Source: an optimization exercise on an open RTL-to-GDS flow (aim: small area, a short achievable clock period and few clock cycles). Production flows keep margins and buffers that such runs may drop.
Where RTL was checked, it was by simulation tests only, not by an equivalence proof against the original.
Not every run is shown, and edits may drop behaviour that the tests do not exercise.
Function not checked in runs 5, 7 to 9 and 17 to 20: the RTL went through the layout flow alone.
The clock input has no modelled driver; a real chip could not lean on it and would need a root buffer or a full tree.

$ cat design/flow/config.mk
export PLATFORM = sky130hd
export DESIGN_NAME = csi_top
export DESIGN_NICKNAME = csi_top
export VERILOG_FILES = /design/flow/design.v
export SDC_FILE = /design/flow/constraint.sdc
export NUM_CORES = 4
export LEC_CHECK = 0
export CAP_MARGIN = 20
export CORE_MARGIN = 2
export CORE_UTILIZATION = 65
export CTS_CLUSTER_DIAMETER = 100
export CTS_CLUSTER_SIZE = 30
export PLACE_DENSITY = 0.75
export SLEW_MARGIN = 20
export SYNTH_HIERARCHICAL = 1
export SYNTH_MINIMUM_KEEP_SIZE = 0
$ cat design/flow/constraint.sdc
create_clock -name core_clock -period 17.0 [get_ports {clk}]
set_input_delay 3.4000 -clock core_clock [delete_from_list [all_inputs] [get_ports {clk}]]
set_output_delay 3.4000 -clock core_clock [all_outputs]
set_load 0.01 [all_outputs]
$ cat design/flow/design.v
`timescale 1ns/100ps
module csi_fa (
	input  wire a, b, c,
	output wire s, co
);
assign s  = a ^ b ^ c;
assign co = (a & b) | (a & c) | (b & c);
endmodule
module csi_ha (
	input  wire a, b,
	output wire s, co
);
assign s  = a ^ b;
assign co = a & b;
endmodule
`timescale 1ns/100ps
module csi_top (
	input  logic        clk,
	input  logic        rst_n,
	input  logic        start,
	output logic [17:0] sram_addr,
	output logic [15:0] sram_wdata,
	output logic        sram_we_n,
	input  logic [15:0] sram_rdata,
	output logic        done
);
localparam logic [17:0] U_BASE   = 18'd38400;
localparam logic [17:0] V_BASE   = 18'd57600;
localparam logic [17:0] RGB_BASE = 18'd146944;
localparam logic [15:0] C_END    = 16'd38406;
logic        run;
logic        we;        
logic [4:0]  ph;        
logic [15:0] c;         
logic [7:0]  col;       
logic [17:0] wc;        
wire wact = (|c[15:3]) | (c[2] & c[1]);    
logic [7:0]  uh, ul, vh, vl;
logic [7:0]  L [0:10];
wire [7:0] ins  = ph[0] ? (c[0] ? vl : vh) : (c[0] ? ul : uh);
logic      head, t157, t158, t159;    
wire [7:0] tp1 = t159 ? L[6] : L[4];
wire [7:0] tp2 = t159 ? L[6] : (t158 ? L[4] : L[2]);
wire [7:0] tp3 = t159 ? L[6] : (t158 ? L[4] : (t157 ? L[2] : L[0]));
logic [8:0] ia, ib, ic;
wire [7:0] tm1 = L[8];
wire [7:0] tm2 = L[10];
wire [7:0] tp0 = L[6];
logic [8:0] uo, vo;
wire  [16:0] it_s, it_c;
wire it_n1 = ~ia[0];
wire it_n2, it_n3;
csi_ha u_it_n2 (.a(ia[1]), .b(ia[3]), .s(it_n2), .co(it_n3));
wire it_n4, it_n5;
csi_ha u_it_n4 (.a(ia[0]), .b(~ia[5]), .s(it_n4), .co(it_n5));
wire it_n6 = ~(ia[1] ^ ~ia[6]);
wire it_n7 = ia[1] | ~ia[6];
wire it_n8, it_n9;
csi_fa u_it_n8 (.a(~ib[0]), .b(ib[3]), .c(ib[4]), .s(it_n8), .co(it_n9));
wire it_n10, it_n11;
csi_fa u_it_n10 (.a(ia[2]), .b(~ia[7]), .c(~ib[1]), .s(it_n10), .co(it_n11));
wire it_n12, it_n13;
csi_fa u_it_n12 (.a(ib[4]), .b(ib[5]), .c(ic[3]), .s(it_n12), .co(it_n13));
wire it_n14, it_n15;
csi_ha u_it_n14 (.a(ic[5]), .b(ic[7]), .s(it_n14), .co(it_n15));
wire it_n16, it_n17;
csi_fa u_it_n16 (.a(~ia[8]), .b(~ib[2]), .c(ib[5]), .s(it_n16), .co(it_n17));
wire it_n18, it_n19;
csi_fa u_it_n18 (.a(ib[6]), .b(ic[4]), .c(ic[6]), .s(it_n18), .co(it_n19));
wire it_n20, it_n21;
csi_fa u_it_n20 (.a(ic[8]), .b(ia[0]), .c(it_n2), .s(it_n20), .co(it_n21));
wire it_n22 = ~(ia[2] ^ ia[4]);
wire it_n23 = ia[2] | ia[4];
wire it_n24, it_n25;
csi_fa u_it_n24 (.a(~ib[3]), .b(ib[6]), .c(ib[7]), .s(it_n24), .co(it_n25));
wire it_n26, it_n27;
csi_fa u_it_n26 (.a(ic[5]), .b(ic[7]), .c(it_n3), .s(it_n26), .co(it_n27));
wire it_n28 = ~(ia[3] ^ ia[5]);
wire it_n29 = ia[3] | ia[5];
wire it_n30, it_n31;
csi_fa u_it_n30 (.a(~ib[4]), .b(ib[7]), .c(ib[8]), .s(it_n30), .co(it_n31));
wire it_n32, it_n33;
csi_ha u_it_n32 (.a(ic[6]), .b(ic[8]), .s(it_n32), .co(it_n33));
wire it_n34 = ~(ia[4] ^ ia[6]);
wire it_n35 = ia[4] | ia[6];
wire it_n36, it_n37;
csi_ha u_it_n36 (.a(~ib[5]), .b(ib[8]), .s(it_n36), .co(it_n37));
wire it_n38 = ~ia[5];
wire it_n39, it_n40;
csi_ha u_it_n39 (.a(~ia[3]), .b(ib[0]), .s(it_n39), .co(it_n40));
wire it_n41, it_n42;
csi_fa u_it_n41 (.a(~ia[4]), .b(ib[1]), .c(ib[2]), .s(it_n41), .co(it_n42));
wire it_n43, it_n44;
csi_ha u_it_n43 (.a(ic[0]), .b(ic[2]), .s(it_n43), .co(it_n44));
wire it_n45, it_n46;
csi_fa u_it_n45 (.a(ib[2]), .b(ib[3]), .c(ic[1]), .s(it_n45), .co(it_n46));
wire it_n47, it_n48;
csi_fa u_it_n47 (.a(ic[3]), .b(ic[5]), .c(it_n4), .s(it_n47), .co(it_n48));
wire it_n49, it_n50;
csi_fa u_it_n49 (.a(ic[2]), .b(ic[4]), .c(ic[6]), .s(it_n49), .co(it_n50));
wire it_n51, it_n52;
csi_fa u_it_n51 (.a(it_n6), .b(it_n5), .c(it_n8), .s(it_n51), .co(it_n52));
wire it_n53, it_n54;
csi_fa u_it_n53 (.a(it_n1), .b(it_n10), .c(it_n12), .s(it_n53), .co(it_n54));
wire it_n55, it_n56;
csi_fa u_it_n55 (.a(it_n7), .b(it_n14), .c(it_n9), .s(it_n55), .co(it_n56));
wire it_n57, it_n58;
csi_fa u_it_n57 (.a(it_n16), .b(it_n18), .c(it_n20), .s(it_n57), .co(it_n58));
wire it_n59, it_n60;
csi_fa u_it_n59 (.a(it_n15), .b(it_n11), .c(it_n13), .s(it_n59), .co(it_n60));
wire it_n61, it_n62;
csi_fa u_it_n61 (.a(it_n22), .b(it_n24), .c(it_n26), .s(it_n61), .co(it_n62));
wire it_n63, it_n64;
csi_fa u_it_n63 (.a(it_n17), .b(it_n19), .c(it_n21), .s(it_n63), .co(it_n64));
wire it_n65, it_n66;
csi_fa u_it_n65 (.a(it_n28), .b(it_n32), .c(it_n30), .s(it_n65), .co(it_n66));
wire it_n67, it_n68;
csi_fa u_it_n67 (.a(it_n23), .b(it_n25), .c(it_n27), .s(it_n67), .co(it_n68));
wire it_n69, it_n70;
csi_fa u_it_n69 (.a(ic[7]), .b(it_n34), .c(it_n36), .s(it_n69), .co(it_n70));
wire it_n71, it_n72;
csi_fa u_it_n71 (.a(it_n29), .b(it_n33), .c(it_n31), .s(it_n71), .co(it_n72));
wire it_n73, it_n74;
csi_fa u_it_n73 (.a(ia[7]), .b(~ib[6]), .c(ic[8]), .s(it_n73), .co(it_n74));
wire it_n75, it_n76;
csi_fa u_it_n75 (.a(it_n38), .b(it_n35), .c(it_n37), .s(it_n75), .co(it_n76));
wire it_n77 = ~(ia[6] ^ ia[8]);
wire it_n78 = ia[6] | ia[8];
wire it_n79, it_n80;
csi_ha u_it_n79 (.a(~ib[7]), .b(ia[5]), .s(it_n79), .co(it_n80));
wire it_n81 = ~ia[7];
wire it_n82, it_n83;
csi_ha u_it_n82 (.a(~ia[2]), .b(ib[0]), .s(it_n82), .co(it_n83));
wire it_n84, it_n85;
csi_fa u_it_n84 (.a(ib[1]), .b(ic[1]), .c(ic[3]), .s(it_n84), .co(it_n85));
wire it_n86, it_n87;
csi_fa u_it_n86 (.a(ic[4]), .b(it_n43), .c(it_n41), .s(it_n86), .co(it_n87));
wire it_n88, it_n89;
csi_fa u_it_n88 (.a(it_n42), .b(it_n45), .c(it_n47), .s(it_n88), .co(it_n89));
wire it_n90, it_n91;
csi_fa u_it_n90 (.a(it_n46), .b(it_n49), .c(it_n51), .s(it_n90), .co(it_n91));
wire it_n92, it_n93;
csi_fa u_it_n92 (.a(it_n50), .b(it_n55), .c(it_n53), .s(it_n92), .co(it_n93));
wire it_n94, it_n95;
csi_fa u_it_n94 (.a(it_n59), .b(it_n54), .c(it_n57), .s(it_n94), .co(it_n95));
wire it_n96, it_n97;
csi_fa u_it_n96 (.a(it_n61), .b(it_n63), .c(it_n58), .s(it_n96), .co(it_n97));
wire it_n98, it_n99;
csi_fa u_it_n98 (.a(it_n65), .b(it_n62), .c(it_n67), .s(it_n98), .co(it_n99));
wire it_n100, it_n101;
csi_fa u_it_n100 (.a(it_n69), .b(it_n71), .c(it_n66), .s(it_n100), .co(it_n101));
wire it_n102, it_n103;
csi_fa u_it_n102 (.a(it_n73), .b(it_n70), .c(it_n75), .s(it_n102), .co(it_n103));
wire it_n104, it_n105;
csi_fa u_it_n104 (.a(it_n77), .b(it_n79), .c(it_n74), .s(it_n104), .co(it_n105));
wire it_n106, it_n107;
csi_fa u_it_n106 (.a(~ib[8]), .b(it_n81), .c(it_n78), .s(it_n106), .co(it_n107));
wire it_n108 = ~ia[8];
wire it_n109 = ~~ia[0];
wire it_n110, it_n111;
csi_ha u_it_n110 (.a(~ia[1]), .b(ic[1]), .s(it_n110), .co(it_n111));
wire it_n112, it_n113;
csi_fa u_it_n112 (.a(ic[0]), .b(ic[2]), .c(it_n82), .s(it_n112), .co(it_n113));
wire it_n114, it_n115;
csi_fa u_it_n114 (.a(it_n83), .b(it_n39), .c(it_n84), .s(it_n114), .co(it_n115));
wire it_n116, it_n117;
csi_fa u_it_n116 (.a(it_n40), .b(it_n85), .c(it_n86), .s(it_n116), .co(it_n117));
wire it_n118, it_n119;
csi_fa u_it_n118 (.a(it_n44), .b(it_n87), .c(it_n88), .s(it_n118), .co(it_n119));
wire it_n120, it_n121;
csi_fa u_it_n120 (.a(it_n48), .b(it_n89), .c(it_n90), .s(it_n120), .co(it_n121));
wire it_n122, it_n123;
csi_fa u_it_n122 (.a(it_n52), .b(it_n91), .c(it_n92), .s(it_n122), .co(it_n123));
wire it_n124, it_n125;
csi_fa u_it_n124 (.a(it_n56), .b(it_n93), .c(it_n94), .s(it_n124), .co(it_n125));
wire it_n126, it_n127;
csi_fa u_it_n126 (.a(it_n60), .b(it_n95), .c(it_n96), .s(it_n126), .co(it_n127));
wire it_n128, it_n129;
csi_fa u_it_n128 (.a(it_n64), .b(it_n98), .c(it_n97), .s(it_n128), .co(it_n129));
wire it_n130, it_n131;
csi_fa u_it_n130 (.a(it_n68), .b(it_n100), .c(it_n99), .s(it_n130), .co(it_n131));
wire it_n132, it_n133;
csi_fa u_it_n132 (.a(it_n72), .b(it_n102), .c(it_n101), .s(it_n132), .co(it_n133));
wire it_n134, it_n135;
csi_fa u_it_n134 (.a(it_n76), .b(it_n104), .c(it_n103), .s(it_n134), .co(it_n135));
wire it_n136, it_n137;
csi_fa u_it_n136 (.a(it_n80), .b(it_n106), .c(it_n105), .s(it_n136), .co(it_n137));
wire it_n138, it_n139;
csi_fa u_it_n138 (.a(ia[7]), .b(it_n108), .c(it_n107), .s(it_n138), .co(it_n139));
wire it_n140 = ~ia[8];
assign it_s = {it_n140, it_n138, it_n136, it_n134, it_n132, it_n130, it_n128, it_n126, it_n124, it_n122, it_n120, it_n118, it_n116, it_n114, it_n112, it_n110, ic[0]};
assign it_c = {it_n139, it_n137, it_n135, it_n133, it_n131, it_n129, it_n127, it_n125, it_n123, it_n121, it_n119, it_n117, it_n115, it_n113, it_n111, ~ia[0], it_n109};
wire [16:0] isum = it_s + it_c;
wire [8:0]  ires = isum[16:8];
function automatic logic [8:0] ex(input logic [7:0] s);    
	ex = {s[7], ~s[7], s[6:0]};
endfunction
logic [7:0] ycur, ylo;         
logic [8:0] xcur;              
logic       selb;              
logic [8:0] gnu, gnv;          
wire [7:0]  rb_y = ycur;
wire [8:0]  rb_x = xcur;
wire        rb_selb = selb;
wire [7:0]  g_y = ycur;
wire [8:0]  g_nu = gnu;
wire [8:0]  g_nv = gnv;
wire [26:0] rbt_s, rbt_c, gt_s, gt_c;
wire rbt_n1 = ~~rb_y[6];
wire rbt_n2, rbt_n3;
csi_ha u_rbt_n2 (.a(rb_y[0]), .b(~rb_y[7]), .s(rbt_n2), .co(rbt_n3));
wire rbt_n4, rbt_n5;
csi_fa u_rbt_n4 (.a(rb_y[0]), .b(rb_y[2]), .c(rb_x[4]), .s(rbt_n4), .co(rbt_n5));
wire rbt_n6, rbt_n7;
csi_fa u_rbt_n6 (.a(rb_y[1]), .b(rb_y[3]), .c(rb_x[5]), .s(rbt_n6), .co(rbt_n7));
wire rbt_n8, rbt_n9;
csi_fa u_rbt_n8 (.a(rb_y[0]), .b(rb_y[2]), .c(rb_y[4]), .s(rbt_n8), .co(rbt_n9));
wire rbt_n10 = ~(rb_y[1] ^ rb_y[3]);
wire rbt_n11 = rb_y[1] | rb_y[3];
wire rbt_n12, rbt_n13;
csi_ha u_rbt_n12 (.a(rb_y[5]), .b(rb_x[7]), .s(rbt_n12), .co(rbt_n13));
wire rbt_n14 = ~(rb_y[2] ^ rb_y[4]);
wire rbt_n15 = rb_y[2] | rb_y[4];
wire rbt_n16, rbt_n17;
csi_fa u_rbt_n16 (.a(rb_y[6]), .b(rb_x[8]), .c((rb_selb ? rb_x[5] : rb_x[0])), .s(rbt_n16), .co(rbt_n17));
wire rbt_n18, rbt_n19;
csi_fa u_rbt_n18 (.a(rb_y[0]), .b(rb_y[3]), .c(rb_y[5]), .s(rbt_n18), .co(rbt_n19));
wire rbt_n20, rbt_n21;
csi_fa u_rbt_n20 (.a(rb_y[7]), .b((~rb_selb & rb_x[0])), .c((rb_selb ? rb_x[6] : rb_x[1])), .s(rbt_n20), .co(rbt_n21));
wire rbt_n22, rbt_n23;
csi_fa u_rbt_n22 (.a(rb_y[1]), .b(rb_y[4]), .c(rb_y[6]), .s(rbt_n22), .co(rbt_n23));
wire rbt_n24, rbt_n25;
csi_ha u_rbt_n24 (.a((rb_selb ? rb_x[0] : rb_x[1])), .b((rb_selb ? rb_x[7] : rb_x[2])), .s(rbt_n24), .co(rbt_n25));
wire rbt_n26, rbt_n27;
csi_fa u_rbt_n26 (.a(rb_y[2]), .b(rb_y[5]), .c(rb_y[7]), .s(rbt_n26), .co(rbt_n27));
wire rbt_n28, rbt_n29;
csi_fa u_rbt_n28 (.a((rb_selb ? rb_x[1] : rb_x[2])), .b((rb_selb ? rb_x[8] : rb_x[3])), .c((~rb_selb & rb_x[6])), .s(rbt_n28), .co(rbt_n29));
wire rbt_n30, rbt_n31;
csi_fa u_rbt_n30 (.a(rb_y[3]), .b(rb_y[6]), .c((rb_selb ? rb_x[2] : rb_x[3])), .s(rbt_n30), .co(rbt_n31));
wire rbt_n32, rbt_n33;
csi_ha u_rbt_n32 (.a((~rb_selb & rb_x[4])), .b((~rb_selb & rb_x[7])), .s(rbt_n32), .co(rbt_n33));
wire rbt_n34, rbt_n35;
csi_fa u_rbt_n34 (.a(rb_y[4]), .b(rb_y[7]), .c((rb_selb ? rb_x[3] : rb_x[4])), .s(rbt_n34), .co(rbt_n35));
wire rbt_n36, rbt_n37;
csi_ha u_rbt_n36 (.a(~rb_y[2]), .b(rb_x[0]), .s(rbt_n36), .co(rbt_n37));
wire rbt_n38, rbt_n39;
csi_fa u_rbt_n38 (.a(~rb_y[3]), .b(rb_x[1]), .c(rb_x[4]), .s(rbt_n38), .co(rbt_n39));
wire rbt_n40 = ~(~rb_y[4] ^ rb_x[2]);
wire rbt_n41 = ~rb_y[4] | rb_x[2];
wire rbt_n42, rbt_n43;
csi_ha u_rbt_n42 (.a(rb_x[5]), .b(rb_x[6]), .s(rbt_n42), .co(rbt_n43));
wire rbt_n44, rbt_n45;
csi_fa u_rbt_n44 (.a(~rb_y[5]), .b(rb_x[0]), .c(rb_x[3]), .s(rbt_n44), .co(rbt_n45));
wire rbt_n46, rbt_n47;
csi_fa u_rbt_n46 (.a(rb_x[6]), .b(rb_x[7]), .c((rb_selb & rb_x[4])), .s(rbt_n46), .co(rbt_n47));
wire rbt_n48, rbt_n49;
csi_fa u_rbt_n48 (.a(rb_x[1]), .b(rb_x[4]), .c(rb_x[7]), .s(rbt_n48), .co(rbt_n49));
wire rbt_n50, rbt_n51;
csi_fa u_rbt_n50 (.a(rb_x[8]), .b((rb_selb & rb_x[5])), .c(rbt_n1), .s(rbt_n50), .co(rbt_n51));
wire rbt_n52, rbt_n53;
csi_fa u_rbt_n52 (.a(rb_x[2]), .b(rb_x[5]), .c(rb_x[8]), .s(rbt_n52), .co(rbt_n53));
wire rbt_n54, rbt_n55;
csi_fa u_rbt_n54 (.a((rb_selb & rb_x[6])), .b(~rb_y[6]), .c(rbt_n2), .s(rbt_n54), .co(rbt_n55));
wire rbt_n56, rbt_n57;
csi_fa u_rbt_n56 (.a(rb_y[1]), .b(rb_x[3]), .c(rb_x[6]), .s(rbt_n56), .co(rbt_n57));
wire rbt_n58, rbt_n59;
csi_fa u_rbt_n58 (.a((rb_selb & rb_x[0])), .b((rb_selb & rb_x[7])), .c(rbt_n3), .s(rbt_n58), .co(rbt_n59));
wire rbt_n60, rbt_n61;
csi_fa u_rbt_n60 (.a(rb_x[7]), .b((rb_selb & rb_x[1])), .c((rb_selb & rb_x[8])), .s(rbt_n60), .co(rbt_n61));
wire rbt_n62, rbt_n63;
csi_fa u_rbt_n62 (.a((~rb_selb & rb_x[0])), .b(~rb_selb), .c(rbt_n4), .s(rbt_n62), .co(rbt_n63));
wire rbt_n64, rbt_n65;
csi_fa u_rbt_n64 (.a(rb_x[8]), .b((rb_selb & rb_x[2])), .c((~rb_selb & rb_x[0])), .s(rbt_n64), .co(rbt_n65));
wire rbt_n66, rbt_n67;
csi_fa u_rbt_n66 (.a((~rb_selb & rb_x[1])), .b(rbt_n5), .c(rbt_n6), .s(rbt_n66), .co(rbt_n67));
wire rbt_n68, rbt_n69;
csi_fa u_rbt_n68 (.a(rb_x[6]), .b((rb_selb & rb_x[3])), .c((~rb_selb & rb_x[1])), .s(rbt_n68), .co(rbt_n69));
wire rbt_n70, rbt_n71;
csi_fa u_rbt_n70 (.a((~rb_selb & rb_x[2])), .b(rbt_n7), .c(rbt_n8), .s(rbt_n70), .co(rbt_n71));
wire rbt_n72, rbt_n73;
csi_fa u_rbt_n72 (.a((rb_selb & rb_x[4])), .b((~rb_selb & rb_x[2])), .c((~rb_selb & rb_x[3])), .s(rbt_n72), .co(rbt_n73));
wire rbt_n74, rbt_n75;
csi_fa u_rbt_n74 (.a(rbt_n10), .b(rbt_n12), .c(rbt_n9), .s(rbt_n74), .co(rbt_n75));
wire rbt_n76, rbt_n77;
csi_fa u_rbt_n76 (.a((~rb_selb & rb_x[3])), .b((~rb_selb & rb_x[4])), .c(rbt_n14), .s(rbt_n76), .co(rbt_n77));
wire rbt_n78, rbt_n79;
csi_fa u_rbt_n78 (.a(rbt_n11), .b(rbt_n13), .c(rbt_n16), .s(rbt_n78), .co(rbt_n79));
wire rbt_n80, rbt_n81;
csi_fa u_rbt_n80 (.a((~rb_selb & rb_x[4])), .b((~rb_selb & rb_x[5])), .c(rbt_n18), .s(rbt_n80), .co(rbt_n81));
wire rbt_n82, rbt_n83;
csi_fa u_rbt_n82 (.a(rbt_n15), .b(rbt_n17), .c(rbt_n20), .s(rbt_n82), .co(rbt_n83));
wire rbt_n84, rbt_n85;
csi_fa u_rbt_n84 (.a((~rb_selb & rb_x[5])), .b((~rb_selb & rb_x[6])), .c(rbt_n22), .s(rbt_n84), .co(rbt_n85));
wire rbt_n86, rbt_n87;
csi_fa u_rbt_n86 (.a(rbt_n24), .b(rbt_n19), .c(rbt_n21), .s(rbt_n86), .co(rbt_n87));
wire rbt_n88, rbt_n89;
csi_fa u_rbt_n88 (.a((~rb_selb & rb_x[7])), .b(~rb_selb), .c(rbt_n26), .s(rbt_n88), .co(rbt_n89));
wire rbt_n90, rbt_n91;
csi_fa u_rbt_n90 (.a(rbt_n25), .b(rbt_n23), .c(rbt_n28), .s(rbt_n90), .co(rbt_n91));
wire rbt_n92, rbt_n93;
csi_fa u_rbt_n92 (.a((~rb_selb & rb_x[8])), .b(rb_selb), .c(rbt_n30), .s(rbt_n92), .co(rbt_n93));
wire rbt_n94, rbt_n95;
csi_fa u_rbt_n94 (.a(rbt_n32), .b(rbt_n27), .c(rbt_n29), .s(rbt_n94), .co(rbt_n95));
wire rbt_n96, rbt_n97;
csi_fa u_rbt_n96 (.a((~rb_selb & rb_x[5])), .b((~rb_selb & rb_x[8])), .c(~rb_selb), .s(rbt_n96), .co(rbt_n97));
wire rbt_n98, rbt_n99;
csi_fa u_rbt_n98 (.a(rbt_n33), .b(rbt_n31), .c(rbt_n34), .s(rbt_n98), .co(rbt_n99));
wire rbt_n100, rbt_n101;
csi_fa u_rbt_n100 (.a(rb_y[5]), .b((rb_selb ? rb_x[4] : rb_x[5])), .c((~rb_selb & rb_x[6])), .s(rbt_n100), .co(rbt_n101));
wire rbt_n102, rbt_n103;
csi_ha u_rbt_n102 (.a(rb_selb), .b(rbt_n35), .s(rbt_n102), .co(rbt_n103));
wire rbt_n104 = ~(rb_y[6] ^ (rb_selb ? rb_x[5] : rb_x[6]));
wire rbt_n105 = rb_y[6] | (rb_selb ? rb_x[5] : rb_x[6]);
wire rbt_n106, rbt_n107;
csi_ha u_rbt_n106 (.a(rb_y[7]), .b((rb_selb ? rb_x[6] : rb_x[7])), .s(rbt_n106), .co(rbt_n107));
wire rbt_n108 = ~~rb_y[0];
wire rbt_n109, rbt_n110;
csi_fa u_rbt_n109 (.a(~rb_y[1]), .b(rb_x[2]), .c(rb_x[3]), .s(rbt_n109), .co(rbt_n110));
wire rbt_n111, rbt_n112;
csi_fa u_rbt_n111 (.a(rb_x[3]), .b(rb_x[4]), .c((rb_selb & rb_x[1])), .s(rbt_n111), .co(rbt_n112));
wire rbt_n113, rbt_n114;
csi_fa u_rbt_n113 (.a(rb_x[5]), .b((rb_selb & rb_x[2])), .c(rbt_n38), .s(rbt_n113), .co(rbt_n114));
wire rbt_n115, rbt_n116;
csi_fa u_rbt_n115 (.a((rb_selb & rb_x[3])), .b(rbt_n40), .c(rbt_n42), .s(rbt_n115), .co(rbt_n116));
wire rbt_n117, rbt_n118;
csi_fa u_rbt_n117 (.a(rbt_n41), .b(rbt_n44), .c(rbt_n46), .s(rbt_n117), .co(rbt_n118));
wire rbt_n119, rbt_n120;
csi_fa u_rbt_n119 (.a(rbt_n45), .b(rbt_n48), .c(rbt_n50), .s(rbt_n119), .co(rbt_n120));
wire rbt_n121, rbt_n122;
csi_fa u_rbt_n121 (.a(rbt_n49), .b(rbt_n52), .c(rbt_n54), .s(rbt_n121), .co(rbt_n122));
wire rbt_n123, rbt_n124;
csi_fa u_rbt_n123 (.a(rbt_n53), .b(rbt_n56), .c(rbt_n58), .s(rbt_n123), .co(rbt_n124));
wire rbt_n125, rbt_n126;
csi_fa u_rbt_n125 (.a(rbt_n57), .b(rbt_n60), .c(rbt_n62), .s(rbt_n125), .co(rbt_n126));
wire rbt_n127, rbt_n128;
csi_fa u_rbt_n127 (.a(rbt_n61), .b(rbt_n64), .c(rbt_n66), .s(rbt_n127), .co(rbt_n128));
wire rbt_n129, rbt_n130;
csi_fa u_rbt_n129 (.a(rbt_n65), .b(rbt_n68), .c(rbt_n70), .s(rbt_n129), .co(rbt_n130));
wire rbt_n131, rbt_n132;
csi_fa u_rbt_n131 (.a(rbt_n69), .b(rbt_n72), .c(rbt_n74), .s(rbt_n131), .co(rbt_n132));
wire rbt_n133, rbt_n134;
csi_fa u_rbt_n133 (.a(rbt_n73), .b(rbt_n76), .c(rbt_n78), .s(rbt_n133), .co(rbt_n134));
wire rbt_n135, rbt_n136;
csi_fa u_rbt_n135 (.a(rbt_n77), .b(rbt_n80), .c(rbt_n82), .s(rbt_n135), .co(rbt_n136));
wire rbt_n137, rbt_n138;
csi_fa u_rbt_n137 (.a(rbt_n81), .b(rbt_n84), .c(rbt_n86), .s(rbt_n137), .co(rbt_n138));
wire rbt_n139, rbt_n140;
csi_fa u_rbt_n139 (.a(rbt_n85), .b(rbt_n88), .c(rbt_n90), .s(rbt_n139), .co(rbt_n140));
wire rbt_n141, rbt_n142;
csi_fa u_rbt_n141 (.a(rbt_n89), .b(rbt_n92), .c(rbt_n94), .s(rbt_n141), .co(rbt_n142));
wire rbt_n143, rbt_n144;
csi_fa u_rbt_n143 (.a(rbt_n96), .b(rbt_n93), .c(rbt_n98), .s(rbt_n143), .co(rbt_n144));
wire rbt_n145, rbt_n146;
csi_fa u_rbt_n145 (.a(rbt_n97), .b(rbt_n100), .c(rbt_n102), .s(rbt_n145), .co(rbt_n146));
wire rbt_n147, rbt_n148;
csi_fa u_rbt_n147 (.a((~rb_selb & rb_x[7])), .b(rbt_n104), .c(rbt_n101), .s(rbt_n147), .co(rbt_n148));
wire rbt_n149, rbt_n150;
csi_fa u_rbt_n149 (.a((~rb_selb & rb_x[8])), .b(rb_selb), .c(rbt_n106), .s(rbt_n149), .co(rbt_n150));
wire rbt_n151, rbt_n152;
csi_ha u_rbt_n151 (.a((rb_selb ? rb_x[7] : rb_x[8])), .b(rb_selb), .s(rbt_n151), .co(rbt_n152));
wire rbt_n153, rbt_n154;
csi_ha u_rbt_n153 (.a(rb_x[1]), .b(rb_x[2]), .s(rbt_n153), .co(rbt_n154));
wire rbt_n155, rbt_n156;
csi_fa u_rbt_n155 (.a((rb_selb & rb_x[0])), .b(~rb_y[0]), .c(rbt_n109), .s(rbt_n155), .co(rbt_n156));
wire rbt_n157, rbt_n158;
csi_fa u_rbt_n157 (.a(rbt_n36), .b(rbt_n110), .c(rbt_n111), .s(rbt_n157), .co(rbt_n158));
wire rbt_n159, rbt_n160;
csi_fa u_rbt_n159 (.a(rbt_n37), .b(rbt_n112), .c(rbt_n113), .s(rbt_n159), .co(rbt_n160));
wire rbt_n161, rbt_n162;
csi_fa u_rbt_n161 (.a(rbt_n39), .b(rbt_n115), .c(rbt_n114), .s(rbt_n161), .co(rbt_n162));
wire rbt_n163, rbt_n164;
csi_fa u_rbt_n163 (.a(rbt_n43), .b(rbt_n116), .c(rbt_n117), .s(rbt_n163), .co(rbt_n164));
wire rbt_n165, rbt_n166;
csi_fa u_rbt_n165 (.a(rbt_n47), .b(rbt_n118), .c(rbt_n119), .s(rbt_n165), .co(rbt_n166));
wire rbt_n167, rbt_n168;
csi_fa u_rbt_n167 (.a(rbt_n51), .b(rbt_n120), .c(rbt_n121), .s(rbt_n167), .co(rbt_n168));
wire rbt_n169, rbt_n170;
csi_fa u_rbt_n169 (.a(rbt_n55), .b(rbt_n123), .c(rbt_n122), .s(rbt_n169), .co(rbt_n170));
wire rbt_n171, rbt_n172;
csi_fa u_rbt_n171 (.a(rbt_n59), .b(rbt_n124), .c(rbt_n125), .s(rbt_n171), .co(rbt_n172));
wire rbt_n173, rbt_n174;
csi_fa u_rbt_n173 (.a(rbt_n63), .b(rbt_n126), .c(rbt_n127), .s(rbt_n173), .co(rbt_n174));
wire rbt_n175, rbt_n176;
csi_fa u_rbt_n175 (.a(rbt_n67), .b(rbt_n128), .c(rbt_n129), .s(rbt_n175), .co(rbt_n176));
wire rbt_n177, rbt_n178;
csi_fa u_rbt_n177 (.a(rbt_n71), .b(rbt_n131), .c(rbt_n130), .s(rbt_n177), .co(rbt_n178));
wire rbt_n179, rbt_n180;
csi_fa u_rbt_n179 (.a(rbt_n75), .b(rbt_n132), .c(rbt_n133), .s(rbt_n179), .co(rbt_n180));
wire rbt_n181, rbt_n182;
csi_fa u_rbt_n181 (.a(rbt_n79), .b(rbt_n134), .c(rbt_n135), .s(rbt_n181), .co(rbt_n182));
wire rbt_n183, rbt_n184;
csi_fa u_rbt_n183 (.a(rbt_n83), .b(rbt_n136), .c(rbt_n137), .s(rbt_n183), .co(rbt_n184));
wire rbt_n185, rbt_n186;
csi_fa u_rbt_n185 (.a(rbt_n87), .b(rbt_n138), .c(rbt_n139), .s(rbt_n185), .co(rbt_n186));
wire rbt_n187, rbt_n188;
csi_fa u_rbt_n187 (.a(rbt_n91), .b(rbt_n140), .c(rbt_n141), .s(rbt_n187), .co(rbt_n188));
wire rbt_n189, rbt_n190;
csi_fa u_rbt_n189 (.a(rbt_n95), .b(rbt_n143), .c(rbt_n142), .s(rbt_n189), .co(rbt_n190));
wire rbt_n191, rbt_n192;
csi_fa u_rbt_n191 (.a(rbt_n99), .b(rbt_n145), .c(rbt_n144), .s(rbt_n191), .co(rbt_n192));
wire rbt_n193, rbt_n194;
csi_fa u_rbt_n193 (.a(rbt_n103), .b(rbt_n147), .c(rbt_n146), .s(rbt_n193), .co(rbt_n194));
wire rbt_n195, rbt_n196;
csi_fa u_rbt_n195 (.a(rbt_n105), .b(rbt_n149), .c(rbt_n148), .s(rbt_n195), .co(rbt_n196));
wire rbt_n197, rbt_n198;
csi_fa u_rbt_n197 (.a(rbt_n107), .b(rbt_n151), .c(rbt_n150), .s(rbt_n197), .co(rbt_n198));
wire rbt_n199, rbt_n200;
csi_fa u_rbt_n199 (.a((rb_selb & rb_x[8])), .b(~rb_selb), .c(rbt_n152), .s(rbt_n199), .co(rbt_n200));
assign rbt_s = {1'b1, rbt_n199, rbt_n197, rbt_n195, rbt_n193, rbt_n191, rbt_n189, rbt_n187, rbt_n185, rbt_n183, rbt_n181, rbt_n179, rbt_n177, rbt_n175, rbt_n173, rbt_n171, rbt_n169, rbt_n167, rbt_n165, rbt_n163, rbt_n161, rbt_n159, rbt_n157, rbt_n155, rbt_n108, rb_x[0], rb_x[0]};
assign rbt_c = {rbt_n200, rbt_n198, rbt_n196, rbt_n194, rbt_n192, rbt_n190, rbt_n188, rbt_n186, rbt_n184, rbt_n182, rbt_n180, rbt_n178, rbt_n176, rbt_n174, rbt_n172, rbt_n170, rbt_n168, rbt_n166, rbt_n164, rbt_n162, rbt_n160, rbt_n158, rbt_n156, rbt_n154, rbt_n153, rb_x[1], 1'b0};
wire gt_n1, gt_n2;
csi_ha u_gt_n1 (.a(g_y[0]), .b(g_y[3]), .s(gt_n1), .co(gt_n2));
wire gt_n3 = ~(g_y[1] ^ g_y[4]);
wire gt_n4 = g_y[1] | g_y[4];
wire gt_n5, gt_n6;
csi_ha u_gt_n5 (.a(g_y[2]), .b(g_y[5]), .s(gt_n5), .co(gt_n6));
wire gt_n7 = ~g_y[1];
wire gt_n8, gt_n9;
csi_fa u_gt_n8 (.a(g_y[0]), .b(g_y[2]), .c(g_y[4]), .s(gt_n8), .co(gt_n9));
wire gt_n10 = ~(g_y[1] ^ g_y[3]);
wire gt_n11 = g_y[1] | g_y[3];
wire gt_n12, gt_n13;
csi_fa u_gt_n12 (.a(g_y[5]), .b(g_nu[0]), .c(g_nu[1]), .s(gt_n12), .co(gt_n13));
wire gt_n14, gt_n15;
csi_fa u_gt_n14 (.a(g_y[2]), .b(g_y[4]), .c(g_y[6]), .s(gt_n14), .co(gt_n15));
wire gt_n16, gt_n17;
csi_fa u_gt_n16 (.a(g_nu[1]), .b(g_nu[2]), .c(g_nu[5]), .s(gt_n16), .co(gt_n17));
wire gt_n18, gt_n19;
csi_ha u_gt_n18 (.a(g_nv[0]), .b(g_nv[1]), .s(gt_n18), .co(gt_n19));
wire gt_n20, gt_n21;
csi_fa u_gt_n20 (.a(g_y[5]), .b(g_y[7]), .c(g_nu[2]), .s(gt_n20), .co(gt_n21));
wire gt_n22, gt_n23;
csi_fa u_gt_n22 (.a(g_nu[3]), .b(g_nu[6]), .c(g_nv[1]), .s(gt_n22), .co(gt_n23));
wire gt_n24, gt_n25;
csi_fa u_gt_n24 (.a(g_nv[2]), .b(g_nv[4]), .c(gt_n1), .s(gt_n24), .co(gt_n25));
wire gt_n26, gt_n27;
csi_fa u_gt_n26 (.a(g_y[6]), .b(g_nu[3]), .c(g_nu[4]), .s(gt_n26), .co(gt_n27));
wire gt_n28, gt_n29;
csi_fa u_gt_n28 (.a(g_nu[7]), .b(g_nv[2]), .c(g_nv[3]), .s(gt_n28), .co(gt_n29));
wire gt_n30, gt_n31;
csi_fa u_gt_n30 (.a(g_nv[5]), .b(gt_n3), .c(gt_n2), .s(gt_n30), .co(gt_n31));
wire gt_n32, gt_n33;
csi_fa u_gt_n32 (.a(g_y[7]), .b(g_nu[4]), .c(g_nu[5]), .s(gt_n32), .co(gt_n33));
wire gt_n34, gt_n35;
csi_fa u_gt_n34 (.a(g_nu[8]), .b(g_nv[3]), .c(g_nv[4]), .s(gt_n34), .co(gt_n35));
wire gt_n36, gt_n37;
csi_fa u_gt_n36 (.a(g_nv[6]), .b(gt_n4), .c(gt_n5), .s(gt_n36), .co(gt_n37));
wire gt_n38 = ~(g_y[3] ^ g_y[6]);
wire gt_n39 = g_y[3] | g_y[6];
wire gt_n40, gt_n41;
csi_fa u_gt_n40 (.a(g_nu[5]), .b(g_nu[6]), .c(g_nv[4]), .s(gt_n40), .co(gt_n41));
wire gt_n42, gt_n43;
csi_fa u_gt_n42 (.a(g_nv[5]), .b(g_nv[7]), .c(gt_n6), .s(gt_n42), .co(gt_n43));
wire gt_n44 = ~(g_y[4] ^ g_y[7]);
wire gt_n45 = g_y[4] | g_y[7];
wire gt_n46, gt_n47;
csi_fa u_gt_n46 (.a(g_nu[6]), .b(g_nu[7]), .c(g_nv[5]), .s(gt_n46), .co(gt_n47));
wire gt_n48, gt_n49;
csi_ha u_gt_n48 (.a(g_nv[6]), .b(g_nv[8]), .s(gt_n48), .co(gt_n49));
wire gt_n50 = ~(g_y[5] ^ g_nu[7]);
wire gt_n51 = g_y[5] | g_nu[7];
wire gt_n52, gt_n53;
csi_ha u_gt_n52 (.a(g_nu[8]), .b(g_nv[6]), .s(gt_n52), .co(gt_n53));
wire gt_n54 = ~~g_y[2];
wire gt_n55 = ~(~g_y[3] ^ g_nu[1]);
wire gt_n56 = ~g_y[3] | g_nu[1];
wire gt_n57, gt_n58;
csi_ha u_gt_n57 (.a(g_nu[2]), .b(g_nv[0]), .s(gt_n57), .co(gt_n58));
wire gt_n59 = ~(~g_y[4] ^ g_nu[2]);
wire gt_n60 = ~g_y[4] | g_nu[2];
wire gt_n61, gt_n62;
csi_fa u_gt_n61 (.a(g_nu[3]), .b(g_nv[1]), .c(g_nv[6]), .s(gt_n61), .co(gt_n62));
wire gt_n63, gt_n64;
csi_fa u_gt_n63 (.a(~g_y[5]), .b(g_nu[3]), .c(g_nu[4]), .s(gt_n63), .co(gt_n64));
wire gt_n65, gt_n66;
csi_ha u_gt_n65 (.a(g_nv[2]), .b(g_nv[7]), .s(gt_n65), .co(gt_n66));
wire gt_n67 = ~(~g_y[6] ^ g_nu[4]);
wire gt_n68 = ~g_y[6] | g_nu[4];
wire gt_n69, gt_n70;
csi_fa u_gt_n69 (.a(g_nu[5]), .b(g_nv[3]), .c(g_nv[8]), .s(gt_n69), .co(gt_n70));
wire gt_n71 = ~(g_y[0] ^ ~g_y[7]);
wire gt_n72 = g_y[0] | ~g_y[7];
wire gt_n73, gt_n74;
csi_fa u_gt_n73 (.a(g_nu[5]), .b(g_nu[6]), .c(g_nv[4]), .s(gt_n73), .co(gt_n74));
wire gt_n75 = ~(g_y[1] ^ g_nu[0]);
wire gt_n76 = g_y[1] | g_nu[0];
wire gt_n77, gt_n78;
csi_fa u_gt_n77 (.a(g_nu[6]), .b(g_nu[7]), .c(g_nv[5]), .s(gt_n77), .co(gt_n78));
wire gt_n79, gt_n80;
csi_fa u_gt_n79 (.a(g_y[0]), .b(g_y[2]), .c(g_nu[1]), .s(gt_n79), .co(gt_n80));
wire gt_n81, gt_n82;
csi_fa u_gt_n81 (.a(g_nu[7]), .b(g_nu[8]), .c(g_nv[6]), .s(gt_n81), .co(gt_n82));
wire gt_n83, gt_n84;
csi_fa u_gt_n83 (.a(g_y[3]), .b(g_nu[2]), .c(g_nu[8]), .s(gt_n83), .co(gt_n84));
wire gt_n85, gt_n86;
csi_fa u_gt_n85 (.a(g_nv[0]), .b(g_nv[7]), .c(gt_n7), .s(gt_n85), .co(gt_n86));
wire gt_n87, gt_n88;
csi_fa u_gt_n87 (.a(g_nu[0]), .b(g_nu[3]), .c(g_nv[1]), .s(gt_n87), .co(gt_n88));
wire gt_n89, gt_n90;
csi_fa u_gt_n89 (.a(g_nv[8]), .b(g_y[1]), .c(gt_n8), .s(gt_n89), .co(gt_n90));
wire gt_n91, gt_n92;
csi_fa u_gt_n91 (.a(g_nu[4]), .b(g_nv[0]), .c(g_nv[2]), .s(gt_n91), .co(gt_n92));
wire gt_n93, gt_n94;
csi_fa u_gt_n93 (.a(gt_n10), .b(gt_n9), .c(gt_n12), .s(gt_n93), .co(gt_n94));
wire gt_n95, gt_n96;
csi_fa u_gt_n95 (.a(g_nv[3]), .b(gt_n14), .c(gt_n16), .s(gt_n95), .co(gt_n96));
wire gt_n97, gt_n98;
csi_fa u_gt_n97 (.a(gt_n11), .b(gt_n18), .c(gt_n13), .s(gt_n97), .co(gt_n98));
wire gt_n99, gt_n100;
csi_fa u_gt_n99 (.a(gt_n20), .b(gt_n22), .c(gt_n24), .s(gt_n99), .co(gt_n100));
wire gt_n101, gt_n102;
csi_fa u_gt_n101 (.a(gt_n19), .b(gt_n15), .c(gt_n17), .s(gt_n101), .co(gt_n102));
wire gt_n103, gt_n104;
csi_fa u_gt_n103 (.a(gt_n26), .b(gt_n28), .c(gt_n30), .s(gt_n103), .co(gt_n104));
wire gt_n105, gt_n106;
csi_fa u_gt_n105 (.a(gt_n21), .b(gt_n23), .c(gt_n25), .s(gt_n105), .co(gt_n106));
wire gt_n107, gt_n108;
csi_fa u_gt_n107 (.a(gt_n32), .b(gt_n34), .c(gt_n36), .s(gt_n107), .co(gt_n108));
wire gt_n109, gt_n110;
csi_fa u_gt_n109 (.a(gt_n27), .b(gt_n29), .c(gt_n31), .s(gt_n109), .co(gt_n110));
wire gt_n111, gt_n112;
csi_fa u_gt_n111 (.a(gt_n38), .b(gt_n40), .c(gt_n42), .s(gt_n111), .co(gt_n112));
wire gt_n113, gt_n114;
csi_fa u_gt_n113 (.a(gt_n33), .b(gt_n35), .c(gt_n37), .s(gt_n113), .co(gt_n114));
wire gt_n115, gt_n116;
csi_fa u_gt_n115 (.a(gt_n44), .b(gt_n48), .c(gt_n46), .s(gt_n115), .co(gt_n116));
wire gt_n117, gt_n118;
csi_fa u_gt_n117 (.a(gt_n39), .b(gt_n41), .c(gt_n43), .s(gt_n117), .co(gt_n118));
wire gt_n119, gt_n120;
csi_fa u_gt_n119 (.a(g_nv[7]), .b(gt_n50), .c(gt_n52), .s(gt_n119), .co(gt_n120));
wire gt_n121, gt_n122;
csi_fa u_gt_n121 (.a(gt_n45), .b(gt_n49), .c(gt_n47), .s(gt_n121), .co(gt_n122));
wire gt_n123, gt_n124;
csi_fa u_gt_n123 (.a(g_y[6]), .b(g_nu[8]), .c(g_nv[7]), .s(gt_n123), .co(gt_n124));
wire gt_n125, gt_n126;
csi_fa u_gt_n125 (.a(g_nv[8]), .b(gt_n51), .c(gt_n53), .s(gt_n125), .co(gt_n126));
wire gt_n127 = ~g_y[7];
wire gt_n128 = ~~g_y[1];
wire gt_n129, gt_n130;
csi_fa u_gt_n129 (.a(g_nu[0]), .b(g_nu[1]), .c(g_nv[4]), .s(gt_n129), .co(gt_n130));
wire gt_n131, gt_n132;
csi_fa u_gt_n131 (.a(g_nv[5]), .b(gt_n55), .c(gt_n57), .s(gt_n131), .co(gt_n132));
wire gt_n133, gt_n134;
csi_fa u_gt_n133 (.a(gt_n59), .b(gt_n56), .c(gt_n61), .s(gt_n133), .co(gt_n134));
wire gt_n135, gt_n136;
csi_fa u_gt_n135 (.a(gt_n60), .b(gt_n65), .c(gt_n63), .s(gt_n135), .co(gt_n136));
wire gt_n137, gt_n138;
csi_fa u_gt_n137 (.a(gt_n67), .b(gt_n64), .c(gt_n69), .s(gt_n137), .co(gt_n138));
wire gt_n139, gt_n140;
csi_fa u_gt_n139 (.a(gt_n71), .b(gt_n68), .c(gt_n73), .s(gt_n139), .co(gt_n140));
wire gt_n141, gt_n142;
csi_fa u_gt_n141 (.a(gt_n75), .b(gt_n72), .c(gt_n77), .s(gt_n141), .co(gt_n142));
wire gt_n143, gt_n144;
csi_fa u_gt_n143 (.a(gt_n76), .b(gt_n79), .c(gt_n81), .s(gt_n143), .co(gt_n144));
wire gt_n145, gt_n146;
csi_fa u_gt_n145 (.a(gt_n80), .b(gt_n83), .c(gt_n85), .s(gt_n145), .co(gt_n146));
wire gt_n147, gt_n148;
csi_fa u_gt_n147 (.a(gt_n84), .b(gt_n87), .c(gt_n89), .s(gt_n147), .co(gt_n148));
wire gt_n149, gt_n150;
csi_fa u_gt_n149 (.a(gt_n88), .b(gt_n91), .c(gt_n93), .s(gt_n149), .co(gt_n150));
wire gt_n151, gt_n152;
csi_fa u_gt_n151 (.a(gt_n92), .b(gt_n97), .c(gt_n95), .s(gt_n151), .co(gt_n152));
wire gt_n153, gt_n154;
csi_fa u_gt_n153 (.a(gt_n101), .b(gt_n96), .c(gt_n99), .s(gt_n153), .co(gt_n154));
wire gt_n155, gt_n156;
csi_fa u_gt_n155 (.a(gt_n105), .b(gt_n100), .c(gt_n103), .s(gt_n155), .co(gt_n156));
wire gt_n157, gt_n158;
csi_fa u_gt_n157 (.a(gt_n109), .b(gt_n104), .c(gt_n107), .s(gt_n157), .co(gt_n158));
wire gt_n159, gt_n160;
csi_fa u_gt_n159 (.a(gt_n111), .b(gt_n113), .c(gt_n108), .s(gt_n159), .co(gt_n160));
wire gt_n161, gt_n162;
csi_fa u_gt_n161 (.a(gt_n115), .b(gt_n112), .c(gt_n117), .s(gt_n161), .co(gt_n162));
wire gt_n163, gt_n164;
csi_fa u_gt_n163 (.a(gt_n119), .b(gt_n121), .c(gt_n116), .s(gt_n163), .co(gt_n164));
wire gt_n165, gt_n166;
csi_fa u_gt_n165 (.a(gt_n123), .b(gt_n120), .c(gt_n125), .s(gt_n165), .co(gt_n166));
wire gt_n167, gt_n168;
csi_fa u_gt_n167 (.a(g_nv[8]), .b(gt_n127), .c(gt_n124), .s(gt_n167), .co(gt_n168));
wire gt_n169 = ~~g_y[0];
wire gt_n170, gt_n171;
csi_fa u_gt_n170 (.a(g_nu[0]), .b(g_nv[3]), .c(gt_n128), .s(gt_n170), .co(gt_n171));
wire gt_n172, gt_n173;
csi_fa u_gt_n172 (.a(~g_y[1]), .b(gt_n54), .c(gt_n129), .s(gt_n172), .co(gt_n173));
wire gt_n174, gt_n175;
csi_fa u_gt_n174 (.a(~g_y[2]), .b(gt_n130), .c(gt_n131), .s(gt_n174), .co(gt_n175));
wire gt_n176, gt_n177;
csi_fa u_gt_n176 (.a(gt_n58), .b(gt_n132), .c(gt_n133), .s(gt_n176), .co(gt_n177));
wire gt_n178, gt_n179;
csi_fa u_gt_n178 (.a(gt_n62), .b(gt_n134), .c(gt_n135), .s(gt_n178), .co(gt_n179));
wire gt_n180, gt_n181;
csi_fa u_gt_n180 (.a(gt_n66), .b(gt_n136), .c(gt_n137), .s(gt_n180), .co(gt_n181));
wire gt_n182, gt_n183;
csi_fa u_gt_n182 (.a(gt_n70), .b(gt_n139), .c(gt_n138), .s(gt_n182), .co(gt_n183));
wire gt_n184, gt_n185;
csi_fa u_gt_n184 (.a(gt_n74), .b(gt_n140), .c(gt_n141), .s(gt_n184), .co(gt_n185));
wire gt_n186, gt_n187;
csi_fa u_gt_n186 (.a(gt_n78), .b(gt_n142), .c(gt_n143), .s(gt_n186), .co(gt_n187));
wire gt_n188, gt_n189;
csi_fa u_gt_n188 (.a(gt_n82), .b(gt_n144), .c(gt_n145), .s(gt_n188), .co(gt_n189));
wire gt_n190, gt_n191;
csi_fa u_gt_n190 (.a(gt_n86), .b(gt_n146), .c(gt_n147), .s(gt_n190), .co(gt_n191));
wire gt_n192, gt_n193;
csi_fa u_gt_n192 (.a(gt_n90), .b(gt_n148), .c(gt_n149), .s(gt_n192), .co(gt_n193));
wire gt_n194, gt_n195;
csi_fa u_gt_n194 (.a(gt_n94), .b(gt_n150), .c(gt_n151), .s(gt_n194), .co(gt_n195));
wire gt_n196, gt_n197;
csi_fa u_gt_n196 (.a(gt_n98), .b(gt_n152), .c(gt_n153), .s(gt_n196), .co(gt_n197));
wire gt_n198, gt_n199;
csi_fa u_gt_n198 (.a(gt_n102), .b(gt_n154), .c(gt_n155), .s(gt_n198), .co(gt_n199));
wire gt_n200, gt_n201;
csi_fa u_gt_n200 (.a(gt_n106), .b(gt_n156), .c(gt_n157), .s(gt_n200), .co(gt_n201));
wire gt_n202, gt_n203;
csi_fa u_gt_n202 (.a(gt_n110), .b(gt_n158), .c(gt_n159), .s(gt_n202), .co(gt_n203));
wire gt_n204, gt_n205;
csi_fa u_gt_n204 (.a(gt_n114), .b(gt_n161), .c(gt_n160), .s(gt_n204), .co(gt_n205));
wire gt_n206, gt_n207;
csi_fa u_gt_n206 (.a(gt_n118), .b(gt_n163), .c(gt_n162), .s(gt_n206), .co(gt_n207));
wire gt_n208, gt_n209;
csi_fa u_gt_n208 (.a(gt_n122), .b(gt_n165), .c(gt_n164), .s(gt_n208), .co(gt_n209));
wire gt_n210, gt_n211;
csi_fa u_gt_n210 (.a(gt_n126), .b(gt_n167), .c(gt_n166), .s(gt_n210), .co(gt_n211));
wire gt_n212, gt_n213;
csi_ha u_gt_n212 (.a(g_y[7]), .b(gt_n168), .s(gt_n212), .co(gt_n213));
assign gt_s = {1'b1, 1'b1, gt_n212, gt_n210, gt_n208, gt_n206, gt_n204, gt_n202, gt_n200, gt_n198, gt_n196, gt_n194, gt_n192, gt_n190, gt_n188, gt_n186, gt_n184, gt_n182, gt_n180, gt_n178, gt_n176, gt_n174, gt_n172, gt_n170, g_nv[2], g_nv[1], 1'b1};
assign gt_c = {1'b0, gt_n213, gt_n211, gt_n209, gt_n207, gt_n205, gt_n203, gt_n201, gt_n199, gt_n197, gt_n195, gt_n193, gt_n191, gt_n189, gt_n187, gt_n185, gt_n183, gt_n181, gt_n179, gt_n177, gt_n175, gt_n173, gt_n171, ~g_y[0], gt_n169, 1'b0, g_nv[0]};
wire [16:0] rb_lo = {1'b0, rbt_s[15:0]} + {1'b0, rbt_c[15:0]};
wire [16:0] g_lo  = {1'b0, gt_s[15:0]} + {1'b0, gt_c[15:0]};
logic [10:0] rb_hs, rb_hc, g_hs, g_hc;
logic        rb_cy, g_cy;
function automatic logic [7:0] clip(input logic [10:0] h);   
	if (h[10])
		clip = 8'd0;
	else if (h[9] | h[8])
		clip = 8'd255;
	else
		clip = h[7:0];
endfunction
wire [10:0] rb_h = rb_hs + rb_hc + {10'd0, rb_cy};
wire [10:0] g_h  = g_hs + g_hc + {10'd0, g_cy};
wire [7:0]  rb   = clip(rb_h);
wire [7:0]  gg   = clip(g_h);
logic [7:0] bbuf;
always_ff @(posedge clk or negedge rst_n) begin
	if (!rst_n) begin
		run       <= 1'b0;
		done      <= 1'b0;
		we   <= 1'b0;
	end else begin
		we   <= run & wact & (ph[1] | ph[3] | ph[4]);
		if (!run) begin
			if (start) begin
				run  <= 1'b1;
				done <= 1'b0;
			end
		end else if (ph[0] && c == C_END) begin
			run  <= 1'b0;
			done <= 1'b1;
		end
	end
end
always_ff @(posedge clk) begin
	if (!run) begin
		ph  <= 5'b00001;
		c   <= 16'd0;
		col  <= 8'd155;
		head <= 1'b0;
		t157 <= 1'b0;
		t158 <= 1'b0;
		t159 <= 1'b0;
		wc  <= RGB_BASE;
	end else begin
		ph <= {ph[3:0], ph[4]};
		if (ph[4]) begin
			c    <= c + 16'd1;
			col  <= t159 ? 8'd0 : col + 8'd1;
			head <= t159;
			t157 <= (col == 8'd156);
			t158 <= t157;
			t159 <= t158;
		end
		if (wact & (ph[1] | ph[3] | ph[4]))
			wc <= wc + 18'd1;
	end
end
assign sram_we_n = ~we;
always_ff @(posedge clk) begin
	if (ph[0])
		sram_addr <= {2'b00, c - 16'd5};
	else if (ph[2])
		sram_addr <= (c[0] ? U_BASE : V_BASE) + {3'b000, c[15:1]};
	else
		sram_addr <= wc;
	sram_wdata[15:8] <= ph[1] ? rb : (ph[3] ? bbuf : gg);
	sram_wdata[7:0]  <= ph[1] ? gg : rb;
	if (ph[2])
		bbuf <= rb;
end
always_ff @(posedge clk) begin
	if (ph[3]) begin
		ycur <= sram_rdata[15:8];
		ylo  <= sram_rdata[7:0];
	end else if (ph[1]) begin
		ycur <= ylo;
	end
	if (ph[0] & c[0])
		{vh, vl} <= sram_rdata;
	if (ph[0] & ~c[0])
		{uh, ul} <= sram_rdata;
	if (run & (ph[0] | ph[2])) begin
		L[0] <= ins;
		for (int i = 1; i <= 10; i++)
			L[i] <= L[i-1];
		if (head) begin
			L[8]  <= L[5];
			L[10] <= L[5];
		end
	end
end
always_ff @(posedge clk) begin
	xcur <= ph[4] ? ex(L[7]) : (ph[0] ? ex(L[6]) : (ph[1] ? vo : uo));
	selb <= ph[0] | ph[2];
	gnu  <= ~(ph[4] ? ex(L[6]) : uo);
	gnv  <= ~(ph[4] ? ex(L[7]) : vo);
	ia <= {1'b0, tp0} + {1'b0, tp1};
	ib <= {1'b0, tm1} + {1'b0, tp2};
	ic <= {1'b0, tm2} + {1'b0, tp3};
	if (ph[3])
		vo <= ires;
	if (ph[4])
		uo <= ires;
	rb_hs <= rbt_s[26:16];
	rb_hc <= rbt_c[26:16];
	rb_cy <= rb_lo[16];
	g_hs  <= gt_s[26:16];
	g_hc  <= gt_c[26:16];
	g_cy  <= g_lo[16];
end
endmodule
$ cat design/flow/flow/run.sh
#!/bin/bash
# Standard ORFS layout with buf_2 port buffers and timing repair aimed at a
# 4.3 ns path delay (the constraints stay the design's: 17 ns clock).
set -euo pipefail
bash standard.sh "BUFFER_PORTS_ARGS=-buffer_cell sky130_fd_sc_hd__buf_2" SETUP_SLACK_MARGIN=12.7 finish > flow.log 2>&1
$ cat design/flow/standard.sh
#!/bin/bash
# synth_recipe.tcl (not shown) runs the flow's synth.tcl, then flattens the netlist and writes it again
# the make line also repeats each setting of config.mk as NAME=value (left out here)
make -C /OpenROAD-flow-scripts/flow DESIGN_CONFIG=/design/flow/config.mk WORK_HOME=/design/flow/orfs CLKGATE_MAP_FILE= SYNTH_SCRIPT=/design/flow/synth_recipe.tcl "${@:-finish}"
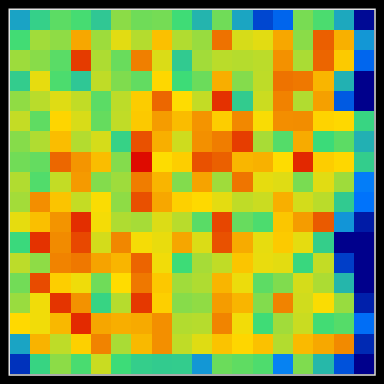
Fig. 1. Local utilization (run 1).
(2 px per um) 18 x 18 tiles, from dark blue (low) to red (high), 0 to 100% covered.
mean over tiles	65%
nearly empty tiles	2.2%
fullest tile	99%
tiles over 75% full	36%
emptiest ninth of the die	south-east
densest ninth of the die	centre
utilization after layout: 0.701
core footprint: 31400 sq um
initial core utilization: 0.657

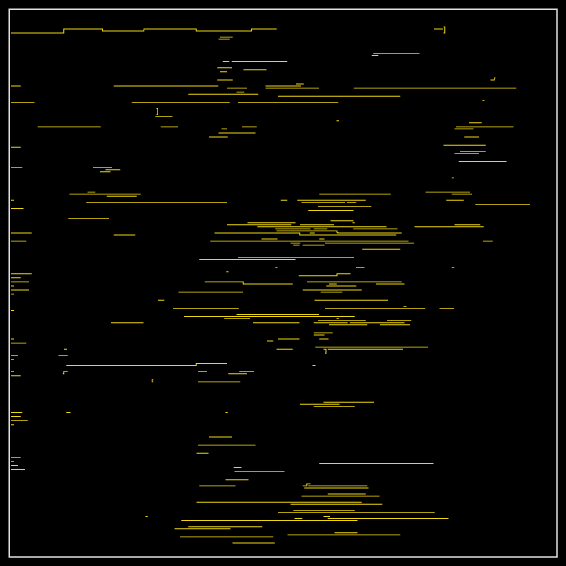
Fig. 2. M3 wires (run 1).
(3 px per um)
share of all routed wire	6.1%
nets with wire on the layer	152
met3 usage: 0.0385
total detailed-routing wirelength: 42.5 mm
detailed-route via count: 12500

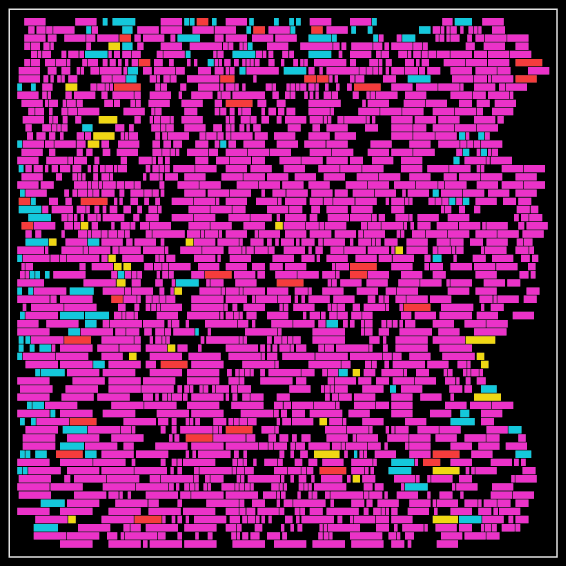
Fig. 3. Cells by drive strength (run 1).
(3 px per um)
colour	size	cells	share
cyan	_2 cells	108	6.3%
red	_6 and larger	32	1.9%
magenta	_0 and _1 cells	1560	90%
yellow	_3 and _4 cells	28	1.6%
summed area of non-filler cells in the final layout: 22000 sq um
setup slack of the critical path after layout: 12.53 ns
layout buffer count excluding clock buffers: 71
relative area change from synthesis to final layout: 6.79%

==> run summary, run 1 <==
most area-hungry cell class in the final design multi-input combinational cells; endpoint with the worst hold slack L[4][5]; termination of the worst setup path sram_we_n; wire length per cell 20.0 um; GRT Total Usage 0.268; transition time of the tightest slew-check pin 1.04 ns; quantity of hold-fixing buffers added after cts 0; capturing element type of the critical path primary output; storage element area 8610 sq um; count of pins over their slew limit 0; master of the slowest instance on the critical path sky130_fd_sc_hd__dfrtp_1; inverters 144; combinational family with the most area after synthesis adder cells; CP Launch Point we; Non-clock buffering overhead 0.0208; routed length on met1 19.1 mm; num tapcells 402; worst min-delay path startpoint L[3][5]; reg2reg end vo[8]; xor/xnor cell area share of the yosys netlist 0.0353; Die W 182 um; post-route setup TNS 0 ns; Clock Tree Root sky130_fd_sc_hd__clkbuf_16; remaining design rule violation count 0; pin count of the biggest net entering global routing 89; source of the worst register-to-register timing path ib[3]; comb_multi_in 1138; clock skew 0.0375 ns; data arrival time of the worst path 1.07 ns; routability congestion estimate 0.880; Hold Fails Final Rpt 0; Cells on Worst Hold Path 0; final critical-path share of the clock period 0.263; met1 usage 0.394; maximum frequency from static timing analysis 0.224 GHz; max-cap viol count 0; Critical Path Start Type flip-flop; async set-or-reset flop fraction in the synthesized netlist 0.00865; clock-pin slew reported for the worst setup and hold paths after clock tree synthesis 0.11 ns; startpoint-to-endpoint class of the critical path flip-flop to primary output; top post-synthesis cells by count sky130_fd_sc_hd__fa_1, sky130_fd_sc_hd__dfxtp_1, sky130_fd_sc_hd__edfxtp_1; clock buffer count 25; global-route congestion overflow total 0; most common library cell in the layout ignoring fill and taps sky130_fd_sc_hd__fa_1; share of synthesized cell area in full adder, half adder and majority cells 0.310; die footprint 33200 sq um; post-synth top area share 0.236; number of gates on the worst path with buffers counted 2; commonest non-fill, non-tap cells in the layout sky130_fd_sc_hd__fa_1, sky130_fd_sc_hd__dfxtp_1, sky130_fd_sc_hd__edfxtp_1; detailed-route vias per instance 5.85; Synth Area in Compound Gates 0.0796; multi-input logic portion of the cell area 0.516; Synth Warn # 8; sequential portion of the cell area 0.391; diode insertion count for antenna repair 0; Relative slew margins 0.304; Required @ worst endpoint 13.60 ns; mean post-synth cell area 12.3 sq um; wire length of the first global-routing pass 69.1 mm; ANT nets after route 0; status finished clean
Testbench counts for the RTL of run 1, summed over its fixed seeds: cycles 2,304,384.
## run 1: state kept, by name (all words and copies together) (netlist names), 9 cells and up
name / flops
vo: 9
g_hc: 10
ic: 9
g_hs: 9
rb_hc: 11
wc: 18
rb_hs: 10
xcur: 9
gnu: 9
sram_addr: 18
c: 16
gnv: 9
ia: 9
uo: 9
sram_wdata: 16
L: 88
ib: 9
## run 1: modules after synthesis (local to each module, per instance)
module / flip-flops and latches / cell area [sq um] / times used
csi_fa: 0 / 20.0 / 223
csi_ha: 0 / 12.5 / 28
csi_top: 347 / 15800 / 1
## run 1: metrics by stage
stage | area (sq um) | cells | setup WS, ns | hold slack [ns]
detailed placement | 21300 | 2095 | 12.45 | 0.405
finish | 22000 | 2130 | 12.53 | 0.417
floorplan | 20600 | 1679 | 12.88 | 0.400
CTS | 21800 | 2124 | 12.50 | 0.423
global placement | 21300 | 2095 | 12.53 | 0.400
global route | 22000 | 2130 | 12.48 | 0.433
## run 1: what timing repair did
action                                  4_1_cts  5_1_grt
gates resized for setup                       7       32
pin swaps                                     1        5
endpoints found under the hold margin         0        0
gates cloned                                  0        0
setup buffers                                 1        6
endpoints found under the setup margin       46       45
Fig. 4: run 1, cell classes on the final placement
(2 px per um) Fill, decap, tap and diode cells in grey.
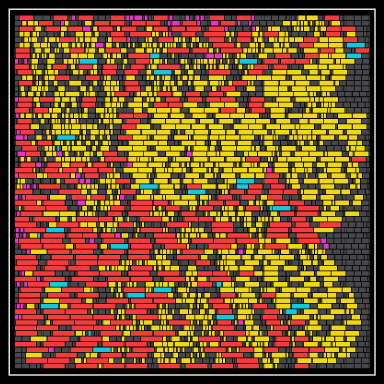

--- run 2 (diff from run 1) ---
--- a/design/flow/config.mk
+++ b/design/flow/config.mk
@@ -8,8 +8,6 @@
 export CAP_MARGIN = 20
 export CORE_MARGIN = 2
 export CORE_UTILIZATION = 65
-export CTS_CLUSTER_DIAMETER = 100
-export CTS_CLUSTER_SIZE = 30
 export PLACE_DENSITY = 0.75
 export SLEW_MARGIN = 20
 export SYNTH_HIERARCHICAL = 1
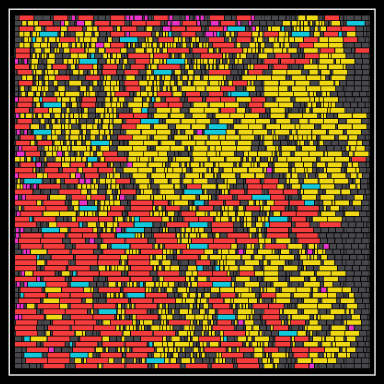
Fig. 5. Cell classes on the final placement (run 2).
(2 px per um) Fill, decap, tap and diode cells in grey.
colour	class	cells	share of their area
red	flops	347	39%
cyan	clock drivers and dummy loads	66	5.1%
magenta	other buffers and delay cells	74	2.1%
yellow	combinational and other logic	1282	54%
sequential portion of the cell area: 0.381
utilization after layout: 0.721
# rows: 65

==> run 2 against run 1 <==
Net effect:
- highest routed layer unchanged
- register-to-register slack about the same
- utilization up 2.0 points
- non-clock buffer count up 3
- worst hold slack worse by 0.0016 ns
- flip-flop and latch count unchanged
- area after synthesis unchanged
- sequential share of layout area down 1.0 points
- die area unchanged
==> run summary, run 2 <==
cell types with the largest area share after synthesis sky130_fd_sc_hd__edfxtp_1, sky130_fd_sc_hd__fa_1, sky130_fd_sc_hd__dfxtp_1; share of synthesized cell area in full adder, half adder and majority cells 0.310 (unchanged); Hold Fails Final Rpt 0 (unchanged); number of gates on the worst path with buffers counted 1 (-1); layout buffer count excluding clock buffers 74 (+4.2%); combined area of the multi-input logic cells 11400 sq um; final critical-path share of the clock period 0.261 (-0.00200); master of the slowest instance on the critical path sky130_fd_sc_hd__dfrtp_1; Relative slew margins 0.303 (-0.00135); core footprint 31400 sq um (unchanged); sequence of cells on the critical path buf_2; Synth Area in Compound Gates 0.0796 (unchanged); count of pins over their slew limit 0 (unchanged); mean post-synth cell area 12.3 sq um (unchanged); Synth Warn # 8 (unchanged); clock buffer count 46 (+84%); die footprint 33200 sq um (unchanged); clock-pin slew reported for the worst setup and hold paths after clock tree synthesis 0.06 ns (-0.05 ns); Cells on Worst Hold Path 0 (unchanged); Clock buffers and inverters, area share 0.0498; flip-flop and latch count 347; buffers and inverters on the worst path 1; DRC violation total after the first TritonRoute iteration 954; instance count of the mapped netlist 1679; inverters 144 (unchanged); clock skew 0.0220 ns (-0.0155 ns); transition time of the tightest slew-check pin 1.04 ns (+0.00202 ns); flip-flop count of the largest register after layout 88 (unchanged); max-cap viol count 0 (unchanged); Register-to-Register Path Depth 12; summed area of non-filler cells in the final layout 22600 sq um (+2.9%); diode insertion count for antenna repair 0 (unchanged); setup slack of the critical path after layout 12.56 ns (+0.0340 ns); remaining design rule violation count 0 (unchanged); global-route congestion overflow total 0 (unchanged); post-route setup TNS 0 ns (unchanged); fraction of layout cells with a size suffix above 1 0.122; GRT Total Usage 0.273 (+0.00501); clock sinks 347; combinational family with the most area after synthesis adder cells; maximum frequency from static timing analysis 0.225 GHz (+0.77%); Non-clock buffering overhead 0.0209 (+0.000137); initial core utilization 0.657 (unchanged); Placement Cell Area 21300 sq um (unchanged); number of standard cells in the layout, taps in and fillers out 2171 (+1.9%); HPWL reported at the end of detailed placement 32.4 mm; detailed-route vias per instance 5.83 (-0.33%); worst slack after detailed placement 12.45 ns (unchanged); storage element area 8620 sq um (+0.12%); comb_multi_in 1138 (unchanged); Clock Tree Root sky130_fd_sc_hd__clkbuf_16; routed length on met1 19.6 mm (+2.6%); number of levels the H-tree was split into 2; multi-input logic portion of the cell area 0.503 (-0.0134); register with the most flip-flops L; commonest non-fill, non-tap cells in the layout sky130_fd_sc_hd__fa_1, sky130_fd_sc_hd__edfxtp_1, sky130_fd_sc_hd__dfxtp_1; Placed Cells 2095 (unchanged); Filler cells 2141; nets in the synthesized netlist 2071; startpoint-to-endpoint class of the critical path flip-flop to primary output; Skew-Pair Late Insertion Delay 0.53 ns; met1 usage 0.399 (+0.00468); xor/xnor cell area share of the yosys netlist 0.0353 (unchanged); capturing element type of the critical path primary output; most common library cell in the layout ignoring fill and taps sky130_fd_sc_hd__fa_1; async set-or-reset flop fraction in the synthesized netlist 0.00865 (unchanged); wire length of the first global-routing pass 70.2 mm (+1.6%); Critical Path Start Type flip-flop; wire length per cell 19.8 um (-0.54%); final worst hold slack 0.415 ns (-0.00157 ns); most frequent cell after synthesis sky130_fd_sc_hd__fa_1; Die W 182 um (unchanged); pin count of the biggest net entering global routing 89 (unchanged); relative area change from synthesis to final layout 9.86%; via count of the first global-routing pass 13100; post-synth top area share 0.236 (unchanged); num tapcells 402 (unchanged); data arrival time of the worst path 1.04 ns (-0.03 ns); met2 routing resource usage after global routing 0.436; status finished clean; Required @ worst endpoint 13.60 ns (about the same); top post-synthesis cells by count sky130_fd_sc_hd__fa_1, sky130_fd_sc_hd__dfxtp_1, sky130_fd_sc_hd__edfxtp_1; number of storage elements in the synthesis netlist 347; ANT nets after route 0 (unchanged); routability congestion estimate 0.880 (unchanged); largest registers L (88), sram_addr (18), wc (18); most area-hungry cell class in the final design multi-input combinational cells
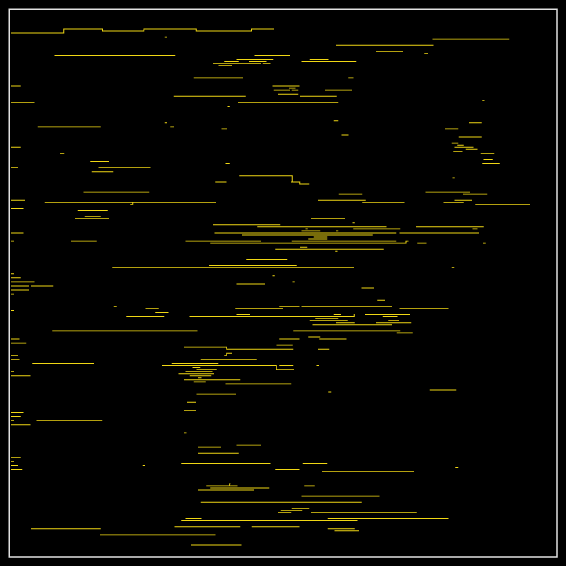
Fig. 6. M3 wires (run 2).
(3 px per um)
share of all routed wire	5.9%
wire length on this layer	2550 um
longest straight run	80.3 um
total detailed-routing wirelength: 43.1 mm
detailed-route via count: 12700
met3 usage: 0.0459

[run 2: cell counts after synthesis]
Identical to the previous run, type by type.
[run 2: path summary, 6_finish.rpt]
path | from | end | slack, ns
worst min register to register | L[3][5] | L[4][5] | 0.42
min in group asynchronous | rst_n | done | 2.65
worst max-delay path | done | done | 12.56
max in group asynchronous | rst_n | run | 14.24
worst min-delay path | L[3][5] | L[4][5] | 0.42
worst max register to register | ia[1] | uo[8] | 12.72
[run 2: modules after synthesis, one instance, submodules excluded]
| module | cells inside | times used | cell area, sq um |
|---|---|---|---|
| csi_fa | 1 | 223 | 20.0 |
| csi_ha | 1 | 28 | 12.5 |
| csi_top | 1428 | 1 | 15800 |
[run 2: repair_timing]
item / CTS / global route
hold buffers: 0 / 0
setup buffers: 1 / 9
setup endpoints to repair: 46 / 45
pin swaps: 1 / 13
gates resized for setup: 8 / 41
cloned: 0 / 0
Fig. 7: run 2, local utilization
(2 px per um) 18 x 18 tiles, from dark blue (low) to red (high), 0 to 100% covered.
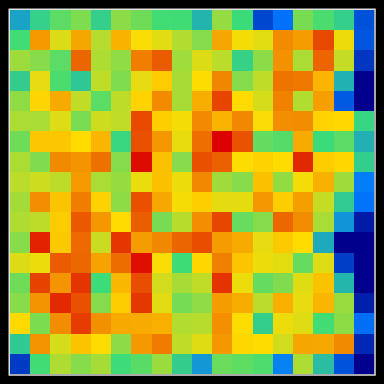

--- run 3 (diff from run 2) ---
--- a/design/flow/config.mk
+++ b/design/flow/config.mk
@@ -8,6 +8,8 @@
 export CAP_MARGIN = 20
 export CORE_MARGIN = 2
 export CORE_UTILIZATION = 65
+export CTS_CLUSTER_DIAMETER = 70
+export CTS_CLUSTER_SIZE = 36
 export PLACE_DENSITY = 0.75
 export SLEW_MARGIN = 20
 export SYNTH_HIERARCHICAL = 1
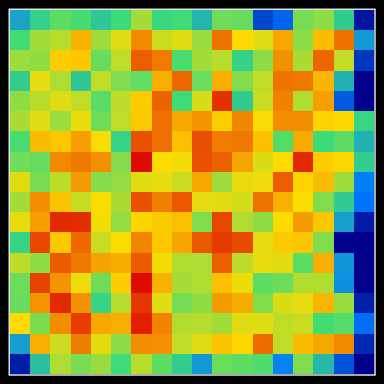
Fig. 8. Local utilization (run 3).
(2 px per um) 18 x 18 tiles, from dark blue (low) to red (high), 0 to 100% covered.
mean over tiles	66%
nearly empty tiles	2.2%
densest ninth of the die	centre
fullest tile	99%
utilization after layout: 0.714

==> run 3 against run 2 <==
Net effect:
- synthesized cell count unchanged
- critical path depth unchanged
- utilization down 0.71 points
- via count down 1.1%
- first-iteration DRC count down 13%
- flip-flop and latch count unchanged
- die area unchanged
- cell count down 1.3%
- clock skew up 0.024 ns
==> run summary, run 3 <==
DRC violation total after the first TritonRoute iteration 832 (-13%); Synth Warn # 8 (unchanged); clock sinks 347 (unchanged); final worst hold slack 0.431 ns (+0.0161 ns); num tapcells 402 (unchanged); post-synth top area share 0.236 (unchanged); worst slack after detailed placement 12.45 ns (unchanged); top post-synthesis cells by count sky130_fd_sc_hd__fa_1, sky130_fd_sc_hd__dfxtp_1, sky130_fd_sc_hd__edfxtp_1; Clock buffers and inverters, area share 0.0407 (-0.00904); layout buffer count excluding clock buffers 71 (-4.1%); clock skew 0.0457 ns (+0.0236 ns); wire length of the first global-routing pass 70.0 mm (-0.16%); global-route congestion overflow total 0 (unchanged); remaining design rule violation count 0 (unchanged); max-cap viol count 0 (unchanged); quantity of hold-fixing buffers added after cts 0 (unchanged); flip-flop count of the largest register after layout 88 (unchanged); status finished clean; register with the most flip-flops L; buffers and inverters on the worst path 1 (unchanged); core footprint 31400 sq um (unchanged); Clock Tree Root sky130_fd_sc_hd__clkbuf_16; Relative slew margins 0.298 (-0.00464); flip-flop and latch count 347 (unchanged); initial core utilization 0.657 (unchanged); summed area of non-filler cells in the final layout 22400 sq um (-0.99%); clock-pin slew reported for the worst setup and hold paths after clock tree synthesis 0.11 ns (+0.05 ns); final critical-path share of the clock period 0.265 (+0.00368); Placed Cells 2095 (unchanged); reg2reg end uo[8]; nets in the synthesized netlist 2071 (unchanged); routability congestion estimate 0.880 (unchanged); die footprint 33200 sq um (unchanged); number of cells upsized or downsized after cts 18 (+10); setup slack of the critical path after layout 12.50 ns (-0.0626 ns); clock buffer count 23 (-50%); comb_multi_in 1138 (unchanged); most common library cell in the layout ignoring fill and taps sky130_fd_sc_hd__fa_1; # rows 65 (unchanged); via count of the first global-routing pass 13000 (-0.90%); met1 usage 0.399 (+0.000472); number of storage elements in the synthesis netlist 347 (unchanged); commonest non-fill, non-tap cells in the layout sky130_fd_sc_hd__fa_1, sky130_fd_sc_hd__edfxtp_1, sky130_fd_sc_hd__dfxtp_1; routed length on met1 19.4 mm (-1.0%); Register-to-Register Path Depth 12 (unchanged); wire length per cell 20.0 um (+0.97%); GRT Total Usage 0.272 (-0.000964); async set-or-reset flop fraction in the synthesized netlist 0.00865 (unchanged); post-route setup TNS 0 ns (unchanged); diode insertion count for antenna repair 0 (unchanged); endpoint with the worst hold slack L[4][7]; largest registers L (88), sram_addr (18), wc (18); startpoint-to-endpoint class of the critical path flip-flop to primary output; worst reg2reg setup slack 12.74 ns (+0.02 ns); worst min-delay path startpoint L[3][7]; Required @ worst endpoint 13.60 ns (about the same); Die W 182 um (unchanged); Filler cells 2165 (+1.1%); most area-hungry cell class in the final design multi-input combinational cells; instance count of the mapped netlist 1679 (unchanged); met2 routing resource usage after global routing 0.440 (+0.00351); Non-clock buffering overhead 0.0207 (-0.000237); inverters 144 (unchanged); storage element area 8620 sq um (about the same); Skew-Pair Late Insertion Delay 0.57 ns (+0.04 ns); ANT nets after route 0 (unchanged); data arrival time of the worst path 1.10 ns (+0.06 ns); sequence of cells on the critical path buf_2
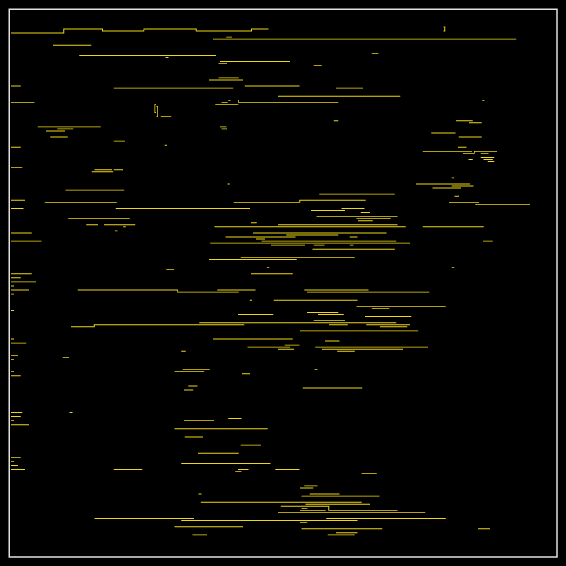
Fig. 9. M3 wires (run 3).
(3 px per um)
share of all routed wire	6.1%
longest straight run	101 um
detailed-route via count: 12500
total detailed-routing wirelength: 42.9 mm
met3 usage: 0.0435

-- run 3: changes by cell type in the layout (fill, tap and decap cells not counted), moves of 3 or more --
| cell | delta |
|---|---|
| sky130_fd_sc_hd__clkbuf_1 | -6 |
| sky130_fd_sc_hd__clkinv_8 | +3 |
| sky130_fd_sc_hd__buf_4 | -3 |
| sky130_fd_sc_hd__clkinv_1 | -3 |
| sky130_fd_sc_hd__clkbuf_16 | -15 |
| sky130_fd_sc_hd__clkinv_2 | -10 |
| sky130_fd_sc_hd__inv_12 | +4 |
| sky130_fd_sc_hd__clkinv_16 | +6 |
-- run 3: how the worst max path moves through the flow --
stage           from  cells after the start  slack (ns)  endpoint
6_report        done                      1       12.50      done
5_1_grt         done                      1       12.47      done
4_1_cts         done                      1       12.48      done
3_5_place_dp   ia[7]                     13       12.45     uo[8]
3_3_place_gp   ia[7]                     13       12.53     uo[7]
2_1_floorplan  ia[7]                     13       12.88     uo[7]
-- run 3: cells by family after synthesis --
group	after synthesis	synth area share
xor+xnor	83	0.0353
buf+inv	194	0.0359
mux	60	0.0346
simple gates	359	0.0878
compound gates	263	0.0796
fa+ha+maj	373	0.310
flops	347	0.416
Fig. 10: run 3, cell classes on the final placement
(2 px per um) Fill, decap, tap and diode cells in grey.
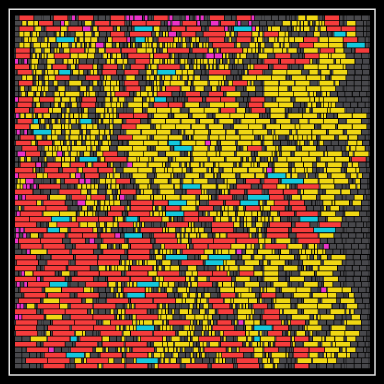

--- run 4 (diff from run 3) ---
==> design/flow/config.mk (replaced) <==
export PLATFORM = sky130hd
export DESIGN_NAME = csi_top
export DESIGN_NICKNAME = csi_top
export VERILOG_FILES = /design/flow/design.v
export SDC_FILE = /design/flow/constraint.sdc
export NUM_CORES = 4
export LEC_CHECK = 0
export CAP_MARGIN = 20
export CORE_MARGIN = 2
export CORE_UTILIZATION = 40
export PLACE_DENSITY = 0.6
export SLEW_MARGIN = 20
export SYNTH_HIERARCHICAL = 1
export SYNTH_MINIMUM_KEEP_SIZE = 0
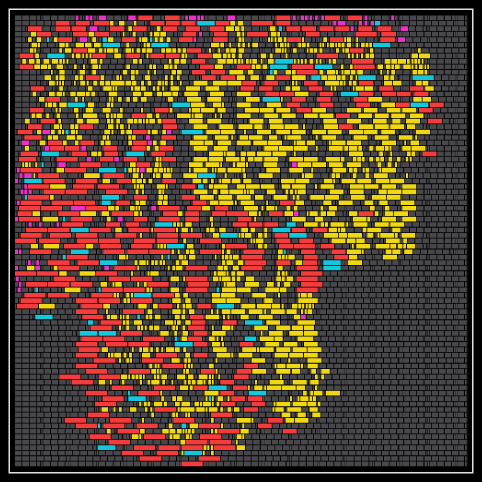
Fig. 11. Cell classes on the final placement (run 4).
(2 px per um) Fill, decap, tap and diode cells in grey.
colour	class	cells	share of their area
magenta	other buffers and delay cells	70	2.2%
cyan	clock drivers and dummy loads	73	5.8%
yellow	combinational and other logic	1282	53%
red	flops	347	39%
sequential portion of the cell area: 0.372
summed area of non-filler cells in the final layout: 23100 sq um
utilization after layout: 0.453

==> run 4 against run 3 <==
Net effect:
- cell area up 3.2%
- count of clock-buffer cells in the layout up 32
- cell count up 14%
- fmax up 0.66%
- critical path depth unchanged
- area after synthesis unchanged
- highest routed layer unchanged
==> run summary, run 4 <==
top post-synthesis cells by count sky130_fd_sc_hd__fa_1, sky130_fd_sc_hd__dfxtp_1, sky130_fd_sc_hd__edfxtp_1; Relative slew margins 0.278 (-0.0198); xor/xnor cell area share of the yosys netlist 0.0353 (unchanged); share of synthesized cell area in full adder, half adder and majority cells 0.310 (unchanged); sequence of cells on the critical path buf_2; initial core utilization 0.403 (-0.253); most common library cell in the layout ignoring fill and taps sky130_fd_sc_hd__fa_1; quantity of hold-fixing buffers added after cts 0 (unchanged); global-route congestion overflow total 0 (unchanged); post-synth top area share 0.236 (unchanged); wire length per cell 18.0 um (-10%); DRC violation total after the first TritonRoute iteration 777 (-6.6%); number of gates on the worst path with buffers counted 1 (unchanged); routability congestion estimate 0.856 (-2.8%); met2 routing resource usage after global routing 0.281 (-0.159); Register-to-Register Path Depth 12 (unchanged); reg2reg end uo[8]; status finished clean; Clock Tree Root sky130_fd_sc_hd__clkbuf_16; Filler cells 4627 (+110%); async set-or-reset flop fraction in the synthesized netlist 0.00865 (unchanged); clock sinks 347 (unchanged); buffers and inverters on the worst path 1 (unchanged); routed length on met1 20.3 mm (+4.6%); clock-pin slew reported for the worst setup and hold paths after clock tree synthesis 0.06 ns (-0.05 ns); worst min-delay path startpoint L[3][0]; wire length of the first global-routing pass 72.7 mm (+3.8%); die footprint 53400 sq um (+61%); endpoint with the worst hold slack L[4][0]; termination of the worst setup path done; combinational family with the most area after synthesis adder cells; post-route setup TNS 0 ns (unchanged); ANT nets after route 0 (unchanged); number of cells upsized or downsized after cts 9 (-9); Synth Area in Compound Gates 0.0796 (unchanged); commonest non-fill, non-tap cells in the layout sky130_fd_sc_hd__fa_1, sky130_fd_sc_hd__edfxtp_1, sky130_fd_sc_hd__dfxtp_1; nets in the synthesized netlist 2071 (unchanged); Synth Warn # 8 (unchanged); # rows 83 (+28%); instance count of the mapped netlist 1679 (unchanged); Skew-Pair Late Insertion Delay 0.56 ns (about the same); share of synthesized area spent on multiplexers 0.0346 (unchanged)
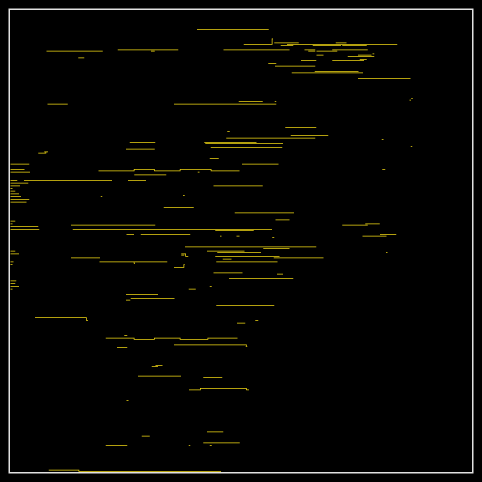
Fig. 12. M3 wires (run 4).
(2 px per um)
main direction	horizontal
nets with wire on the layer	92
wire length on this layer	2040 um
longest straight run	99.4 um
detailed-route via count: 12400
met3 usage: 0.0327
total detailed-routing wirelength: 44.2 mm

==> run 4: metrics by stage <==
step                      hold slack, ns  worst slack, ns  cells
after global routing               0.426            12.48   2452
after global placement             0.402            12.49   2375
after CTS                          0.418            12.48   2449
final                              0.414            12.53   2452
after floorplan                    0.400            12.88   1679
after detailed placement           0.405            12.44   2375
==> run 4: final cells by class <==
class / count / area [sq um] / area share
clock buffers: 55 / 1130 / 0.0490
clock inverters: 18 / 160 / 0.00692
inverters: 144 / 541 / 0.0234
multi-input cells: 1138 / 11400 / 0.491
flip-flops and latches: 347 / 8610 / 0.372
well taps: 680 / 851 / 0.0368
repair buffers: 70 / 484 / 0.0209
==> run 4: Yosys stat by module, one instance, submodules excluded <==
module   copies in the design  cells  cell area, sq um  flops+latches
csi_top                     1   1428             15800            347
csi_fa                    223      1              20.0              0
csi_ha                     28      1              12.5              0
Fig. 13: run 4, cells by drive strength
(2 px per um)
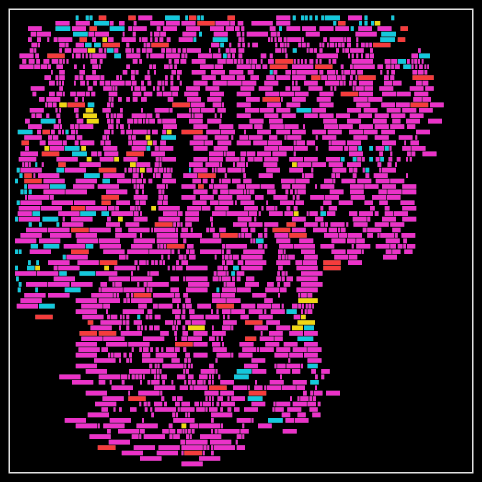

--- run 5 (diff from run 4) ---
--- a/design/flow/design.v
+++ b/design/flow/design.v
@@ -190,8 +190,10 @@
 wire it_n140 = ~ia[8];
 assign it_s = {it_n140, it_n138, it_n136, it_n134, it_n132, it_n130, it_n128, it_n126, it_n124, it_n122, it_n120, it_n118, it_n116, it_n114, it_n112, it_n110, ic[0]};
 assign it_c = {it_n139, it_n137, it_n135, it_n133, it_n131, it_n129, it_n127, it_n125, it_n123, it_n121, it_n119, it_n117, it_n115, it_n113, it_n111, ~ia[0], it_n109};
-wire [16:0] isum = it_s + it_c;
-wire [8:0]  ires = isum[16:8];
+wire [8:0]  it_lo = {1'b0, it_s[7:0]} + {1'b0, it_c[7:0]};
+logic [8:0] i_hs, i_hc;
+logic       i_cy;
+wire [8:0]  ires = i_hs + i_hc + {8'd0, i_cy};
 function automatic logic [8:0] ex(input logic [7:0] s);    
 	ex = {s[7], ~s[7], s[6:0]};
 endfunction
@@ -724,9 +726,12 @@
 	ia <= {1'b0, tp0} + {1'b0, tp1};
 	ib <= {1'b0, tm1} + {1'b0, tp2};
 	ic <= {1'b0, tm2} + {1'b0, tp3};
-	if (ph[3])
-		vo <= ires;
+	i_hs <= it_s[16:8];
+	i_hc <= it_c[16:8];
+	i_cy <= it_lo[8];
 	if (ph[4])
+		vo <= ires;
+	if (ph[0])
 		uo <= ires;
 	rb_hs <= rbt_s[26:16];
 	rb_hc <= rbt_c[26:16];
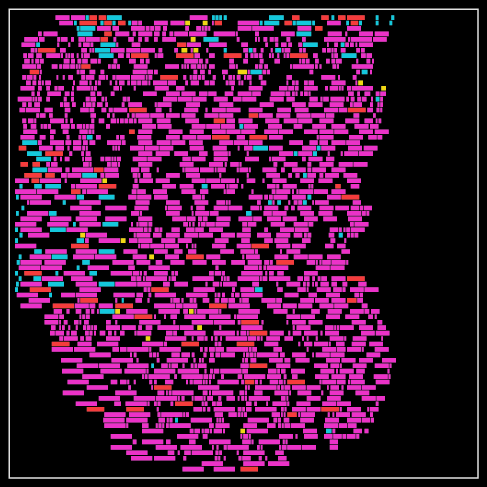
Fig. 14. Cells by drive strength (run 5).
(2 px per um)
colour	size	cells	share
yellow	_3 and _4 cells	17	0.94%
red	_6 and larger	72	4.0%
cyan	_2 cells	100	5.5%
magenta	_0 and _1 cells	1615	90%
summed area of non-filler cells in the final layout: 23600 sq um
setup slack of the critical path after layout: 12.55 ns

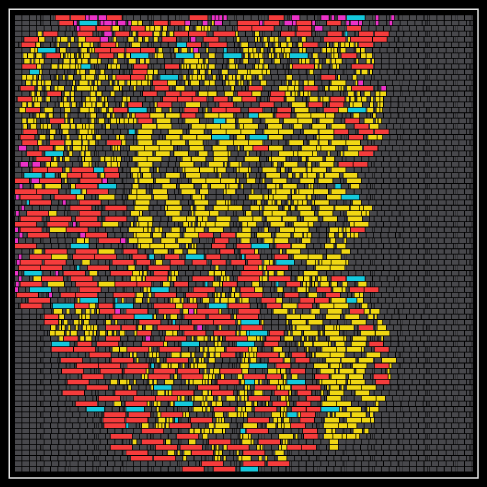
Fig. 15. Cell classes on the final placement (run 5).
(2 px per um) Fill, decap, tap and diode cells in grey.
colour	class	cells	share of their area
cyan	clock drivers and dummy loads	70	5.7%
red	flops	366	40%
magenta	other buffers and delay cells	67	2.1%
yellow	combinational and other logic	1301	53%
core footprint: 52300 sq um
sequential portion of the cell area: 0.382
# rows: 84
utilization after layout: 0.450

==> run 5 against run 4 <==
Net effect:
- still clean
- cell count increased by 1.6%
- setup slack better by 0.022 ns
- non-clock buffer count decreased by 3
- critical path type unchanged
==> run summary, run 5 <==
summed instance area of the synthesized netlist 21100 sq um; Synth Warn # 8 (unchanged); post-route setup TNS 0 ns (unchanged); combined area of the multi-input logic cells 11400 sq um (about the same); final worst path period need 4.45 ns; pin count of the biggest net entering global routing 80; wire length per cell 18.1 um (+0.46%); storage element area 8990 sq um (+4.4%); instance count of the mapped netlist 1719 (+2.4%); remaining design rule violation count 0; routability congestion estimate 0.873 (+2.0%); wire length of the first global-routing pass 73.5 mm (+1.1%); status finished clean; IO Port Bufs 54; final worst hold slack 0.419 ns (+0.00461 ns); classification of the worst-slack hold path flip-flop to flip-flop; routed length on met1 21.4 mm (+5.6%); worst min-delay path startpoint L[1][7]; DRC violation total after the first TritonRoute iteration 721 (-7.2%); total detailed-routing wirelength 45.1 mm (+2.1%); number of gates on the worst path with buffers counted 1 (unchanged); final critical-path share of the clock period 0.262; clock sinks 366 (+5.5%); initial core utilization 0.403 (-0.000547); first-pass iteration count of the detailed router 6; commonest non-fill, non-tap cells in the layout sky130_fd_sc_hd__fa_1, sky130_fd_sc_hd__dfxtp_1, sky130_fd_sc_hd__edfxtp_1; Filler cells 4774 (+3.2%); termination of the worst setup path done; detailed-route vias per instance 5.04; antenna violations before repair 1; Register-to-Register Path Depth 11 (-1); die footprint 54600 sq um (+2.3%); via count of the first global-routing pass 13500; number of standard cells in the layout, taps in and fillers out 2492 (+1.6%); count of pins over their slew limit 0; transition time of the tightest slew-check pin 0.997 ns; met3 usage 0.0289 (-0.00380); ANT nets after route 0 (unchanged); Relative slew margins 0.334 (+0.0560); quantity of hold-fixing buffers added after cts 0 (unchanged); worst reg2reg setup slack 12.90 ns; library cell occupying the most area in the post-synthesis netlist sky130_fd_sc_hd__edfxtp_1; reg2reg end rb_cy; Placement Cell Area 22100 sq um; fraction of layout cells with a size suffix above 1 0.105; worst slack after detailed placement 12.71 ns (+0.271 ns); Critical Path Start Type flip-flop; Placed Cells 2422 (+2.0%); detailed-route via count 12600 (+1.2%); endpoint with the worst hold slack L[2][7]; clock-pin slew reported for the worst setup and hold paths after clock tree synthesis 0.06 ns (about the same); startpoint-to-endpoint class of the critical path flip-flop to primary output; nets in the synthesized netlist 2112 (+2.0%); HPWL reported at the end of detailed placement 34.7 mm; met2 routing resource usage after global routing 0.272 (-0.00850); top post-synthesis cells by count sky130_fd_sc_hd__fa_1, sky130_fd_sc_hd__dfxtp_1, sky130_fd_sc_hd__edfxtp_1; post-synth top area share 0.231 (-0.00531); most common library cell in the layout ignoring fill and taps sky130_fd_sc_hd__fa_1; Hold Fails Final Rpt 0; sequence of cells on the critical path buf_2; Clock Tree Root sky130_fd_sc_hd__clkbuf_16; share of the yosys chip area belonging to registers 0.425; async set-or-reset flop fraction in the synthesized netlist 0.00820 (-0.000449); global-route congestion overflow total 0 (unchanged); busiest layer in global routing met2; buffers and inverters on the worst path 1 (unchanged); cell types with the largest area share after synthesis sky130_fd_sc_hd__edfxtp_1, sky130_fd_sc_hd__fa_1, sky130_fd_sc_hd__dfxtp_1; Skew-Pair Late Insertion Delay 0.54 ns (-0.02 ns)
run 5: changes by cell type in the layout (fill, tap and decap cells not counted), sizes merged, moves of 7 or more:
cell   before  now
nor2b      29   39
dfxtp     182  201
a21oi      58   70
nor3       30   21
o22ai      18   11
inv       145  155
and2       41   49
run 5: layout make-up:
class,count,share of cell area
well taps,688,0.0366
inverters,153,0.0244
clock buffers,57,0.0496
clock inverters,13,0.00563
multi-input cells,1148,0.482
flip-flops and latches,366,0.382
repair buffers,67,0.0201
run 5: kinds of logic (layout without fill, tap and decap cells):
family | after synthesis | in the layout | share of synthesized area
AND/OR/NAND/NOR | 357 | 357 | 0.0863
flip-flops | 366 | 366 | 0.425
AO/OA/AOI/OAI | 272 | 272 | 0.0780
XOR/XNOR | 85 | 85 | 0.0353
multiplexers | 60 | 60 | 0.0338
adder cells (fa/ha/maj) | 374 | 374 | 0.305
buffers and inverters | 205 | 290 | 0.0368
run 5: what timing repair did:
action | in CTS | in global routing
gates resized for setup | 13 | 22
setup endpoints to repair | 37 | 36
buffers inserted | 0 | 0
Fig. 16: run 5, M3 wires
(2 px per um)
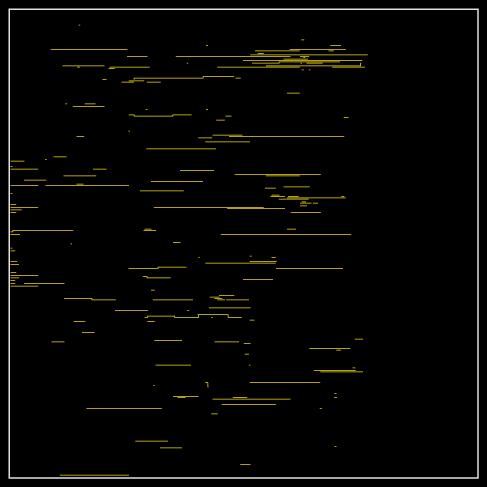

--- run 6 (diff from run 5) ---
--- a/design/flow/design.v
+++ b/design/flow/design.v
@@ -190,10 +190,8 @@
 wire it_n140 = ~ia[8];
 assign it_s = {it_n140, it_n138, it_n136, it_n134, it_n132, it_n130, it_n128, it_n126, it_n124, it_n122, it_n120, it_n118, it_n116, it_n114, it_n112, it_n110, ic[0]};
 assign it_c = {it_n139, it_n137, it_n135, it_n133, it_n131, it_n129, it_n127, it_n125, it_n123, it_n121, it_n119, it_n117, it_n115, it_n113, it_n111, ~ia[0], it_n109};
-wire [8:0]  it_lo = {1'b0, it_s[7:0]} + {1'b0, it_c[7:0]};
-logic [8:0] i_hs, i_hc;
-logic       i_cy;
-wire [8:0]  ires = i_hs + i_hc + {8'd0, i_cy};
+wire [16:0] isum = it_s + it_c;
+wire [8:0]  ires = isum[16:8];
 function automatic logic [8:0] ex(input logic [7:0] s);    
 	ex = {s[7], ~s[7], s[6:0]};
 endfunction
@@ -726,12 +724,9 @@
 	ia <= {1'b0, tp0} + {1'b0, tp1};
 	ib <= {1'b0, tm1} + {1'b0, tp2};
 	ic <= {1'b0, tm2} + {1'b0, tp3};
-	i_hs <= it_s[16:8];
-	i_hc <= it_c[16:8];
-	i_cy <= it_lo[8];
-	if (ph[4])
+	if (ph[3])
 		vo <= ires;
-	if (ph[0])
+	if (ph[4])
 		uo <= ires;
 	rb_hs <= rbt_s[26:16];
 	rb_hc <= rbt_c[26:16];
==> design/flow/flow/run.sh (replaced) <==
#!/bin/bash
# Standard ORFS layout with buf_2 port buffers and timing repair aimed at a
# 4.3 ns path delay (the constraints stay the design's: 17 ns clock).
set -euo pipefail
bash standard.sh "BUFFER_PORTS_ARGS=-buffer_cell sky130_fd_sc_hd__buf_2" SETUP_SLACK_MARGIN=12.8 MATCH_CELL_FOOTPRINT=0 finish > flow.log 2>&1
--- a/design/flow/config.mk
+++ b/design/flow/config.mk
@@ -7,8 +7,10 @@
 export LEC_CHECK = 0
 export CAP_MARGIN = 20
 export CORE_MARGIN = 2
-export CORE_UTILIZATION = 40
-export PLACE_DENSITY = 0.6
+export CORE_UTILIZATION = 65
+export CTS_CLUSTER_DIAMETER = 100
+export CTS_CLUSTER_SIZE = 30
+export PLACE_DENSITY = 0.75
 export SLEW_MARGIN = 20
 export SYNTH_HIERARCHICAL = 1
 export SYNTH_MINIMUM_KEEP_SIZE = 0
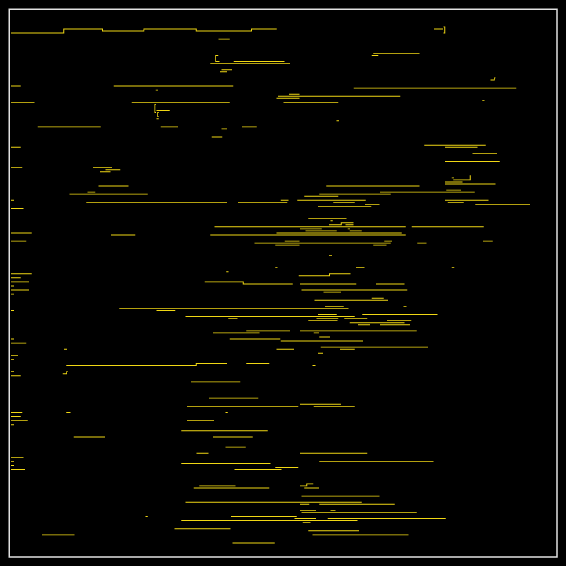
Fig. 17. M3 wires (run 6).
(3 px per um)
main direction	horizontal
share of all routed wire	5.9%
longest straight run	76.1 um
nets with wire on the layer	141
detailed-route via count: 12500
met3 usage: 0.0385
total detailed-routing wirelength: 42.6 mm

==> run 6 against run 5 <==
Net effect:
- still clean
- fmax shrank 0.56%
- clock skew grew 0.027 ns
- first-iteration DRC count grew 37%
- global-route usage grew 9.6 points
- cell area shrank 6.0%
- utilization grew 26 points
- sequential share of layout area grew 0.76 points
- cell count shrank 14%
- highest routed layer is now met4
==> run summary, run 6 <==
status finished clean; global-route congestion overflow total 0 (unchanged); initial core utilization 0.657 (+0.254); transition time of the tightest slew-check pin 1.05 ns (+0.0525 ns); wire length of the first global-routing pass 69.3 mm (-5.8%); classification of the worst-slack hold path flip-flop to flip-flop; HPWL reported at the end of detailed placement 32.4 mm (-6.7%); startpoint-to-endpoint class of the critical path flip-flop to primary output; clock-pin slew reported for the worst setup and hold paths after clock tree synthesis 0.11 ns (+0.05 ns); worst min-delay path startpoint L[3][5]; number of cells upsized or downsized after cts 18 (+5); Placement Cell Area 21300 sq um (-3.9%); wire length per cell 19.9 um (+9.9%); combinational family with the most area after synthesis adder cells; detailed-route vias per instance 5.84 (+16%); top post-synthesis cells by count sky130_fd_sc_hd__fa_1, sky130_fd_sc_hd__dfxtp_1, sky130_fd_sc_hd__edfxtp_1; IO Port Bufs 54 (unchanged); worst slack after detailed placement 12.45 ns (-0.256 ns); number of standard cells in the layout, taps in and fillers out 2138 (-14%); met2 routing resource usage after global routing 0.440 (+0.167); count of pins over their slew limit 0 (unchanged); post-CTS setup buffers 3 (+3); routed length on met1 19.1 mm (-10%); remaining design rule violation count 0 (unchanged); Skew-Pair Late Insertion Delay 0.53 ns (about the same); via count of the first global-routing pass 12900 (-4.2%); # rows 65 (-23%); sequence of cells on the critical path inv_1, buf_2; pin count of the biggest net entering global routing 89 (+11%); worst reg2reg setup slack 12.81 ns (-0.09 ns); Synth Warn # 8 (unchanged); final worst hold slack 0.417 ns (-0.00166 ns); share of synthesized area spent on multiplexers 0.0346 (+0.000837); Hold Fails Final Rpt 0 (unchanged); cell types with the largest area share after synthesis sky130_fd_sc_hd__edfxtp_1, sky130_fd_sc_hd__fa_1, sky130_fd_sc_hd__dfxtp_1; nets in the synthesized netlist 2071 (-1.9%); termination of the worst setup path sram_we_n; xor/xnor cell area share of the yosys netlist 0.0353 (-0.0000377); Critical Path Start Type flip-flop; die footprint 33200 sq um (-39%); async set-or-reset flop fraction in the synthesized netlist 0.00865 (+0.000449); Relative slew margins 0.299 (-0.0350); reg2reg end vo[8]; endpoint with the worst hold slack L[4][5]; setup slack of the critical path after layout 12.53 ns (-0.0249 ns); antenna violations before repair 0 (-1); share of synthesized cell area in full adder, half adder and majority cells 0.310 (+0.00568); busiest layer in global routing met2; fraction of layout cells with a size suffix above 1 0.105 (+0.000648)
Testbench counts for the RTL of run 6, summed over its fixed seeds: cycles 2,304,384.
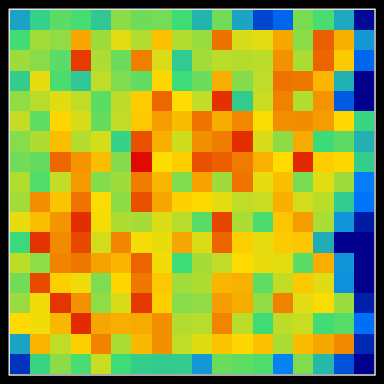
Fig. 18. Local utilization (run 6).
(2 px per um) 18 x 18 tiles, from dark blue (low) to red (high), 0 to 100% covered.
fullest tile	99%
tiles over 75% full	37%
mean over tiles	65%
nearly empty tiles	2.2%
densest ninth of the die	centre
utilization after layout: 0.705
core footprint: 31400 sq um

==> run 6: cell count changes in the layout (fill, tap and decap cells not counted), moves of 7 or more <==
cell                        previous run  this run
sky130_fd_sc_hd__buf_4                13        22
sky130_fd_sc_hd__buf_2                37        45
sky130_fd_sc_hd__buf_6                17        10
sky130_fd_sc_hd__nor2b_1              39        29
sky130_fd_sc_hd__clkbuf_16            40        18
sky130_fd_sc_hd__o21ai_0              95        88
sky130_fd_sc_hd__dfxtp_1             181       161
sky130_fd_sc_hd__clkbuf_8             10         1
sky130_fd_sc_hd__and2_1               49        41
sky130_fd_sc_hd__a21oi_1              70        56
sky130_fd_sc_hd__inv_1               152       140
==> run 6: layout make-up <==
type,instances,area [sq um]
multi-input combinational,1138,11400
fill,2210,9260
sequential,347,8610
timing repair buffer,79,543
inverter,144,541
tap,402,503
clock buffer,25,490
clock inverter,3,52.6
==> run 6: cell families (layout without fill, tap and decap cells) <==
logic type | after synthesis | after routing
muxes | 60 | 60
and+or+nand+nor | 359 | 359
xor gates and xnor gates | 83 | 83
buffers and inverters | 194 | 251
DFF | 347 | 347
AOI/OAI and AO/OA | 263 | 263
adders and majority gates | 373 | 373
Fig. 19: run 6, cells by drive strength
(3 px per um)
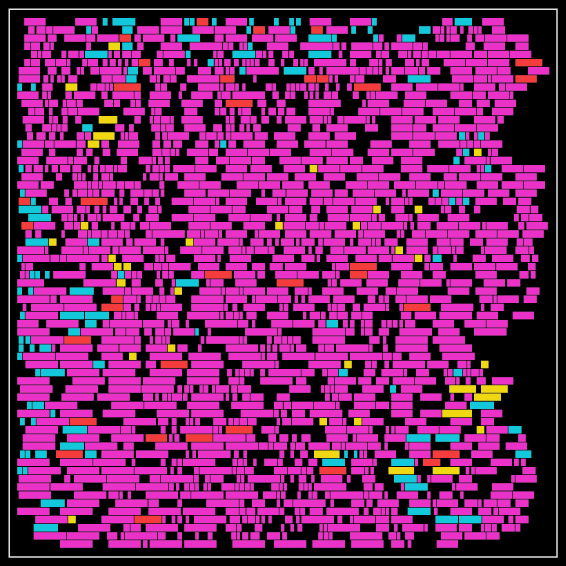

--- run 7 (diff from run 6) ---
--- a/design/flow/design.v
+++ b/design/flow/design.v
@@ -29,7 +29,6 @@
 localparam logic [17:0] RGB_BASE = 18'd146944;
 localparam logic [15:0] C_END    = 16'd38406;
 logic        run;
-logic        we;        
 logic [4:0]  ph;        
 logic [15:0] c;         
 logic [7:0]  col;       
@@ -38,14 +37,14 @@
 logic [7:0]  uh, ul, vh, vl;
 logic [7:0]  L [0:10];
 wire [7:0] ins  = ph[0] ? (c[0] ? vl : vh) : (c[0] ? ul : uh);
-logic      head, t157, t158, t159;    
+wire       head = (col == 8'd0);
+wire t157 = (col == 8'd157);
+wire t158 = (col == 8'd158);
+wire t159 = (col == 8'd159);
 wire [7:0] tp1 = t159 ? L[6] : L[4];
 wire [7:0] tp2 = t159 ? L[6] : (t158 ? L[4] : L[2]);
 wire [7:0] tp3 = t159 ? L[6] : (t158 ? L[4] : (t157 ? L[2] : L[0]));
 logic [8:0] ia, ib, ic;
-wire [7:0] tm1 = L[8];
-wire [7:0] tm2 = L[10];
-wire [7:0] tp0 = L[6];
 logic [8:0] uo, vo;
 wire  [16:0] it_s, it_c;
 wire it_n1 = ~ia[0];
@@ -644,9 +643,9 @@
 	if (!rst_n) begin
 		run       <= 1'b0;
 		done      <= 1'b0;
-		we   <= 1'b0;
+		sram_we_n <= 1'b1;
 	end else begin
-		we   <= run & wact & (ph[1] | ph[3] | ph[4]);
+		sram_we_n <= ~(run & wact & (ph[1] | ph[3] | ph[4]));
 		if (!run) begin
 			if (start) begin
 				run  <= 1'b1;
@@ -662,27 +661,18 @@
 	if (!run) begin
 		ph  <= 5'b00001;
 		c   <= 16'd0;
-		col  <= 8'd155;
-		head <= 1'b0;
-		t157 <= 1'b0;
-		t158 <= 1'b0;
-		t159 <= 1'b0;
+		col <= 8'd155;
 		wc  <= RGB_BASE;
 	end else begin
 		ph <= {ph[3:0], ph[4]};
 		if (ph[4]) begin
-			c    <= c + 16'd1;
-			col  <= t159 ? 8'd0 : col + 8'd1;
-			head <= t159;
-			t157 <= (col == 8'd156);
-			t158 <= t157;
-			t159 <= t158;
+			c   <= c + 16'd1;
+			col <= (col == 8'd159) ? 8'd0 : col + 8'd1;
 		end
 		if (wact & (ph[1] | ph[3] | ph[4]))
 			wc <= wc + 18'd1;
 	end
 end
-assign sram_we_n = ~we;
 always_ff @(posedge clk) begin
 	if (ph[0])
 		sram_addr <= {2'b00, c - 16'd5};
@@ -721,9 +711,9 @@
 	selb <= ph[0] | ph[2];
 	gnu  <= ~(ph[4] ? ex(L[6]) : uo);
 	gnv  <= ~(ph[4] ? ex(L[7]) : vo);
-	ia <= {1'b0, tp0} + {1'b0, tp1};
-	ib <= {1'b0, tm1} + {1'b0, tp2};
-	ic <= {1'b0, tm2} + {1'b0, tp3};
+	ia <= {1'b0, L[6]} + {1'b0, tp1};
+	ib <= {1'b0, L[8]} + {1'b0, tp2};
+	ic <= {1'b0, L[10]} + {1'b0, tp3};
 	if (ph[3])
 		vo <= ires;
 	if (ph[4])
==> design/flow/run.sh (new file) <==
#!/bin/bash
# synth_recipe.tcl (not shown) runs the flow's synth.tcl, then flattens the netlist and writes it again
# the make line also repeats each setting of config.mk as NAME=value (left out here)
make -C /OpenROAD-flow-scripts/flow DESIGN_CONFIG=/design/flow/config.mk WORK_HOME=/design/flow/orfs CLKGATE_MAP_FILE= SYNTH_SCRIPT=/design/flow/synth_recipe.tcl finish
==> design/flow/config.mk (replaced) <==
export PLATFORM = sky130hd
export DESIGN_NAME = csi_top
export DESIGN_NICKNAME = csi_top
export VERILOG_FILES = /design/flow/design.v
export SDC_FILE = /design/flow/constraint.sdc
export NUM_CORES = 4
export LEC_CHECK = 0
export CAP_MARGIN = 20
export CORE_MARGIN = 2
export CORE_UTILIZATION = 40
export CTS_BUF_LIST = sky130_fd_sc_hd__clkbuf_4
export PLACE_DENSITY = 0.6
export SLEW_MARGIN = 20
export SYNTH_HIERARCHICAL = 1
export SYNTH_MINIMUM_KEEP_SIZE = 0
removed: design/flow/flow/run.sh
removed: design/flow/standard.sh
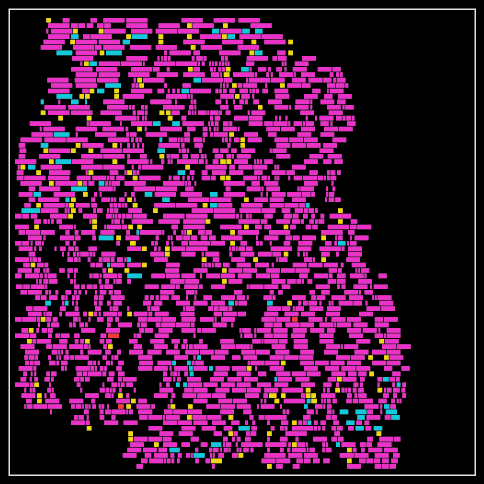
Fig. 20. Cells by drive strength (run 7).
(2 px per um)
colour	size	cells	share
cyan	_2 cells	77	4.2%
red	_6 and larger	3	0.16%
yellow	_3 and _4 cells	150	8.1%
magenta	_0 and _1 cells	1616	88%
summed area of non-filler cells in the final layout: 23200 sq um
relative area change from synthesis to final layout: 11.5%
setup slack of the critical path after layout: 11.72 ns
layout buffer count excluding clock buffers: 68

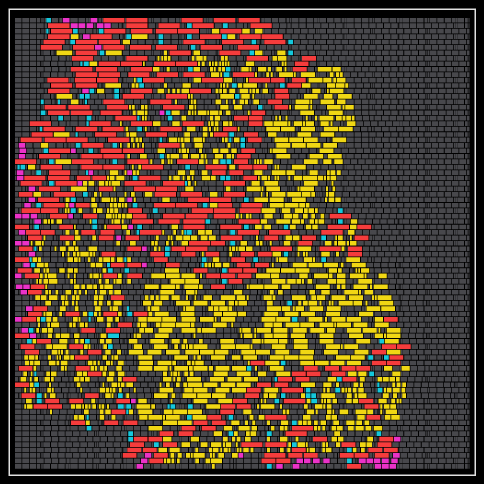
Fig. 21. Cell classes on the final placement (run 7).
(2 px per um) Fill, decap, tap and diode cells in grey.
colour	class	cells	share of their area
magenta	other buffers and delay cells	68	2.9%
yellow	combinational and other logic	1270	54%
red	flops	343	38%
cyan	clock drivers and dummy loads	165	5.1%
core footprint: 51400 sq um
# rows: 83
utilization after layout: 0.452

==> run 7 against run 6 <==
Net effect:
- critical path type unchanged
- global-route usage down 9.0 points
- largest cell class unchanged
- highest routed layer unchanged
- cell area up 5.0%
==> run summary, run 7 <==
status finished clean; worst reg2reg setup slack 12.55 ns (-0.26 ns); share of synthesized cell area in full adder, half adder and majority cells 0.308 (-0.00210); share of synthesized area spent on multiplexers 0.0443 (+0.00966); antenna violations before repair 2 (+2); mean post-synth cell area 12.5 sq um; async set-or-reset flop fraction in the synthesized netlist 0.00875 (+0.000101); clock-pin slew reported for the worst setup and hold paths after clock tree synthesis 0.07 ns (-0.04 ns); die footprint 53900 sq um (+63%); met2 routing resource usage after global routing 0.285 (-0.155); Required @ worst endpoint 13.60 ns; endpoint with the worst hold slack L[4][5]; first-pass iteration count of the detailed router 5; Synth Warn # 8 (unchanged); combinational family with the most area after synthesis adder cells; pin count of the biggest net entering global routing 65 (-27%); IO Port Bufs 54 (unchanged); startpoint-to-endpoint class of the critical path flip-flop to primary output; Synth Area in Compound Gates 0.0793; via count of the first global-routing pass 14000 (+8.4%); nets in the synthesized netlist 2061 (-0.48%); instance count of the mapped netlist 1667; transition time of the tightest slew-check pin 0.946 ns (-0.104 ns); detailed-route vias per instance 5.11 (-12%); wire length of the first global-routing pass 74.5 mm (+7.5%); wire length per cell 18.3 um (-8.0%); cell types with the largest area share after synthesis sky130_fd_sc_hd__edfxtp_1, sky130_fd_sc_hd__fa_1, sky130_fd_sc_hd__dfxtp_1; global-route congestion overflow total 0 (unchanged); Hold Fails Final Rpt 0 (unchanged); HPWL reported at the end of detailed placement 35.0 mm (+8.1%); count of pins over their slew limit 0 (unchanged); worst min-delay path startpoint L[3][5]; fraction of layout cells with a size suffix above 1 0.125 (+0.0192); Skew-Pair Late Insertion Delay 0.84 ns (+0.31 ns); summed instance area of the synthesized netlist 20800 sq um; initial core utilization 0.405 (-0.251); reg2reg end vo[8]; top post-synthesis cells by count sky130_fd_sc_hd__fa_1, sky130_fd_sc_hd__dfxtp_1, sky130_fd_sc_hd__edfxtp_1; routed length on met1 21.0 mm (+9.9%); classification of the worst-slack hold path flip-flop to flip-flop; busiest layer in global routing met2; number of cells upsized or downsized after cts 0 (-18); total detailed-routing wirelength 46.3 mm (+8.7%); Cells on Worst Hold Path 0; remaining design rule violation count 0 (unchanged); # setup viols final 0; GRT Total Usage 0.178; detailed-route via count 12900 (+3.5%); post-CTS setup buffers 0 (-3); Relative slew margins 0.369 (+0.0695); sequence of cells on the critical path clkdlybuf4s50_1; xor/xnor cell area share of the yosys netlist 0.0369 (+0.00167); capturing element type of the critical path primary output; Critical Path Start Type flip-flop; met3 usage 0.0350 (-0.00352)
[run 7: metrics by stage]
stage | hold WS, ns | instance area, sq um | setup WS, ns | cells | util
finish | 0.385 | 23200 | 11.72 | 2527 | 0.452
CTS | 0.397 | 23200 | 11.61 | 2526 | 0.452
floorplan | 0.400 | 20800 | 12.77 | 1667 | -
global route | 0.380 | 23200 | 11.61 | 2527 | 0.452
detailed placement | 0.405 | 22100 | 12.55 | 2361 | 0.430
global placement | 0.401 | 22100 | 12.58 | 2361 | 0.430
[run 7: worst max path at each step]
stage / from / end / slack [ns] / cells past startpoint
global route: sram_we_n / sram_we_n / 11.61 / 1
finish: sram_we_n / sram_we_n / 11.72 / 1
CTS: sram_we_n / sram_we_n / 11.61 / 1
global placement: sram_we_n / sram_we_n / 12.58 / 1
detailed placement: ib[3] / uo[8] / 12.55 / 12
floorplan: ib[3] / uo[8] / 12.77 / 12
[run 7: final cells by class]
type | count | area (sq um)
multi-input combinational | 1148 | 11600
sequential | 343 | 8510
antenna | 1 | 2.50
clock inverter | 35 | 175
timing repair buffer | 68 | 646
inverter | 122 | 458
tap | 680 | 851
clock buffer | 130 | 976
fill | 4728 | 28200
Fig. 22: run 7, M3 wires
(2 px per um)
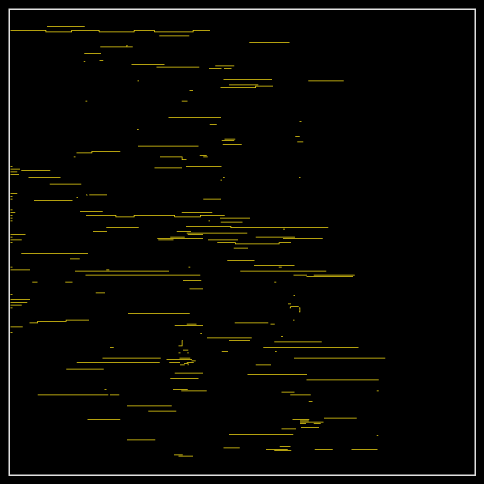

--- run 8 (diff from run 7) ---
--- a/design/flow/config.mk
+++ b/design/flow/config.mk
@@ -8,7 +8,8 @@
 export CAP_MARGIN = 20
 export CORE_MARGIN = 2
 export CORE_UTILIZATION = 40
-export CTS_BUF_LIST = sky130_fd_sc_hd__clkbuf_4
+export CTS_BUF_LIST = sky130_fd_sc_hd__clkbuf_8
+export CTS_CLUSTER_SIZE = 50
 export PLACE_DENSITY = 0.6
 export SLEW_MARGIN = 20
 export SYNTH_HIERARCHICAL = 1
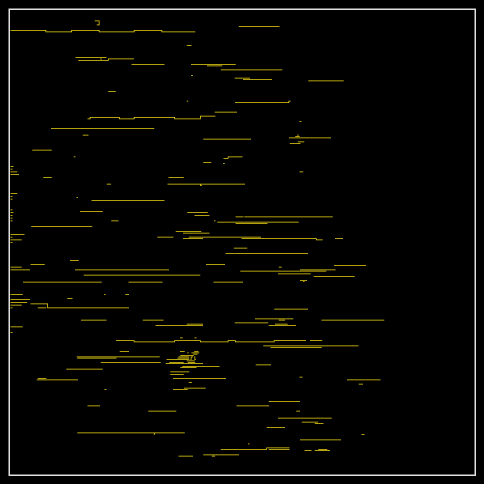
Fig. 23. M3 wires (run 8).
(2 px per um)
wire length on this layer	2330 um
nets with wire on the layer	113
detailed-route via count: 12700
total detailed-routing wirelength: 46.1 mm
met3 usage: 0.0340

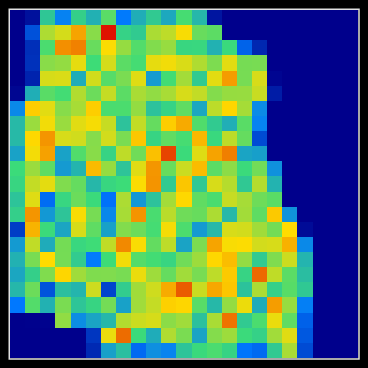
Fig. 24. Local utilization (run 8).
(1.5 px per um) 23 x 23 tiles, from dark blue (low) to red (high), 0 to 100% covered.
fullest tile	98%
emptiest ninth of the die	north-east
tiles over 75% full	9.1%
mean over tiles	42%
utilization after layout: 0.454
initial core utilization: 0.405

==> run 8 against run 7 <==
Net effect:
- largest cell class unchanged
- non-clock buffer count is the same
- critical endpoint unchanged
- cell count shrank 2.3%
==> run summary, run 8 <==
status finished clean; number of cells upsized or downsized after cts 0 (unchanged); Synth Warn # 8 (unchanged); top post-synthesis cells by count sky130_fd_sc_hd__fa_1, sky130_fd_sc_hd__dfxtp_1, sky130_fd_sc_hd__edfxtp_1; reg2reg end uo[8]; Hold Fails Final Rpt 0 (unchanged); Clock Tree Root sky130_fd_sc_hd__clkbuf_8; CP Launch Point sram_we_n; cell types with the largest area share after synthesis sky130_fd_sc_hd__edfxtp_1, sky130_fd_sc_hd__fa_1, sky130_fd_sc_hd__dfxtp_1; startpoint-to-endpoint class of the critical path flip-flop to primary output; combined area of the multi-input logic cells 11600 sq um (unchanged); classification of the worst-slack hold path flip-flop to flip-flop; final worst hold slack 0.415 ns (+0.0295 ns); setup slack of the critical path after layout 11.89 ns (+0.173 ns); post-CTS setup buffers 0 (unchanged); worst slack after detailed placement 12.55 ns (unchanged); worst min-delay path startpoint L[1][6]; core footprint 51400 sq um (unchanged); xor/xnor cell area share of the yosys netlist 0.0369 (unchanged); die footprint 53900 sq um (unchanged); via count of the first global-routing pass 13800 (-1.4%); wire length of the first global-routing pass 74.6 mm (+0.19%); capturing element type of the critical path primary output; clock-pin slew reported for the worst setup and hold paths after clock tree synthesis 0.06 ns (about the same); antenna violations before repair 1 (-1); combinational family with the most area after synthesis adder cells; Relative slew margins 0.368 (-0.000951); count of pins over their slew limit 0 (unchanged); summed area of non-filler cells in the final layout 23300 sq um (+0.37%); detailed-route vias per instance 5.15 (+0.62%); relative area change from synthesis to final layout 11.9%; Register-to-Register Path Depth 12; Cells on Worst Hold Path 0 (unchanged); # rows 83 (unchanged); endpoint with the worst hold slack L[2][6]; unrepaired setup endpoints after global routing no; first-pass iteration count of the detailed router 5 (unchanged); Synth Area in Compound Gates 0.0793 (unchanged); DIE HEIGHT 232 um; Placed Cells 2361 (unchanged); wire length per cell 18.7 um (+1.9%); mean post-synth cell area 12.5 sq um (unchanged); summed instance area of the synthesized netlist 20800 sq um (unchanged); Filler cells 4692 (-0.76%); source of the worst register-to-register timing path ib[3]; diode insertion count for antenna repair 0 (-1); Skew-Pair Late Insertion Delay 0.68 ns (-0.16 ns); nets in the synthesized netlist 2061 (unchanged); number of gates on the worst path with buffers counted 1 (unchanged); Required @ worst endpoint 13.60 ns (about the same); transition time of the tightest slew-check pin 0.946 ns (+0.0000699 ns); maximum number of buffers from clock root to sink 3; async set-or-reset flop fraction in the synthesized netlist 0.00875 (unchanged); GRT Total Usage 0.177 (-0.000801); global-route congestion overflow total 0 (unchanged); # setup viols final 0 (unchanged); sequence of cells on the critical path clkdlybuf4s50_1; pin count of the biggest net entering global routing 65 (unchanged); storage element area 8510 sq um (unchanged); termination of the worst setup path sram_we_n; number of standard cells in the layout, taps in and fillers out 2470 (-2.3%); remaining design rule violation count 0 (unchanged); Critical Path Start Type flip-flop; share of synthesized area spent on multiplexers 0.0443 (unchanged); Placement Cell Area 22100 sq um (unchanged); IO Port Bufs 54 (unchanged); HPWL reported at the end of detailed placement 35.0 mm (unchanged); fraction of layout cells with a size suffix above 1 0.0983 (-0.0263); share of synthesized cell area in full adder, half adder and majority cells 0.308 (unchanged)
==> run 8: Yosys stat by module, one instance, submodules excluded <==
module / cells / flops+latches / times used / cell area, sq um
csi_ha: 1 / 0 / 28 / 12.5
csi_top: 1416 / 343 / 1 / 16000
csi_fa: 1 / 0 / 223 / 20.0
==> run 8: area by class of cell <==
cell class / instances / area share
Multi-Input combinational cell: 1148 / 0.498
Clock buffer: 71 / 0.0419
Tap cell: 680 / 0.0365
Inverter: 122 / 0.0196
Clock inverter: 38 / 0.0112
Timing Repair Buffer: 68 / 0.0277
Sequential cell: 343 / 0.365
==> run 8: layer usage <==
layer | GRT usage | up-vias | wire length (um)
li1 | - | 5965 | -
met1 | 0.242 | 6375 | 20700
met4 | 0.0543 | 0 | 1110
met3 | 0.0340 | 66 | 2330
met2 | 0.286 | 303 | 21900
met5 | 0 | - | 0
Fig. 25: run 8, cell classes on the final placement
(2 px per um) Fill, decap, tap and diode cells in grey.
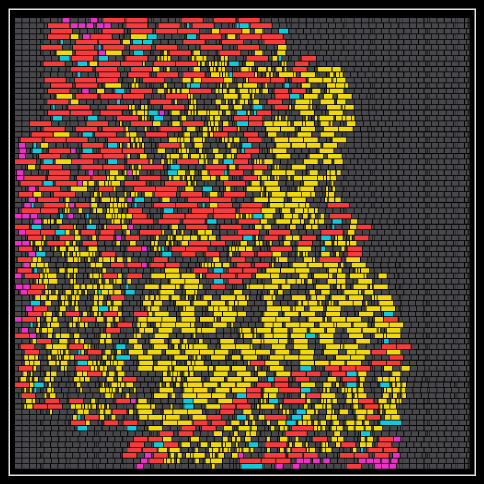

--- run 9 (diff from run 8) ---
==> design/flow/flow/run.sh (new file) <==
#!/bin/bash
# Standard ORFS layout; the I/O ports get a buf_2 as their port buffer.
set -euo pipefail
bash standard.sh "BUFFER_PORTS_ARGS=-buffer_cell sky130_fd_sc_hd__buf_2" finish > flow.log 2>&1
==> design/flow/standard.sh (new file) <==
#!/bin/bash
# synth_recipe.tcl (not shown) runs the flow's synth.tcl, then flattens the netlist and writes it again
# the make line also repeats each setting of config.mk as NAME=value (left out here)
make -C /OpenROAD-flow-scripts/flow DESIGN_CONFIG=/design/flow/config.mk WORK_HOME=/design/flow/orfs CLKGATE_MAP_FILE= SYNTH_SCRIPT=/design/flow/synth_recipe.tcl "${@:-finish}"
--- a/design/flow/config.mk
+++ b/design/flow/config.mk
@@ -8,8 +8,6 @@
 export CAP_MARGIN = 20
 export CORE_MARGIN = 2
 export CORE_UTILIZATION = 40
-export CTS_BUF_LIST = sky130_fd_sc_hd__clkbuf_8
-export CTS_CLUSTER_SIZE = 50
 export PLACE_DENSITY = 0.6
 export SLEW_MARGIN = 20
 export SYNTH_HIERARCHICAL = 1
removed: design/flow/run.sh
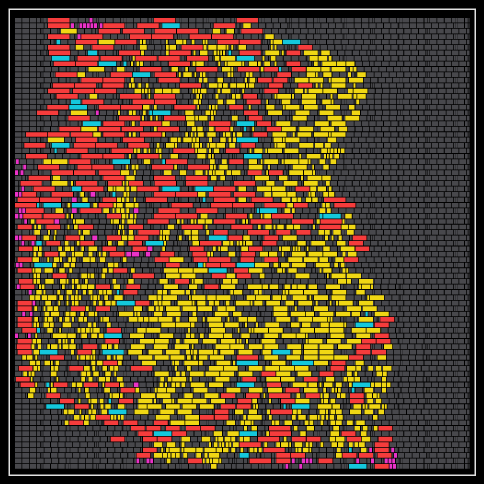
Fig. 26. Cell classes on the final placement (run 9).
(2 px per um) Fill, decap, tap and diode cells in grey.
colour	class	cells	share of their area
cyan	clock drivers and dummy loads	68	5.5%
red	flops	343	38%
yellow	combinational and other logic	1270	55%
magenta	other buffers and delay cells	65	1.6%
summed area of non-filler cells in the final layout: 23000 sq um
sequential portion of the cell area: 0.370
utilization after layout: 0.447

==> run 9 against run 8 <==
Net effect:
- worst hold slack better by 0.0011 ns
- critical path type unchanged
- clock skew is 0.0078 ns lower
- register-to-register slack hardly changed
- first-iteration DRC count is 21% lower
- utilization is 0.62 points lower
- global-route usage is 0.091 points lower
==> run summary, run 9 <==
status finished clean; most area-hungry cell class in the final design multi-input combinational cells; wire length per cell 19.0 um (+1.6%); most frequent cell after synthesis sky130_fd_sc_hd__fa_1; reg2reg end uo[8]; Filler cells 4692 (unchanged); storage element area 8510 sq um (unchanged); Relative slew margins 0.330 (-0.0376); antenna violations before repair 2 (+1); number of cells upsized or downsized after cts 0 (unchanged); data arrival time of the worst path 1.21 ns; source of the worst register-to-register timing path ib[3]; DRC violation total after the first TritonRoute iteration 705; clock buffer count 48 (-32%); global-route congestion overflow total 0 (unchanged); master of the slowest instance on the critical path sky130_fd_sc_hd__dfstp_2; comb_multi_in 1148 (unchanged); Hold Fails Final Rpt 0 (unchanged); flip-flop and latch count 343 (unchanged); IO Port Bufs 54 (unchanged); pin count of the biggest net entering global routing 89 (+37%); fraction of layout cells with a size suffix above 1 0.113 (+0.0145); sequence of cells on the critical path buf_2; startpoint-to-endpoint class of the critical path flip-flop to primary output; inverters 122 (unchanged); mean post-synth cell area 12.5 sq um (unchanged); Placement Cell Area 21800 sq um (-1.3%); Synth Area in Compound Gates 0.0793 (unchanged); Register-to-Register Path Depth 12 (unchanged); diode insertion count for antenna repair 0 (unchanged); die footprint 53900 sq um (unchanged); Critical Path Start Type flip-flop; classification of the worst-slack hold path flip-flop to flip-flop; detailed-route via count 12500 (-1.5%); core footprint 51400 sq um (unchanged); transition time of the tightest slew-check pin 1.00 ns (+0.0590 ns); remaining design rule violation count 0 (unchanged); top post-synthesis cells by count sky130_fd_sc_hd__fa_1, sky130_fd_sc_hd__dfxtp_1, sky130_fd_sc_hd__edfxtp_1; maximum number of buffers from clock root to sink 3 (unchanged); first-pass iteration count of the detailed router 5 (unchanged); Clock buffers and inverters, area share 0.0527 (-0.000408); Cells on Worst Hold Path 0 (unchanged); wire length of the first global-routing pass 74.0 mm (-0.88%); final worst path period need 4.61 ns; combined area of the multi-input logic cells 11600 sq um (about the same); endpoint with the worst hold slack L[4][6]; number of levels the H-tree was split into 2; multi-input logic portion of the cell area 0.505 (+0.00678); # rows 83 (unchanged); initial core utilization 0.405 (unchanged); cell types with the largest area share after synthesis sky130_fd_sc_hd__edfxtp_1, sky130_fd_sc_hd__fa_1, sky130_fd_sc_hd__dfxtp_1; post-CTS setup buffers 0 (unchanged); Die W 232 um; Skew-Pair Late Insertion Delay 0.57 ns (-0.11 ns); share of synthesized cell area in full adder, half adder and majority cells 0.308 (unchanged); register with the most flip-flops L; Non-clock buffering overhead 0.0155 (-0.0122); detailed-route vias per instance 5.16 (+0.31%); Synth Warn # 8 (unchanged); CP Launch Point sram_we_n; async set-or-reset flop fraction in the synthesized netlist 0.00875 (unchanged); unrepaired setup endpoints after global routing no; nets in the synthesized netlist 2061 (unchanged); via count of the first global-routing pass 13400 (-2.4%); num tapcells 680 (unchanged); worst slack after detailed placement 12.53 ns (-0.0202 ns); clock-pin slew reported for the worst setup and hold paths after clock tree synthesis 0.06 ns (about the same); # setup viols final 0 (unchanged); xor/xnor cell area share of the yosys netlist 0.0369 (unchanged); worst min-delay path startpoint L[3][6]; count of pins over their slew limit 0 (unchanged); combinational family with the most area after synthesis adder cells; capturing element type of the critical path primary output; total detailed-routing wirelength 46.0 mm (-0.25%); worst reg2reg setup slack 12.57 ns; share of synthesized area spent on multiplexers 0.0443 (unchanged); Required @ worst endpoint 13.60 ns (about the same); number of gates on the worst path with buffers counted 1 (unchanged); HPWL reported at the end of detailed placement 35.4 mm (+1.2%); DIE HEIGHT 232 um (unchanged); termination of the worst setup path sram_we_n; GRT Total Usage 0.176 (-0.000911); Clock Tree Root sky130_fd_sc_hd__clkbuf_16; post-synthesis simple-gate area fraction 0.0885; maximum frequency from static timing analysis 0.217 GHz; EDFF count, synth 162; summed instance area of the synthesized netlist 20800 sq um (unchanged)
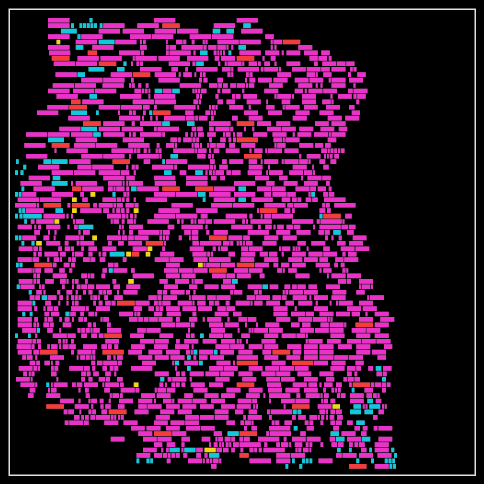
Fig. 27. Cells by drive strength (run 9).
(2 px per um)
colour	size	cells	share
cyan	_2 cells	135	7.7%
yellow	_3 and _4 cells	16	0.92%
magenta	_0 and _1 cells	1549	89%
red	_6 and larger	46	2.6%
layout buffer count excluding clock buffers: 65
setup slack of the critical path after layout: 12.39 ns
relative area change from synthesis to final layout: 10.4%

==> run 9: cell counts after synthesis <==
No cell type changed its count.
==> run 9: Yosys stat by module (local to each module, per instance) <==
| module | times used | flops+latches | cell area (sq um) |
|---|---|---|---|
| csi_ha | 28 | 0 | 12.5 |
| csi_fa | 223 | 0 | 20.0 |
| csi_top | 1 | 343 | 16000 |
==> run 9: through the flow <==
step	hold WS [ns]	utilization	instances
2_1_floorplan	0.400	-	1667
3_3_place_gp	0.400	0.424	2358
3_5_place_dp	0.405	0.424	2358
4_1_cts	0.417	0.447	2426
5_1_grt	0.424	0.447	2426
6_report	0.416	0.447	2426
==> run 9: cells by family (layout without fill, tap and decap cells) <==
family,after synthesis,after routing
DFF,343,343
buffers and inverters,176,255
muxes,79,79
AOI/OAI and AO/OA,247,247
adders and majority gates,375,375
xor gates and xnor gates,87,87
and+or+nand+nor,360,360
==> run 9: routing by layer <==
| layer | track usage | part of all wire |
|---|---|---|
| met2 | 0.291 | 0.48 |
| met5 | 0 | 0 |
| met4 | 0.0539 | 0.027 |
| met1 | 0.237 | 0.45 |
| met3 | 0.0307 | 0.041 |
Fig. 28: run 9, M3 wires
(2 px per um)
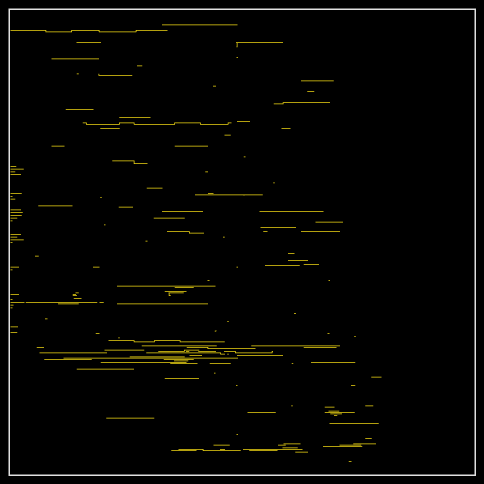

--- run 10 (diff from run 9) ---
--- a/design/flow/design.v
+++ b/design/flow/design.v
@@ -27,25 +27,26 @@
 localparam logic [17:0] U_BASE   = 18'd38400;
 localparam logic [17:0] V_BASE   = 18'd57600;
 localparam logic [17:0] RGB_BASE = 18'd146944;
-localparam logic [15:0] C_END    = 16'd38406;
+localparam logic [15:0] C_END    = 16'd38405;
 logic        run;
+logic        we;        
 logic [4:0]  ph;        
 logic [15:0] c;         
 logic [7:0]  col;       
 logic [17:0] wc;        
-wire wact = (|c[15:3]) | (c[2] & c[1]);    
-logic [7:0]  uh, ul, vh, vl;
+wire wact = (|c[15:3]) | (c[2] & (c[1] | c[0]));    
+logic [7:0]  ul, vh, vl;
 logic [7:0]  L [0:10];
-wire [7:0] ins  = ph[0] ? (c[0] ? vl : vh) : (c[0] ? ul : uh);
-wire       head = (col == 8'd0);
-wire t157 = (col == 8'd157);
-wire t158 = (col == 8'd158);
-wire t159 = (col == 8'd159);
+wire [7:0] ins  = ph[0] ? (c[0] ? ul : sram_rdata[15:8]) : (c[0] ? vh : vl);
+logic      head, t157, t158, t159;    
+wire       hmod = (ph[0] & head) | (ph[4] & t159);    
 wire [7:0] tp1 = t159 ? L[6] : L[4];
 wire [7:0] tp2 = t159 ? L[6] : (t158 ? L[4] : L[2]);
 wire [7:0] tp3 = t159 ? L[6] : (t158 ? L[4] : (t157 ? L[2] : L[0]));
 logic [8:0] ia, ib, ic;
-logic [8:0] uo, vo;
+wire [7:0] tm1 = L[8];
+wire [7:0] tm2 = L[10];
+wire [7:0] tp0 = L[6];
 wire  [16:0] it_s, it_c;
 wire it_n1 = ~ia[0];
 wire it_n2, it_n3;
@@ -643,9 +644,9 @@
 	if (!rst_n) begin
 		run       <= 1'b0;
 		done      <= 1'b0;
-		sram_we_n <= 1'b1;
+		we   <= 1'b0;
 	end else begin
-		sram_we_n <= ~(run & wact & (ph[1] | ph[3] | ph[4]));
+		we   <= run & wact & (ph[1] | ph[3] | ph[4]);
 		if (!run) begin
 			if (start) begin
 				run  <= 1'b1;
@@ -661,21 +662,30 @@
 	if (!run) begin
 		ph  <= 5'b00001;
 		c   <= 16'd0;
-		col <= 8'd155;
+		col  <= 8'd155;
+		head <= 1'b0;
+		t157 <= 1'b0;
+		t158 <= 1'b0;
+		t159 <= 1'b0;
 		wc  <= RGB_BASE;
 	end else begin
 		ph <= {ph[3:0], ph[4]};
 		if (ph[4]) begin
-			c   <= c + 16'd1;
-			col <= (col == 8'd159) ? 8'd0 : col + 8'd1;
+			c    <= c + 16'd1;
+			col  <= t159 ? 8'd0 : col + 8'd1;
+			head <= t159;
+			t157 <= (col == 8'd156);
+			t158 <= t157;
+			t159 <= t158;
 		end
 		if (wact & (ph[1] | ph[3] | ph[4]))
 			wc <= wc + 18'd1;
 	end
 end
+assign sram_we_n = ~we;
 always_ff @(posedge clk) begin
 	if (ph[0])
-		sram_addr <= {2'b00, c - 16'd5};
+		sram_addr <= {2'b00, c - 16'd4};
 	else if (ph[2])
 		sram_addr <= (c[0] ? U_BASE : V_BASE) + {3'b000, c[15:1]};
 	else
@@ -695,29 +705,26 @@
 	if (ph[0] & c[0])
 		{vh, vl} <= sram_rdata;
 	if (ph[0] & ~c[0])
-		{uh, ul} <= sram_rdata;
-	if (run & (ph[0] | ph[2])) begin
+		ul <= sram_rdata[7:0];
+	if (run & (ph[0] | ph[4])) begin
 		L[0] <= ins;
 		for (int i = 1; i <= 10; i++)
 			L[i] <= L[i-1];
-		if (head) begin
+		if (hmod) begin
 			L[8]  <= L[5];
 			L[10] <= L[5];
 		end
 	end
 end
 always_ff @(posedge clk) begin
-	xcur <= ph[4] ? ex(L[7]) : (ph[0] ? ex(L[6]) : (ph[1] ? vo : uo));
+	xcur <= (ph[4] | ph[0]) ? ex(L[5]) : ires;
 	selb <= ph[0] | ph[2];
-	gnu  <= ~(ph[4] ? ex(L[6]) : uo);
-	gnv  <= ~(ph[4] ? ex(L[7]) : vo);
-	ia <= {1'b0, L[6]} + {1'b0, tp1};
-	ib <= {1'b0, L[8]} + {1'b0, tp2};
-	ic <= {1'b0, L[10]} + {1'b0, tp3};
-	if (ph[3])
-		vo <= ires;
-	if (ph[4])
-		uo <= ires;
+	gnu  <= ~(ph[4] ? ex(L[4]) : ires);
+	if (ph[4] | ph[1])
+		gnv <= ~(ph[4] ? ex(L[5]) : ires);
+	ia <= {1'b0, tp0} + {1'b0, tp1};
+	ib <= {1'b0, tm1} + {1'b0, tp2};
+	ic <= {1'b0, tm2} + {1'b0, tp3};
 	rb_hs <= rbt_s[26:16];
 	rb_hc <= rbt_c[26:16];
 	rb_cy <= rb_lo[16];
==> design/flow/flow/run.sh (replaced) <==
#!/bin/bash
# Standard ORFS layout with buf_2 port buffers, a shallower clock tree (no
# intermediate buffers between the root and the sink-cluster buffers) and timing
# repair aimed at a 4.3 ns path delay. The constraints stay the design's.
set -euo pipefail
bash standard.sh "BUFFER_PORTS_ARGS=-buffer_cell sky130_fd_sc_hd__buf_2" SETUP_SLACK_MARGIN=12.7 \
  "CTS_ARGS=-sink_clustering_enable -repair_clock_nets -sink_clustering_size 30 -sink_clustering_max_diameter 100 -distance_between_buffers 400 -branching_point_buffers_distance 400" \
  finish > flow.log 2>&1
--- a/design/flow/config.mk
+++ b/design/flow/config.mk
@@ -7,8 +7,10 @@
 export LEC_CHECK = 0
 export CAP_MARGIN = 20
 export CORE_MARGIN = 2
-export CORE_UTILIZATION = 40
-export PLACE_DENSITY = 0.6
+export CORE_UTILIZATION = 65
+export CTS_CLUSTER_DIAMETER = 100
+export CTS_CLUSTER_SIZE = 30
+export PLACE_DENSITY = 0.75
 export SLEW_MARGIN = 20
 export SYNTH_HIERARCHICAL = 1
 export SYNTH_MINIMUM_KEEP_SIZE = 0
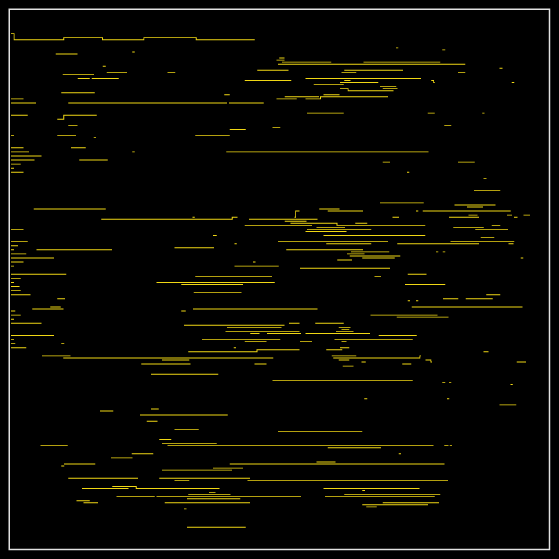
Fig. 29. M3 wires (run 10).
(3 px per um)
share of all routed wire	7.0%
main direction	horizontal
wire length on this layer	3030 um
longest straight run	88.3 um
total detailed-routing wirelength: 43.1 mm
detailed-route via count: 12500

==> run 10 against run 9 <==
Net effect:
- still clean on timing, DRC and antenna
- non-clock buffer count is 5 higher
- fmax grew 3.7%
- via count is 0.54% lower
- clock skew shrank 0.0089 ns
- critical path type unchanged
- critical endpoint is now done
==> run summary, run 10 <==
status finished clean; unrepaired setup endpoints after global routing yes; HPWL reported at the end of detailed placement 33.2 mm (-6.1%); sequential portion of the cell area 0.369 (-0.000771); CP Launch Point done; clock-pin slew reported for the worst setup and hold paths after clock tree synthesis 0.11 ns (+0.05 ns); count of pins over their slew limit 0 (unchanged); detailed-route vias per instance 5.95 (+15%); Clock Tree Root sky130_fd_sc_hd__clkbuf_16; num tapcells 396 (-42%); Required @ worst endpoint 13.60 ns (about the same); capturing element type of the critical path primary output; reg2reg end gnv[7]; combined area of the multi-input logic cells 11600 sq um (-0.23%); Clock buffers and inverters, area share 0.0224 (-0.0303); # setup viols final 0 (unchanged); master of the slowest instance on the critical path sky130_fd_sc_hd__dfrtp_1; layout buffer count excluding clock buffers 70 (+7.7%); startpoint-to-endpoint class of the critical path flip-flop to primary output; comb_multi_in 1147 (-0.087%); cell types with the largest area share after synthesis sky130_fd_sc_hd__fa_1, sky130_fd_sc_hd__edfxtp_1, sky130_fd_sc_hd__dfxtp_1; endpoint with the worst hold slack L[4][0]; Filler cells 2170 (-54%); Die W 180 um (-23%); final worst path period need 4.45 ns (-0.166 ns); data arrival time of the worst path 1.05 ns (-0.16 ns); summed area of non-filler cells in the final layout 21400 sq um (-6.8%); Cells on Worst Hold Path 0 (unchanged); DIE HEIGHT 180 um (-23%); multi-input logic portion of the cell area 0.541 (+0.0358); Synth Warn # 8 (unchanged); via count of the first global-routing pass 13000 (-3.0%); Critical Path Start Type flip-flop; maximum frequency from static timing analysis 0.225 GHz (+3.7%); diode insertion count for antenna repair 0 (unchanged); transition time of the tightest slew-check pin 1.10 ns (+0.0977 ns); DRC violation total after the first TritonRoute iteration 972 (+38%); worst min-delay path startpoint L[3][0]; mean post-synth cell area 12.1 sq um (-2.8%); wire length of the first global-routing pass 69.8 mm (-5.7%); number of levels the H-tree was split into 1 (-1); Skew-Pair Late Insertion Delay 0.52 ns (-0.05 ns); Hold Fails Final Rpt 0 (unchanged); relative area change from synthesis to final layout 6.98%
Testbench counts for the RTL of run 10, summed over its fixed seeds: cycles 2,304,324.
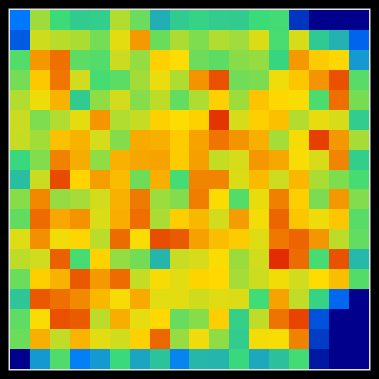
Fig. 30. Local utilization (run 10).
(2 px per um) 18 x 18 tiles, from dark blue (low) to red (high), 0 to 100% covered.
fullest tile	95%
emptiest ninth of the die	south-east
nearly empty tiles	3.4%
mean over tiles	65%
tiles over 75% full	36%
utilization after layout: 0.702
core footprint: 30500 sq um
initial core utilization: 0.657

run 10: metal layers:
metal / GRT usage / vias up / share of wire
met4: 0.0673 / 0 / 0.025
met3: 0.0456 / 71 / 0.070
met2: 0.430 / 438 / 0.46
met5: 0 / - / 0
li1: - / 5725 / -
met1: 0.402 / 6219 / 0.44
run 10: kinds of logic (layout without fill, tap and decap cells):
group / count (synthesis) / count (layout) / synth area share
adder cells (fa/ha/maj): 376 / 376 / 0.321
multiplexers: 58 / 58 / 0.0349
AND/OR/NAND/NOR: 377 / 377 / 0.0967
buffers and inverters: 181 / 230 / 0.0348
flip-flops: 321 / 321 / 0.394
XOR/XNOR: 80 / 80 / 0.0350
AO/OA/AOI/OAI: 256 / 256 / 0.0833
run 10: timing repair:
action,4_1_cts,5_1_grt
setup buffers,2,3
setup endpoints to repair,53,54
resized for setup,19,36
pin swaps,4,7
gates cloned,0,0
--- run 11 (diff from run 10) ---
==> design/flow/flow/run.sh (replaced) <==
#!/bin/bash
# Standard ORFS layout with buf_2 port buffers and timing repair aimed at a
# 4.3 ns path delay (the constraints stay the design's: 17 ns clock).
set -euo pipefail
bash standard.sh "BUFFER_PORTS_ARGS=-buffer_cell sky130_fd_sc_hd__buf_2" SETUP_SLACK_MARGIN=12.7 finish > flow.log 2>&1
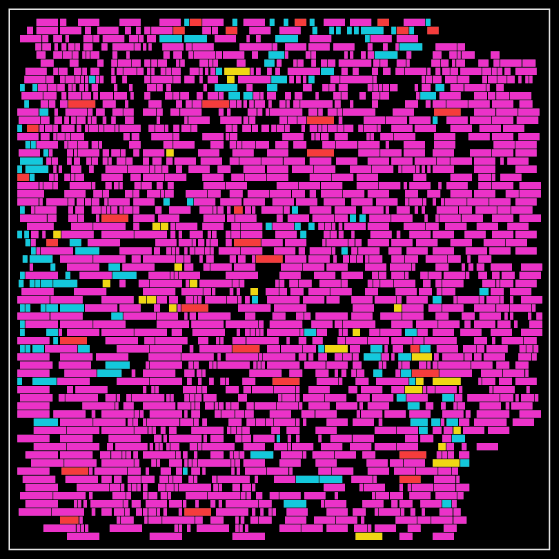
Fig. 31. Cells by drive strength (run 11).
(3 px per um)
colour	size	cells	share
cyan	_2 cells	123	7.2%
yellow	_3 and _4 cells	24	1.4%
magenta	_0 and _1 cells	1521	90%
red	_6 and larger	30	1.8%
layout buffer count excluding clock buffers: 70
relative area change from synthesis to final layout: 6.98%
setup slack of the critical path after layout: 12.55 ns
summed area of non-filler cells in the final layout: 21400 sq um

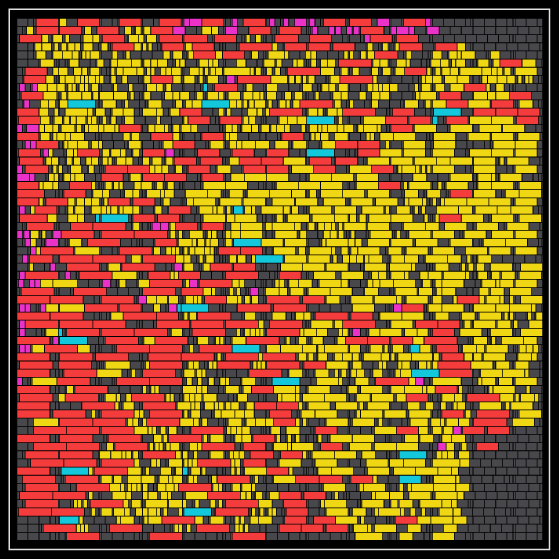
Fig. 32. Cell classes on the final placement (run 11).
(3 px per um) Fill, decap, tap and diode cells in grey.
colour	class	cells	share of their area
red	flops	321	38%
cyan	clock drivers and dummy loads	26	2.3%
yellow	combinational and other logic	1281	58%
magenta	other buffers and delay cells	70	2.2%
# rows: 64
sequential portion of the cell area: 0.369

==> run 11 against run 10 <==
Net effect:
- still clean
- first-iteration DRC count unchanged
- clock skew stayed put
- cell area unchanged
- flip-flop and latch count is the same
- setup slack is the same
- critical path type unchanged
==> run summary, run 11 <==
Skew-Pair Late Insertion Delay 0.52 ns (about the same); # setup viols final 0 (unchanged); worst min-delay path startpoint L[3][0]; wire length of the first global-routing pass 69.8 mm (unchanged); count of pins over their slew limit 0 (unchanged); busiest layer in global routing met2; mean post-synth cell area 12.1 sq um (unchanged); met1 usage 0.402 (unchanged); Filler cells 2170 (unchanged); DRC violation total after the first TritonRoute iteration 972 (unchanged); utilization after layout 0.702 (unchanged); master of the slowest instance on the critical path sky130_fd_sc_hd__dfrtp_1; top layer in use met4; capturing element type of the critical path primary output; num tapcells 396 (unchanged); Cells on Worst Hold Path 0 (unchanged); met3 usage 0.0456 (unchanged); number of levels the H-tree was split into 1 (unchanged); clock-pin slew reported for the worst setup and hold paths after clock tree synthesis 0.11 ns (about the same); met2 routing resource usage after global routing 0.430 (unchanged); initial core utilization 0.657 (unchanged); data arrival time of the worst path 1.05 ns (about the same); endpoint with the worst hold slack L[4][0]; unrepaired setup endpoints after global routing yes; core footprint 30500 sq um (unchanged); transition time of the tightest slew-check pin 1.10 ns (unchanged); routed length on met1 19.1 mm (unchanged); Required @ worst endpoint 13.60 ns (about the same); diode insertion count for antenna repair 0 (unchanged); Hold Fails Final Rpt 0 (unchanged); status finished clean; startpoint-to-endpoint class of the critical path flip-flop to primary output; cell types with the largest area share after synthesis sky130_fd_sc_hd__fa_1, sky130_fd_sc_hd__edfxtp_1, sky130_fd_sc_hd__dfxtp_1; HPWL reported at the end of detailed placement 33.2 mm (unchanged); final worst path period need 4.45 ns (unchanged); Clock Tree Root sky130_fd_sc_hd__clkbuf_16; multi-input logic portion of the cell area 0.541 (unchanged); combined area of the multi-input logic cells 11600 sq um (unchanged); reg2reg end gnv[7]
run 11: cell counts in the layout (fill, tap and decap cells not counted):
No cell type changed its count.
run 11: kinds of logic (layout without fill, tap and decap cells):
group	count (synthesis)	after routing	share of synthesized area
and+or+nand+nor	377	377	0.0967
buffers and inverters	181	230	0.0348
xor gates and xnor gates	80	80	0.0350
DFF	321	321	0.394
muxes	58	58	0.0349
AOI/OAI and AO/OA	256	256	0.0833
adders and majority gates	376	376	0.321
run 11: how the worst max path moves through the flow:
stage | from | end | slack [ns] | cells past startpoint
2_1_floorplan | ia[1] | gnv[6] | 12.73 | 13
3_3_place_gp | ia[1] | gnv[6] | 12.40 | 13
3_5_place_dp | ia[1] | gnv[6] | 12.33 | 13
4_1_cts | done | done | 12.53 | 1
5_1_grt | ia[1] | gnv[6] | 12.43 | 13
6_report | done | done | 12.55 | 1
run 11: per-module statistics from Yosys, one instance, submodules excluded:
module | times used | area (sq um) | flops+latches
csi_fa | 223 | 20.0 | 0
csi_ha | 28 | 12.5 | 0
csi_top | 1 | 15200 | 321
run 11: what timing repair did:
item / 4_1_cts / 5_1_grt
buffers inserted: 2 / 3
resized for setup: 19 / 36
pin swaps: 4 / 7
endpoints found under the setup margin: 53 / 54
--- run 12 (diff from run 11) ---
--- a/design/flow/design.v
+++ b/design/flow/design.v
@@ -34,6 +34,129 @@
 logic [15:0] c;         
 logic [7:0]  col;       
 logic [17:0] wc;        
+wire [15:0] c_inc;
+assign c_inc[0] = ~c[0];
+wire c_inc_s1, c_inc_c1;
+csi_ha u_c_inc_1 (.a(c[1]), .b(c[0]), .s(c_inc_s1), .co(c_inc_c1));
+assign c_inc[1] = c_inc_s1;
+wire c_inc_s2, c_inc_c2;
+csi_ha u_c_inc_2 (.a(c[2]), .b(c_inc_c1), .s(c_inc_s2), .co(c_inc_c2));
+assign c_inc[2] = c_inc_s2;
+wire c_inc_s3, c_inc_c3;
+csi_ha u_c_inc_3 (.a(c[3]), .b(c_inc_c2), .s(c_inc_s3), .co(c_inc_c3));
+assign c_inc[3] = c_inc_s3;
+wire c_inc_s4, c_inc_c4;
+csi_ha u_c_inc_4 (.a(c[4]), .b(c_inc_c3), .s(c_inc_s4), .co(c_inc_c4));
+assign c_inc[4] = c_inc_s4;
+wire c_inc_s5, c_inc_c5;
+csi_ha u_c_inc_5 (.a(c[5]), .b(c_inc_c4), .s(c_inc_s5), .co(c_inc_c5));
+assign c_inc[5] = c_inc_s5;
+wire c_inc_s6, c_inc_c6;
+csi_ha u_c_inc_6 (.a(c[6]), .b(c_inc_c5), .s(c_inc_s6), .co(c_inc_c6));
+assign c_inc[6] = c_inc_s6;
+wire c_inc_s7, c_inc_c7;
+csi_ha u_c_inc_7 (.a(c[7]), .b(c_inc_c6), .s(c_inc_s7), .co(c_inc_c7));
+assign c_inc[7] = c_inc_s7;
+wire c_inc_s8, c_inc_c8;
+csi_ha u_c_inc_8 (.a(c[8]), .b(c_inc_c7), .s(c_inc_s8), .co(c_inc_c8));
+assign c_inc[8] = c_inc_s8;
+wire c_inc_s9, c_inc_c9;
+csi_ha u_c_inc_9 (.a(c[9]), .b(c_inc_c8), .s(c_inc_s9), .co(c_inc_c9));
+assign c_inc[9] = c_inc_s9;
+wire c_inc_s10, c_inc_c10;
+csi_ha u_c_inc_10 (.a(c[10]), .b(c_inc_c9), .s(c_inc_s10), .co(c_inc_c10));
+assign c_inc[10] = c_inc_s10;
+wire c_inc_s11, c_inc_c11;
+csi_ha u_c_inc_11 (.a(c[11]), .b(c_inc_c10), .s(c_inc_s11), .co(c_inc_c11));
+assign c_inc[11] = c_inc_s11;
+wire c_inc_s12, c_inc_c12;
+csi_ha u_c_inc_12 (.a(c[12]), .b(c_inc_c11), .s(c_inc_s12), .co(c_inc_c12));
+assign c_inc[12] = c_inc_s12;
+wire c_inc_s13, c_inc_c13;
+csi_ha u_c_inc_13 (.a(c[13]), .b(c_inc_c12), .s(c_inc_s13), .co(c_inc_c13));
+assign c_inc[13] = c_inc_s13;
+wire c_inc_s14, c_inc_c14;
+csi_ha u_c_inc_14 (.a(c[14]), .b(c_inc_c13), .s(c_inc_s14), .co(c_inc_c14));
+assign c_inc[14] = c_inc_s14;
+wire c_inc_s15, c_inc_c15;
+csi_ha u_c_inc_15 (.a(c[15]), .b(c_inc_c14), .s(c_inc_s15), .co(c_inc_c15));
+assign c_inc[15] = c_inc_s15;
+wire [17:0] wc_inc;
+assign wc_inc[0] = ~wc[0];
+wire wc_inc_s1, wc_inc_c1;
+csi_ha u_wc_inc_1 (.a(wc[1]), .b(wc[0]), .s(wc_inc_s1), .co(wc_inc_c1));
+assign wc_inc[1] = wc_inc_s1;
+wire wc_inc_s2, wc_inc_c2;
+csi_ha u_wc_inc_2 (.a(wc[2]), .b(wc_inc_c1), .s(wc_inc_s2), .co(wc_inc_c2));
+assign wc_inc[2] = wc_inc_s2;
+wire wc_inc_s3, wc_inc_c3;
+csi_ha u_wc_inc_3 (.a(wc[3]), .b(wc_inc_c2), .s(wc_inc_s3), .co(wc_inc_c3));
+assign wc_inc[3] = wc_inc_s3;
+wire wc_inc_s4, wc_inc_c4;
+csi_ha u_wc_inc_4 (.a(wc[4]), .b(wc_inc_c3), .s(wc_inc_s4), .co(wc_inc_c4));
+assign wc_inc[4] = wc_inc_s4;
+wire wc_inc_s5, wc_inc_c5;
+csi_ha u_wc_inc_5 (.a(wc[5]), .b(wc_inc_c4), .s(wc_inc_s5), .co(wc_inc_c5));
+assign wc_inc[5] = wc_inc_s5;
+wire wc_inc_s6, wc_inc_c6;
+csi_ha u_wc_inc_6 (.a(wc[6]), .b(wc_inc_c5), .s(wc_inc_s6), .co(wc_inc_c6));
+assign wc_inc[6] = wc_inc_s6;
+wire wc_inc_s7, wc_inc_c7;
+csi_ha u_wc_inc_7 (.a(wc[7]), .b(wc_inc_c6), .s(wc_inc_s7), .co(wc_inc_c7));
+assign wc_inc[7] = wc_inc_s7;
+wire wc_inc_s8, wc_inc_c8;
+csi_ha u_wc_inc_8 (.a(wc[8]), .b(wc_inc_c7), .s(wc_inc_s8), .co(wc_inc_c8));
+assign wc_inc[8] = wc_inc_s8;
+wire wc_inc_s9, wc_inc_c9;
+csi_ha u_wc_inc_9 (.a(wc[9]), .b(wc_inc_c8), .s(wc_inc_s9), .co(wc_inc_c9));
+assign wc_inc[9] = wc_inc_s9;
+wire wc_inc_s10, wc_inc_c10;
+csi_ha u_wc_inc_10 (.a(wc[10]), .b(wc_inc_c9), .s(wc_inc_s10), .co(wc_inc_c10));
+assign wc_inc[10] = wc_inc_s10;
+wire wc_inc_s11, wc_inc_c11;
+csi_ha u_wc_inc_11 (.a(wc[11]), .b(wc_inc_c10), .s(wc_inc_s11), .co(wc_inc_c11));
+assign wc_inc[11] = wc_inc_s11;
+wire wc_inc_s12, wc_inc_c12;
+csi_ha u_wc_inc_12 (.a(wc[12]), .b(wc_inc_c11), .s(wc_inc_s12), .co(wc_inc_c12));
+assign wc_inc[12] = wc_inc_s12;
+wire wc_inc_s13, wc_inc_c13;
+csi_ha u_wc_inc_13 (.a(wc[13]), .b(wc_inc_c12), .s(wc_inc_s13), .co(wc_inc_c13));
+assign wc_inc[13] = wc_inc_s13;
+wire wc_inc_s14, wc_inc_c14;
+csi_ha u_wc_inc_14 (.a(wc[14]), .b(wc_inc_c13), .s(wc_inc_s14), .co(wc_inc_c14));
+assign wc_inc[14] = wc_inc_s14;
+wire wc_inc_s15, wc_inc_c15;
+csi_ha u_wc_inc_15 (.a(wc[15]), .b(wc_inc_c14), .s(wc_inc_s15), .co(wc_inc_c15));
+assign wc_inc[15] = wc_inc_s15;
+wire wc_inc_s16, wc_inc_c16;
+csi_ha u_wc_inc_16 (.a(wc[16]), .b(wc_inc_c15), .s(wc_inc_s16), .co(wc_inc_c16));
+assign wc_inc[16] = wc_inc_s16;
+wire wc_inc_s17, wc_inc_c17;
+csi_ha u_wc_inc_17 (.a(wc[17]), .b(wc_inc_c16), .s(wc_inc_s17), .co(wc_inc_c17));
+assign wc_inc[17] = wc_inc_s17;
+wire [7:0] col_inc;
+assign col_inc[0] = ~col[0];
+wire col_inc_s1, col_inc_c1;
+csi_ha u_col_inc_1 (.a(col[1]), .b(col[0]), .s(col_inc_s1), .co(col_inc_c1));
+assign col_inc[1] = col_inc_s1;
+wire col_inc_s2, col_inc_c2;
+csi_ha u_col_inc_2 (.a(col[2]), .b(col_inc_c1), .s(col_inc_s2), .co(col_inc_c2));
+assign col_inc[2] = col_inc_s2;
+wire col_inc_s3, col_inc_c3;
+csi_ha u_col_inc_3 (.a(col[3]), .b(col_inc_c2), .s(col_inc_s3), .co(col_inc_c3));
+assign col_inc[3] = col_inc_s3;
+wire col_inc_s4, col_inc_c4;
+csi_ha u_col_inc_4 (.a(col[4]), .b(col_inc_c3), .s(col_inc_s4), .co(col_inc_c4));
+assign col_inc[4] = col_inc_s4;
+wire col_inc_s5, col_inc_c5;
+csi_ha u_col_inc_5 (.a(col[5]), .b(col_inc_c4), .s(col_inc_s5), .co(col_inc_c5));
+assign col_inc[5] = col_inc_s5;
+wire col_inc_s6, col_inc_c6;
+csi_ha u_col_inc_6 (.a(col[6]), .b(col_inc_c5), .s(col_inc_s6), .co(col_inc_c6));
+assign col_inc[6] = col_inc_s6;
+wire col_inc_s7, col_inc_c7;
+csi_ha u_col_inc_7 (.a(col[7]), .b(col_inc_c6), .s(col_inc_s7), .co(col_inc_c7));
+assign col_inc[7] = col_inc_s7;
 wire wact = (|c[15:3]) | (c[2] & (c[1] | c[0]));    
 logic [7:0]  ul, vh, vl;
 logic [7:0]  L [0:10];
@@ -671,15 +794,15 @@
 	end else begin
 		ph <= {ph[3:0], ph[4]};
 		if (ph[4]) begin
-			c    <= c + 16'd1;
-			col  <= t159 ? 8'd0 : col + 8'd1;
+			c    <= c_inc;
+			col  <= t159 ? 8'd0 : col_inc;
 			head <= t159;
 			t157 <= (col == 8'd156);
 			t158 <= t157;
 			t159 <= t158;
 		end
 		if (wact & (ph[1] | ph[3] | ph[4]))
-			wc <= wc + 18'd1;
+			wc <= wc_inc;
 	end
 end
 assign sram_we_n = ~we;
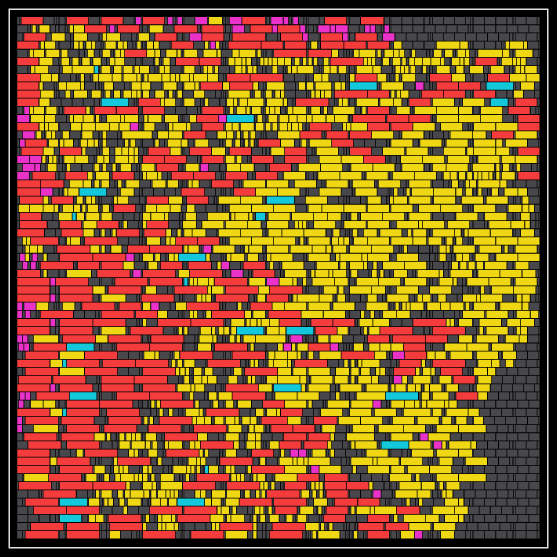
Fig. 33. Cell classes on the final placement (run 12).
(3 px per um) Fill, decap, tap and diode cells in grey.
colour	class	cells	share of their area
yellow	combinational and other logic	1226	57%
red	flops	321	38%
cyan	clock drivers and dummy loads	25	2.2%
magenta	other buffers and delay cells	78	2.7%
summed area of non-filler cells in the final layout: 21500 sq um
utilization after layout: 0.710
sequential portion of the cell area: 0.368
core footprint: 30300 sq um

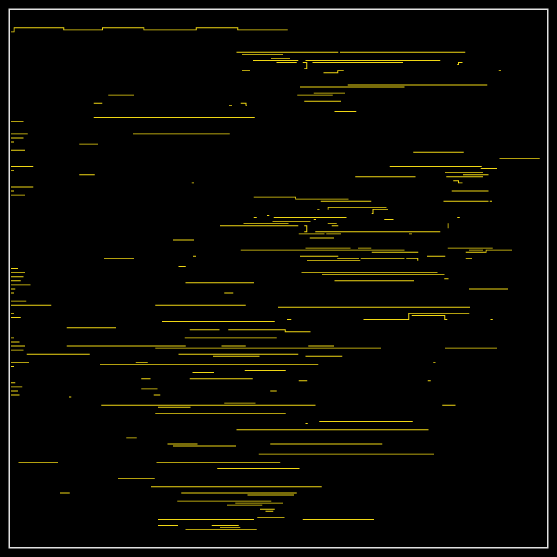
Fig. 34. M3 wires (run 12).
(3 px per um)
longest straight run	75.0 um
share of all routed wire	6.7%
nets with wire on the layer	138
wire length on this layer	2750 um
main direction	horizontal
total detailed-routing wirelength: 41.1 mm
detailed-route via count: 11900
met3 usage: 0.0458

==> run 12 against run 11 <==
Net effect:
- still clean on timing, DRC and antenna
- non-clock buffer count up 8
- utilization is 0.74 points higher
- highest routed layer unchanged
==> run summary, run 12 <==
transition time of the tightest slew-check pin 1.19 ns (+0.0827 ns); DRC violation total after the first TritonRoute iteration 850 (-13%); global-route congestion overflow total 0; # rows 64 (unchanged); initial core utilization 0.656 (-0.000781); layout buffer count excluding clock buffers 78 (+11%); cell family contributing the most delay on the critical path flip-flops; num tapcells 396 (unchanged); max-cap viol count 0; Synth Area in Compound Gates 0.0815 (-0.00179); number of standard cells in the layout, taps in and fillers out 2046; classification of the worst-slack hold path flip-flop to flip-flop; final worst hold slack 0.418 ns; final worst path period need 4.47 ns (+0.0211 ns); ANT nets after route 0; most area-hungry cell class in the final design multi-input combinational cells; wire length of the first global-routing pass 65.8 mm (-5.7%); CTS tree yes; relative area change from synthesis to final layout 8.23%; data arrival time of the worst path 1.07 ns (+0.02 ns); most common library cell in the layout ignoring fill and taps sky130_fd_sc_hd__fa_1; most frequent cell after synthesis sky130_fd_sc_hd__fa_1; quantity of hold-fixing buffers added after cts 0; routability congestion estimate 0.879; unrepaired setup endpoints after global routing yes; IO Port Bufs 54; post-CTS setup buffers 0 (-2); first-pass iteration count of the detailed router 5; Non-clock buffering overhead 0.0263; share of synthesized area spent on multiplexers 0.0519 (+0.0169); io pins 55; Hold Fails Final Rpt 0 (unchanged); startpoint-to-endpoint class of the critical path flip-flop to primary output; number of levels the H-tree was split into 1 (unchanged); number of buffers inserted during clock tree synthesis 15; combined area of the multi-input logic cells 11600 sq um (about the same); maximum number of buffers from clock root to sink 3; wire length per cell 20.1 um; Filler cells 2098 (-3.3%); cell types with the largest area share after synthesis sky130_fd_sc_hd__fa_1, sky130_fd_sc_hd__edfxtp_1, sky130_fd_sc_hd__dfxtp_1; pin count of the biggest net entering global routing 89; Relative slew margins 0.207; Required @ worst endpoint 13.60 ns (about the same); Clock Tree Root sky130_fd_sc_hd__clkbuf_16; inverters 131; largest registers L (88), sram_addr (18), wc (18); sequence of cells on the critical path inv_1, buf_2; post-synthesis simple-gate area fraction 0.0735 (-0.0232); status finished clean; mean post-synth cell area 12.5 sq um (+3.2%); count of pins over their slew limit 0 (unchanged); clock-pin slew reported for the worst setup and hold paths after clock tree synthesis 0.11 ns (about the same); number of cells upsized or downsized after cts 21 (+2); top post-synthesis cells by count sky130_fd_sc_hd__fa_1, sky130_fd_sc_hd__ha_1, sky130_fd_sc_hd__dfxtp_1; Skew-Pair Late Insertion Delay 0.54 ns (+0.02 ns); maximum frequency from static timing analysis 0.224 GHz; multi-input logic portion of the cell area 0.538 (-0.00314); share of synthesized cell area in full adder, half adder and majority cells 0.344 (+0.0222); combinational family with the most area after synthesis adder cells; Die W 179 um; storage element area 7930 sq um; nets in the synthesized netlist 2014; master of the slowest instance on the critical path sky130_fd_sc_hd__dfrtp_1; EDFF count, synth 145; # setup viols final 0 (unchanged); xor/xnor cell area share of the yosys netlist 0.0207 (-0.0143); slowest stage delay, CP 0.38 ns; share of the yosys chip area belonging to registers 0.397; capturing element type of the critical path primary output; setup slack of the critical path after layout 12.53 ns (-0.0211 ns); diode insertion count for antenna repair 0 (unchanged); HPWL reported at the end of detailed placement 31.6 mm (-4.9%)
Testbench counts for the RTL of run 12, summed over its fixed seeds: cycles 2,304,324.
[run 12: cell families after synthesis]
family	after synthesis
AO/OA/AOI/OAI	239
XOR/XNOR	47
adder cells (fa/ha/maj)	408
buffers and inverters	171
flip-flops	321
multiplexers	90
AND/OR/NAND/NOR	311
[run 12: Yosys stat by module (local to each module, per instance)]
module / area, sq um / cells / flip-flops and latches / copies in the design
csi_top: 14600 / 1297 / 321 / 1
csi_fa: 20.0 / 1 / 0 / 223
csi_ha: 12.5 / 1 / 0 / 67
[run 12: layer usage]
metal	GRT usage	wire length, um
met2	0.446	19800
met4	0.0545	690
met1	0.381	17900
met3	0.0458	2750
met5	0	0
[run 12: path summary, 6_finish.rpt]
| check | from | end | slack [ns] | depth (start not counted) |
|---|---|---|---|---|
| min in group asynchronous | rst_n | run | 2.65 | 1 |
| max | we | sram_we_n | 12.53 | 2 |
| max reg2reg | ia[7] | xcur[8] | 12.66 | 14 |
| min reg2reg | L[1][2] | L[2][2] | 0.42 | 0 |
| max in group asynchronous | rst_n | we | 14.25 | 1 |
| min | L[1][2] | L[2][2] | 0.42 | 0 |
Fig. 35: run 12, cells by drive strength
(3 px per um)
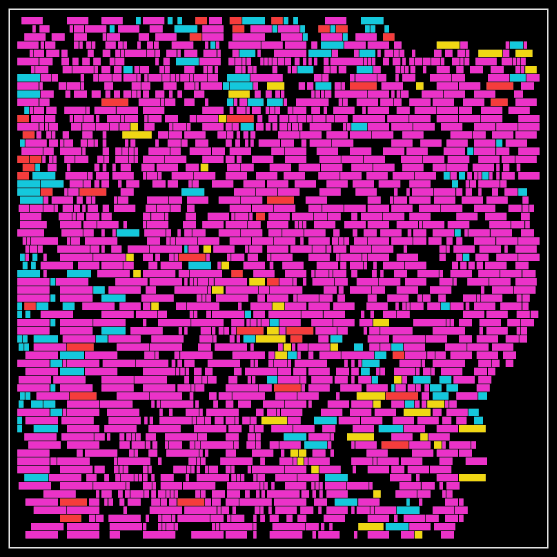

--- run 13 (diff from run 12) ---
==> design/flow/flow/run.sh (replaced) <==
#!/bin/bash
# Standard ORFS layout with buf_2 port buffers, clock tree options below, and
# timing repair aimed at a 4.3 ns path delay. The constraints stay the design's.
set -euo pipefail
bash standard.sh "BUFFER_PORTS_ARGS=-buffer_cell sky130_fd_sc_hd__buf_2" SETUP_SLACK_MARGIN=12.7 \
  "CTS_ARGS=-sink_clustering_enable -repair_clock_nets -sink_clustering_size 40 -sink_clustering_max_diameter 70 -dont_use_dummy_load" \
  finish > flow.log 2>&1
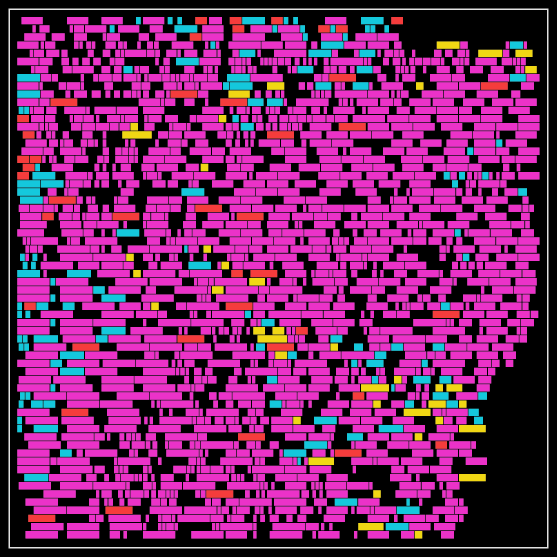
Fig. 36. Cells by drive strength (run 13).
(3 px per um)
colour	size	cells	share
red	_6 and larger	43	2.6%
yellow	_3 and _4 cells	40	2.4%
magenta	_0 and _1 cells	1432	87%
cyan	_2 cells	132	8.0%
relative area change from synthesis to final layout: 8.67%
layout buffer count excluding clock buffers: 77
summed area of non-filler cells in the final layout: 21600 sq um
setup slack of the critical path after layout: 12.56 ns

==> run 13 against run 12 <==
Net effect:
- critical path depth is the same
- still clean on timing, DRC and antenna
- cell area grew 0.41%
- flip-flop and latch count is the same
- clock skew grew 0.047 ns
- synthesized cell count is the same
- non-clock buffer count shrank 1
- first-iteration DRC count shrank 6.6%
- global-route usage is essentially flat
- register-to-register slack gained 0.07 ns
- die area is the same
==> run summary, run 13 <==
num tapcells 396 (unchanged); mean post-synth cell area 12.5 sq um (unchanged); Hold Fails Final Rpt 0 (unchanged); met3 usage 0.0462 (+0.000424); Die W 179 um (unchanged); Synth Area in Compound Gates 0.0815 (unchanged); status finished clean; nets in the synthesized netlist 2014 (unchanged); capturing element type of the critical path primary output; clock-pin slew reported for the worst setup and hold paths after clock tree synthesis 0.12 ns (about the same); combined area of the multi-input logic cells 11600 sq um (about the same); detailed-route via count 11900 (+0.092%); worst reg2reg setup slack 12.73 ns (+0.07 ns); routed length on met1 18.1 mm (+1.1%); number of buffers inserted during clock tree synthesis 23 (+8); quantity of hold-fixing buffers added after cts 0 (unchanged); CTS tree yes; xor/xnor cell area share of the yosys netlist 0.0207 (unchanged); DRC violation total after the first TritonRoute iteration 794 (-6.6%); busiest layer in global routing met2; maximum frequency from static timing analysis 0.225 GHz (+0.52%); Filler cells 2100 (+0.095%); sequence of cells on the critical path inv_1, buf_2; HPWL reported at the end of detailed placement 31.6 mm (unchanged); inverters 131 (unchanged); pin count of the biggest net entering global routing 89 (unchanged); wire length of the first global-routing pass 66.2 mm (+0.54%); core footprint 30300 sq um (unchanged); most area-hungry cell class in the final design multi-input combinational cells; global-route congestion overflow total 0 (unchanged); io pins 55 (unchanged); top layer in use met4; final worst path period need 4.44 ns (-0.0230 ns); classification of the worst-slack hold path flip-flop to flip-flop; slowest stage delay, CP 0.37 ns (about the same); met2 routing resource usage after global routing 0.445 (-0.000481); Required @ worst endpoint 13.60 ns (about the same); combinational family with the most area after synthesis adder cells; final worst hold slack 0.330 ns (-0.0879 ns); largest registers L (88), sram_addr (18), wc (18); EDFF count, synth 145 (unchanged); startpoint-to-endpoint class of the critical path flip-flop to primary output; Non-clock buffering overhead 0.0258 (-0.000453); share of the yosys chip area belonging to registers 0.397 (unchanged); ANT nets after route 0 (unchanged); multi-input logic portion of the cell area 0.535 (-0.00235); unrepaired setup endpoints after global routing yes; total detailed-routing wirelength 41.1 mm (-0.10%); data arrival time of the worst path 1.04 ns (-0.03 ns); most frequent cell after synthesis sky130_fd_sc_hd__fa_1; met1 usage 0.383 (+0.00183); count of pins over their slew limit 0 (unchanged); top post-synthesis cells by count sky130_fd_sc_hd__fa_1, sky130_fd_sc_hd__ha_1, sky130_fd_sc_hd__dfxtp_1; share of synthesized cell area in full adder, half adder and majority cells 0.344 (unchanged); maximum number of buffers from clock root to sink 3 (unchanged); master of the slowest instance on the critical path sky130_fd_sc_hd__dfrtp_1; cell family contributing the most delay on the critical path flip-flops; wire length per cell 20.1 um (about the same); diode insertion count for antenna repair 0 (unchanged); met3 WL 2.71 mm (-1.6%)
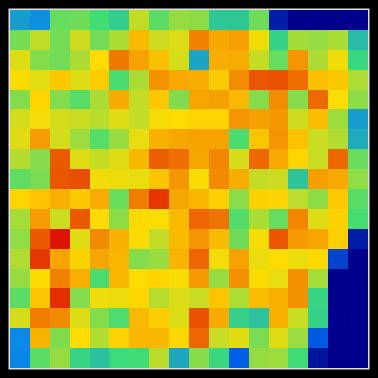
Fig. 37. Local utilization (run 13).
(2 px per um) 18 x 18 tiles, from dark blue (low) to red (high), 0 to 100% covered.
fullest tile	98%
tiles over 75% full	41%
mean over tiles	66%
nearly empty tiles	4.6%
emptiest ninth of the die	south-east
utilization after layout: 0.713
initial core utilization: 0.656

## run 13: cell counts after synthesis
Identical to the previous run, type by type.
## run 13: timing repair
item,in CTS,in global routing
hold endpoints to repair,0,0
pin swaps,1,23
setup endpoints to repair,46,57
setup buffers,0,13
gates resized for setup,22,62
## run 13: kinds of logic after synthesis
family | Yosys count
adder cells (fa/ha/maj) | 408
flip-flops | 321
AND/OR/NAND/NOR | 311
AO/OA/AOI/OAI | 239
buffers and inverters | 171
multiplexers | 90
XOR/XNOR | 47
## run 13: path summary, 6_finish.rpt
| path | endpoint | cells past startpoint | start |
|---|---|---|---|
| min reg2reg | L[2][2] | 0 | L[1][2] |
| max in group asynchronous | we | 1 | rst_n |
| max reg2reg | gnv[6] | 14 | ib[0] |
| min | L[2][2] | 0 | L[1][2] |
| min in group asynchronous | run | 1 | rst_n |
| max | sram_we_n | 2 | we |
## run 13: Yosys stat by module, one instance, submodules excluded
module   copies in the design  area [sq um]  flip-flops and latches  cells
csi_fa                    223          20.0                       0      1
csi_ha                     67          12.5                       0      1
csi_top                     1         14600                     321   1297
Fig. 38: run 13, M3 wires
(3 px per um)
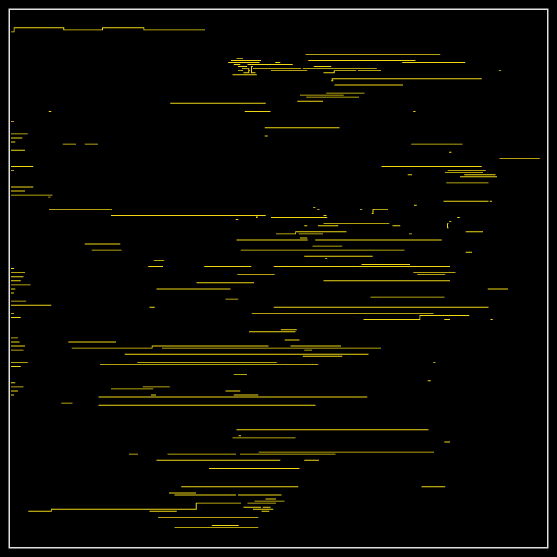

--- run 14 (diff from run 13) ---
==> design/flow/flow/run.sh (replaced) <==
#!/bin/bash
# Standard ORFS layout with buf_2 port buffers, clock tree options below, and
# timing repair aimed at a 4.3 ns path delay. The constraints stay the design's.
set -euo pipefail
bash standard.sh "BUFFER_PORTS_ARGS=-buffer_cell sky130_fd_sc_hd__buf_2" SETUP_SLACK_MARGIN=12.7 \
  "CTS_ARGS=-sink_clustering_enable -repair_clock_nets -sink_clustering_size 30 -sink_clustering_max_diameter 100 -dont_use_dummy_load -sink_clustering_levels 1" \
  finish > flow.log 2>&1
--- a/design/flow/config.mk
+++ b/design/flow/config.mk
@@ -7,10 +7,10 @@
 export LEC_CHECK = 0
 export CAP_MARGIN = 20
 export CORE_MARGIN = 2
-export CORE_UTILIZATION = 65
+export CORE_UTILIZATION = 75
 export CTS_CLUSTER_DIAMETER = 100
 export CTS_CLUSTER_SIZE = 30
-export PLACE_DENSITY = 0.75
+export PLACE_DENSITY = 0.85
 export SLEW_MARGIN = 20
 export SYNTH_HIERARCHICAL = 1
 export SYNTH_MINIMUM_KEEP_SIZE = 0
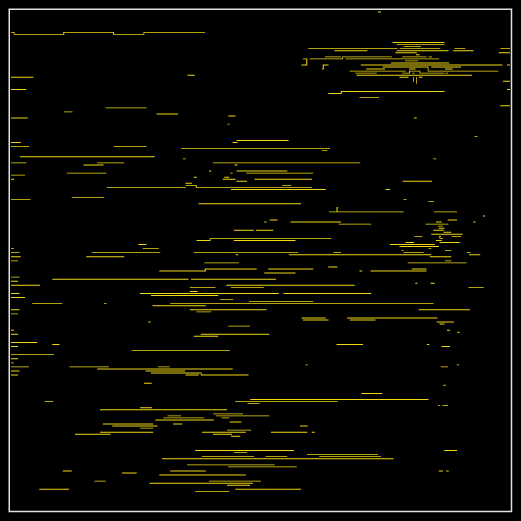
Fig. 39. M3 wires (run 14).
(3 px per um)
main direction	horizontal
longest straight run	87.4 um
wire length on this layer	3020 um
total detailed-routing wirelength: 42.6 mm
met3 usage: 0.0549
detailed-route via count: 12300

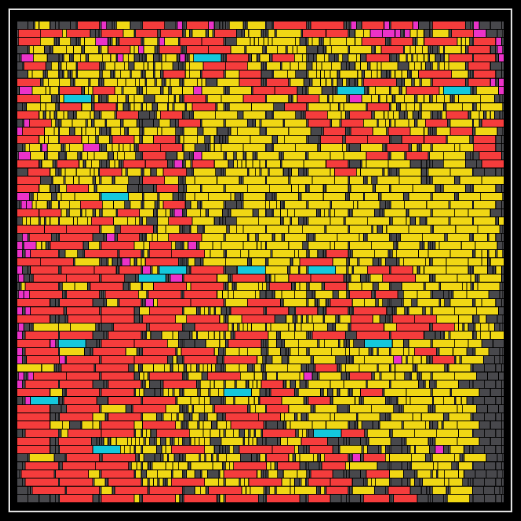
Fig. 40. Cell classes on the final placement (run 14).
(3 px per um) Fill, decap, tap and diode cells in grey.
colour	class	cells	share of their area
red	flops	321	38%
cyan	clock drivers	15	1.8%
magenta	other buffers and delay cells	69	2.2%
yellow	combinational and other logic	1226	58%
utilization after layout: 0.815
core footprint: 26100 sq um

==> run 14 against run 13 <==
Net effect:
- critical endpoint unchanged
- area after synthesis stayed put
- first-iteration DRC count is 26% higher
- setup slack worse by 0.019 ns
- utilization is 10 points higher
==> run summary, run 14 <==
predominant post-synthesis flop cell sky130_fd_sc_hd__dfxtp_1; number of buffers inserted during clock tree synthesis 15 (-35%); busiest layer in global routing met2; Hold Fails Final Rpt 0 (unchanged); most frequent cell after synthesis sky130_fd_sc_hd__fa_1; Required @ worst endpoint 13.60 ns (about the same); post-synth top area share 0.232; worst reg2reg setup slack 12.71 ns (-0.02 ns); HPWL reported at the end of detailed placement 32.4 mm (+2.5%); Filler cells 1465 (-30%); cell family contributing the most delay on the critical path flip-flops; combined area of the multi-input logic cells 11600 sq um (unchanged); pin count of the biggest net entering global routing 89 (unchanged); nets in the synthesized netlist 2014 (unchanged); summed area of non-filler cells in the final layout 21200 sq um (-1.8%); largest registers L (88), sram_addr (18), wc (18); Synth Warn # 8; CP Launch Point we; classification of the worst-slack hold path flip-flop to flip-flop; termination of the worst setup path sram_we_n; wire length of the first global-routing pass 67.9 mm (+2.6%); most area-hungry cell class in the final design multi-input combinational cells; # rows 59; quantity of hold-fixing buffers added after cts 0 (unchanged); startpoint-to-endpoint class of the critical path flip-flop to primary output; Synth Area in Compound Gates 0.0815 (unchanged); top layer in use met4; EDFF count, synth 145 (unchanged); diode insertion count for antenna repair 0 (unchanged); met2 routing resource usage after global routing 0.530 (+0.0843); share of the yosys chip area belonging to registers 0.397 (unchanged); status finished clean; source of the worst register-to-register timing path ia[1]; comb_multi_in 1095; final net count 2060; capturing element type of the critical path primary output; met1 usage 0.425 (+0.0423); setup slack of the critical path after layout 12.54 ns (-0.0190 ns); final worst path period need 4.46 ns (+0.0190 ns); count of pins over their slew limit 0 (unchanged); sequence of cells on the critical path inv_1, buf_2; io pins 55 (unchanged); # setup viols final 0; DRC violation total after the first TritonRoute iteration 1003 (+26%); xor/xnor cell area share of the yosys netlist 0.0207 (unchanged); wire length per cell 21.7 um (+7.8%); slowest stage delay, CP 0.38 ns (about the same); commonest non-fill, non-tap cells in the layout sky130_fd_sc_hd__fa_1, sky130_fd_sc_hd__ha_1, sky130_fd_sc_hd__dfxtp_1; met2 layer wire length in the routed design 21.1 mm; Placed Cells 1947; maximum frequency from static timing analysis 0.224 GHz (-0.43%); multi-input logic portion of the cell area 0.545 (+0.00964); CTS tree yes; routed length on met1 17.3 mm (-4.6%); master of the slowest instance on the critical path sky130_fd_sc_hd__dfrtp_1; top post-synthesis cells by count sky130_fd_sc_hd__fa_1, sky130_fd_sc_hd__ha_1, sky130_fd_sc_hd__dfxtp_1; data arrival time of the worst path 1.06 ns (+0.02 ns); global-route congestion overflow total 0 (unchanged); initial core utilization 0.764 (+0.108); unrepaired setup endpoints after global routing yes; maximum number of buffers from clock root to sink 3 (unchanged); final worst hold slack 0.430 ns (+0.100 ns); relative area change from synthesis to final layout 6.74%; share of synthesized cell area in full adder, half adder and majority cells 0.344 (unchanged); number of standard cells in the layout, taps in and fillers out 1966; number of gates on the worst path with buffers counted 2 (unchanged); Critical Path Start Type flip-flop; met3 WL 3.02 mm (+11%); reg2reg end gnv[7]; Non-clock buffering overhead 0.0215 (-0.00430); ANT nets after route 0 (unchanged); layout buffer count excluding clock buffers 69 (-10%); num tapcells 335 (-15%); storage element area 7930 sq um; clock-pin slew reported for the worst setup and hold paths after clock tree synthesis 0.11 ns (about the same); most common library cell in the layout ignoring fill and taps sky130_fd_sc_hd__fa_1; Die W 167 um (-6.8%); clock buffer count 15; combinational family with the most area after synthesis adder cells; mean post-synth cell area 12.5 sq um (unchanged); Register-to-Register Path Depth 13 (-1); inverters 131 (unchanged)
-- run 14: cells by family after synthesis --
| group | after synthesis |
|---|---|
| adders and majority gates | 408 |
| DFF | 321 |
| and+or+nand+nor | 311 |
| AOI/OAI and AO/OA | 239 |
| buffers and inverters | 171 |
| muxes | 90 |
| xor gates and xnor gates | 47 |
-- run 14: how the worst min path moves through the flow --
stage | startpoint | endpoint | slack [ns] | cells after the start
5_1_grt | L[3][2] | L[4][2] | 0.44 | 0
3_3_place_gp | L[1][7] | L[2][7] | 0.40 | 0
2_1_floorplan | L[1][0] | L[2][0] | 0.40 | 0
3_5_place_dp | L[1][4] | L[2][4] | 0.41 | 0
4_1_cts | L[1][4] | L[2][4] | 0.43 | 0
6_report | L[3][2] | L[4][2] | 0.43 | 0
-- run 14: repair_timing --
action	4_1_cts	5_1_grt
setup buffers	1	3
pin swaps	1	20
gates cloned	0	0
resized for setup	10	56
endpoints found under the setup margin	48	53
-- run 14: modules after synthesis, one instance, submodules excluded --
module	cells inside	flip-flops and latches
csi_fa	1	0
csi_top	1297	321
csi_ha	1	0
Fig. 41: run 14, local utilization
(2 px per um) 17 x 17 tiles, from dark blue (low) to red (high), 0 to 100% covered.
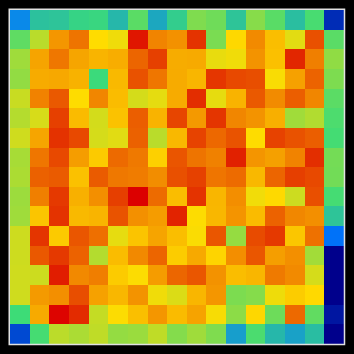

--- run 15 (diff from run 14) ---
--- a/design/flow/config.mk
+++ b/design/flow/config.mk
@@ -7,10 +7,10 @@
 export LEC_CHECK = 0
 export CAP_MARGIN = 20
 export CORE_MARGIN = 2
-export CORE_UTILIZATION = 75
+export CORE_UTILIZATION = 65
 export CTS_CLUSTER_DIAMETER = 100
 export CTS_CLUSTER_SIZE = 30
-export PLACE_DENSITY = 0.85
+export PLACE_DENSITY = 0.75
 export SLEW_MARGIN = 20
 export SYNTH_HIERARCHICAL = 1
 export SYNTH_MINIMUM_KEEP_SIZE = 0
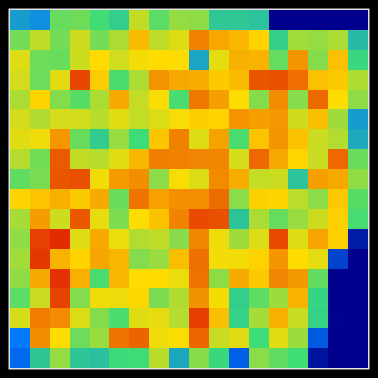
Fig. 42. Local utilization (run 15).
(2 px per um) 18 x 18 tiles, from dark blue (low) to red (high), 0 to 100% covered.
nearly empty tiles	4.9%
fullest tile	95%
mean over tiles	65%
tiles over 75% full	37%
emptiest ninth of the die	south-east
utilization after layout: 0.704
core footprint: 30300 sq um

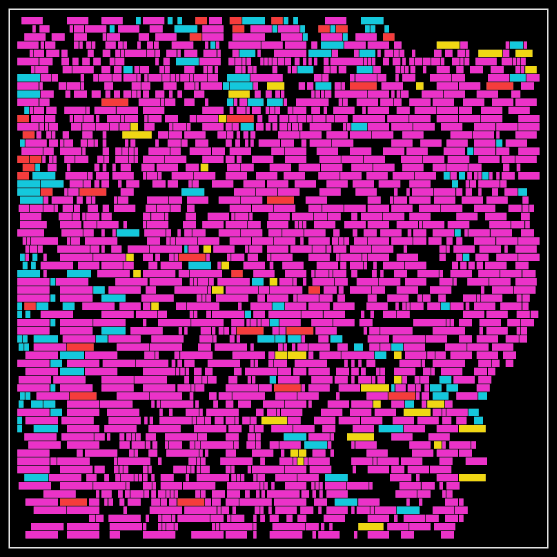
Fig. 43. Cells by drive strength (run 15).
(3 px per um)
colour	size	cells	share
magenta	_0 and _1 cells	1441	88%
red	_6 and larger	33	2.0%
cyan	_2 cells	125	7.6%
yellow	_3 and _4 cells	35	2.1%
layout buffer count excluding clock buffers: 72
setup slack of the critical path after layout: 12.56 ns
summed area of non-filler cells in the final layout: 21400 sq um
relative area change from synthesis to final layout: 7.27%

==> run 15 against run 14 <==
Net effect:
- utilization decreased by 11 points
- critical path type unchanged
- highest routed layer unchanged
==> run summary, run 15 <==
final worst path period need 4.44 ns (-0.0252 ns); Cells on Worst Hold Path 0 (unchanged); status finished clean; endpoint with the worst hold slack L[2][2]; Filler cells 2124 (+45%); xor/xnor cell area share of the yosys netlist 0.0207 (unchanged); worst reg2reg setup slack 12.75 ns (+0.04 ns); termination of the worst setup path sram_we_n; Placed Cells 2007 (+3.1%); unrepaired setup endpoints after global routing yes; most frequent cell after synthesis sky130_fd_sc_hd__fa_1; Register-to-Register Path Depth 13 (unchanged); count of pins over their slew limit 0 (unchanged); commonest non-fill, non-tap cells in the layout sky130_fd_sc_hd__fa_1, sky130_fd_sc_hd__ha_1, sky130_fd_sc_hd__dfxtp_1; clock-pin slew reported for the worst setup and hold paths after clock tree synthesis 0.11 ns (about the same); Required @ worst endpoint 13.60 ns (about the same); cell types with the largest area share after synthesis sky130_fd_sc_hd__fa_1, sky130_fd_sc_hd__edfxtp_1, sky130_fd_sc_hd__dfxtp_1; share of the yosys chip area belonging to registers 0.397 (unchanged); total detailed-routing wirelength 40.7 mm (-4.4%); worst min-delay path startpoint L[1][2]; Critical Path Start Type flip-flop; combined area of the multi-input logic cells 11500 sq um (-0.30%); top post-synthesis cells by count sky130_fd_sc_hd__fa_1, sky130_fd_sc_hd__ha_1, sky130_fd_sc_hd__dfxtp_1; CP Launch Point we; Synth Area in Compound Gates 0.0815 (unchanged); quantity of hold-fixing buffers added after cts 0 (unchanged); # setup viols final 0 (unchanged); number of buffers inserted during clock tree synthesis 15 (unchanged); most common library cell in the layout ignoring fill and taps sky130_fd_sc_hd__fa_1; diode insertion count for antenna repair 0 (unchanged); data arrival time of the worst path 1.04 ns (-0.02 ns); final net count 2063 (+0.15%); Synth Warn # 8 (unchanged); source of the worst register-to-register timing path ia[3]; DRC violation total after the first TritonRoute iteration 878 (-12%); number of standard cells in the layout, taps in and fillers out 2030 (+3.3%); ANT nets after route 0 (unchanged); detailed-route via count 11900 (-3.8%); final worst hold slack 0.381 ns (-0.0491 ns); io pins 55 (unchanged); pin count of the biggest net entering global routing 89 (unchanged); wire length of the first global-routing pass 65.6 mm (-3.3%); Die W 179 um (+7.2%); combinational family with the most area after synthesis adder cells; classification of the worst-slack hold path flip-flop to flip-flop; EDFF count, synth 145 (unchanged); largest registers L (88), sram_addr (18), wc (18); predominant post-synthesis flop cell sky130_fd_sc_hd__dfxtp_1; HPWL reported at the end of detailed placement 31.6 mm (-2.4%); final critical-path share of the clock period 0.261; Hold Fails Final Rpt 0 (unchanged); storage element area 7930 sq um (about the same); post-synth top area share 0.232 (unchanged); reg2reg end xcur[7]; startpoint-to-endpoint class of the critical path flip-flop to primary output; capturing element type of the critical path primary output; initial core utilization 0.656 (-0.108); CTS tree yes; mean post-synth cell area 12.5 sq um (unchanged); maximum frequency from static timing analysis 0.225 GHz (+0.57%); maximum number of buffers from clock root to sink 3 (unchanged); nets in the synthesized netlist 2014 (unchanged); global-route congestion overflow total 0 (unchanged); # rows 64 (+8.5%)
run 15: cell counts after synthesis:
Identical to the previous run, type by type.
run 15: worst max-delay path, stage by stage, from the launching register on:
cell and delay, ns:
sky130_fd_sc_hd__dfrtp_1 0.38, sky130_fd_sc_hd__inv_1 0.05, sky130_fd_sc_hd__buf_2 0.12
run 15: routing by layer:
layer  GRT usage  vias to the layer above  wire length [um]
li1            -                     5550                 -
met3      0.0454                       56              2580
met2       0.445                      301             19500
met1       0.381                     5954             17900
met5           0                        -                 0
met4      0.0549                        0               754
run 15: layout make-up:
cell class | instances | area share
inverter | 131 | 0.0231
timing repair buffer | 72 | 0.0240
sequential | 321 | 0.371
multi-input combinational | 1095 | 0.541
tap | 396 | 0.0232
clock buffer | 15 | 0.0176
run 15: timing repair:
| item | in CTS | in global routing |
|---|---|---|
| setup endpoints to repair | 48 | 53 |
| gates resized for setup | 21 | 51 |
| buffers inserted | 0 | 8 |
| pin swaps | 2 | 12 |
Fig. 44: run 15, M3 wires
(3 px per um)
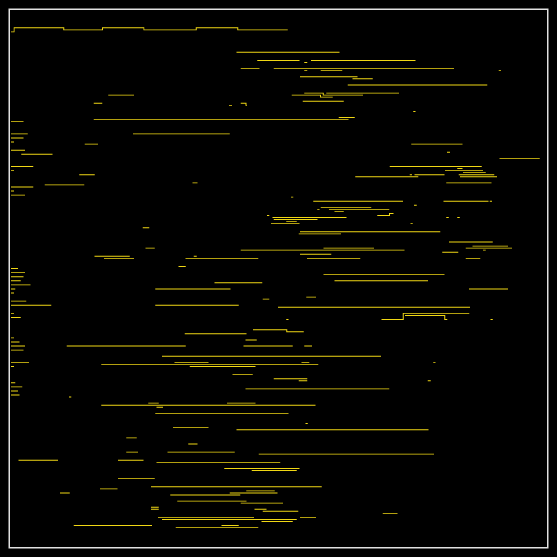

--- run 16 (diff from run 15) ---
==> design/flow/config.mk (replaced) <==
export PLATFORM = sky130hd
export DESIGN_NAME = csi_top
export DESIGN_NICKNAME = csi_top
export VERILOG_FILES = /design/flow/design.v
export SDC_FILE = /design/flow/constraint.sdc
export NUM_CORES = 4
export LEC_CHECK = 0
export CAP_MARGIN = 0
export CORE_MARGIN = 2
export CORE_UTILIZATION = 65
export CTS_CLUSTER_DIAMETER = 100
export CTS_CLUSTER_SIZE = 30
export PLACE_DENSITY = 0.75
export SLEW_MARGIN = 0
export SYNTH_HIERARCHICAL = 1
export SYNTH_MINIMUM_KEEP_SIZE = 0
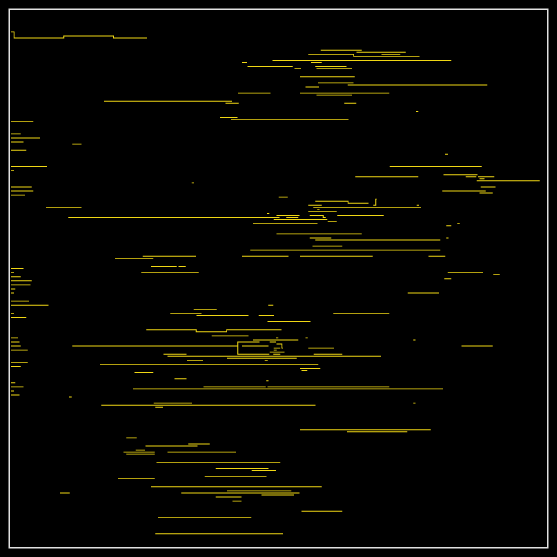
Fig. 45. M3 wires (run 16).
(3 px per um)
nets with wire on the layer	130
main direction	horizontal
wire length on this layer	2390 um
detailed-route via count: 11900
met3 usage: 0.0452
total detailed-routing wirelength: 40.9 mm

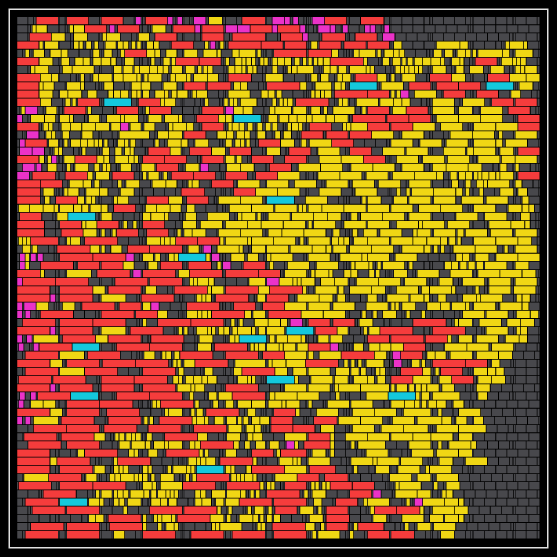
Fig. 46. Cell classes on the final placement (run 16).
(3 px per um) Fill, decap, tap and diode cells in grey.
colour	class	cells	share of their area
red	flops	321	38%
magenta	other buffers and delay cells	72	2.4%
yellow	combinational and other logic	1226	58%
cyan	clock drivers	15	1.8%
utilization after layout: 0.705
summed area of non-filler cells in the final layout: 21400 sq um
sequential portion of the cell area: 0.371

==> run 16 against run 15 <==
Net effect:
- still clean on timing, DRC and antenna
- sequential share of layout area about the same
- worst hold slack gained 0.00062 ns
- cell area up 0.18%
- routed wire length grew 0.35%
- setup slack worse by 0.0015 ns
- register-to-register slack lost 0.06 ns
- via count up 0.52%
- first-iteration DRC count shrank 5.2%
- die area unchanged
- highest routed layer unchanged
==> run summary, run 16 <==
CP Launch Point we; Hold Fails Final Rpt 0 (unchanged); source of the worst register-to-register timing path ia[3]; Non-clock buffering overhead 0.0234 (-0.000627); final net count 2063 (unchanged); combinational family with the most area after synthesis adder cells; data arrival time of the worst path 1.04 ns (about the same); wire length of the first global-routing pass 65.9 mm (+0.40%); reg2reg end gnv[7]; number of buffers inserted during clock tree synthesis 15 (unchanged); # rows 64 (unchanged); worst min-delay path startpoint L[1][2]; initial core utilization 0.656 (unchanged); comb_multi_in 1095 (unchanged); num tapcells 396 (unchanged); endpoint with the worst hold slack L[2][2]; buffers and inverters on the worst path 2 (unchanged); share of the yosys chip area belonging to registers 0.397 (unchanged); cell family contributing the most delay on the critical path flip-flops; combined area of the multi-input logic cells 11600 sq um (+0.42%); most common library cell in the layout ignoring fill and taps sky130_fd_sc_hd__fa_1; EDFF count, synth 145 (unchanged); multi-input logic portion of the cell area 0.542 (+0.00133); Clock buffers and inverters, area share 0.0175 (-0.0000309); CTS tree yes; classification of the worst-slack hold path flip-flop to flip-flop; most area-hungry cell class in the final design multi-input combinational cells; master of the slowest instance on the critical path sky130_fd_sc_hd__dfrtp_1; nets in the synthesized netlist 2014 (unchanged); core footprint 30300 sq um (unchanged); io pins 55 (unchanged); pin count of the biggest net entering global routing 89 (unchanged); Critical Path Start Type flip-flop; top post-synthesis cells by count sky130_fd_sc_hd__fa_1, sky130_fd_sc_hd__ha_1, sky130_fd_sc_hd__dfxtp_1; Register-to-Register Path Depth 13 (unchanged); mean post-synth cell area 12.5 sq um (unchanged); Synth Area in Compound Gates 0.0815 (unchanged); Cells on Worst Hold Path 0 (unchanged); HPWL reported at the end of detailed placement 31.6 mm (about the same); slowest stage delay, CP 0.39 ns (about the same); number of cells upsized or downsized after cts 15 (-29%); most frequent cell after synthesis sky130_fd_sc_hd__fa_1; Filler cells 2123 (-0.047%); maximum number of buffers from clock root to sink 3 (unchanged); largest registers L (88), sram_addr (18), wc (18); DRC violation total after the first TritonRoute iteration 832 (-5.2%); number of gates on the worst path with buffers counted 2 (unchanged); global-route congestion overflow total 0 (unchanged); capturing element type of the critical path primary output; cell types with the largest area share after synthesis sky130_fd_sc_hd__fa_1, sky130_fd_sc_hd__edfxtp_1, sky130_fd_sc_hd__dfxtp_1; Required @ worst endpoint 13.60 ns (about the same); maximum frequency from static timing analysis 0.225 GHz (about the same); startpoint-to-endpoint class of the critical path flip-flop to primary output; Die W 179 um (unchanged); status finished clean; # setup viols final 0 (unchanged); ANT nets after route 0 (unchanged); final critical-path share of the clock period 0.261 (about the same); storage element area 7930 sq um (about the same); clock-pin slew reported for the worst setup and hold paths after clock tree synthesis 0.10 ns (about the same); relative area change from synthesis to final layout 7.46%; final worst path period need 4.44 ns (+0.00150 ns); predominant post-synthesis flop cell sky130_fd_sc_hd__dfxtp_1; diode insertion count for antenna repair 0 (unchanged)
==> run 16: modules after synthesis (local to each module, per instance) <==
module | copies in the design | cells inside | cell area [sq um]
csi_top | 1 | 1297 | 14600
csi_fa | 223 | 1 | 20.0
csi_ha | 67 | 1 | 12.5
==> run 16: per-layer routing <==
metal,global-route usage,routed length (um)
met3,0.0452,2390
met1,0.384,18300
met5,0,0
met2,0.449,19600
met4,0.0464,558
==> run 16: per-stage QoR <==
step / instance area [sq um] / hold WS, ns / instances / setup WS, ns / utilization
3_3_place_gp: 20600 / 0.401 / 2007 / 12.56 / 0.680
3_5_place_dp: 20600 / 0.406 / 2007 / 12.48 / 0.680
6_report: 21400 / 0.382 / 2030 / 12.56 / 0.705
5_1_grt: 21400 / 0.383 / 2030 / 12.52 / 0.705
2_1_floorplan: 19900 / 0.400 / 1587 / 12.82 / -
4_1_cts: 21100 / 0.385 / 2022 / 12.54 / 0.694
Fig. 47: run 16, cells by drive strength
(3 px per um)
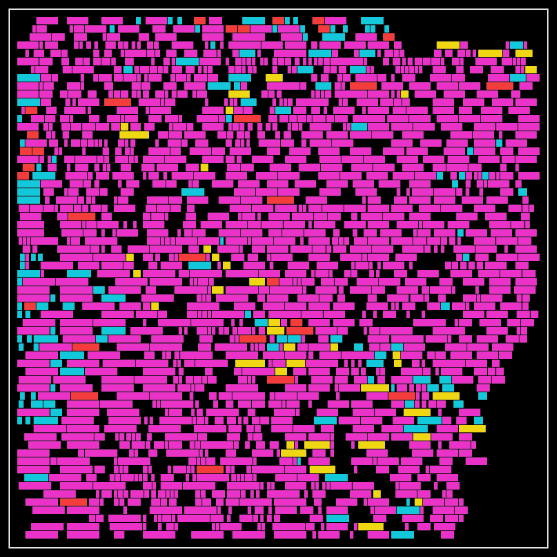

--- run 17 (diff from run 16) ---
--- a/design/flow/design.v
+++ b/design/flow/design.v
@@ -33,7 +33,7 @@
 logic [4:0]  ph;        
 logic [15:0] c;         
 logic [7:0]  col;       
-logic [17:0] wc;        
+logic [16:0] wc;        
 wire [15:0] c_inc;
 assign c_inc[0] = ~c[0];
 wire c_inc_s1, c_inc_c1;
@@ -81,7 +81,7 @@
 wire c_inc_s15, c_inc_c15;
 csi_ha u_c_inc_15 (.a(c[15]), .b(c_inc_c14), .s(c_inc_s15), .co(c_inc_c15));
 assign c_inc[15] = c_inc_s15;
-wire [17:0] wc_inc;
+wire [16:0] wc_inc;
 assign wc_inc[0] = ~wc[0];
 wire wc_inc_s1, wc_inc_c1;
 csi_ha u_wc_inc_1 (.a(wc[1]), .b(wc[0]), .s(wc_inc_s1), .co(wc_inc_c1));
@@ -131,9 +131,6 @@
 wire wc_inc_s16, wc_inc_c16;
 csi_ha u_wc_inc_16 (.a(wc[16]), .b(wc_inc_c15), .s(wc_inc_s16), .co(wc_inc_c16));
 assign wc_inc[16] = wc_inc_s16;
-wire wc_inc_s17, wc_inc_c17;
-csi_ha u_wc_inc_17 (.a(wc[17]), .b(wc_inc_c16), .s(wc_inc_s17), .co(wc_inc_c17));
-assign wc_inc[17] = wc_inc_s17;
 wire [7:0] col_inc;
 assign col_inc[0] = ~col[0];
 wire col_inc_s1, col_inc_c1;
@@ -790,7 +787,7 @@
 		t157 <= 1'b0;
 		t158 <= 1'b0;
 		t159 <= 1'b0;
-		wc  <= RGB_BASE;
+		wc  <= RGB_BASE[16:0];
 	end else begin
 		ph <= {ph[3:0], ph[4]};
 		if (ph[4]) begin
@@ -812,7 +809,7 @@
 	else if (ph[2])
 		sram_addr <= (c[0] ? U_BASE : V_BASE) + {3'b000, c[15:1]};
 	else
-		sram_addr <= wc;
+		sram_addr <= {1'b1, wc};
 	sram_wdata[15:8] <= ph[1] ? rb : (ph[3] ? bbuf : gg);
 	sram_wdata[7:0]  <= ph[1] ? gg : rb;
 	if (ph[2])
@@ -843,8 +840,7 @@
 	xcur <= (ph[4] | ph[0]) ? ex(L[5]) : ires;
 	selb <= ph[0] | ph[2];
 	gnu  <= ~(ph[4] ? ex(L[4]) : ires);
-	if (ph[4] | ph[1])
-		gnv <= ~(ph[4] ? ex(L[5]) : ires);
+	gnv  <= ~(ph[4] ? ex(L[5]) : xcur);    
 	ia <= {1'b0, tp0} + {1'b0, tp1};
 	ib <= {1'b0, tm1} + {1'b0, tp2};
 	ic <= {1'b0, tm2} + {1'b0, tp3};
--- a/design/flow/config.mk
+++ b/design/flow/config.mk
@@ -5,12 +5,12 @@
 export SDC_FILE = /design/flow/constraint.sdc
 export NUM_CORES = 4
 export LEC_CHECK = 0
-export CAP_MARGIN = 0
+export CAP_MARGIN = 20
 export CORE_MARGIN = 2
 export CORE_UTILIZATION = 65
 export CTS_CLUSTER_DIAMETER = 100
 export CTS_CLUSTER_SIZE = 30
 export PLACE_DENSITY = 0.75
-export SLEW_MARGIN = 0
+export SLEW_MARGIN = 20
 export SYNTH_HIERARCHICAL = 1
 export SYNTH_MINIMUM_KEEP_SIZE = 0
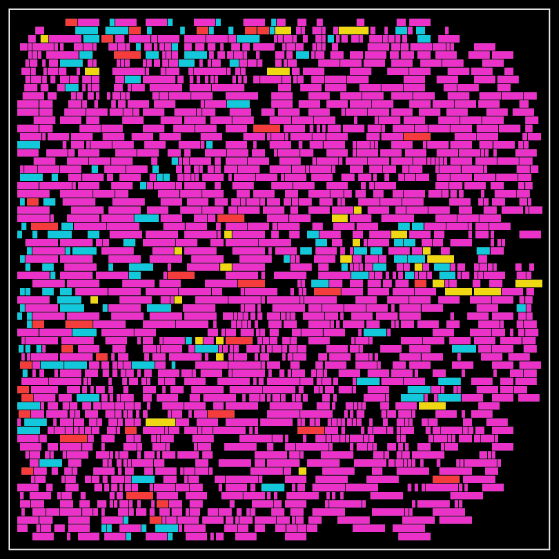
Fig. 48. Cells by drive strength (run 17).
(3 px per um)
colour	size	cells	share
yellow	_3 and _4 cells	28	1.7%
magenta	_0 and _1 cells	1479	89%
red	_6 and larger	34	2.0%
cyan	_2 cells	124	7.4%
summed area of non-filler cells in the final layout: 21400 sq um
setup slack of the critical path after layout: 12.54 ns

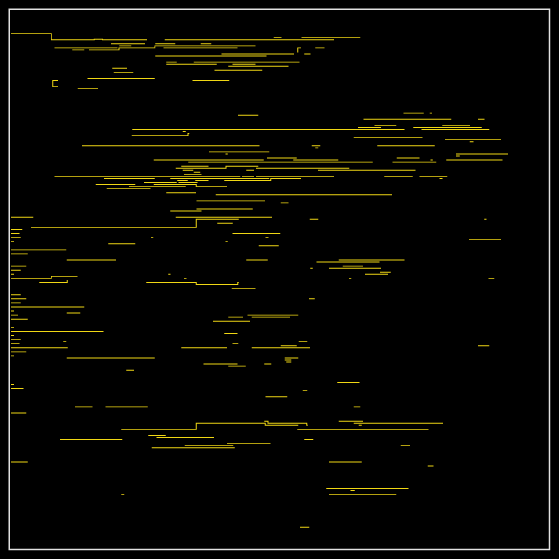
Fig. 49. M3 wires (run 17).
(3 px per um)
wire length on this layer	2560 um
longest straight run	90.4 um
share of all routed wire	6.1%
main direction	horizontal
nets with wire on the layer	137
total detailed-routing wirelength: 41.8 mm
met3 usage: 0.0375
detailed-route via count: 12300

==> run 17 against run 16 <==
Net effect:
- area after synthesis grew 0.65%
- first-iteration DRC count is 2.5% higher
- critical path type unchanged
- highest routed layer unchanged
==> run summary, run 17 <==
status finished clean; slowest stage delay, CP 0.38 ns (about the same); termination of the worst setup path sram_we_n; most common library cell in the layout ignoring fill and taps sky130_fd_sc_hd__fa_1; ANT nets after route 0 (unchanged); EDFF count, synth 136 (-6.2%); top layer in use met4; top post-synthesis cells by count sky130_fd_sc_hd__fa_1, sky130_fd_sc_hd__dfxtp_1, sky130_fd_sc_hd__ha_1; combinational family with the most area after synthesis adder cells; Critical Path Start Type flip-flop; diode insertion count for antenna repair 0 (unchanged); buffers and inverters on the worst path 2 (unchanged); worst slack after detailed placement 12.62 ns (+0.136 ns); met3 WL 2.56 mm (+6.9%); Hold Fails Final Rpt 0 (unchanged); capturing element type of the critical path primary output; fraction of layout cells with a size suffix above 1 0.112; Netlist cell types 71; maximum frequency from static timing analysis 0.224 GHz (-0.38%); cell types with the largest area share after synthesis sky130_fd_sc_hd__fa_1, sky130_fd_sc_hd__edfxtp_1, sky130_fd_sc_hd__dfxtp_1; CTS tree yes; CP Launch Point we; share of synthesized cell area in full adder, half adder and majority cells 0.341; busiest layer in global routing met2; number of gates on the worst path with buffers counted 2 (unchanged); Placed Cells 2040 (+1.6%); met1 usage 0.403 (+0.0197); io pins 55 (unchanged); largest registers L (88), sram_addr (18), wc (17); Placement Cell Area 20700 sq um (+0.46%); pin count of the biggest net entering global routing 67 (-25%); predominant post-synthesis flop cell sky130_fd_sc_hd__dfxtp_1; # rows 64 (unchanged); HPWL reported at the end of detailed placement 32.4 mm (+2.4%); worst reg2reg setup slack 12.75 ns; maximum number of buffers from clock root to sink 3 (unchanged); async set-or-reset flop fraction in the synthesized netlist 0.00938; number of levels the H-tree was split into 1; mean post-synth cell area 12.3 sq um (-1.7%); number of buffers inserted during clock tree synthesis 15 (unchanged); # setup viols final 0 (unchanged); source of the worst register-to-register timing path ia[1]; classification of the worst-slack hold path flip-flop to flip-flop; routed length on met1 19.2 mm (+5.3%); utilization after layout 0.703 (-0.00202); nets in the synthesized netlist 2051 (+1.8%); share of the yosys chip area belonging to registers 0.388 (-0.00807); Die W 180 um (+0.32%); quantity of hold-fixing buffers added after cts 0; cell family contributing the most delay on the critical path flip-flops; reg2reg end xcur[3]; met2 layer wire length in the routed design 19.1 mm (-2.7%); CP Max Fanout 1; final critical-path share of the clock period 0.262 (+0.000994); relative area change from synthesis to final layout 7.01%; final worst path period need 4.46 ns (+0.0169 ns); Synth Area in Compound Gates 0.0841 (+0.00259); final worst hold slack 0.430 ns (+0.0482 ns); data arrival time of the worst path 1.06 ns (+0.02 ns); master of the slowest instance on the critical path sky130_fd_sc_hd__dfrtp_1; global-route congestion overflow total 0 (unchanged); wire length of the first global-routing pass 68.2 mm (+3.5%); startpoint-to-endpoint class of the critical path flip-flop to primary output; initial core utilization 0.657 (+0.000822); Required @ worst endpoint 13.60 ns (about the same); most frequent cell after synthesis sky130_fd_sc_hd__fa_1; clock sinks 320; final net count 2093 (+1.5%); clock-pin slew reported for the worst setup and hold paths after clock tree synthesis 0.11 ns (about the same); met2 routing resource usage after global routing 0.419 (-0.0299); Register-to-Register Path Depth 14 (+1); Skew-Pair Late Insertion Delay 0.52 ns; core footprint 30500 sq um (+0.53%); number of cells upsized or downsized after cts 19 (+4); GRT Total Usage 0.268; DRC violation total after the first TritonRoute iteration 853 (+2.5%); number of standard cells in the layout, taps in and fillers out 2061 (+1.5%)
run 17: changes by cell type after synthesis, moves of 5 or more:
cell                        delta
sky130_fd_sc_hd__a2111oi_2     -5
sky130_fd_sc_hd__a21o_1        -5
sky130_fd_sc_hd__a31o_2        -5
sky130_fd_sc_hd__dfxtp_1       +8
sky130_fd_sc_hd__edfxtp_1      -9
sky130_fd_sc_hd__nand3b_1      +5
sky130_fd_sc_hd__nor2_1        +7
sky130_fd_sc_hd__nor2b_1       -6
sky130_fd_sc_hd__o221ai_1      +5
sky130_fd_sc_hd__o22ai_1       -6
run 17: cell type report:
type	count	area, sq um
well taps	396	495
flip-flops and latches	320	7820
fillers	2192	9070
repair buffers	69	497
clock buffers	15	375
multi-input cells	1129	11800
inverters	132	495
run 17: worst min-delay path by stage:
| stage | from | to | cells after the start |
|---|---|---|---|
| final | L[1][3] | L[2][3] | 0 |
| after global routing | L[3][0] | L[4][0] | 0 |
| after CTS | L[1][5] | L[2][5] | 0 |
| after detailed placement | L[1][5] | L[2][5] | 0 |
| after global placement | L[1][5] | L[2][5] | 0 |
| after floorplan | L[1][0] | L[2][0] | 0 |
Fig. 50: run 17, cell classes on the final placement
(3 px per um) Fill, decap, tap and diode cells in grey.
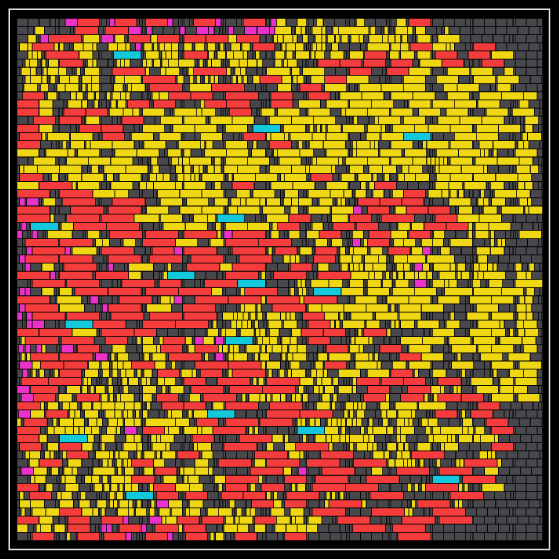

--- run 18 (diff from run 17) ---
--- a/design/flow/design.v
+++ b/design/flow/design.v
@@ -167,6 +167,24 @@
 wire [7:0] tm1 = L[8];
 wire [7:0] tm2 = L[10];
 wire [7:0] tp0 = L[6];
+wire [8:0] sa;
+wire sa_s0, sa_c0;
+csi_ha u_sa_0 (.a(tp0[0]), .b(tp1[0]), .s(sa_s0), .co(sa_c0));
+wire sa_s1, sa_c1;
+csi_fa u_sa_1 (.a(tp0[1]), .b(tp1[1]), .c(sa_c0), .s(sa_s1), .co(sa_c1));
+wire sa_s2, sa_c2;
+csi_fa u_sa_2 (.a(tp0[2]), .b(tp1[2]), .c(sa_c1), .s(sa_s2), .co(sa_c2));
+wire sa_s3, sa_c3;
+csi_fa u_sa_3 (.a(tp0[3]), .b(tp1[3]), .c(sa_c2), .s(sa_s3), .co(sa_c3));
+wire sa_s4, sa_c4;
+csi_fa u_sa_4 (.a(tp0[4]), .b(tp1[4]), .c(sa_c3), .s(sa_s4), .co(sa_c4));
+wire sa_s5, sa_c5;
+csi_fa u_sa_5 (.a(tp0[5]), .b(tp1[5]), .c(sa_c4), .s(sa_s5), .co(sa_c5));
+wire sa_s6, sa_c6;
+csi_fa u_sa_6 (.a(tp0[6]), .b(tp1[6]), .c(sa_c5), .s(sa_s6), .co(sa_c6));
+wire sa_s7, sa_c7;
+csi_fa u_sa_7 (.a(tp0[7]), .b(tp1[7]), .c(sa_c6), .s(sa_s7), .co(sa_c7));
+assign sa = {sa_c7, sa_s7, sa_s6, sa_s5, sa_s4, sa_s3, sa_s2, sa_s1, sa_s0};
 wire  [16:0] it_s, it_c;
 wire it_n1 = ~ia[0];
 wire it_n2, it_n3;
@@ -812,8 +830,7 @@
 		sram_addr <= {1'b1, wc};
 	sram_wdata[15:8] <= ph[1] ? rb : (ph[3] ? bbuf : gg);
 	sram_wdata[7:0]  <= ph[1] ? gg : rb;
-	if (ph[2])
-		bbuf <= rb;
+	bbuf <= rb;    
 end
 always_ff @(posedge clk) begin
 	if (ph[3]) begin
@@ -841,7 +858,7 @@
 	selb <= ph[0] | ph[2];
 	gnu  <= ~(ph[4] ? ex(L[4]) : ires);
 	gnv  <= ~(ph[4] ? ex(L[5]) : xcur);    
-	ia <= {1'b0, tp0} + {1'b0, tp1};
+	ia <= sa;
 	ib <= {1'b0, tm1} + {1'b0, tp2};
 	ic <= {1'b0, tm2} + {1'b0, tp3};
 	rb_hs <= rbt_s[26:16];
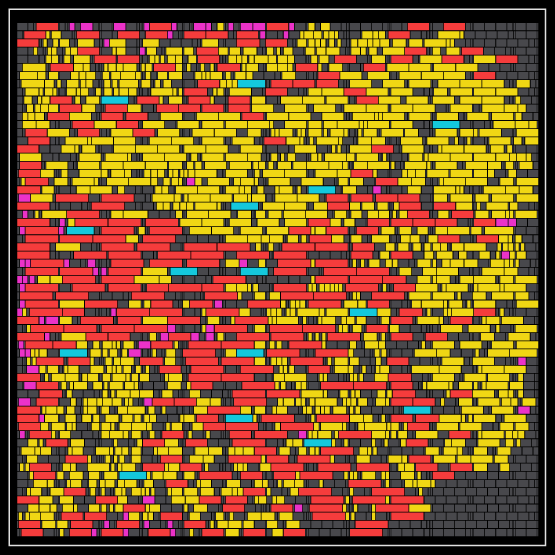
Fig. 51. Cell classes on the final placement (run 18).
(3 px per um) Fill, decap, tap and diode cells in grey.
colour	class	cells	share of their area
red	flops	320	38%
magenta	other buffers and delay cells	72	2.4%
cyan	clock drivers	15	1.8%
yellow	combinational and other logic	1190	58%
core footprint: 29800 sq um
summed area of non-filler cells in the final layout: 21000 sq um
utilization after layout: 0.706
# rows: 63

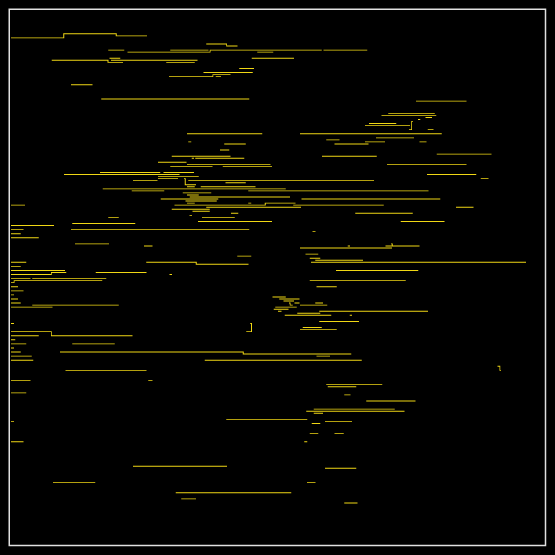
Fig. 52. M3 wires (run 18).
(3 px per um)
main direction	horizontal
nets with wire on the layer	132
wire length on this layer	2590 um
share of all routed wire	6.5%
longest straight run	71.3 um
total detailed-routing wirelength: 39.7 mm
detailed-route via count: 11600
met3 usage: 0.0405

==> run 18 against run 17 <==
Net effect:
- still clean on timing, DRC and antenna
- synthesized cell count shrank 4.7%
- first-iteration DRC count rose by 17%
- count of clock-buffer cells in the layout stayed put
- area after synthesis shrank 1.5%
- utilization rose by 0.33 points
==> run summary, run 18 <==
status finished clean; capturing element type of the critical path primary output; worst reg2reg setup slack 12.80 ns (+0.05 ns); share of the yosys chip area belonging to registers 0.390 (+0.00175); share of synthesized cell area in full adder, half adder and majority cells 0.348 (+0.00725); layout buffer count excluding clock buffers 72 (+4.3%); mean post-synth cell area 12.7 sq um (+3.4%); relative area change from synthesis to final layout 6.57%; startpoint-to-endpoint class of the critical path flip-flop to primary output; inverters 123 (-6.8%); multi-input logic portion of the cell area 0.546 (-0.00242); combined area of the multi-input logic cells 11500 sq um (-2.3%); storage element area 7730 sq um (-1.1%); data arrival time of the worst path 1.05 ns (about the same); async set-or-reset flop fraction in the synthesized netlist 0.00938 (unchanged); comb_multi_in 1067 (-5.5%); slowest stage delay, CP 0.38 ns (about the same); Required @ worst endpoint 13.60 ns (about the same); Critical Path Start Type flip-flop; setup slack of the critical path after layout 12.55 ns (+0.00150 ns); Register-to-Register Path Depth 16 (+2); diode insertion count for antenna repair 0 (unchanged); Placement Cell Area 20400 sq um (-1.5%); number of buffers inserted during clock tree synthesis 15 (unchanged); cell family contributing the most delay on the critical path flip-flops; wire length of the first global-routing pass 64.3 mm (-5.8%); number of standard cells in the layout, taps in and fillers out 1987 (-3.6%); CTS tree yes; Skew-Pair Late Insertion Delay 0.52 ns (about the same); Filler cells 2080 (-5.1%); EDFF count, synth 128 (-5.9%); worst min-delay path startpoint L[3][2]; largest registers L (88), sram_addr (18), wc (17); quantity of hold-fixing buffers added after cts 0 (unchanged); final net count 2024 (-3.3%); master of the slowest instance on the critical path sky130_fd_sc_hd__dfrtp_1; HPWL reported at the end of detailed placement 31.1 mm (-4.0%); source of the worst register-to-register timing path ia[1]; Die W 178 um (-0.72%); clock sinks 320 (unchanged); final critical-path share of the clock period 0.262 (about the same); Cells on Worst Hold Path 0 (unchanged); Placed Cells 1965 (-3.7%); top post-synthesis cells by count sky130_fd_sc_hd__fa_1, sky130_fd_sc_hd__dfxtp_1, sky130_fd_sc_hd__ha_1; sequential portion of the cell area 0.367 (+0.00284); pin count of the biggest net entering global routing 58 (-13%); cell types with the largest area share after synthesis sky130_fd_sc_hd__fa_1, sky130_fd_sc_hd__edfxtp_1, sky130_fd_sc_hd__dfxtp_1; clock-pin slew reported for the worst setup and hold paths after clock tree synthesis 0.11 ns (about the same); clock buffer count 15 (unchanged); buffers and inverters on the worst path 2 (unchanged); num tapcells 390 (-1.5%); CP Max Fanout 1 (unchanged); Synth Area in Compound Gates 0.0802 (-0.00388); combinational family with the most area after synthesis adder cells
[run 18: cell count changes in the layout (fill, tap and decap cells not counted), sizes merged, moves of 4 or more]
cell | previous run | this run
fa | 231 | 237
inv | 130 | 122
nand3b | 5 | 0
a22oi | 9 | 4
nor2 | 105 | 81
nor3 | 18 | 12
nand2b | 10 | 15
edfxtp | 136 | 128
ha | 176 | 169
a31oi | 6 | 2
a2111oi | 4 | 0
o21ai | 67 | 60
nand2 | 98 | 85
dfxtp | 181 | 189
[run 18: cell families after synthesis]
group,after synthesis
AOI/OAI and AO/OA,230
xor gates and xnor gates,48
adders and majority gates,407
buffers and inverters,162
DFF,320
muxes,96
and+or+nand+nor,286
[run 18: what timing repair did]
action / CTS / global route
endpoints found under the setup margin: 41 / 51
endpoints found under the hold margin: 0 / 0
setup buffers: 2 / 5
pin swaps: 3 / 8
resized for setup: 15 / 35
[run 18: metal layers]
metal,track usage,share of wire,vias up
met4,0.0464,0.015,0
met1,0.395,0.46,5864
li1,-,-,5423
met2,0.417,0.46,320
met5,0,0,-
met3,0.0405,0.065,38
Fig. 53: run 18, cells by drive strength
(3 px per um)
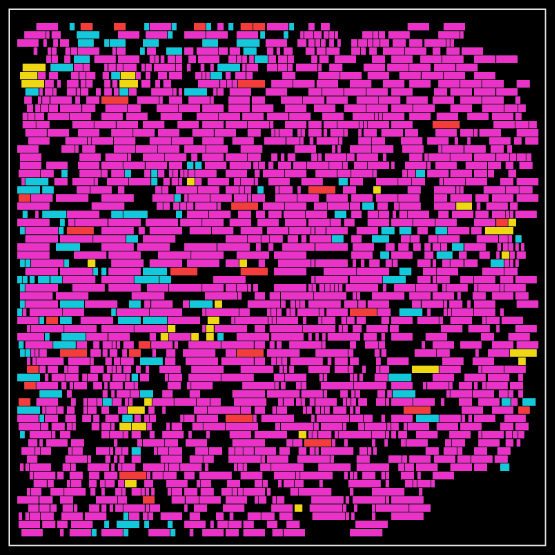

--- run 19 (diff from run 18) ---
--- a/design/flow/design.v
+++ b/design/flow/design.v
@@ -160,9 +160,10 @@
 wire [7:0] ins  = ph[0] ? (c[0] ? ul : sram_rdata[15:8]) : (c[0] ? vh : vl);
 logic      head, t157, t158, t159;    
 wire       hmod = (ph[0] & head) | (ph[4] & t159);    
-wire [7:0] tp1 = t159 ? L[6] : L[4];
-wire [7:0] tp2 = t159 ? L[6] : (t158 ? L[4] : L[2]);
-wire [7:0] tp3 = t159 ? L[6] : (t158 ? L[4] : (t157 ? L[2] : L[0]));
+logic tn2, tn3;
+wire [7:0] tp1 = ({8{~t159}} & L[4]) | ({8{t159}} & L[6]);
+wire [7:0] tp2 = ({8{tn2}} & L[2]) | ({8{t158}} & L[4]) | ({8{t159}} & L[6]);
+wire [7:0] tp3 = ({8{tn3}} & L[0]) | ({8{t157}} & L[2]) | ({8{t158}} & L[4]) | ({8{t159}} & L[6]);
 logic [8:0] ia, ib, ic;
 wire [7:0] tm1 = L[8];
 wire [7:0] tm2 = L[10];
@@ -185,6 +186,42 @@
 wire sa_s7, sa_c7;
 csi_fa u_sa_7 (.a(tp0[7]), .b(tp1[7]), .c(sa_c6), .s(sa_s7), .co(sa_c7));
 assign sa = {sa_c7, sa_s7, sa_s6, sa_s5, sa_s4, sa_s3, sa_s2, sa_s1, sa_s0};
+wire [8:0] sb;
+wire sb_s0, sb_c0;
+csi_ha u_sb_0 (.a(tm1[0]), .b(tp2[0]), .s(sb_s0), .co(sb_c0));
+wire sb_s1, sb_c1;
+csi_fa u_sb_1 (.a(tm1[1]), .b(tp2[1]), .c(sb_c0), .s(sb_s1), .co(sb_c1));
+wire sb_s2, sb_c2;
+csi_fa u_sb_2 (.a(tm1[2]), .b(tp2[2]), .c(sb_c1), .s(sb_s2), .co(sb_c2));
+wire sb_s3, sb_c3;
+csi_fa u_sb_3 (.a(tm1[3]), .b(tp2[3]), .c(sb_c2), .s(sb_s3), .co(sb_c3));
+wire sb_s4, sb_c4;
+csi_fa u_sb_4 (.a(tm1[4]), .b(tp2[4]), .c(sb_c3), .s(sb_s4), .co(sb_c4));
+wire sb_s5, sb_c5;
+csi_fa u_sb_5 (.a(tm1[5]), .b(tp2[5]), .c(sb_c4), .s(sb_s5), .co(sb_c5));
+wire sb_s6, sb_c6;
+csi_fa u_sb_6 (.a(tm1[6]), .b(tp2[6]), .c(sb_c5), .s(sb_s6), .co(sb_c6));
+wire sb_s7, sb_c7;
+csi_fa u_sb_7 (.a(tm1[7]), .b(tp2[7]), .c(sb_c6), .s(sb_s7), .co(sb_c7));
+assign sb = {sb_c7, sb_s7, sb_s6, sb_s5, sb_s4, sb_s3, sb_s2, sb_s1, sb_s0};
+wire [8:0] sc;
+wire sc_s0, sc_c0;
+csi_ha u_sc_0 (.a(tm2[0]), .b(tp3[0]), .s(sc_s0), .co(sc_c0));
+wire sc_s1, sc_c1;
+csi_fa u_sc_1 (.a(tm2[1]), .b(tp3[1]), .c(sc_c0), .s(sc_s1), .co(sc_c1));
+wire sc_s2, sc_c2;
+csi_fa u_sc_2 (.a(tm2[2]), .b(tp3[2]), .c(sc_c1), .s(sc_s2), .co(sc_c2));
+wire sc_s3, sc_c3;
+csi_fa u_sc_3 (.a(tm2[3]), .b(tp3[3]), .c(sc_c2), .s(sc_s3), .co(sc_c3));
+wire sc_s4, sc_c4;
+csi_fa u_sc_4 (.a(tm2[4]), .b(tp3[4]), .c(sc_c3), .s(sc_s4), .co(sc_c4));
+wire sc_s5, sc_c5;
+csi_fa u_sc_5 (.a(tm2[5]), .b(tp3[5]), .c(sc_c4), .s(sc_s5), .co(sc_c5));
+wire sc_s6, sc_c6;
+csi_fa u_sc_6 (.a(tm2[6]), .b(tp3[6]), .c(sc_c5), .s(sc_s6), .co(sc_c6));
+wire sc_s7, sc_c7;
+csi_fa u_sc_7 (.a(tm2[7]), .b(tp3[7]), .c(sc_c6), .s(sc_s7), .co(sc_c7));
+assign sc = {sc_c7, sc_s7, sc_s6, sc_s5, sc_s4, sc_s3, sc_s2, sc_s1, sc_s0};
 wire  [16:0] it_s, it_c;
 wire it_n1 = ~ia[0];
 wire it_n2, it_n3;
@@ -805,6 +842,8 @@
 		t157 <= 1'b0;
 		t158 <= 1'b0;
 		t159 <= 1'b0;
+		tn2  <= 1'b1;
+		tn3  <= 1'b1;
 		wc  <= RGB_BASE[16:0];
 	end else begin
 		ph <= {ph[3:0], ph[4]};
@@ -815,6 +854,8 @@
 			t157 <= (col == 8'd156);
 			t158 <= t157;
 			t159 <= t158;
+			tn2  <= ~(t157 | t158) | t159;
+			tn3  <= ~((col == 8'd156) | t157 | t158) | t159;
 		end
 		if (wact & (ph[1] | ph[3] | ph[4]))
 			wc <= wc_inc;
@@ -859,8 +900,8 @@
 	gnu  <= ~(ph[4] ? ex(L[4]) : ires);
 	gnv  <= ~(ph[4] ? ex(L[5]) : xcur);    
 	ia <= sa;
-	ib <= {1'b0, tm1} + {1'b0, tp2};
-	ic <= {1'b0, tm2} + {1'b0, tp3};
+	ib <= sb;
+	ic <= sc;
 	rb_hs <= rbt_s[26:16];
 	rb_hc <= rbt_c[26:16];
 	rb_cy <= rb_lo[16];
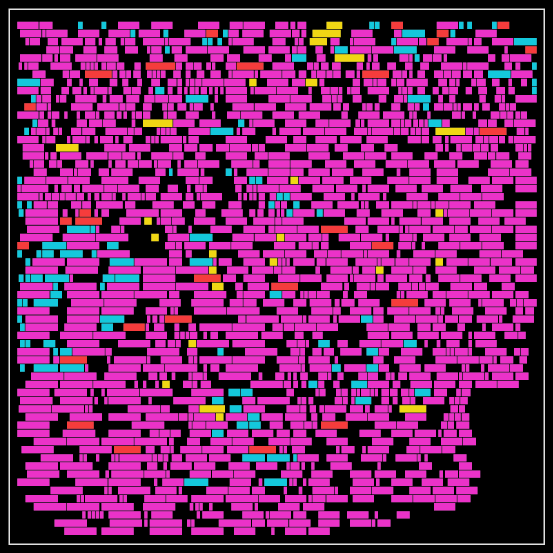
Fig. 54. Cells by drive strength (run 19).
(3 px per um)
colour	size	cells	share
magenta	_0 and _1 cells	1399	89%
cyan	_2 cells	113	7.2%
red	_6 and larger	28	1.8%
yellow	_3 and _4 cells	25	1.6%
layout buffer count excluding clock buffers: 71
setup slack of the critical path after layout: 12.54 ns
relative area change from synthesis to final layout: 6.52%

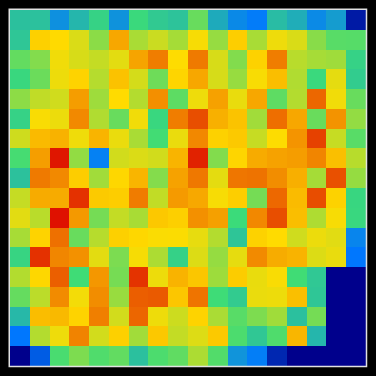
Fig. 55. Local utilization (run 19).
(2 px per um) 18 x 18 tiles, from dark blue (low) to red (high), 0 to 100% covered.
emptiest ninth of the die	south-east
nearly empty tiles	4.0%
mean over tiles	65%
initial core utilization: 0.661
core footprint: 29700 sq um
utilization after layout: 0.704

==> run 19 against run 18 <==
Net effect:
- routed wire length grew 2.9%
- setup slack worse by 0.0094 ns
- cell count fell by 1.6%
- fmax down 0.21%
- non-clock buffer count fell by 1
- via count is 1.8% higher
- critical path type unchanged
==> run summary, run 19 <==
status finished clean; final critical-path share of the clock period 0.263 (+0.000553); Clock Tree Root sky130_fd_sc_hd__clkbuf_16; flip-flop count of the largest register after layout 88; Required @ worst endpoint 13.60 ns (about the same); clock-pin slew reported for the worst setup and hold paths after clock tree synthesis 0.11 ns (about the same); Register-to-Register Path Depth 12 (-4); buffers and inverters on the worst path 2 (unchanged); top post-synthesis cells by count sky130_fd_sc_hd__fa_1, sky130_fd_sc_hd__dfxtp_1, sky130_fd_sc_hd__ha_1; cell family contributing the most delay on the critical path flip-flops; unrepaired setup endpoints after global routing yes; share of synthesized cell area in full adder, half adder and majority cells 0.353 (+0.00455); Critical Path Start Type flip-flop; summed instance area of the synthesized netlist 19600 sq um; Placed Cells 1931 (-1.7%); IO Port Bufs 54; quantity of hold-fixing buffers added after cts 0 (unchanged); post-route setup TNS 0 ns; summed area of non-filler cells in the final layout 20900 sq um (-0.54%); HPWL reported at the end of detailed placement 32.1 mm (+3.1%); total detailed-routing wirelength 40.9 mm (+2.9%); clock sinks 322 (+0.63%); diode insertion count for antenna repair 0 (unchanged); combinational family with the most area after synthesis adder cells; mean post-synth cell area 12.9 sq um (+1.4%); slowest stage delay, CP 0.38 ns (about the same); library cell occupying the most area in the post-synthesis netlist sky130_fd_sc_hd__fa_1; Skew-Pair Late Insertion Delay 0.53 ns (about the same); GRT Total Usage 0.274; number of storage elements in the synthesis netlist 322; EDFF count, synth 128 (unchanged); data arrival time of the worst path 1.06 ns (about the same); largest registers L (88), sram_addr (18), wc (17); count of pins over their slew limit 0; Relative slew margins 0.383; instance count of the mapped netlist 1520; via count of the first global-routing pass 12500; cell types with the largest area share after synthesis sky130_fd_sc_hd__fa_1, sky130_fd_sc_hd__edfxtp_1, sky130_fd_sc_hd__dfxtp_1; wire length of the first global-routing pass 66.4 mm (+3.3%); # rows 63 (unchanged); detailed-route via count 11900 (+1.8%); sequence of cells on the critical path inv_1, buf_2; async set-or-reset flop fraction in the synthesized netlist 0.00932 (-0.0000582); Die W 178 um (-0.25%); final worst path period need 4.46 ns; register with the most flip-flops L; Synth Area in Compound Gates 0.0891 (+0.00881); startpoint-to-endpoint class of the critical path flip-flop to primary output; master of the slowest instance on the critical path sky130_fd_sc_hd__dfrtp_1; first-pass iteration count of the detailed router 5; final net count 1990 (-1.7%); commonest non-fill, non-tap cells in the layout sky130_fd_sc_hd__fa_1, sky130_fd_sc_hd__dfxtp_1, sky130_fd_sc_hd__ha_1; routability congestion estimate 0.950; worst slack after detailed placement 12.72 ns; CTS tree yes; post-synthesis simple-gate area fraction 0.0695; pin count of the biggest net entering global routing 75 (+29%); number of standard cells in the layout, taps in and fillers out 1955 (-1.6%); number of buffers inserted during clock tree synthesis 15 (unchanged); Cells on Worst Hold Path 0 (unchanged); predominant post-synthesis flop cell sky130_fd_sc_hd__dfxtp_1; CP Max Fanout 1 (unchanged); maximum frequency from static timing analysis 0.224 GHz; xor/xnor cell area share of the yosys netlist 0.0166; Placement Cell Area 20300 sq um (-0.46%); share of the yosys chip area belonging to registers 0.394 (+0.00400); capturing element type of the critical path primary output; Synth Warn # 8; detailed-route vias per instance 6.06
-- run 19: layout make-up --
class,instances,area [sq um]
clock buffers,15,375
fillers,2103,8790
inverters,109,409
multi-input cells,1048,11400
flip-flops and latches,322,7760
well taps,390,488
repair buffers,71,505
-- run 19: routing by layer --
| layer | vias to the layer above | wire (um) | track usage |
|---|---|---|---|
| met4 | 0 | 893 | 0.0611 |
| met1 | 6002 | 18200 | 0.393 |
| met2 | 377 | 19300 | 0.441 |
| met5 | - | 0 | 0 |
| met3 | 60 | 2510 | 0.0476 |
| li1 | 5416 | - | - |
-- run 19: timing repair --
item	CTS	global route
buffers inserted	0	8
resized for setup	13	20
pin swaps	0	3
setup endpoints to repair	40	50
-- run 19: final timing paths --
check                         from         to  slack [ns]
max reg2reg                  ia[1]    xcur[5]       12.76
min reg2reg                L[3][0]    L[4][0]        0.39
min in group asynchronous    rst_n        run        2.65
min                        L[3][0]    L[4][0]        0.39
max                             we  sram_we_n       12.54
max in group asynchronous    rst_n       done       14.23
Fig. 56: run 19, M3 wires
(3 px per um)
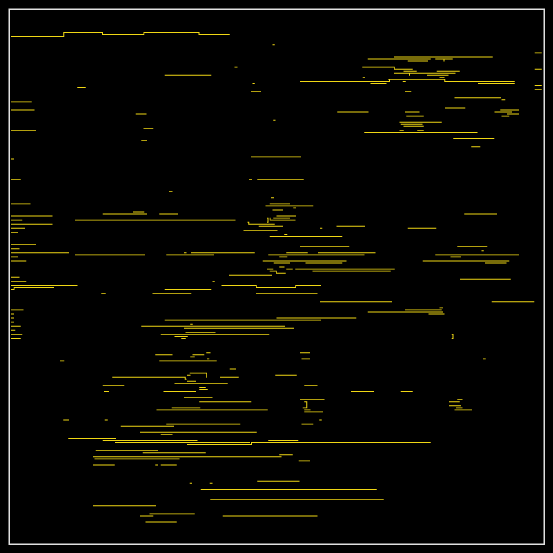

--- run 20: outline of the changes from run 19 ---
design/flow/design.v: 912 -> 908 lines; modules unchanged: 2
  csi_top: edited, 896 -> 892 lines
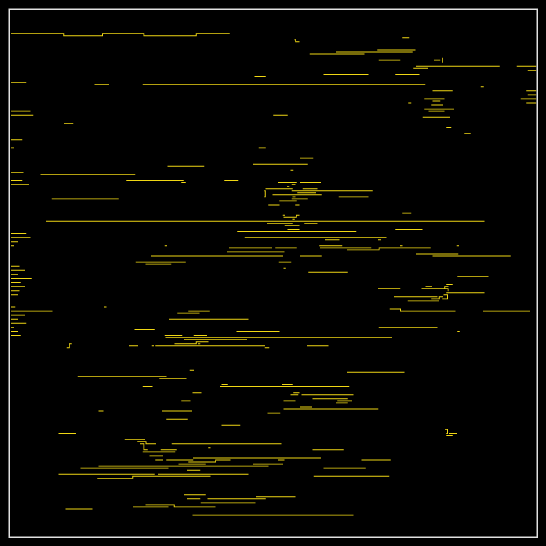
Fig. 57. M3 wires (run 20).
(3 px per um)
share of all routed wire	6.0%
nets with wire on the layer	163
wire length on this layer	2370 um
met3 usage: 0.0411
detailed-route via count: 11500
total detailed-routing wirelength: 39.7 mm

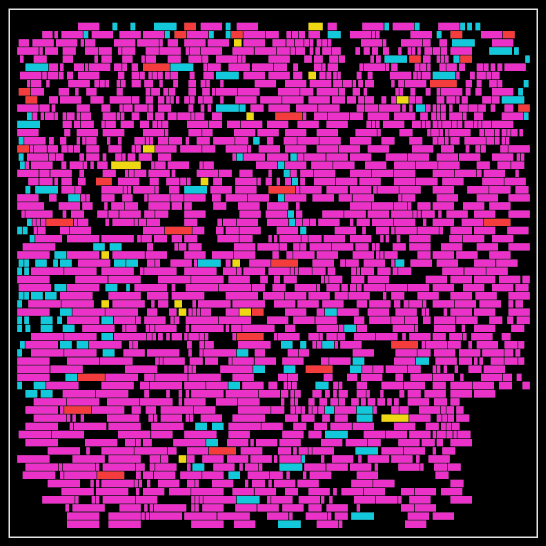
Fig. 58. Cells by drive strength (run 20).
(3 px per um)
colour	size	cells	share
magenta	_0 and _1 cells	1379	89%
cyan	_2 cells	126	8.1%
yellow	_3 and _4 cells	16	1.0%
red	_6 and larger	28	1.8%
summed area of non-filler cells in the final layout: 20300 sq um
layout buffer count excluding clock buffers: 66
setup slack of the critical path after layout: 12.55 ns
relative area change from synthesis to final layout: 6.40%

==> run 20 against run 19 <==
Net effect:
- critical path depth is the same
- worst hold slack gained 0.012 ns
- fmax grew 0.35%
- highest routed layer is now met5
- clock skew grew 0.017 ns
- sequential share of layout area shrank 0.11 points
- still clean on timing, DRC and antenna
- first-iteration DRC count grew 2.9%
- utilization grew 0.085 points
- flip-flop and latch count shrank 8
- synthesized cell count shrank 0.92%
==> run summary, run 20 <==
EDFF count, synth 120 (-6.3%); detailed-route vias per instance 5.95 (-1.8%); quantity of hold-fixing buffers added after cts 0 (unchanged); summed instance area of the synthesized netlist 19100 sq um (-2.7%); IO Port Bufs 54 (unchanged); buffers and inverters on the worst path 2 (unchanged); GRT Total Usage 0.270 (-0.00370); Clock Tree Root sky130_fd_sc_hd__clkbuf_16; CTS tree yes; met3 WL 2.37 mm (-5.4%); CP Max Fanout 1 (unchanged); Relative slew margins 0.321 (-0.0621); cell family contributing the most delay on the critical path flip-flops; post-route setup TNS 0 ns (unchanged); maximum frequency from static timing analysis 0.225 GHz (+0.35%); Synth Warn # 8 (unchanged); predominant post-synthesis flop cell sky130_fd_sc_hd__dfxtp_1; status finished clean; xor/xnor cell area share of the yosys netlist 0.0156 (-0.000987); library cell occupying the most area in the post-synthesis netlist sky130_fd_sc_hd__fa_1; routability congestion estimate 0.934 (-1.7%); commonest non-fill, non-tap cells in the layout sky130_fd_sc_hd__fa_1, sky130_fd_sc_hd__dfxtp_1, sky130_fd_sc_hd__ha_1; number of buffers inserted during clock tree synthesis 15 (unchanged); Required @ worst endpoint 13.60 ns (about the same); wire length of the first global-routing pass 64.5 mm (-2.9%); top post-synthesis cells by count sky130_fd_sc_hd__fa_1, sky130_fd_sc_hd__dfxtp_1, sky130_fd_sc_hd__ha_1; number of storage elements in the synthesis netlist 314 (-2.5%); final worst path period need 4.45 ns (-0.0153 ns); most area-hungry cell class in the final design multi-input combinational cells; async set-or-reset flop fraction in the synthesized netlist 0.00955 (+0.000237); clock sinks 314 (-2.5%); flip-flop and latch count 314 (-2.5%); core footprint 28900 sq um (-2.9%); comb_multi_in 1043 (-0.48%); final critical-path share of the clock period 0.262 (-0.000900); Skew-Pair Late Insertion Delay 0.53 ns (about the same); top layer in use met5; # rows 62 (-1.6%); clock-pin slew reported for the worst setup and hold paths after clock tree synthesis 0.11 ns (about the same); sequence of cells on the critical path inv_1, buf_2
## run 20: changes by cell type after synthesis, sizes merged, moves of 8 or more
cell | previous run | this run
a21oi | 46 | 55
edfxtp | 128 | 120
mux2 | 21 | 40
mux4 | 8 | 0
nand2 | 79 | 96
nor2b | 27 | 19
o221ai | 13 | 2
o31ai | 11 | 3
## run 20: repair_timing
action,CTS,global route
setup endpoints to repair,37,47
gates resized for setup,3,33
pin swaps,0,5
## run 20: kinds of logic after synthesis
family | Yosys count
AOI/OAI and AO/OA | 215
xor gates and xnor gates | 34
adders and majority gates | 402
buffers and inverters | 149
DFF | 314
muxes | 95
and+or+nand+nor | 297
## run 20: path summary, 6_finish.rpt
kind                               from   endpoint  slack, ns  cells past startpoint
worst min-delay path            L[3][5]    L[4][5]       0.41                      0
worst max-delay path                 we  sram_we_n      12.55                      2
worst min register to register  L[3][5]    L[4][5]       0.41                      0
max in group asynchronous         rst_n        run      14.23                      1
worst max register to register     t159      ic[7]      12.79                     11
min in group asynchronous         rst_n         we       2.66                      1
## run 20: per-layer routing
layer,track usage,vias up
met5,0,-
met4,0.0572,2
met3,0.0411,55
met2,0.433,360
met1,0.397,5818
li1,-,5277
--- run 21 (diff from run 20) ---
--- a/design/flow/design.v
+++ b/design/flow/design.v
@@ -813,8 +813,8 @@
 logic [7:0] bbuf;
 always_ff @(posedge clk or negedge rst_n) begin
 	if (!rst_n) begin
-		run       <= 1'b0;
-		done      <= 1'b0;
+		run  <= 1'b0;
+		done <= 1'b0;
 		we   <= 1'b0;
 	end else begin
 		we   <= run & wact & (ph[1] | ph[3] | ph[4]);
@@ -831,8 +831,8 @@
 end
 always_ff @(posedge clk) begin
 	if (!run) begin
-		ph  <= 5'b00001;
-		c   <= 16'd0;
+		ph   <= 5'b00001;
+		c    <= 16'd0;
 		col  <= 8'd155;
 		head <= 1'b0;
 		t157 <= 1'b0;
@@ -840,7 +840,7 @@
 		t159 <= 1'b0;
 		tn2  <= 1'b1;
 		tn3  <= 1'b1;
-		wc  <= RGB_BASE[16:0];
+		wc   <= RGB_BASE[16:0];
 	end else begin
 		ph <= {ph[3:0], ph[4]};
 		if (ph[4]) begin
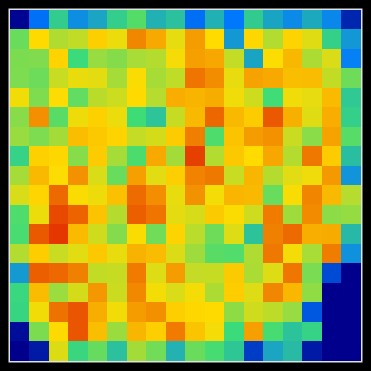
Fig. 59. Local utilization (run 21).
(2 px per um) 18 x 18 tiles, from dark blue (low) to red (high), 0 to 100% covered.
mean over tiles	65%
nearly empty tiles	3.4%
tiles over 75% full	37%
emptiest ninth of the die	south-east
fullest tile	94%
utilization after layout: 0.705
core footprint: 28900 sq um

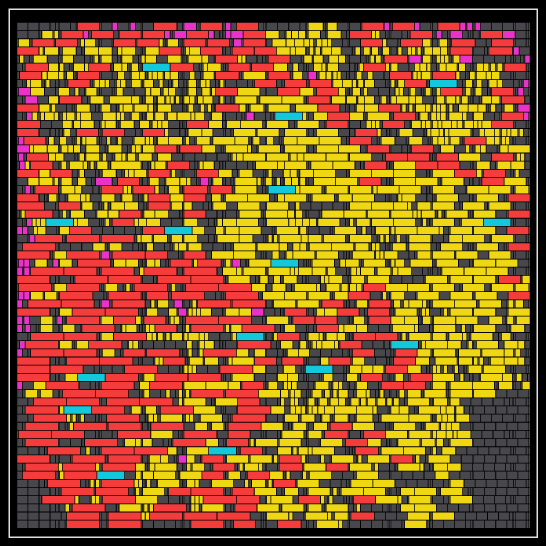
Fig. 60. Cell classes on the final placement (run 21).
(3 px per um) Fill, decap, tap and diode cells in grey.
colour	class	cells	share of their area
cyan	clock drivers	15	1.9%
magenta	other buffers and delay cells	66	2.2%
yellow	combinational and other logic	1154	58%
red	flops	314	38%
sequential portion of the cell area: 0.370
# rows: 62

==> run 21 against run 20 <==
Net effect:
- global-route usage did not move
- sequential share of layout area did not move
- register-to-register slack barely moved
- critical path type unchanged
- flip-flop and latch count did not move
- fmax did not move
- still clean
- via count did not move
==> run summary, run 21 <==
status finished clean; CP Max Fanout 1 (unchanged); transition time of the tightest slew-check pin 1.01 ns; wire length of the first global-routing pass 64.5 mm (unchanged); clock-pin slew reported for the worst setup and hold paths after clock tree synthesis 0.11 ns (about the same); classification of the worst-slack hold path flip-flop to flip-flop; total detailed-routing wirelength 39.7 mm (unchanged); # setup viols final 0; routability congestion estimate 0.934 (unchanged); setup slack of the critical path after layout 12.55 ns (unchanged); via count of the first global-routing pass 12100; relative area change from synthesis to final layout 6.40% (unchanged); IO Port Bufs 54 (unchanged); post-synthesis simple-gate area fraction 0.0734; initial core utilization 0.663; mean post-synth cell area 12.7 sq um; Synth Warn # 8 (unchanged); final worst path period need 4.45 ns (unchanged); top post-synthesis cells by count sky130_fd_sc_hd__fa_1, sky130_fd_sc_hd__dfxtp_1, sky130_fd_sc_hd__ha_1; xor/xnor cell area share of the yosys netlist 0.0156 (unchanged); Synth Area in Compound Gates 0.0753; final net count 1972; clock skew 0.0728 ns; flip-flop and latch count 314 (unchanged); Netlist cell types 70; maximum frequency from static timing analysis 0.225 GHz (unchanged); most area-hungry cell class in the final design multi-input combinational cells; library cell occupying the most area in the post-synthesis netlist sky130_fd_sc_hd__fa_1; final critical-path share of the clock period 0.262 (unchanged); Skew-Pair Late Insertion Delay 0.53 ns (about the same); global-route congestion overflow total 0; CTS tree yes; share of the yosys chip area belonging to registers 0.392; data arrival time of the worst path 1.05 ns; Relative slew margins 0.321 (unchanged); GRT Total Usage 0.270 (unchanged); most common library cell in the layout ignoring fill and taps sky130_fd_sc_hd__fa_1; share of synthesized cell area in full adder, half adder and majority cells 0.360; remaining design rule violation count 0; EDFF count, synth 120 (unchanged); Non-clock buffering overhead 0.0217; detailed-route vias per instance 5.95 (unchanged); Required @ worst endpoint 13.60 ns (about the same); number of buffers inserted during clock tree synthesis 15 (unchanged); commonest non-fill, non-tap cells in the layout sky130_fd_sc_hd__fa_1, sky130_fd_sc_hd__dfxtp_1, sky130_fd_sc_hd__ha_1; maximum number of buffers from clock root to sink 3; detailed-route via count 11500 (unchanged); largest registers L (88), sram_addr (18), wc (17); number of storage elements in the synthesis netlist 314 (unchanged); max-cap viol count 0; diode insertion count for antenna repair 1; ANT nets after route 0; pin count of the biggest net entering global routing 89; post-route setup TNS 0 ns (unchanged); clock sinks 314 (unchanged); post-CTS setup buffers 0; predominant post-synthesis flop cell sky130_fd_sc_hd__dfxtp_1; async set-or-reset flop fraction in the synthesized netlist 0.00955 (unchanged); layout buffer count excluding clock buffers 66 (unchanged); Clock Tree Root sky130_fd_sc_hd__clkbuf_16; comb_multi_in 1043 (unchanged); number of cells upsized or downsized after cts 3 (unchanged); quantity of hold-fixing buffers added after cts 0 (unchanged); capturing element type of the critical path primary output; summed instance area of the synthesized netlist 19100 sq um (unchanged)
Testbench counts for the RTL of run 21, summed over its fixed seeds: cycles 2,304,324.
[run 21: cell counts in the layout (fill, tap and decap cells not counted)]
Identical to the previous run, type by type.
[run 21: layer usage]
layer / routed length (um) / global-route usage / part of all wire / vias up
li1: - / - / - / 5277
met1: 17900 / 0.397 / 0.45 / 5818
met2: 18700 / 0.433 / 0.47 / 360
met3: 2370 / 0.0411 / 0.060 / 55
met4: 721 / 0.0572 / 0.018 / 2
met5: 13 / 0 / 0.00033 / -
[run 21: through the flow]
stage	area (sq um)	cells
floorplan	19100	1506
global placement	19800	1917
detailed placement	19800	1918
CTS	20200	1933
global route	20300	1933
finish	20300	1934
[run 21: worst paths after layout]
check / from / endpoint / slack [ns] / cells past startpoint
max: we / sram_we_n / 12.55 / 2
min: L[3][5] / L[4][5] / 0.41 / 0
max reg2reg: t159 / ic[7] / 12.79 / 11
min reg2reg: L[3][5] / L[4][5] / 0.41 / 0
max in group asynchronous: rst_n / run / 14.23 / 1
min in group asynchronous: rst_n / we / 2.66 / 1
[run 21: critical path: stages (launching register included)]
cell                      delay [ns]
sky130_fd_sc_hd__dfrtp_1        0.38
sky130_fd_sc_hd__inv_1          0.05
sky130_fd_sc_hd__buf_2          0.12
--- run 22 (diff from run 21) ---
==> design/flow/flow/run.sh (replaced) <==
#!/bin/bash
# Standard ORFS layout with buf_2 port buffers, the clock tree options below with
# its branch-buffer level removed (flow/post_cts.tcl), and timing repair aimed
# at a 4.3 ns path delay. The constraints stay the design's (17 ns clock).
set -euo pipefail
here=$(pwd)
bash standard.sh "BUFFER_PORTS_ARGS=-buffer_cell sky130_fd_sc_hd__buf_2" SETUP_SLACK_MARGIN=12.7 \
  "CTS_ARGS=-sink_clustering_enable -repair_clock_nets -sink_clustering_size 30 -sink_clustering_max_diameter 100 -dont_use_dummy_load -sink_clustering_levels 1" \
  "POST_CTS_TCL=$here/flow/post_cts.tcl" \
  finish > flow.log 2>&1
==> design/flow/flow/post_cts.tcl (new file) <==
# Runs at the end of ORFS's CTS step (POST_CTS_TCL). TritonCTS puts one level of
# H-tree branch buffers between the root buffer and the sink-cluster buffers;
# this removes that level so the root buffer drives every cluster buffer
# directly. Every register keeps the same number of buffers (two) on its clock
# path, so the tree stays balanced; only the common insertion delay shrinks.
set block [ord::get_db_block]
set root [$block findInst clkbuf_0_clk]
if { $root == "NULL" } {
  puts "post_cts: no root buffer clkbuf_0_clk, tree left as is"
  return
}
set root_net [[$root findITerm X] getNet]
set removed 0
foreach it [$root_net getITerms] {
  set inst [$it getInst]
  if { $inst == $root } { continue }
  set name [$inst getName]
  if { ![string match "clkbuf_1_*" $name] } { continue }
  set out_net [[$inst findITerm X] getNet]
  foreach load [$out_net getITerms] {
    if { [$load getInst] == $inst } { continue }
    $load disconnect
    $load connect $root_net
  }
  [$inst findITerm A] disconnect
  [$inst findITerm X] disconnect
  odb::dbInst_destroy $inst
  odb::dbNet_destroy $out_net
  incr removed
}
puts "post_cts: removed $removed branch buffers; root drives [llength [$root_net getITerms]] pins"
estimate_parasitics -placement
report_clock_skew
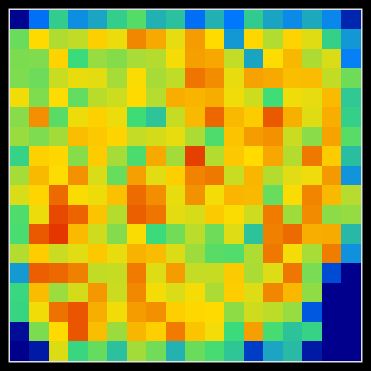
Fig. 61. Local utilization (run 22).
(2 px per um) 18 x 18 tiles, from dark blue (low) to red (high), 0 to 100% covered.
tiles over 75% full	36%
nearly empty tiles	3.4%
emptiest ninth of the die	south-east
utilization after layout: 0.703
initial core utilization: 0.663

==> run 22 against run 21 <==
Net effect:
- count of clock-buffer cells in the layout down 2
- still clean on timing, DRC and antenna
- first-iteration DRC count is 0.28% higher
- sequential share of layout area grew 0.091 points
- area after synthesis unchanged
- critical path type unchanged
- cell area shrank 0.25%
- die area is the same
- flip-flop and latch count is the same
- worst hold slack got worse by 0.0019 ns
- global-route usage is 0.55 points higher
- utilization is 0.17 points lower
- cell count decreased by 0.10%
==> run summary, run 22 <==
library cell occupying the most area in the post-synthesis netlist sky130_fd_sc_hd__fa_1; source of the worst register-to-register timing path t159; clock sinks 314 (unchanged); capturing element type of the critical path primary output; async set-or-reset flop fraction in the synthesized netlist 0.00955 (unchanged); Netlist cell types 70 (unchanged); pin count of the biggest net entering global routing 89 (unchanged); Synth Warn # 8 (unchanged); Required @ worst endpoint 13.60 ns (about the same); worst min-delay path startpoint L[3][5]; CP Launch Point we; # rows 62 (unchanged); transition time of the tightest slew-check pin 1.01 ns (+0.0000598 ns); cell family contributing the most delay on the critical path flip-flops; CP Max Fanout 1 (unchanged); met1 usage 0.397 (about the same); maximum frequency from static timing analysis 0.227 GHz (+1.0%); met2 layer wire length in the routed design 18.7 mm (+0.13%); endpoint with the worst hold slack L[4][5]; routed length on met1 17.8 mm (-0.57%); top post-synthesis cells by count sky130_fd_sc_hd__fa_1, sky130_fd_sc_hd__dfxtp_1, sky130_fd_sc_hd__ha_1; post-route setup TNS 0 ns (unchanged); share of the yosys chip area belonging to registers 0.392 (unchanged); Filler cells 2113; predominant post-synthesis flop cell sky130_fd_sc_hd__dfxtp_1; most frequent cell after synthesis sky130_fd_sc_hd__fa_1; clock skew 0.0570 ns (-0.0158 ns); Cells on Worst Hold Path 0 (unchanged); commonest non-fill, non-tap cells in the layout sky130_fd_sc_hd__fa_1, sky130_fd_sc_hd__dfxtp_1, sky130_fd_sc_hd__ha_1; core footprint 28900 sq um (unchanged); worst reg2reg setup slack 12.80 ns (about the same); xor/xnor cell area share of the yosys netlist 0.0156 (unchanged); mean post-synth cell area 12.7 sq um (unchanged); detailed-route vias per instance 5.96 (+0.17%); met2 routing resource usage after global routing 0.433 (unchanged); share of synthesized cell area in full adder, half adder and majority cells 0.360 (unchanged); post-synthesis simple-gate area fraction 0.0734 (unchanged); status finished clean; GRT Total Usage 0.276 (+0.00554); top layer in use met5; global-route congestion overflow total 0 (unchanged); largest registers L (88), sram_addr (18), wc (17); busiest layer in global routing met2; classification of the worst-slack hold path flip-flop to flip-flop; clock-pin slew reported for the worst setup and hold paths after clock tree synthesis 0.11 ns (about the same); reg2reg end ic[7]; data arrival time of the worst path 1.00 ns (-0.05 ns); EDFF count, synth 120 (unchanged); buffers and inverters on the worst path 2 (unchanged); sequence of cells on the critical path inv_1, buf_2; Skew-Pair Late Insertion Delay 0.47 ns (-0.06 ns); DRC violation total after the first TritonRoute iteration 1064; summed area of non-filler cells in the final layout 20300 sq um (-0.25%); most common library cell in the layout ignoring fill and taps sky130_fd_sc_hd__fa_1; Die W 176 um; IO Port Bufs 54 (unchanged); Synth Area in Compound Gates 0.0753 (unchanged); Relative slew margins 0.321 (about the same); final critical-path share of the clock period 0.259 (-0.00259); met3 WL 2.33 mm (-1.5%); slowest stage delay, CP 0.38 ns (about the same); register with the most flip-flops L; number of gates on the worst path with buffers counted 2 (unchanged); combinational family with the most area after synthesis adder cells; # setup viols final 0 (unchanged); ANT nets after route 0 (unchanged); relative area change from synthesis to final layout 6.14%; routability congestion estimate 0.934 (unchanged); wire length of the first global-routing pass 64.4 mm (-0.14%); number of storage elements in the synthesis netlist 314 (unchanged); fraction of layout cells with a size suffix above 1 0.109; final net count 1970 (-0.10%); max-cap viol count 0 (unchanged); remaining design rule violation count 0 (unchanged); count of pins over their slew limit 0; final worst path period need 4.40 ns (-0.0441 ns); summed instance area of the synthesized netlist 19100 sq um (unchanged); via count of the first global-routing pass 12000 (-0.17%); Placement Cell Area 19800 sq um (unchanged); Register-to-Register Path Depth 11 (unchanged); master of the slowest instance on the critical path sky130_fd_sc_hd__dfrtp_1; termination of the worst setup path sram_we_n
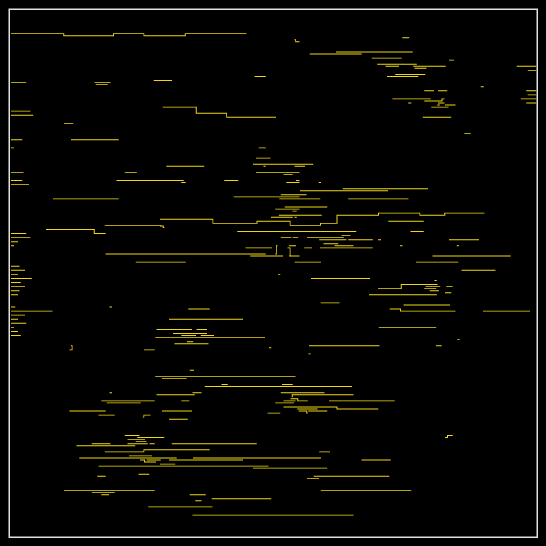
Fig. 62. M3 wires (run 22).
(3 px per um)
longest straight run	56.4 um
share of all routed wire	5.9%
main direction	horizontal
nets with wire on the layer	166
total detailed-routing wirelength: 39.7 mm
detailed-route via count: 11500
met3 usage: 0.0530

==> run 22: stage by stage <==
stage | setup WS (ns) | instances | hold WS [ns]
after global placement | 12.77 | 1917 | 0.402
final | 12.60 | 1932 | 0.403
after floorplan | 12.97 | 1506 | 0.400
after detailed placement | 12.70 | 1918 | 0.406
after global routing | 12.54 | 1931 | 0.410
==> run 22: layout make-up <==
cell class,instances,area (sq um),area share
timing repair buffer,66,440,0.0217
multi-input combinational,1043,11100,0.547
tap,384,480,0.0237
inverter,111,417,0.0205
sequential,314,7530,0.371
clock buffer,13,325,0.0160
antenna,1,2.50,0.000123
==> run 22: cell families after synthesis <==
family / after synthesis
buffers and inverters: 149
multiplexers: 95
AO/OA/AOI/OAI: 215
adder cells (fa/ha/maj): 402
XOR/XNOR: 34
AND/OR/NAND/NOR: 297
flip-flops: 314

==> separate check: timing with driven ports <==
In the flow no input, the clock included, has a driving cell. The finished layouts below were timed again as built, in two steps. Step 1: set_driving_cell puts a clkbuf_16 on clk and a buf_2 on each other input, an assumption about the parent block. Step 2 adds t to the input delays and takes it off the output delays; t is the mean of the earliest and latest rising clock arrival at the registers after step 1. Input paths then give back, and output paths get back, about the clock's delay inside the block. Slacks: ideal ports / drivers / drivers and shift; pairs: ideal ports / drivers.
run	shift t [ns]	slack for setup (ns)	hold slack, ns	slew at the worst register clock pin (ns)	cell pins on the clock port's net
run 1	0.570	12.528 / 12.475 / 12.722	0.417 / 0.417 / 0.417	0.11 / 0.11	1
run 2	0.572	12.562 / 12.508 / 12.721	0.415 / 0.415 / 0.415	0.07 / 0.07	1
run 3	0.603	12.499 / 12.447 / 12.743	0.431 / 0.431 / 0.431	0.12 / 0.12	1
run 4	0.599	12.529 / 12.477 / 12.775	0.414 / 0.414 / 0.414	0.06 / 0.06	1
run 5	0.581	12.551 / 12.501 / 12.897	0.419 / 0.419 / 0.419	0.06 / 0.06	1
run 6	0.570	12.526 / 12.473 / 12.809	0.417 / 0.417 / 0.417	0.11 / 0.11	1
run 7	0.855	11.717 / 11.663 / 12.518	0.385 / 0.385 / 0.385	0.07 / 0.07	1
run 8	0.706	11.890 / 11.839 / 12.545	0.415 / 0.415 / 0.415	0.07 / 0.07	1
run 9	0.613	12.389 / 12.333 / 12.569	0.416 / 0.416 / 0.416	0.06 / 0.06	1
run 10	0.559	12.555 / 12.504 / 12.578	0.418 / 0.418 / 0.418	0.12 / 0.12	1
run 11	0.559	12.555 / 12.504 / 12.578	0.418 / 0.418 / 0.418	0.12 / 0.12	1
run 12	0.570	12.533 / 12.479 / 12.657	0.418 / 0.418 / 0.418	0.12 / 0.12	1
run 13	0.570	12.557 / 12.505 / 12.734	0.330 / 0.330 / 0.330	0.12 / 0.12	1
run 14	0.540	12.537 / 12.487 / 12.712	0.430 / 0.430 / 0.430	0.11 / 0.11	1
run 15	0.542	12.563 / 12.509 / 12.752	0.381 / 0.381 / 0.381	0.12 / 0.12	1
run 16	0.552	12.561 / 12.503 / 12.694	0.382 / 0.382 / 0.382	0.12 / 0.12	1
run 17	0.548	12.544 / 12.491 / 12.748	0.430 / 0.430 / 0.430	0.11 / 0.11	1
run 18	0.539	12.546 / 12.494 / 12.760	0.426 / 0.426 / 0.426	0.12 / 0.12	1
run 19	0.553	12.536 / 12.484 / 12.756	0.393 / 0.393 / 0.393	0.11 / 0.11	1
run 20	0.542	12.552 / 12.501 / 12.793	0.405 / 0.405 / 0.405	0.12 / 0.12	1
run 21	0.542	12.552 / 12.501 / 12.793	0.405 / 0.405 / 0.405	0.12 / 0.12	1
run 22	0.492	12.596 / 12.546 / 12.796	0.403 / 0.403 / 0.403	0.12 / 0.12	1
After both steps every run listed still meets setup and hold.
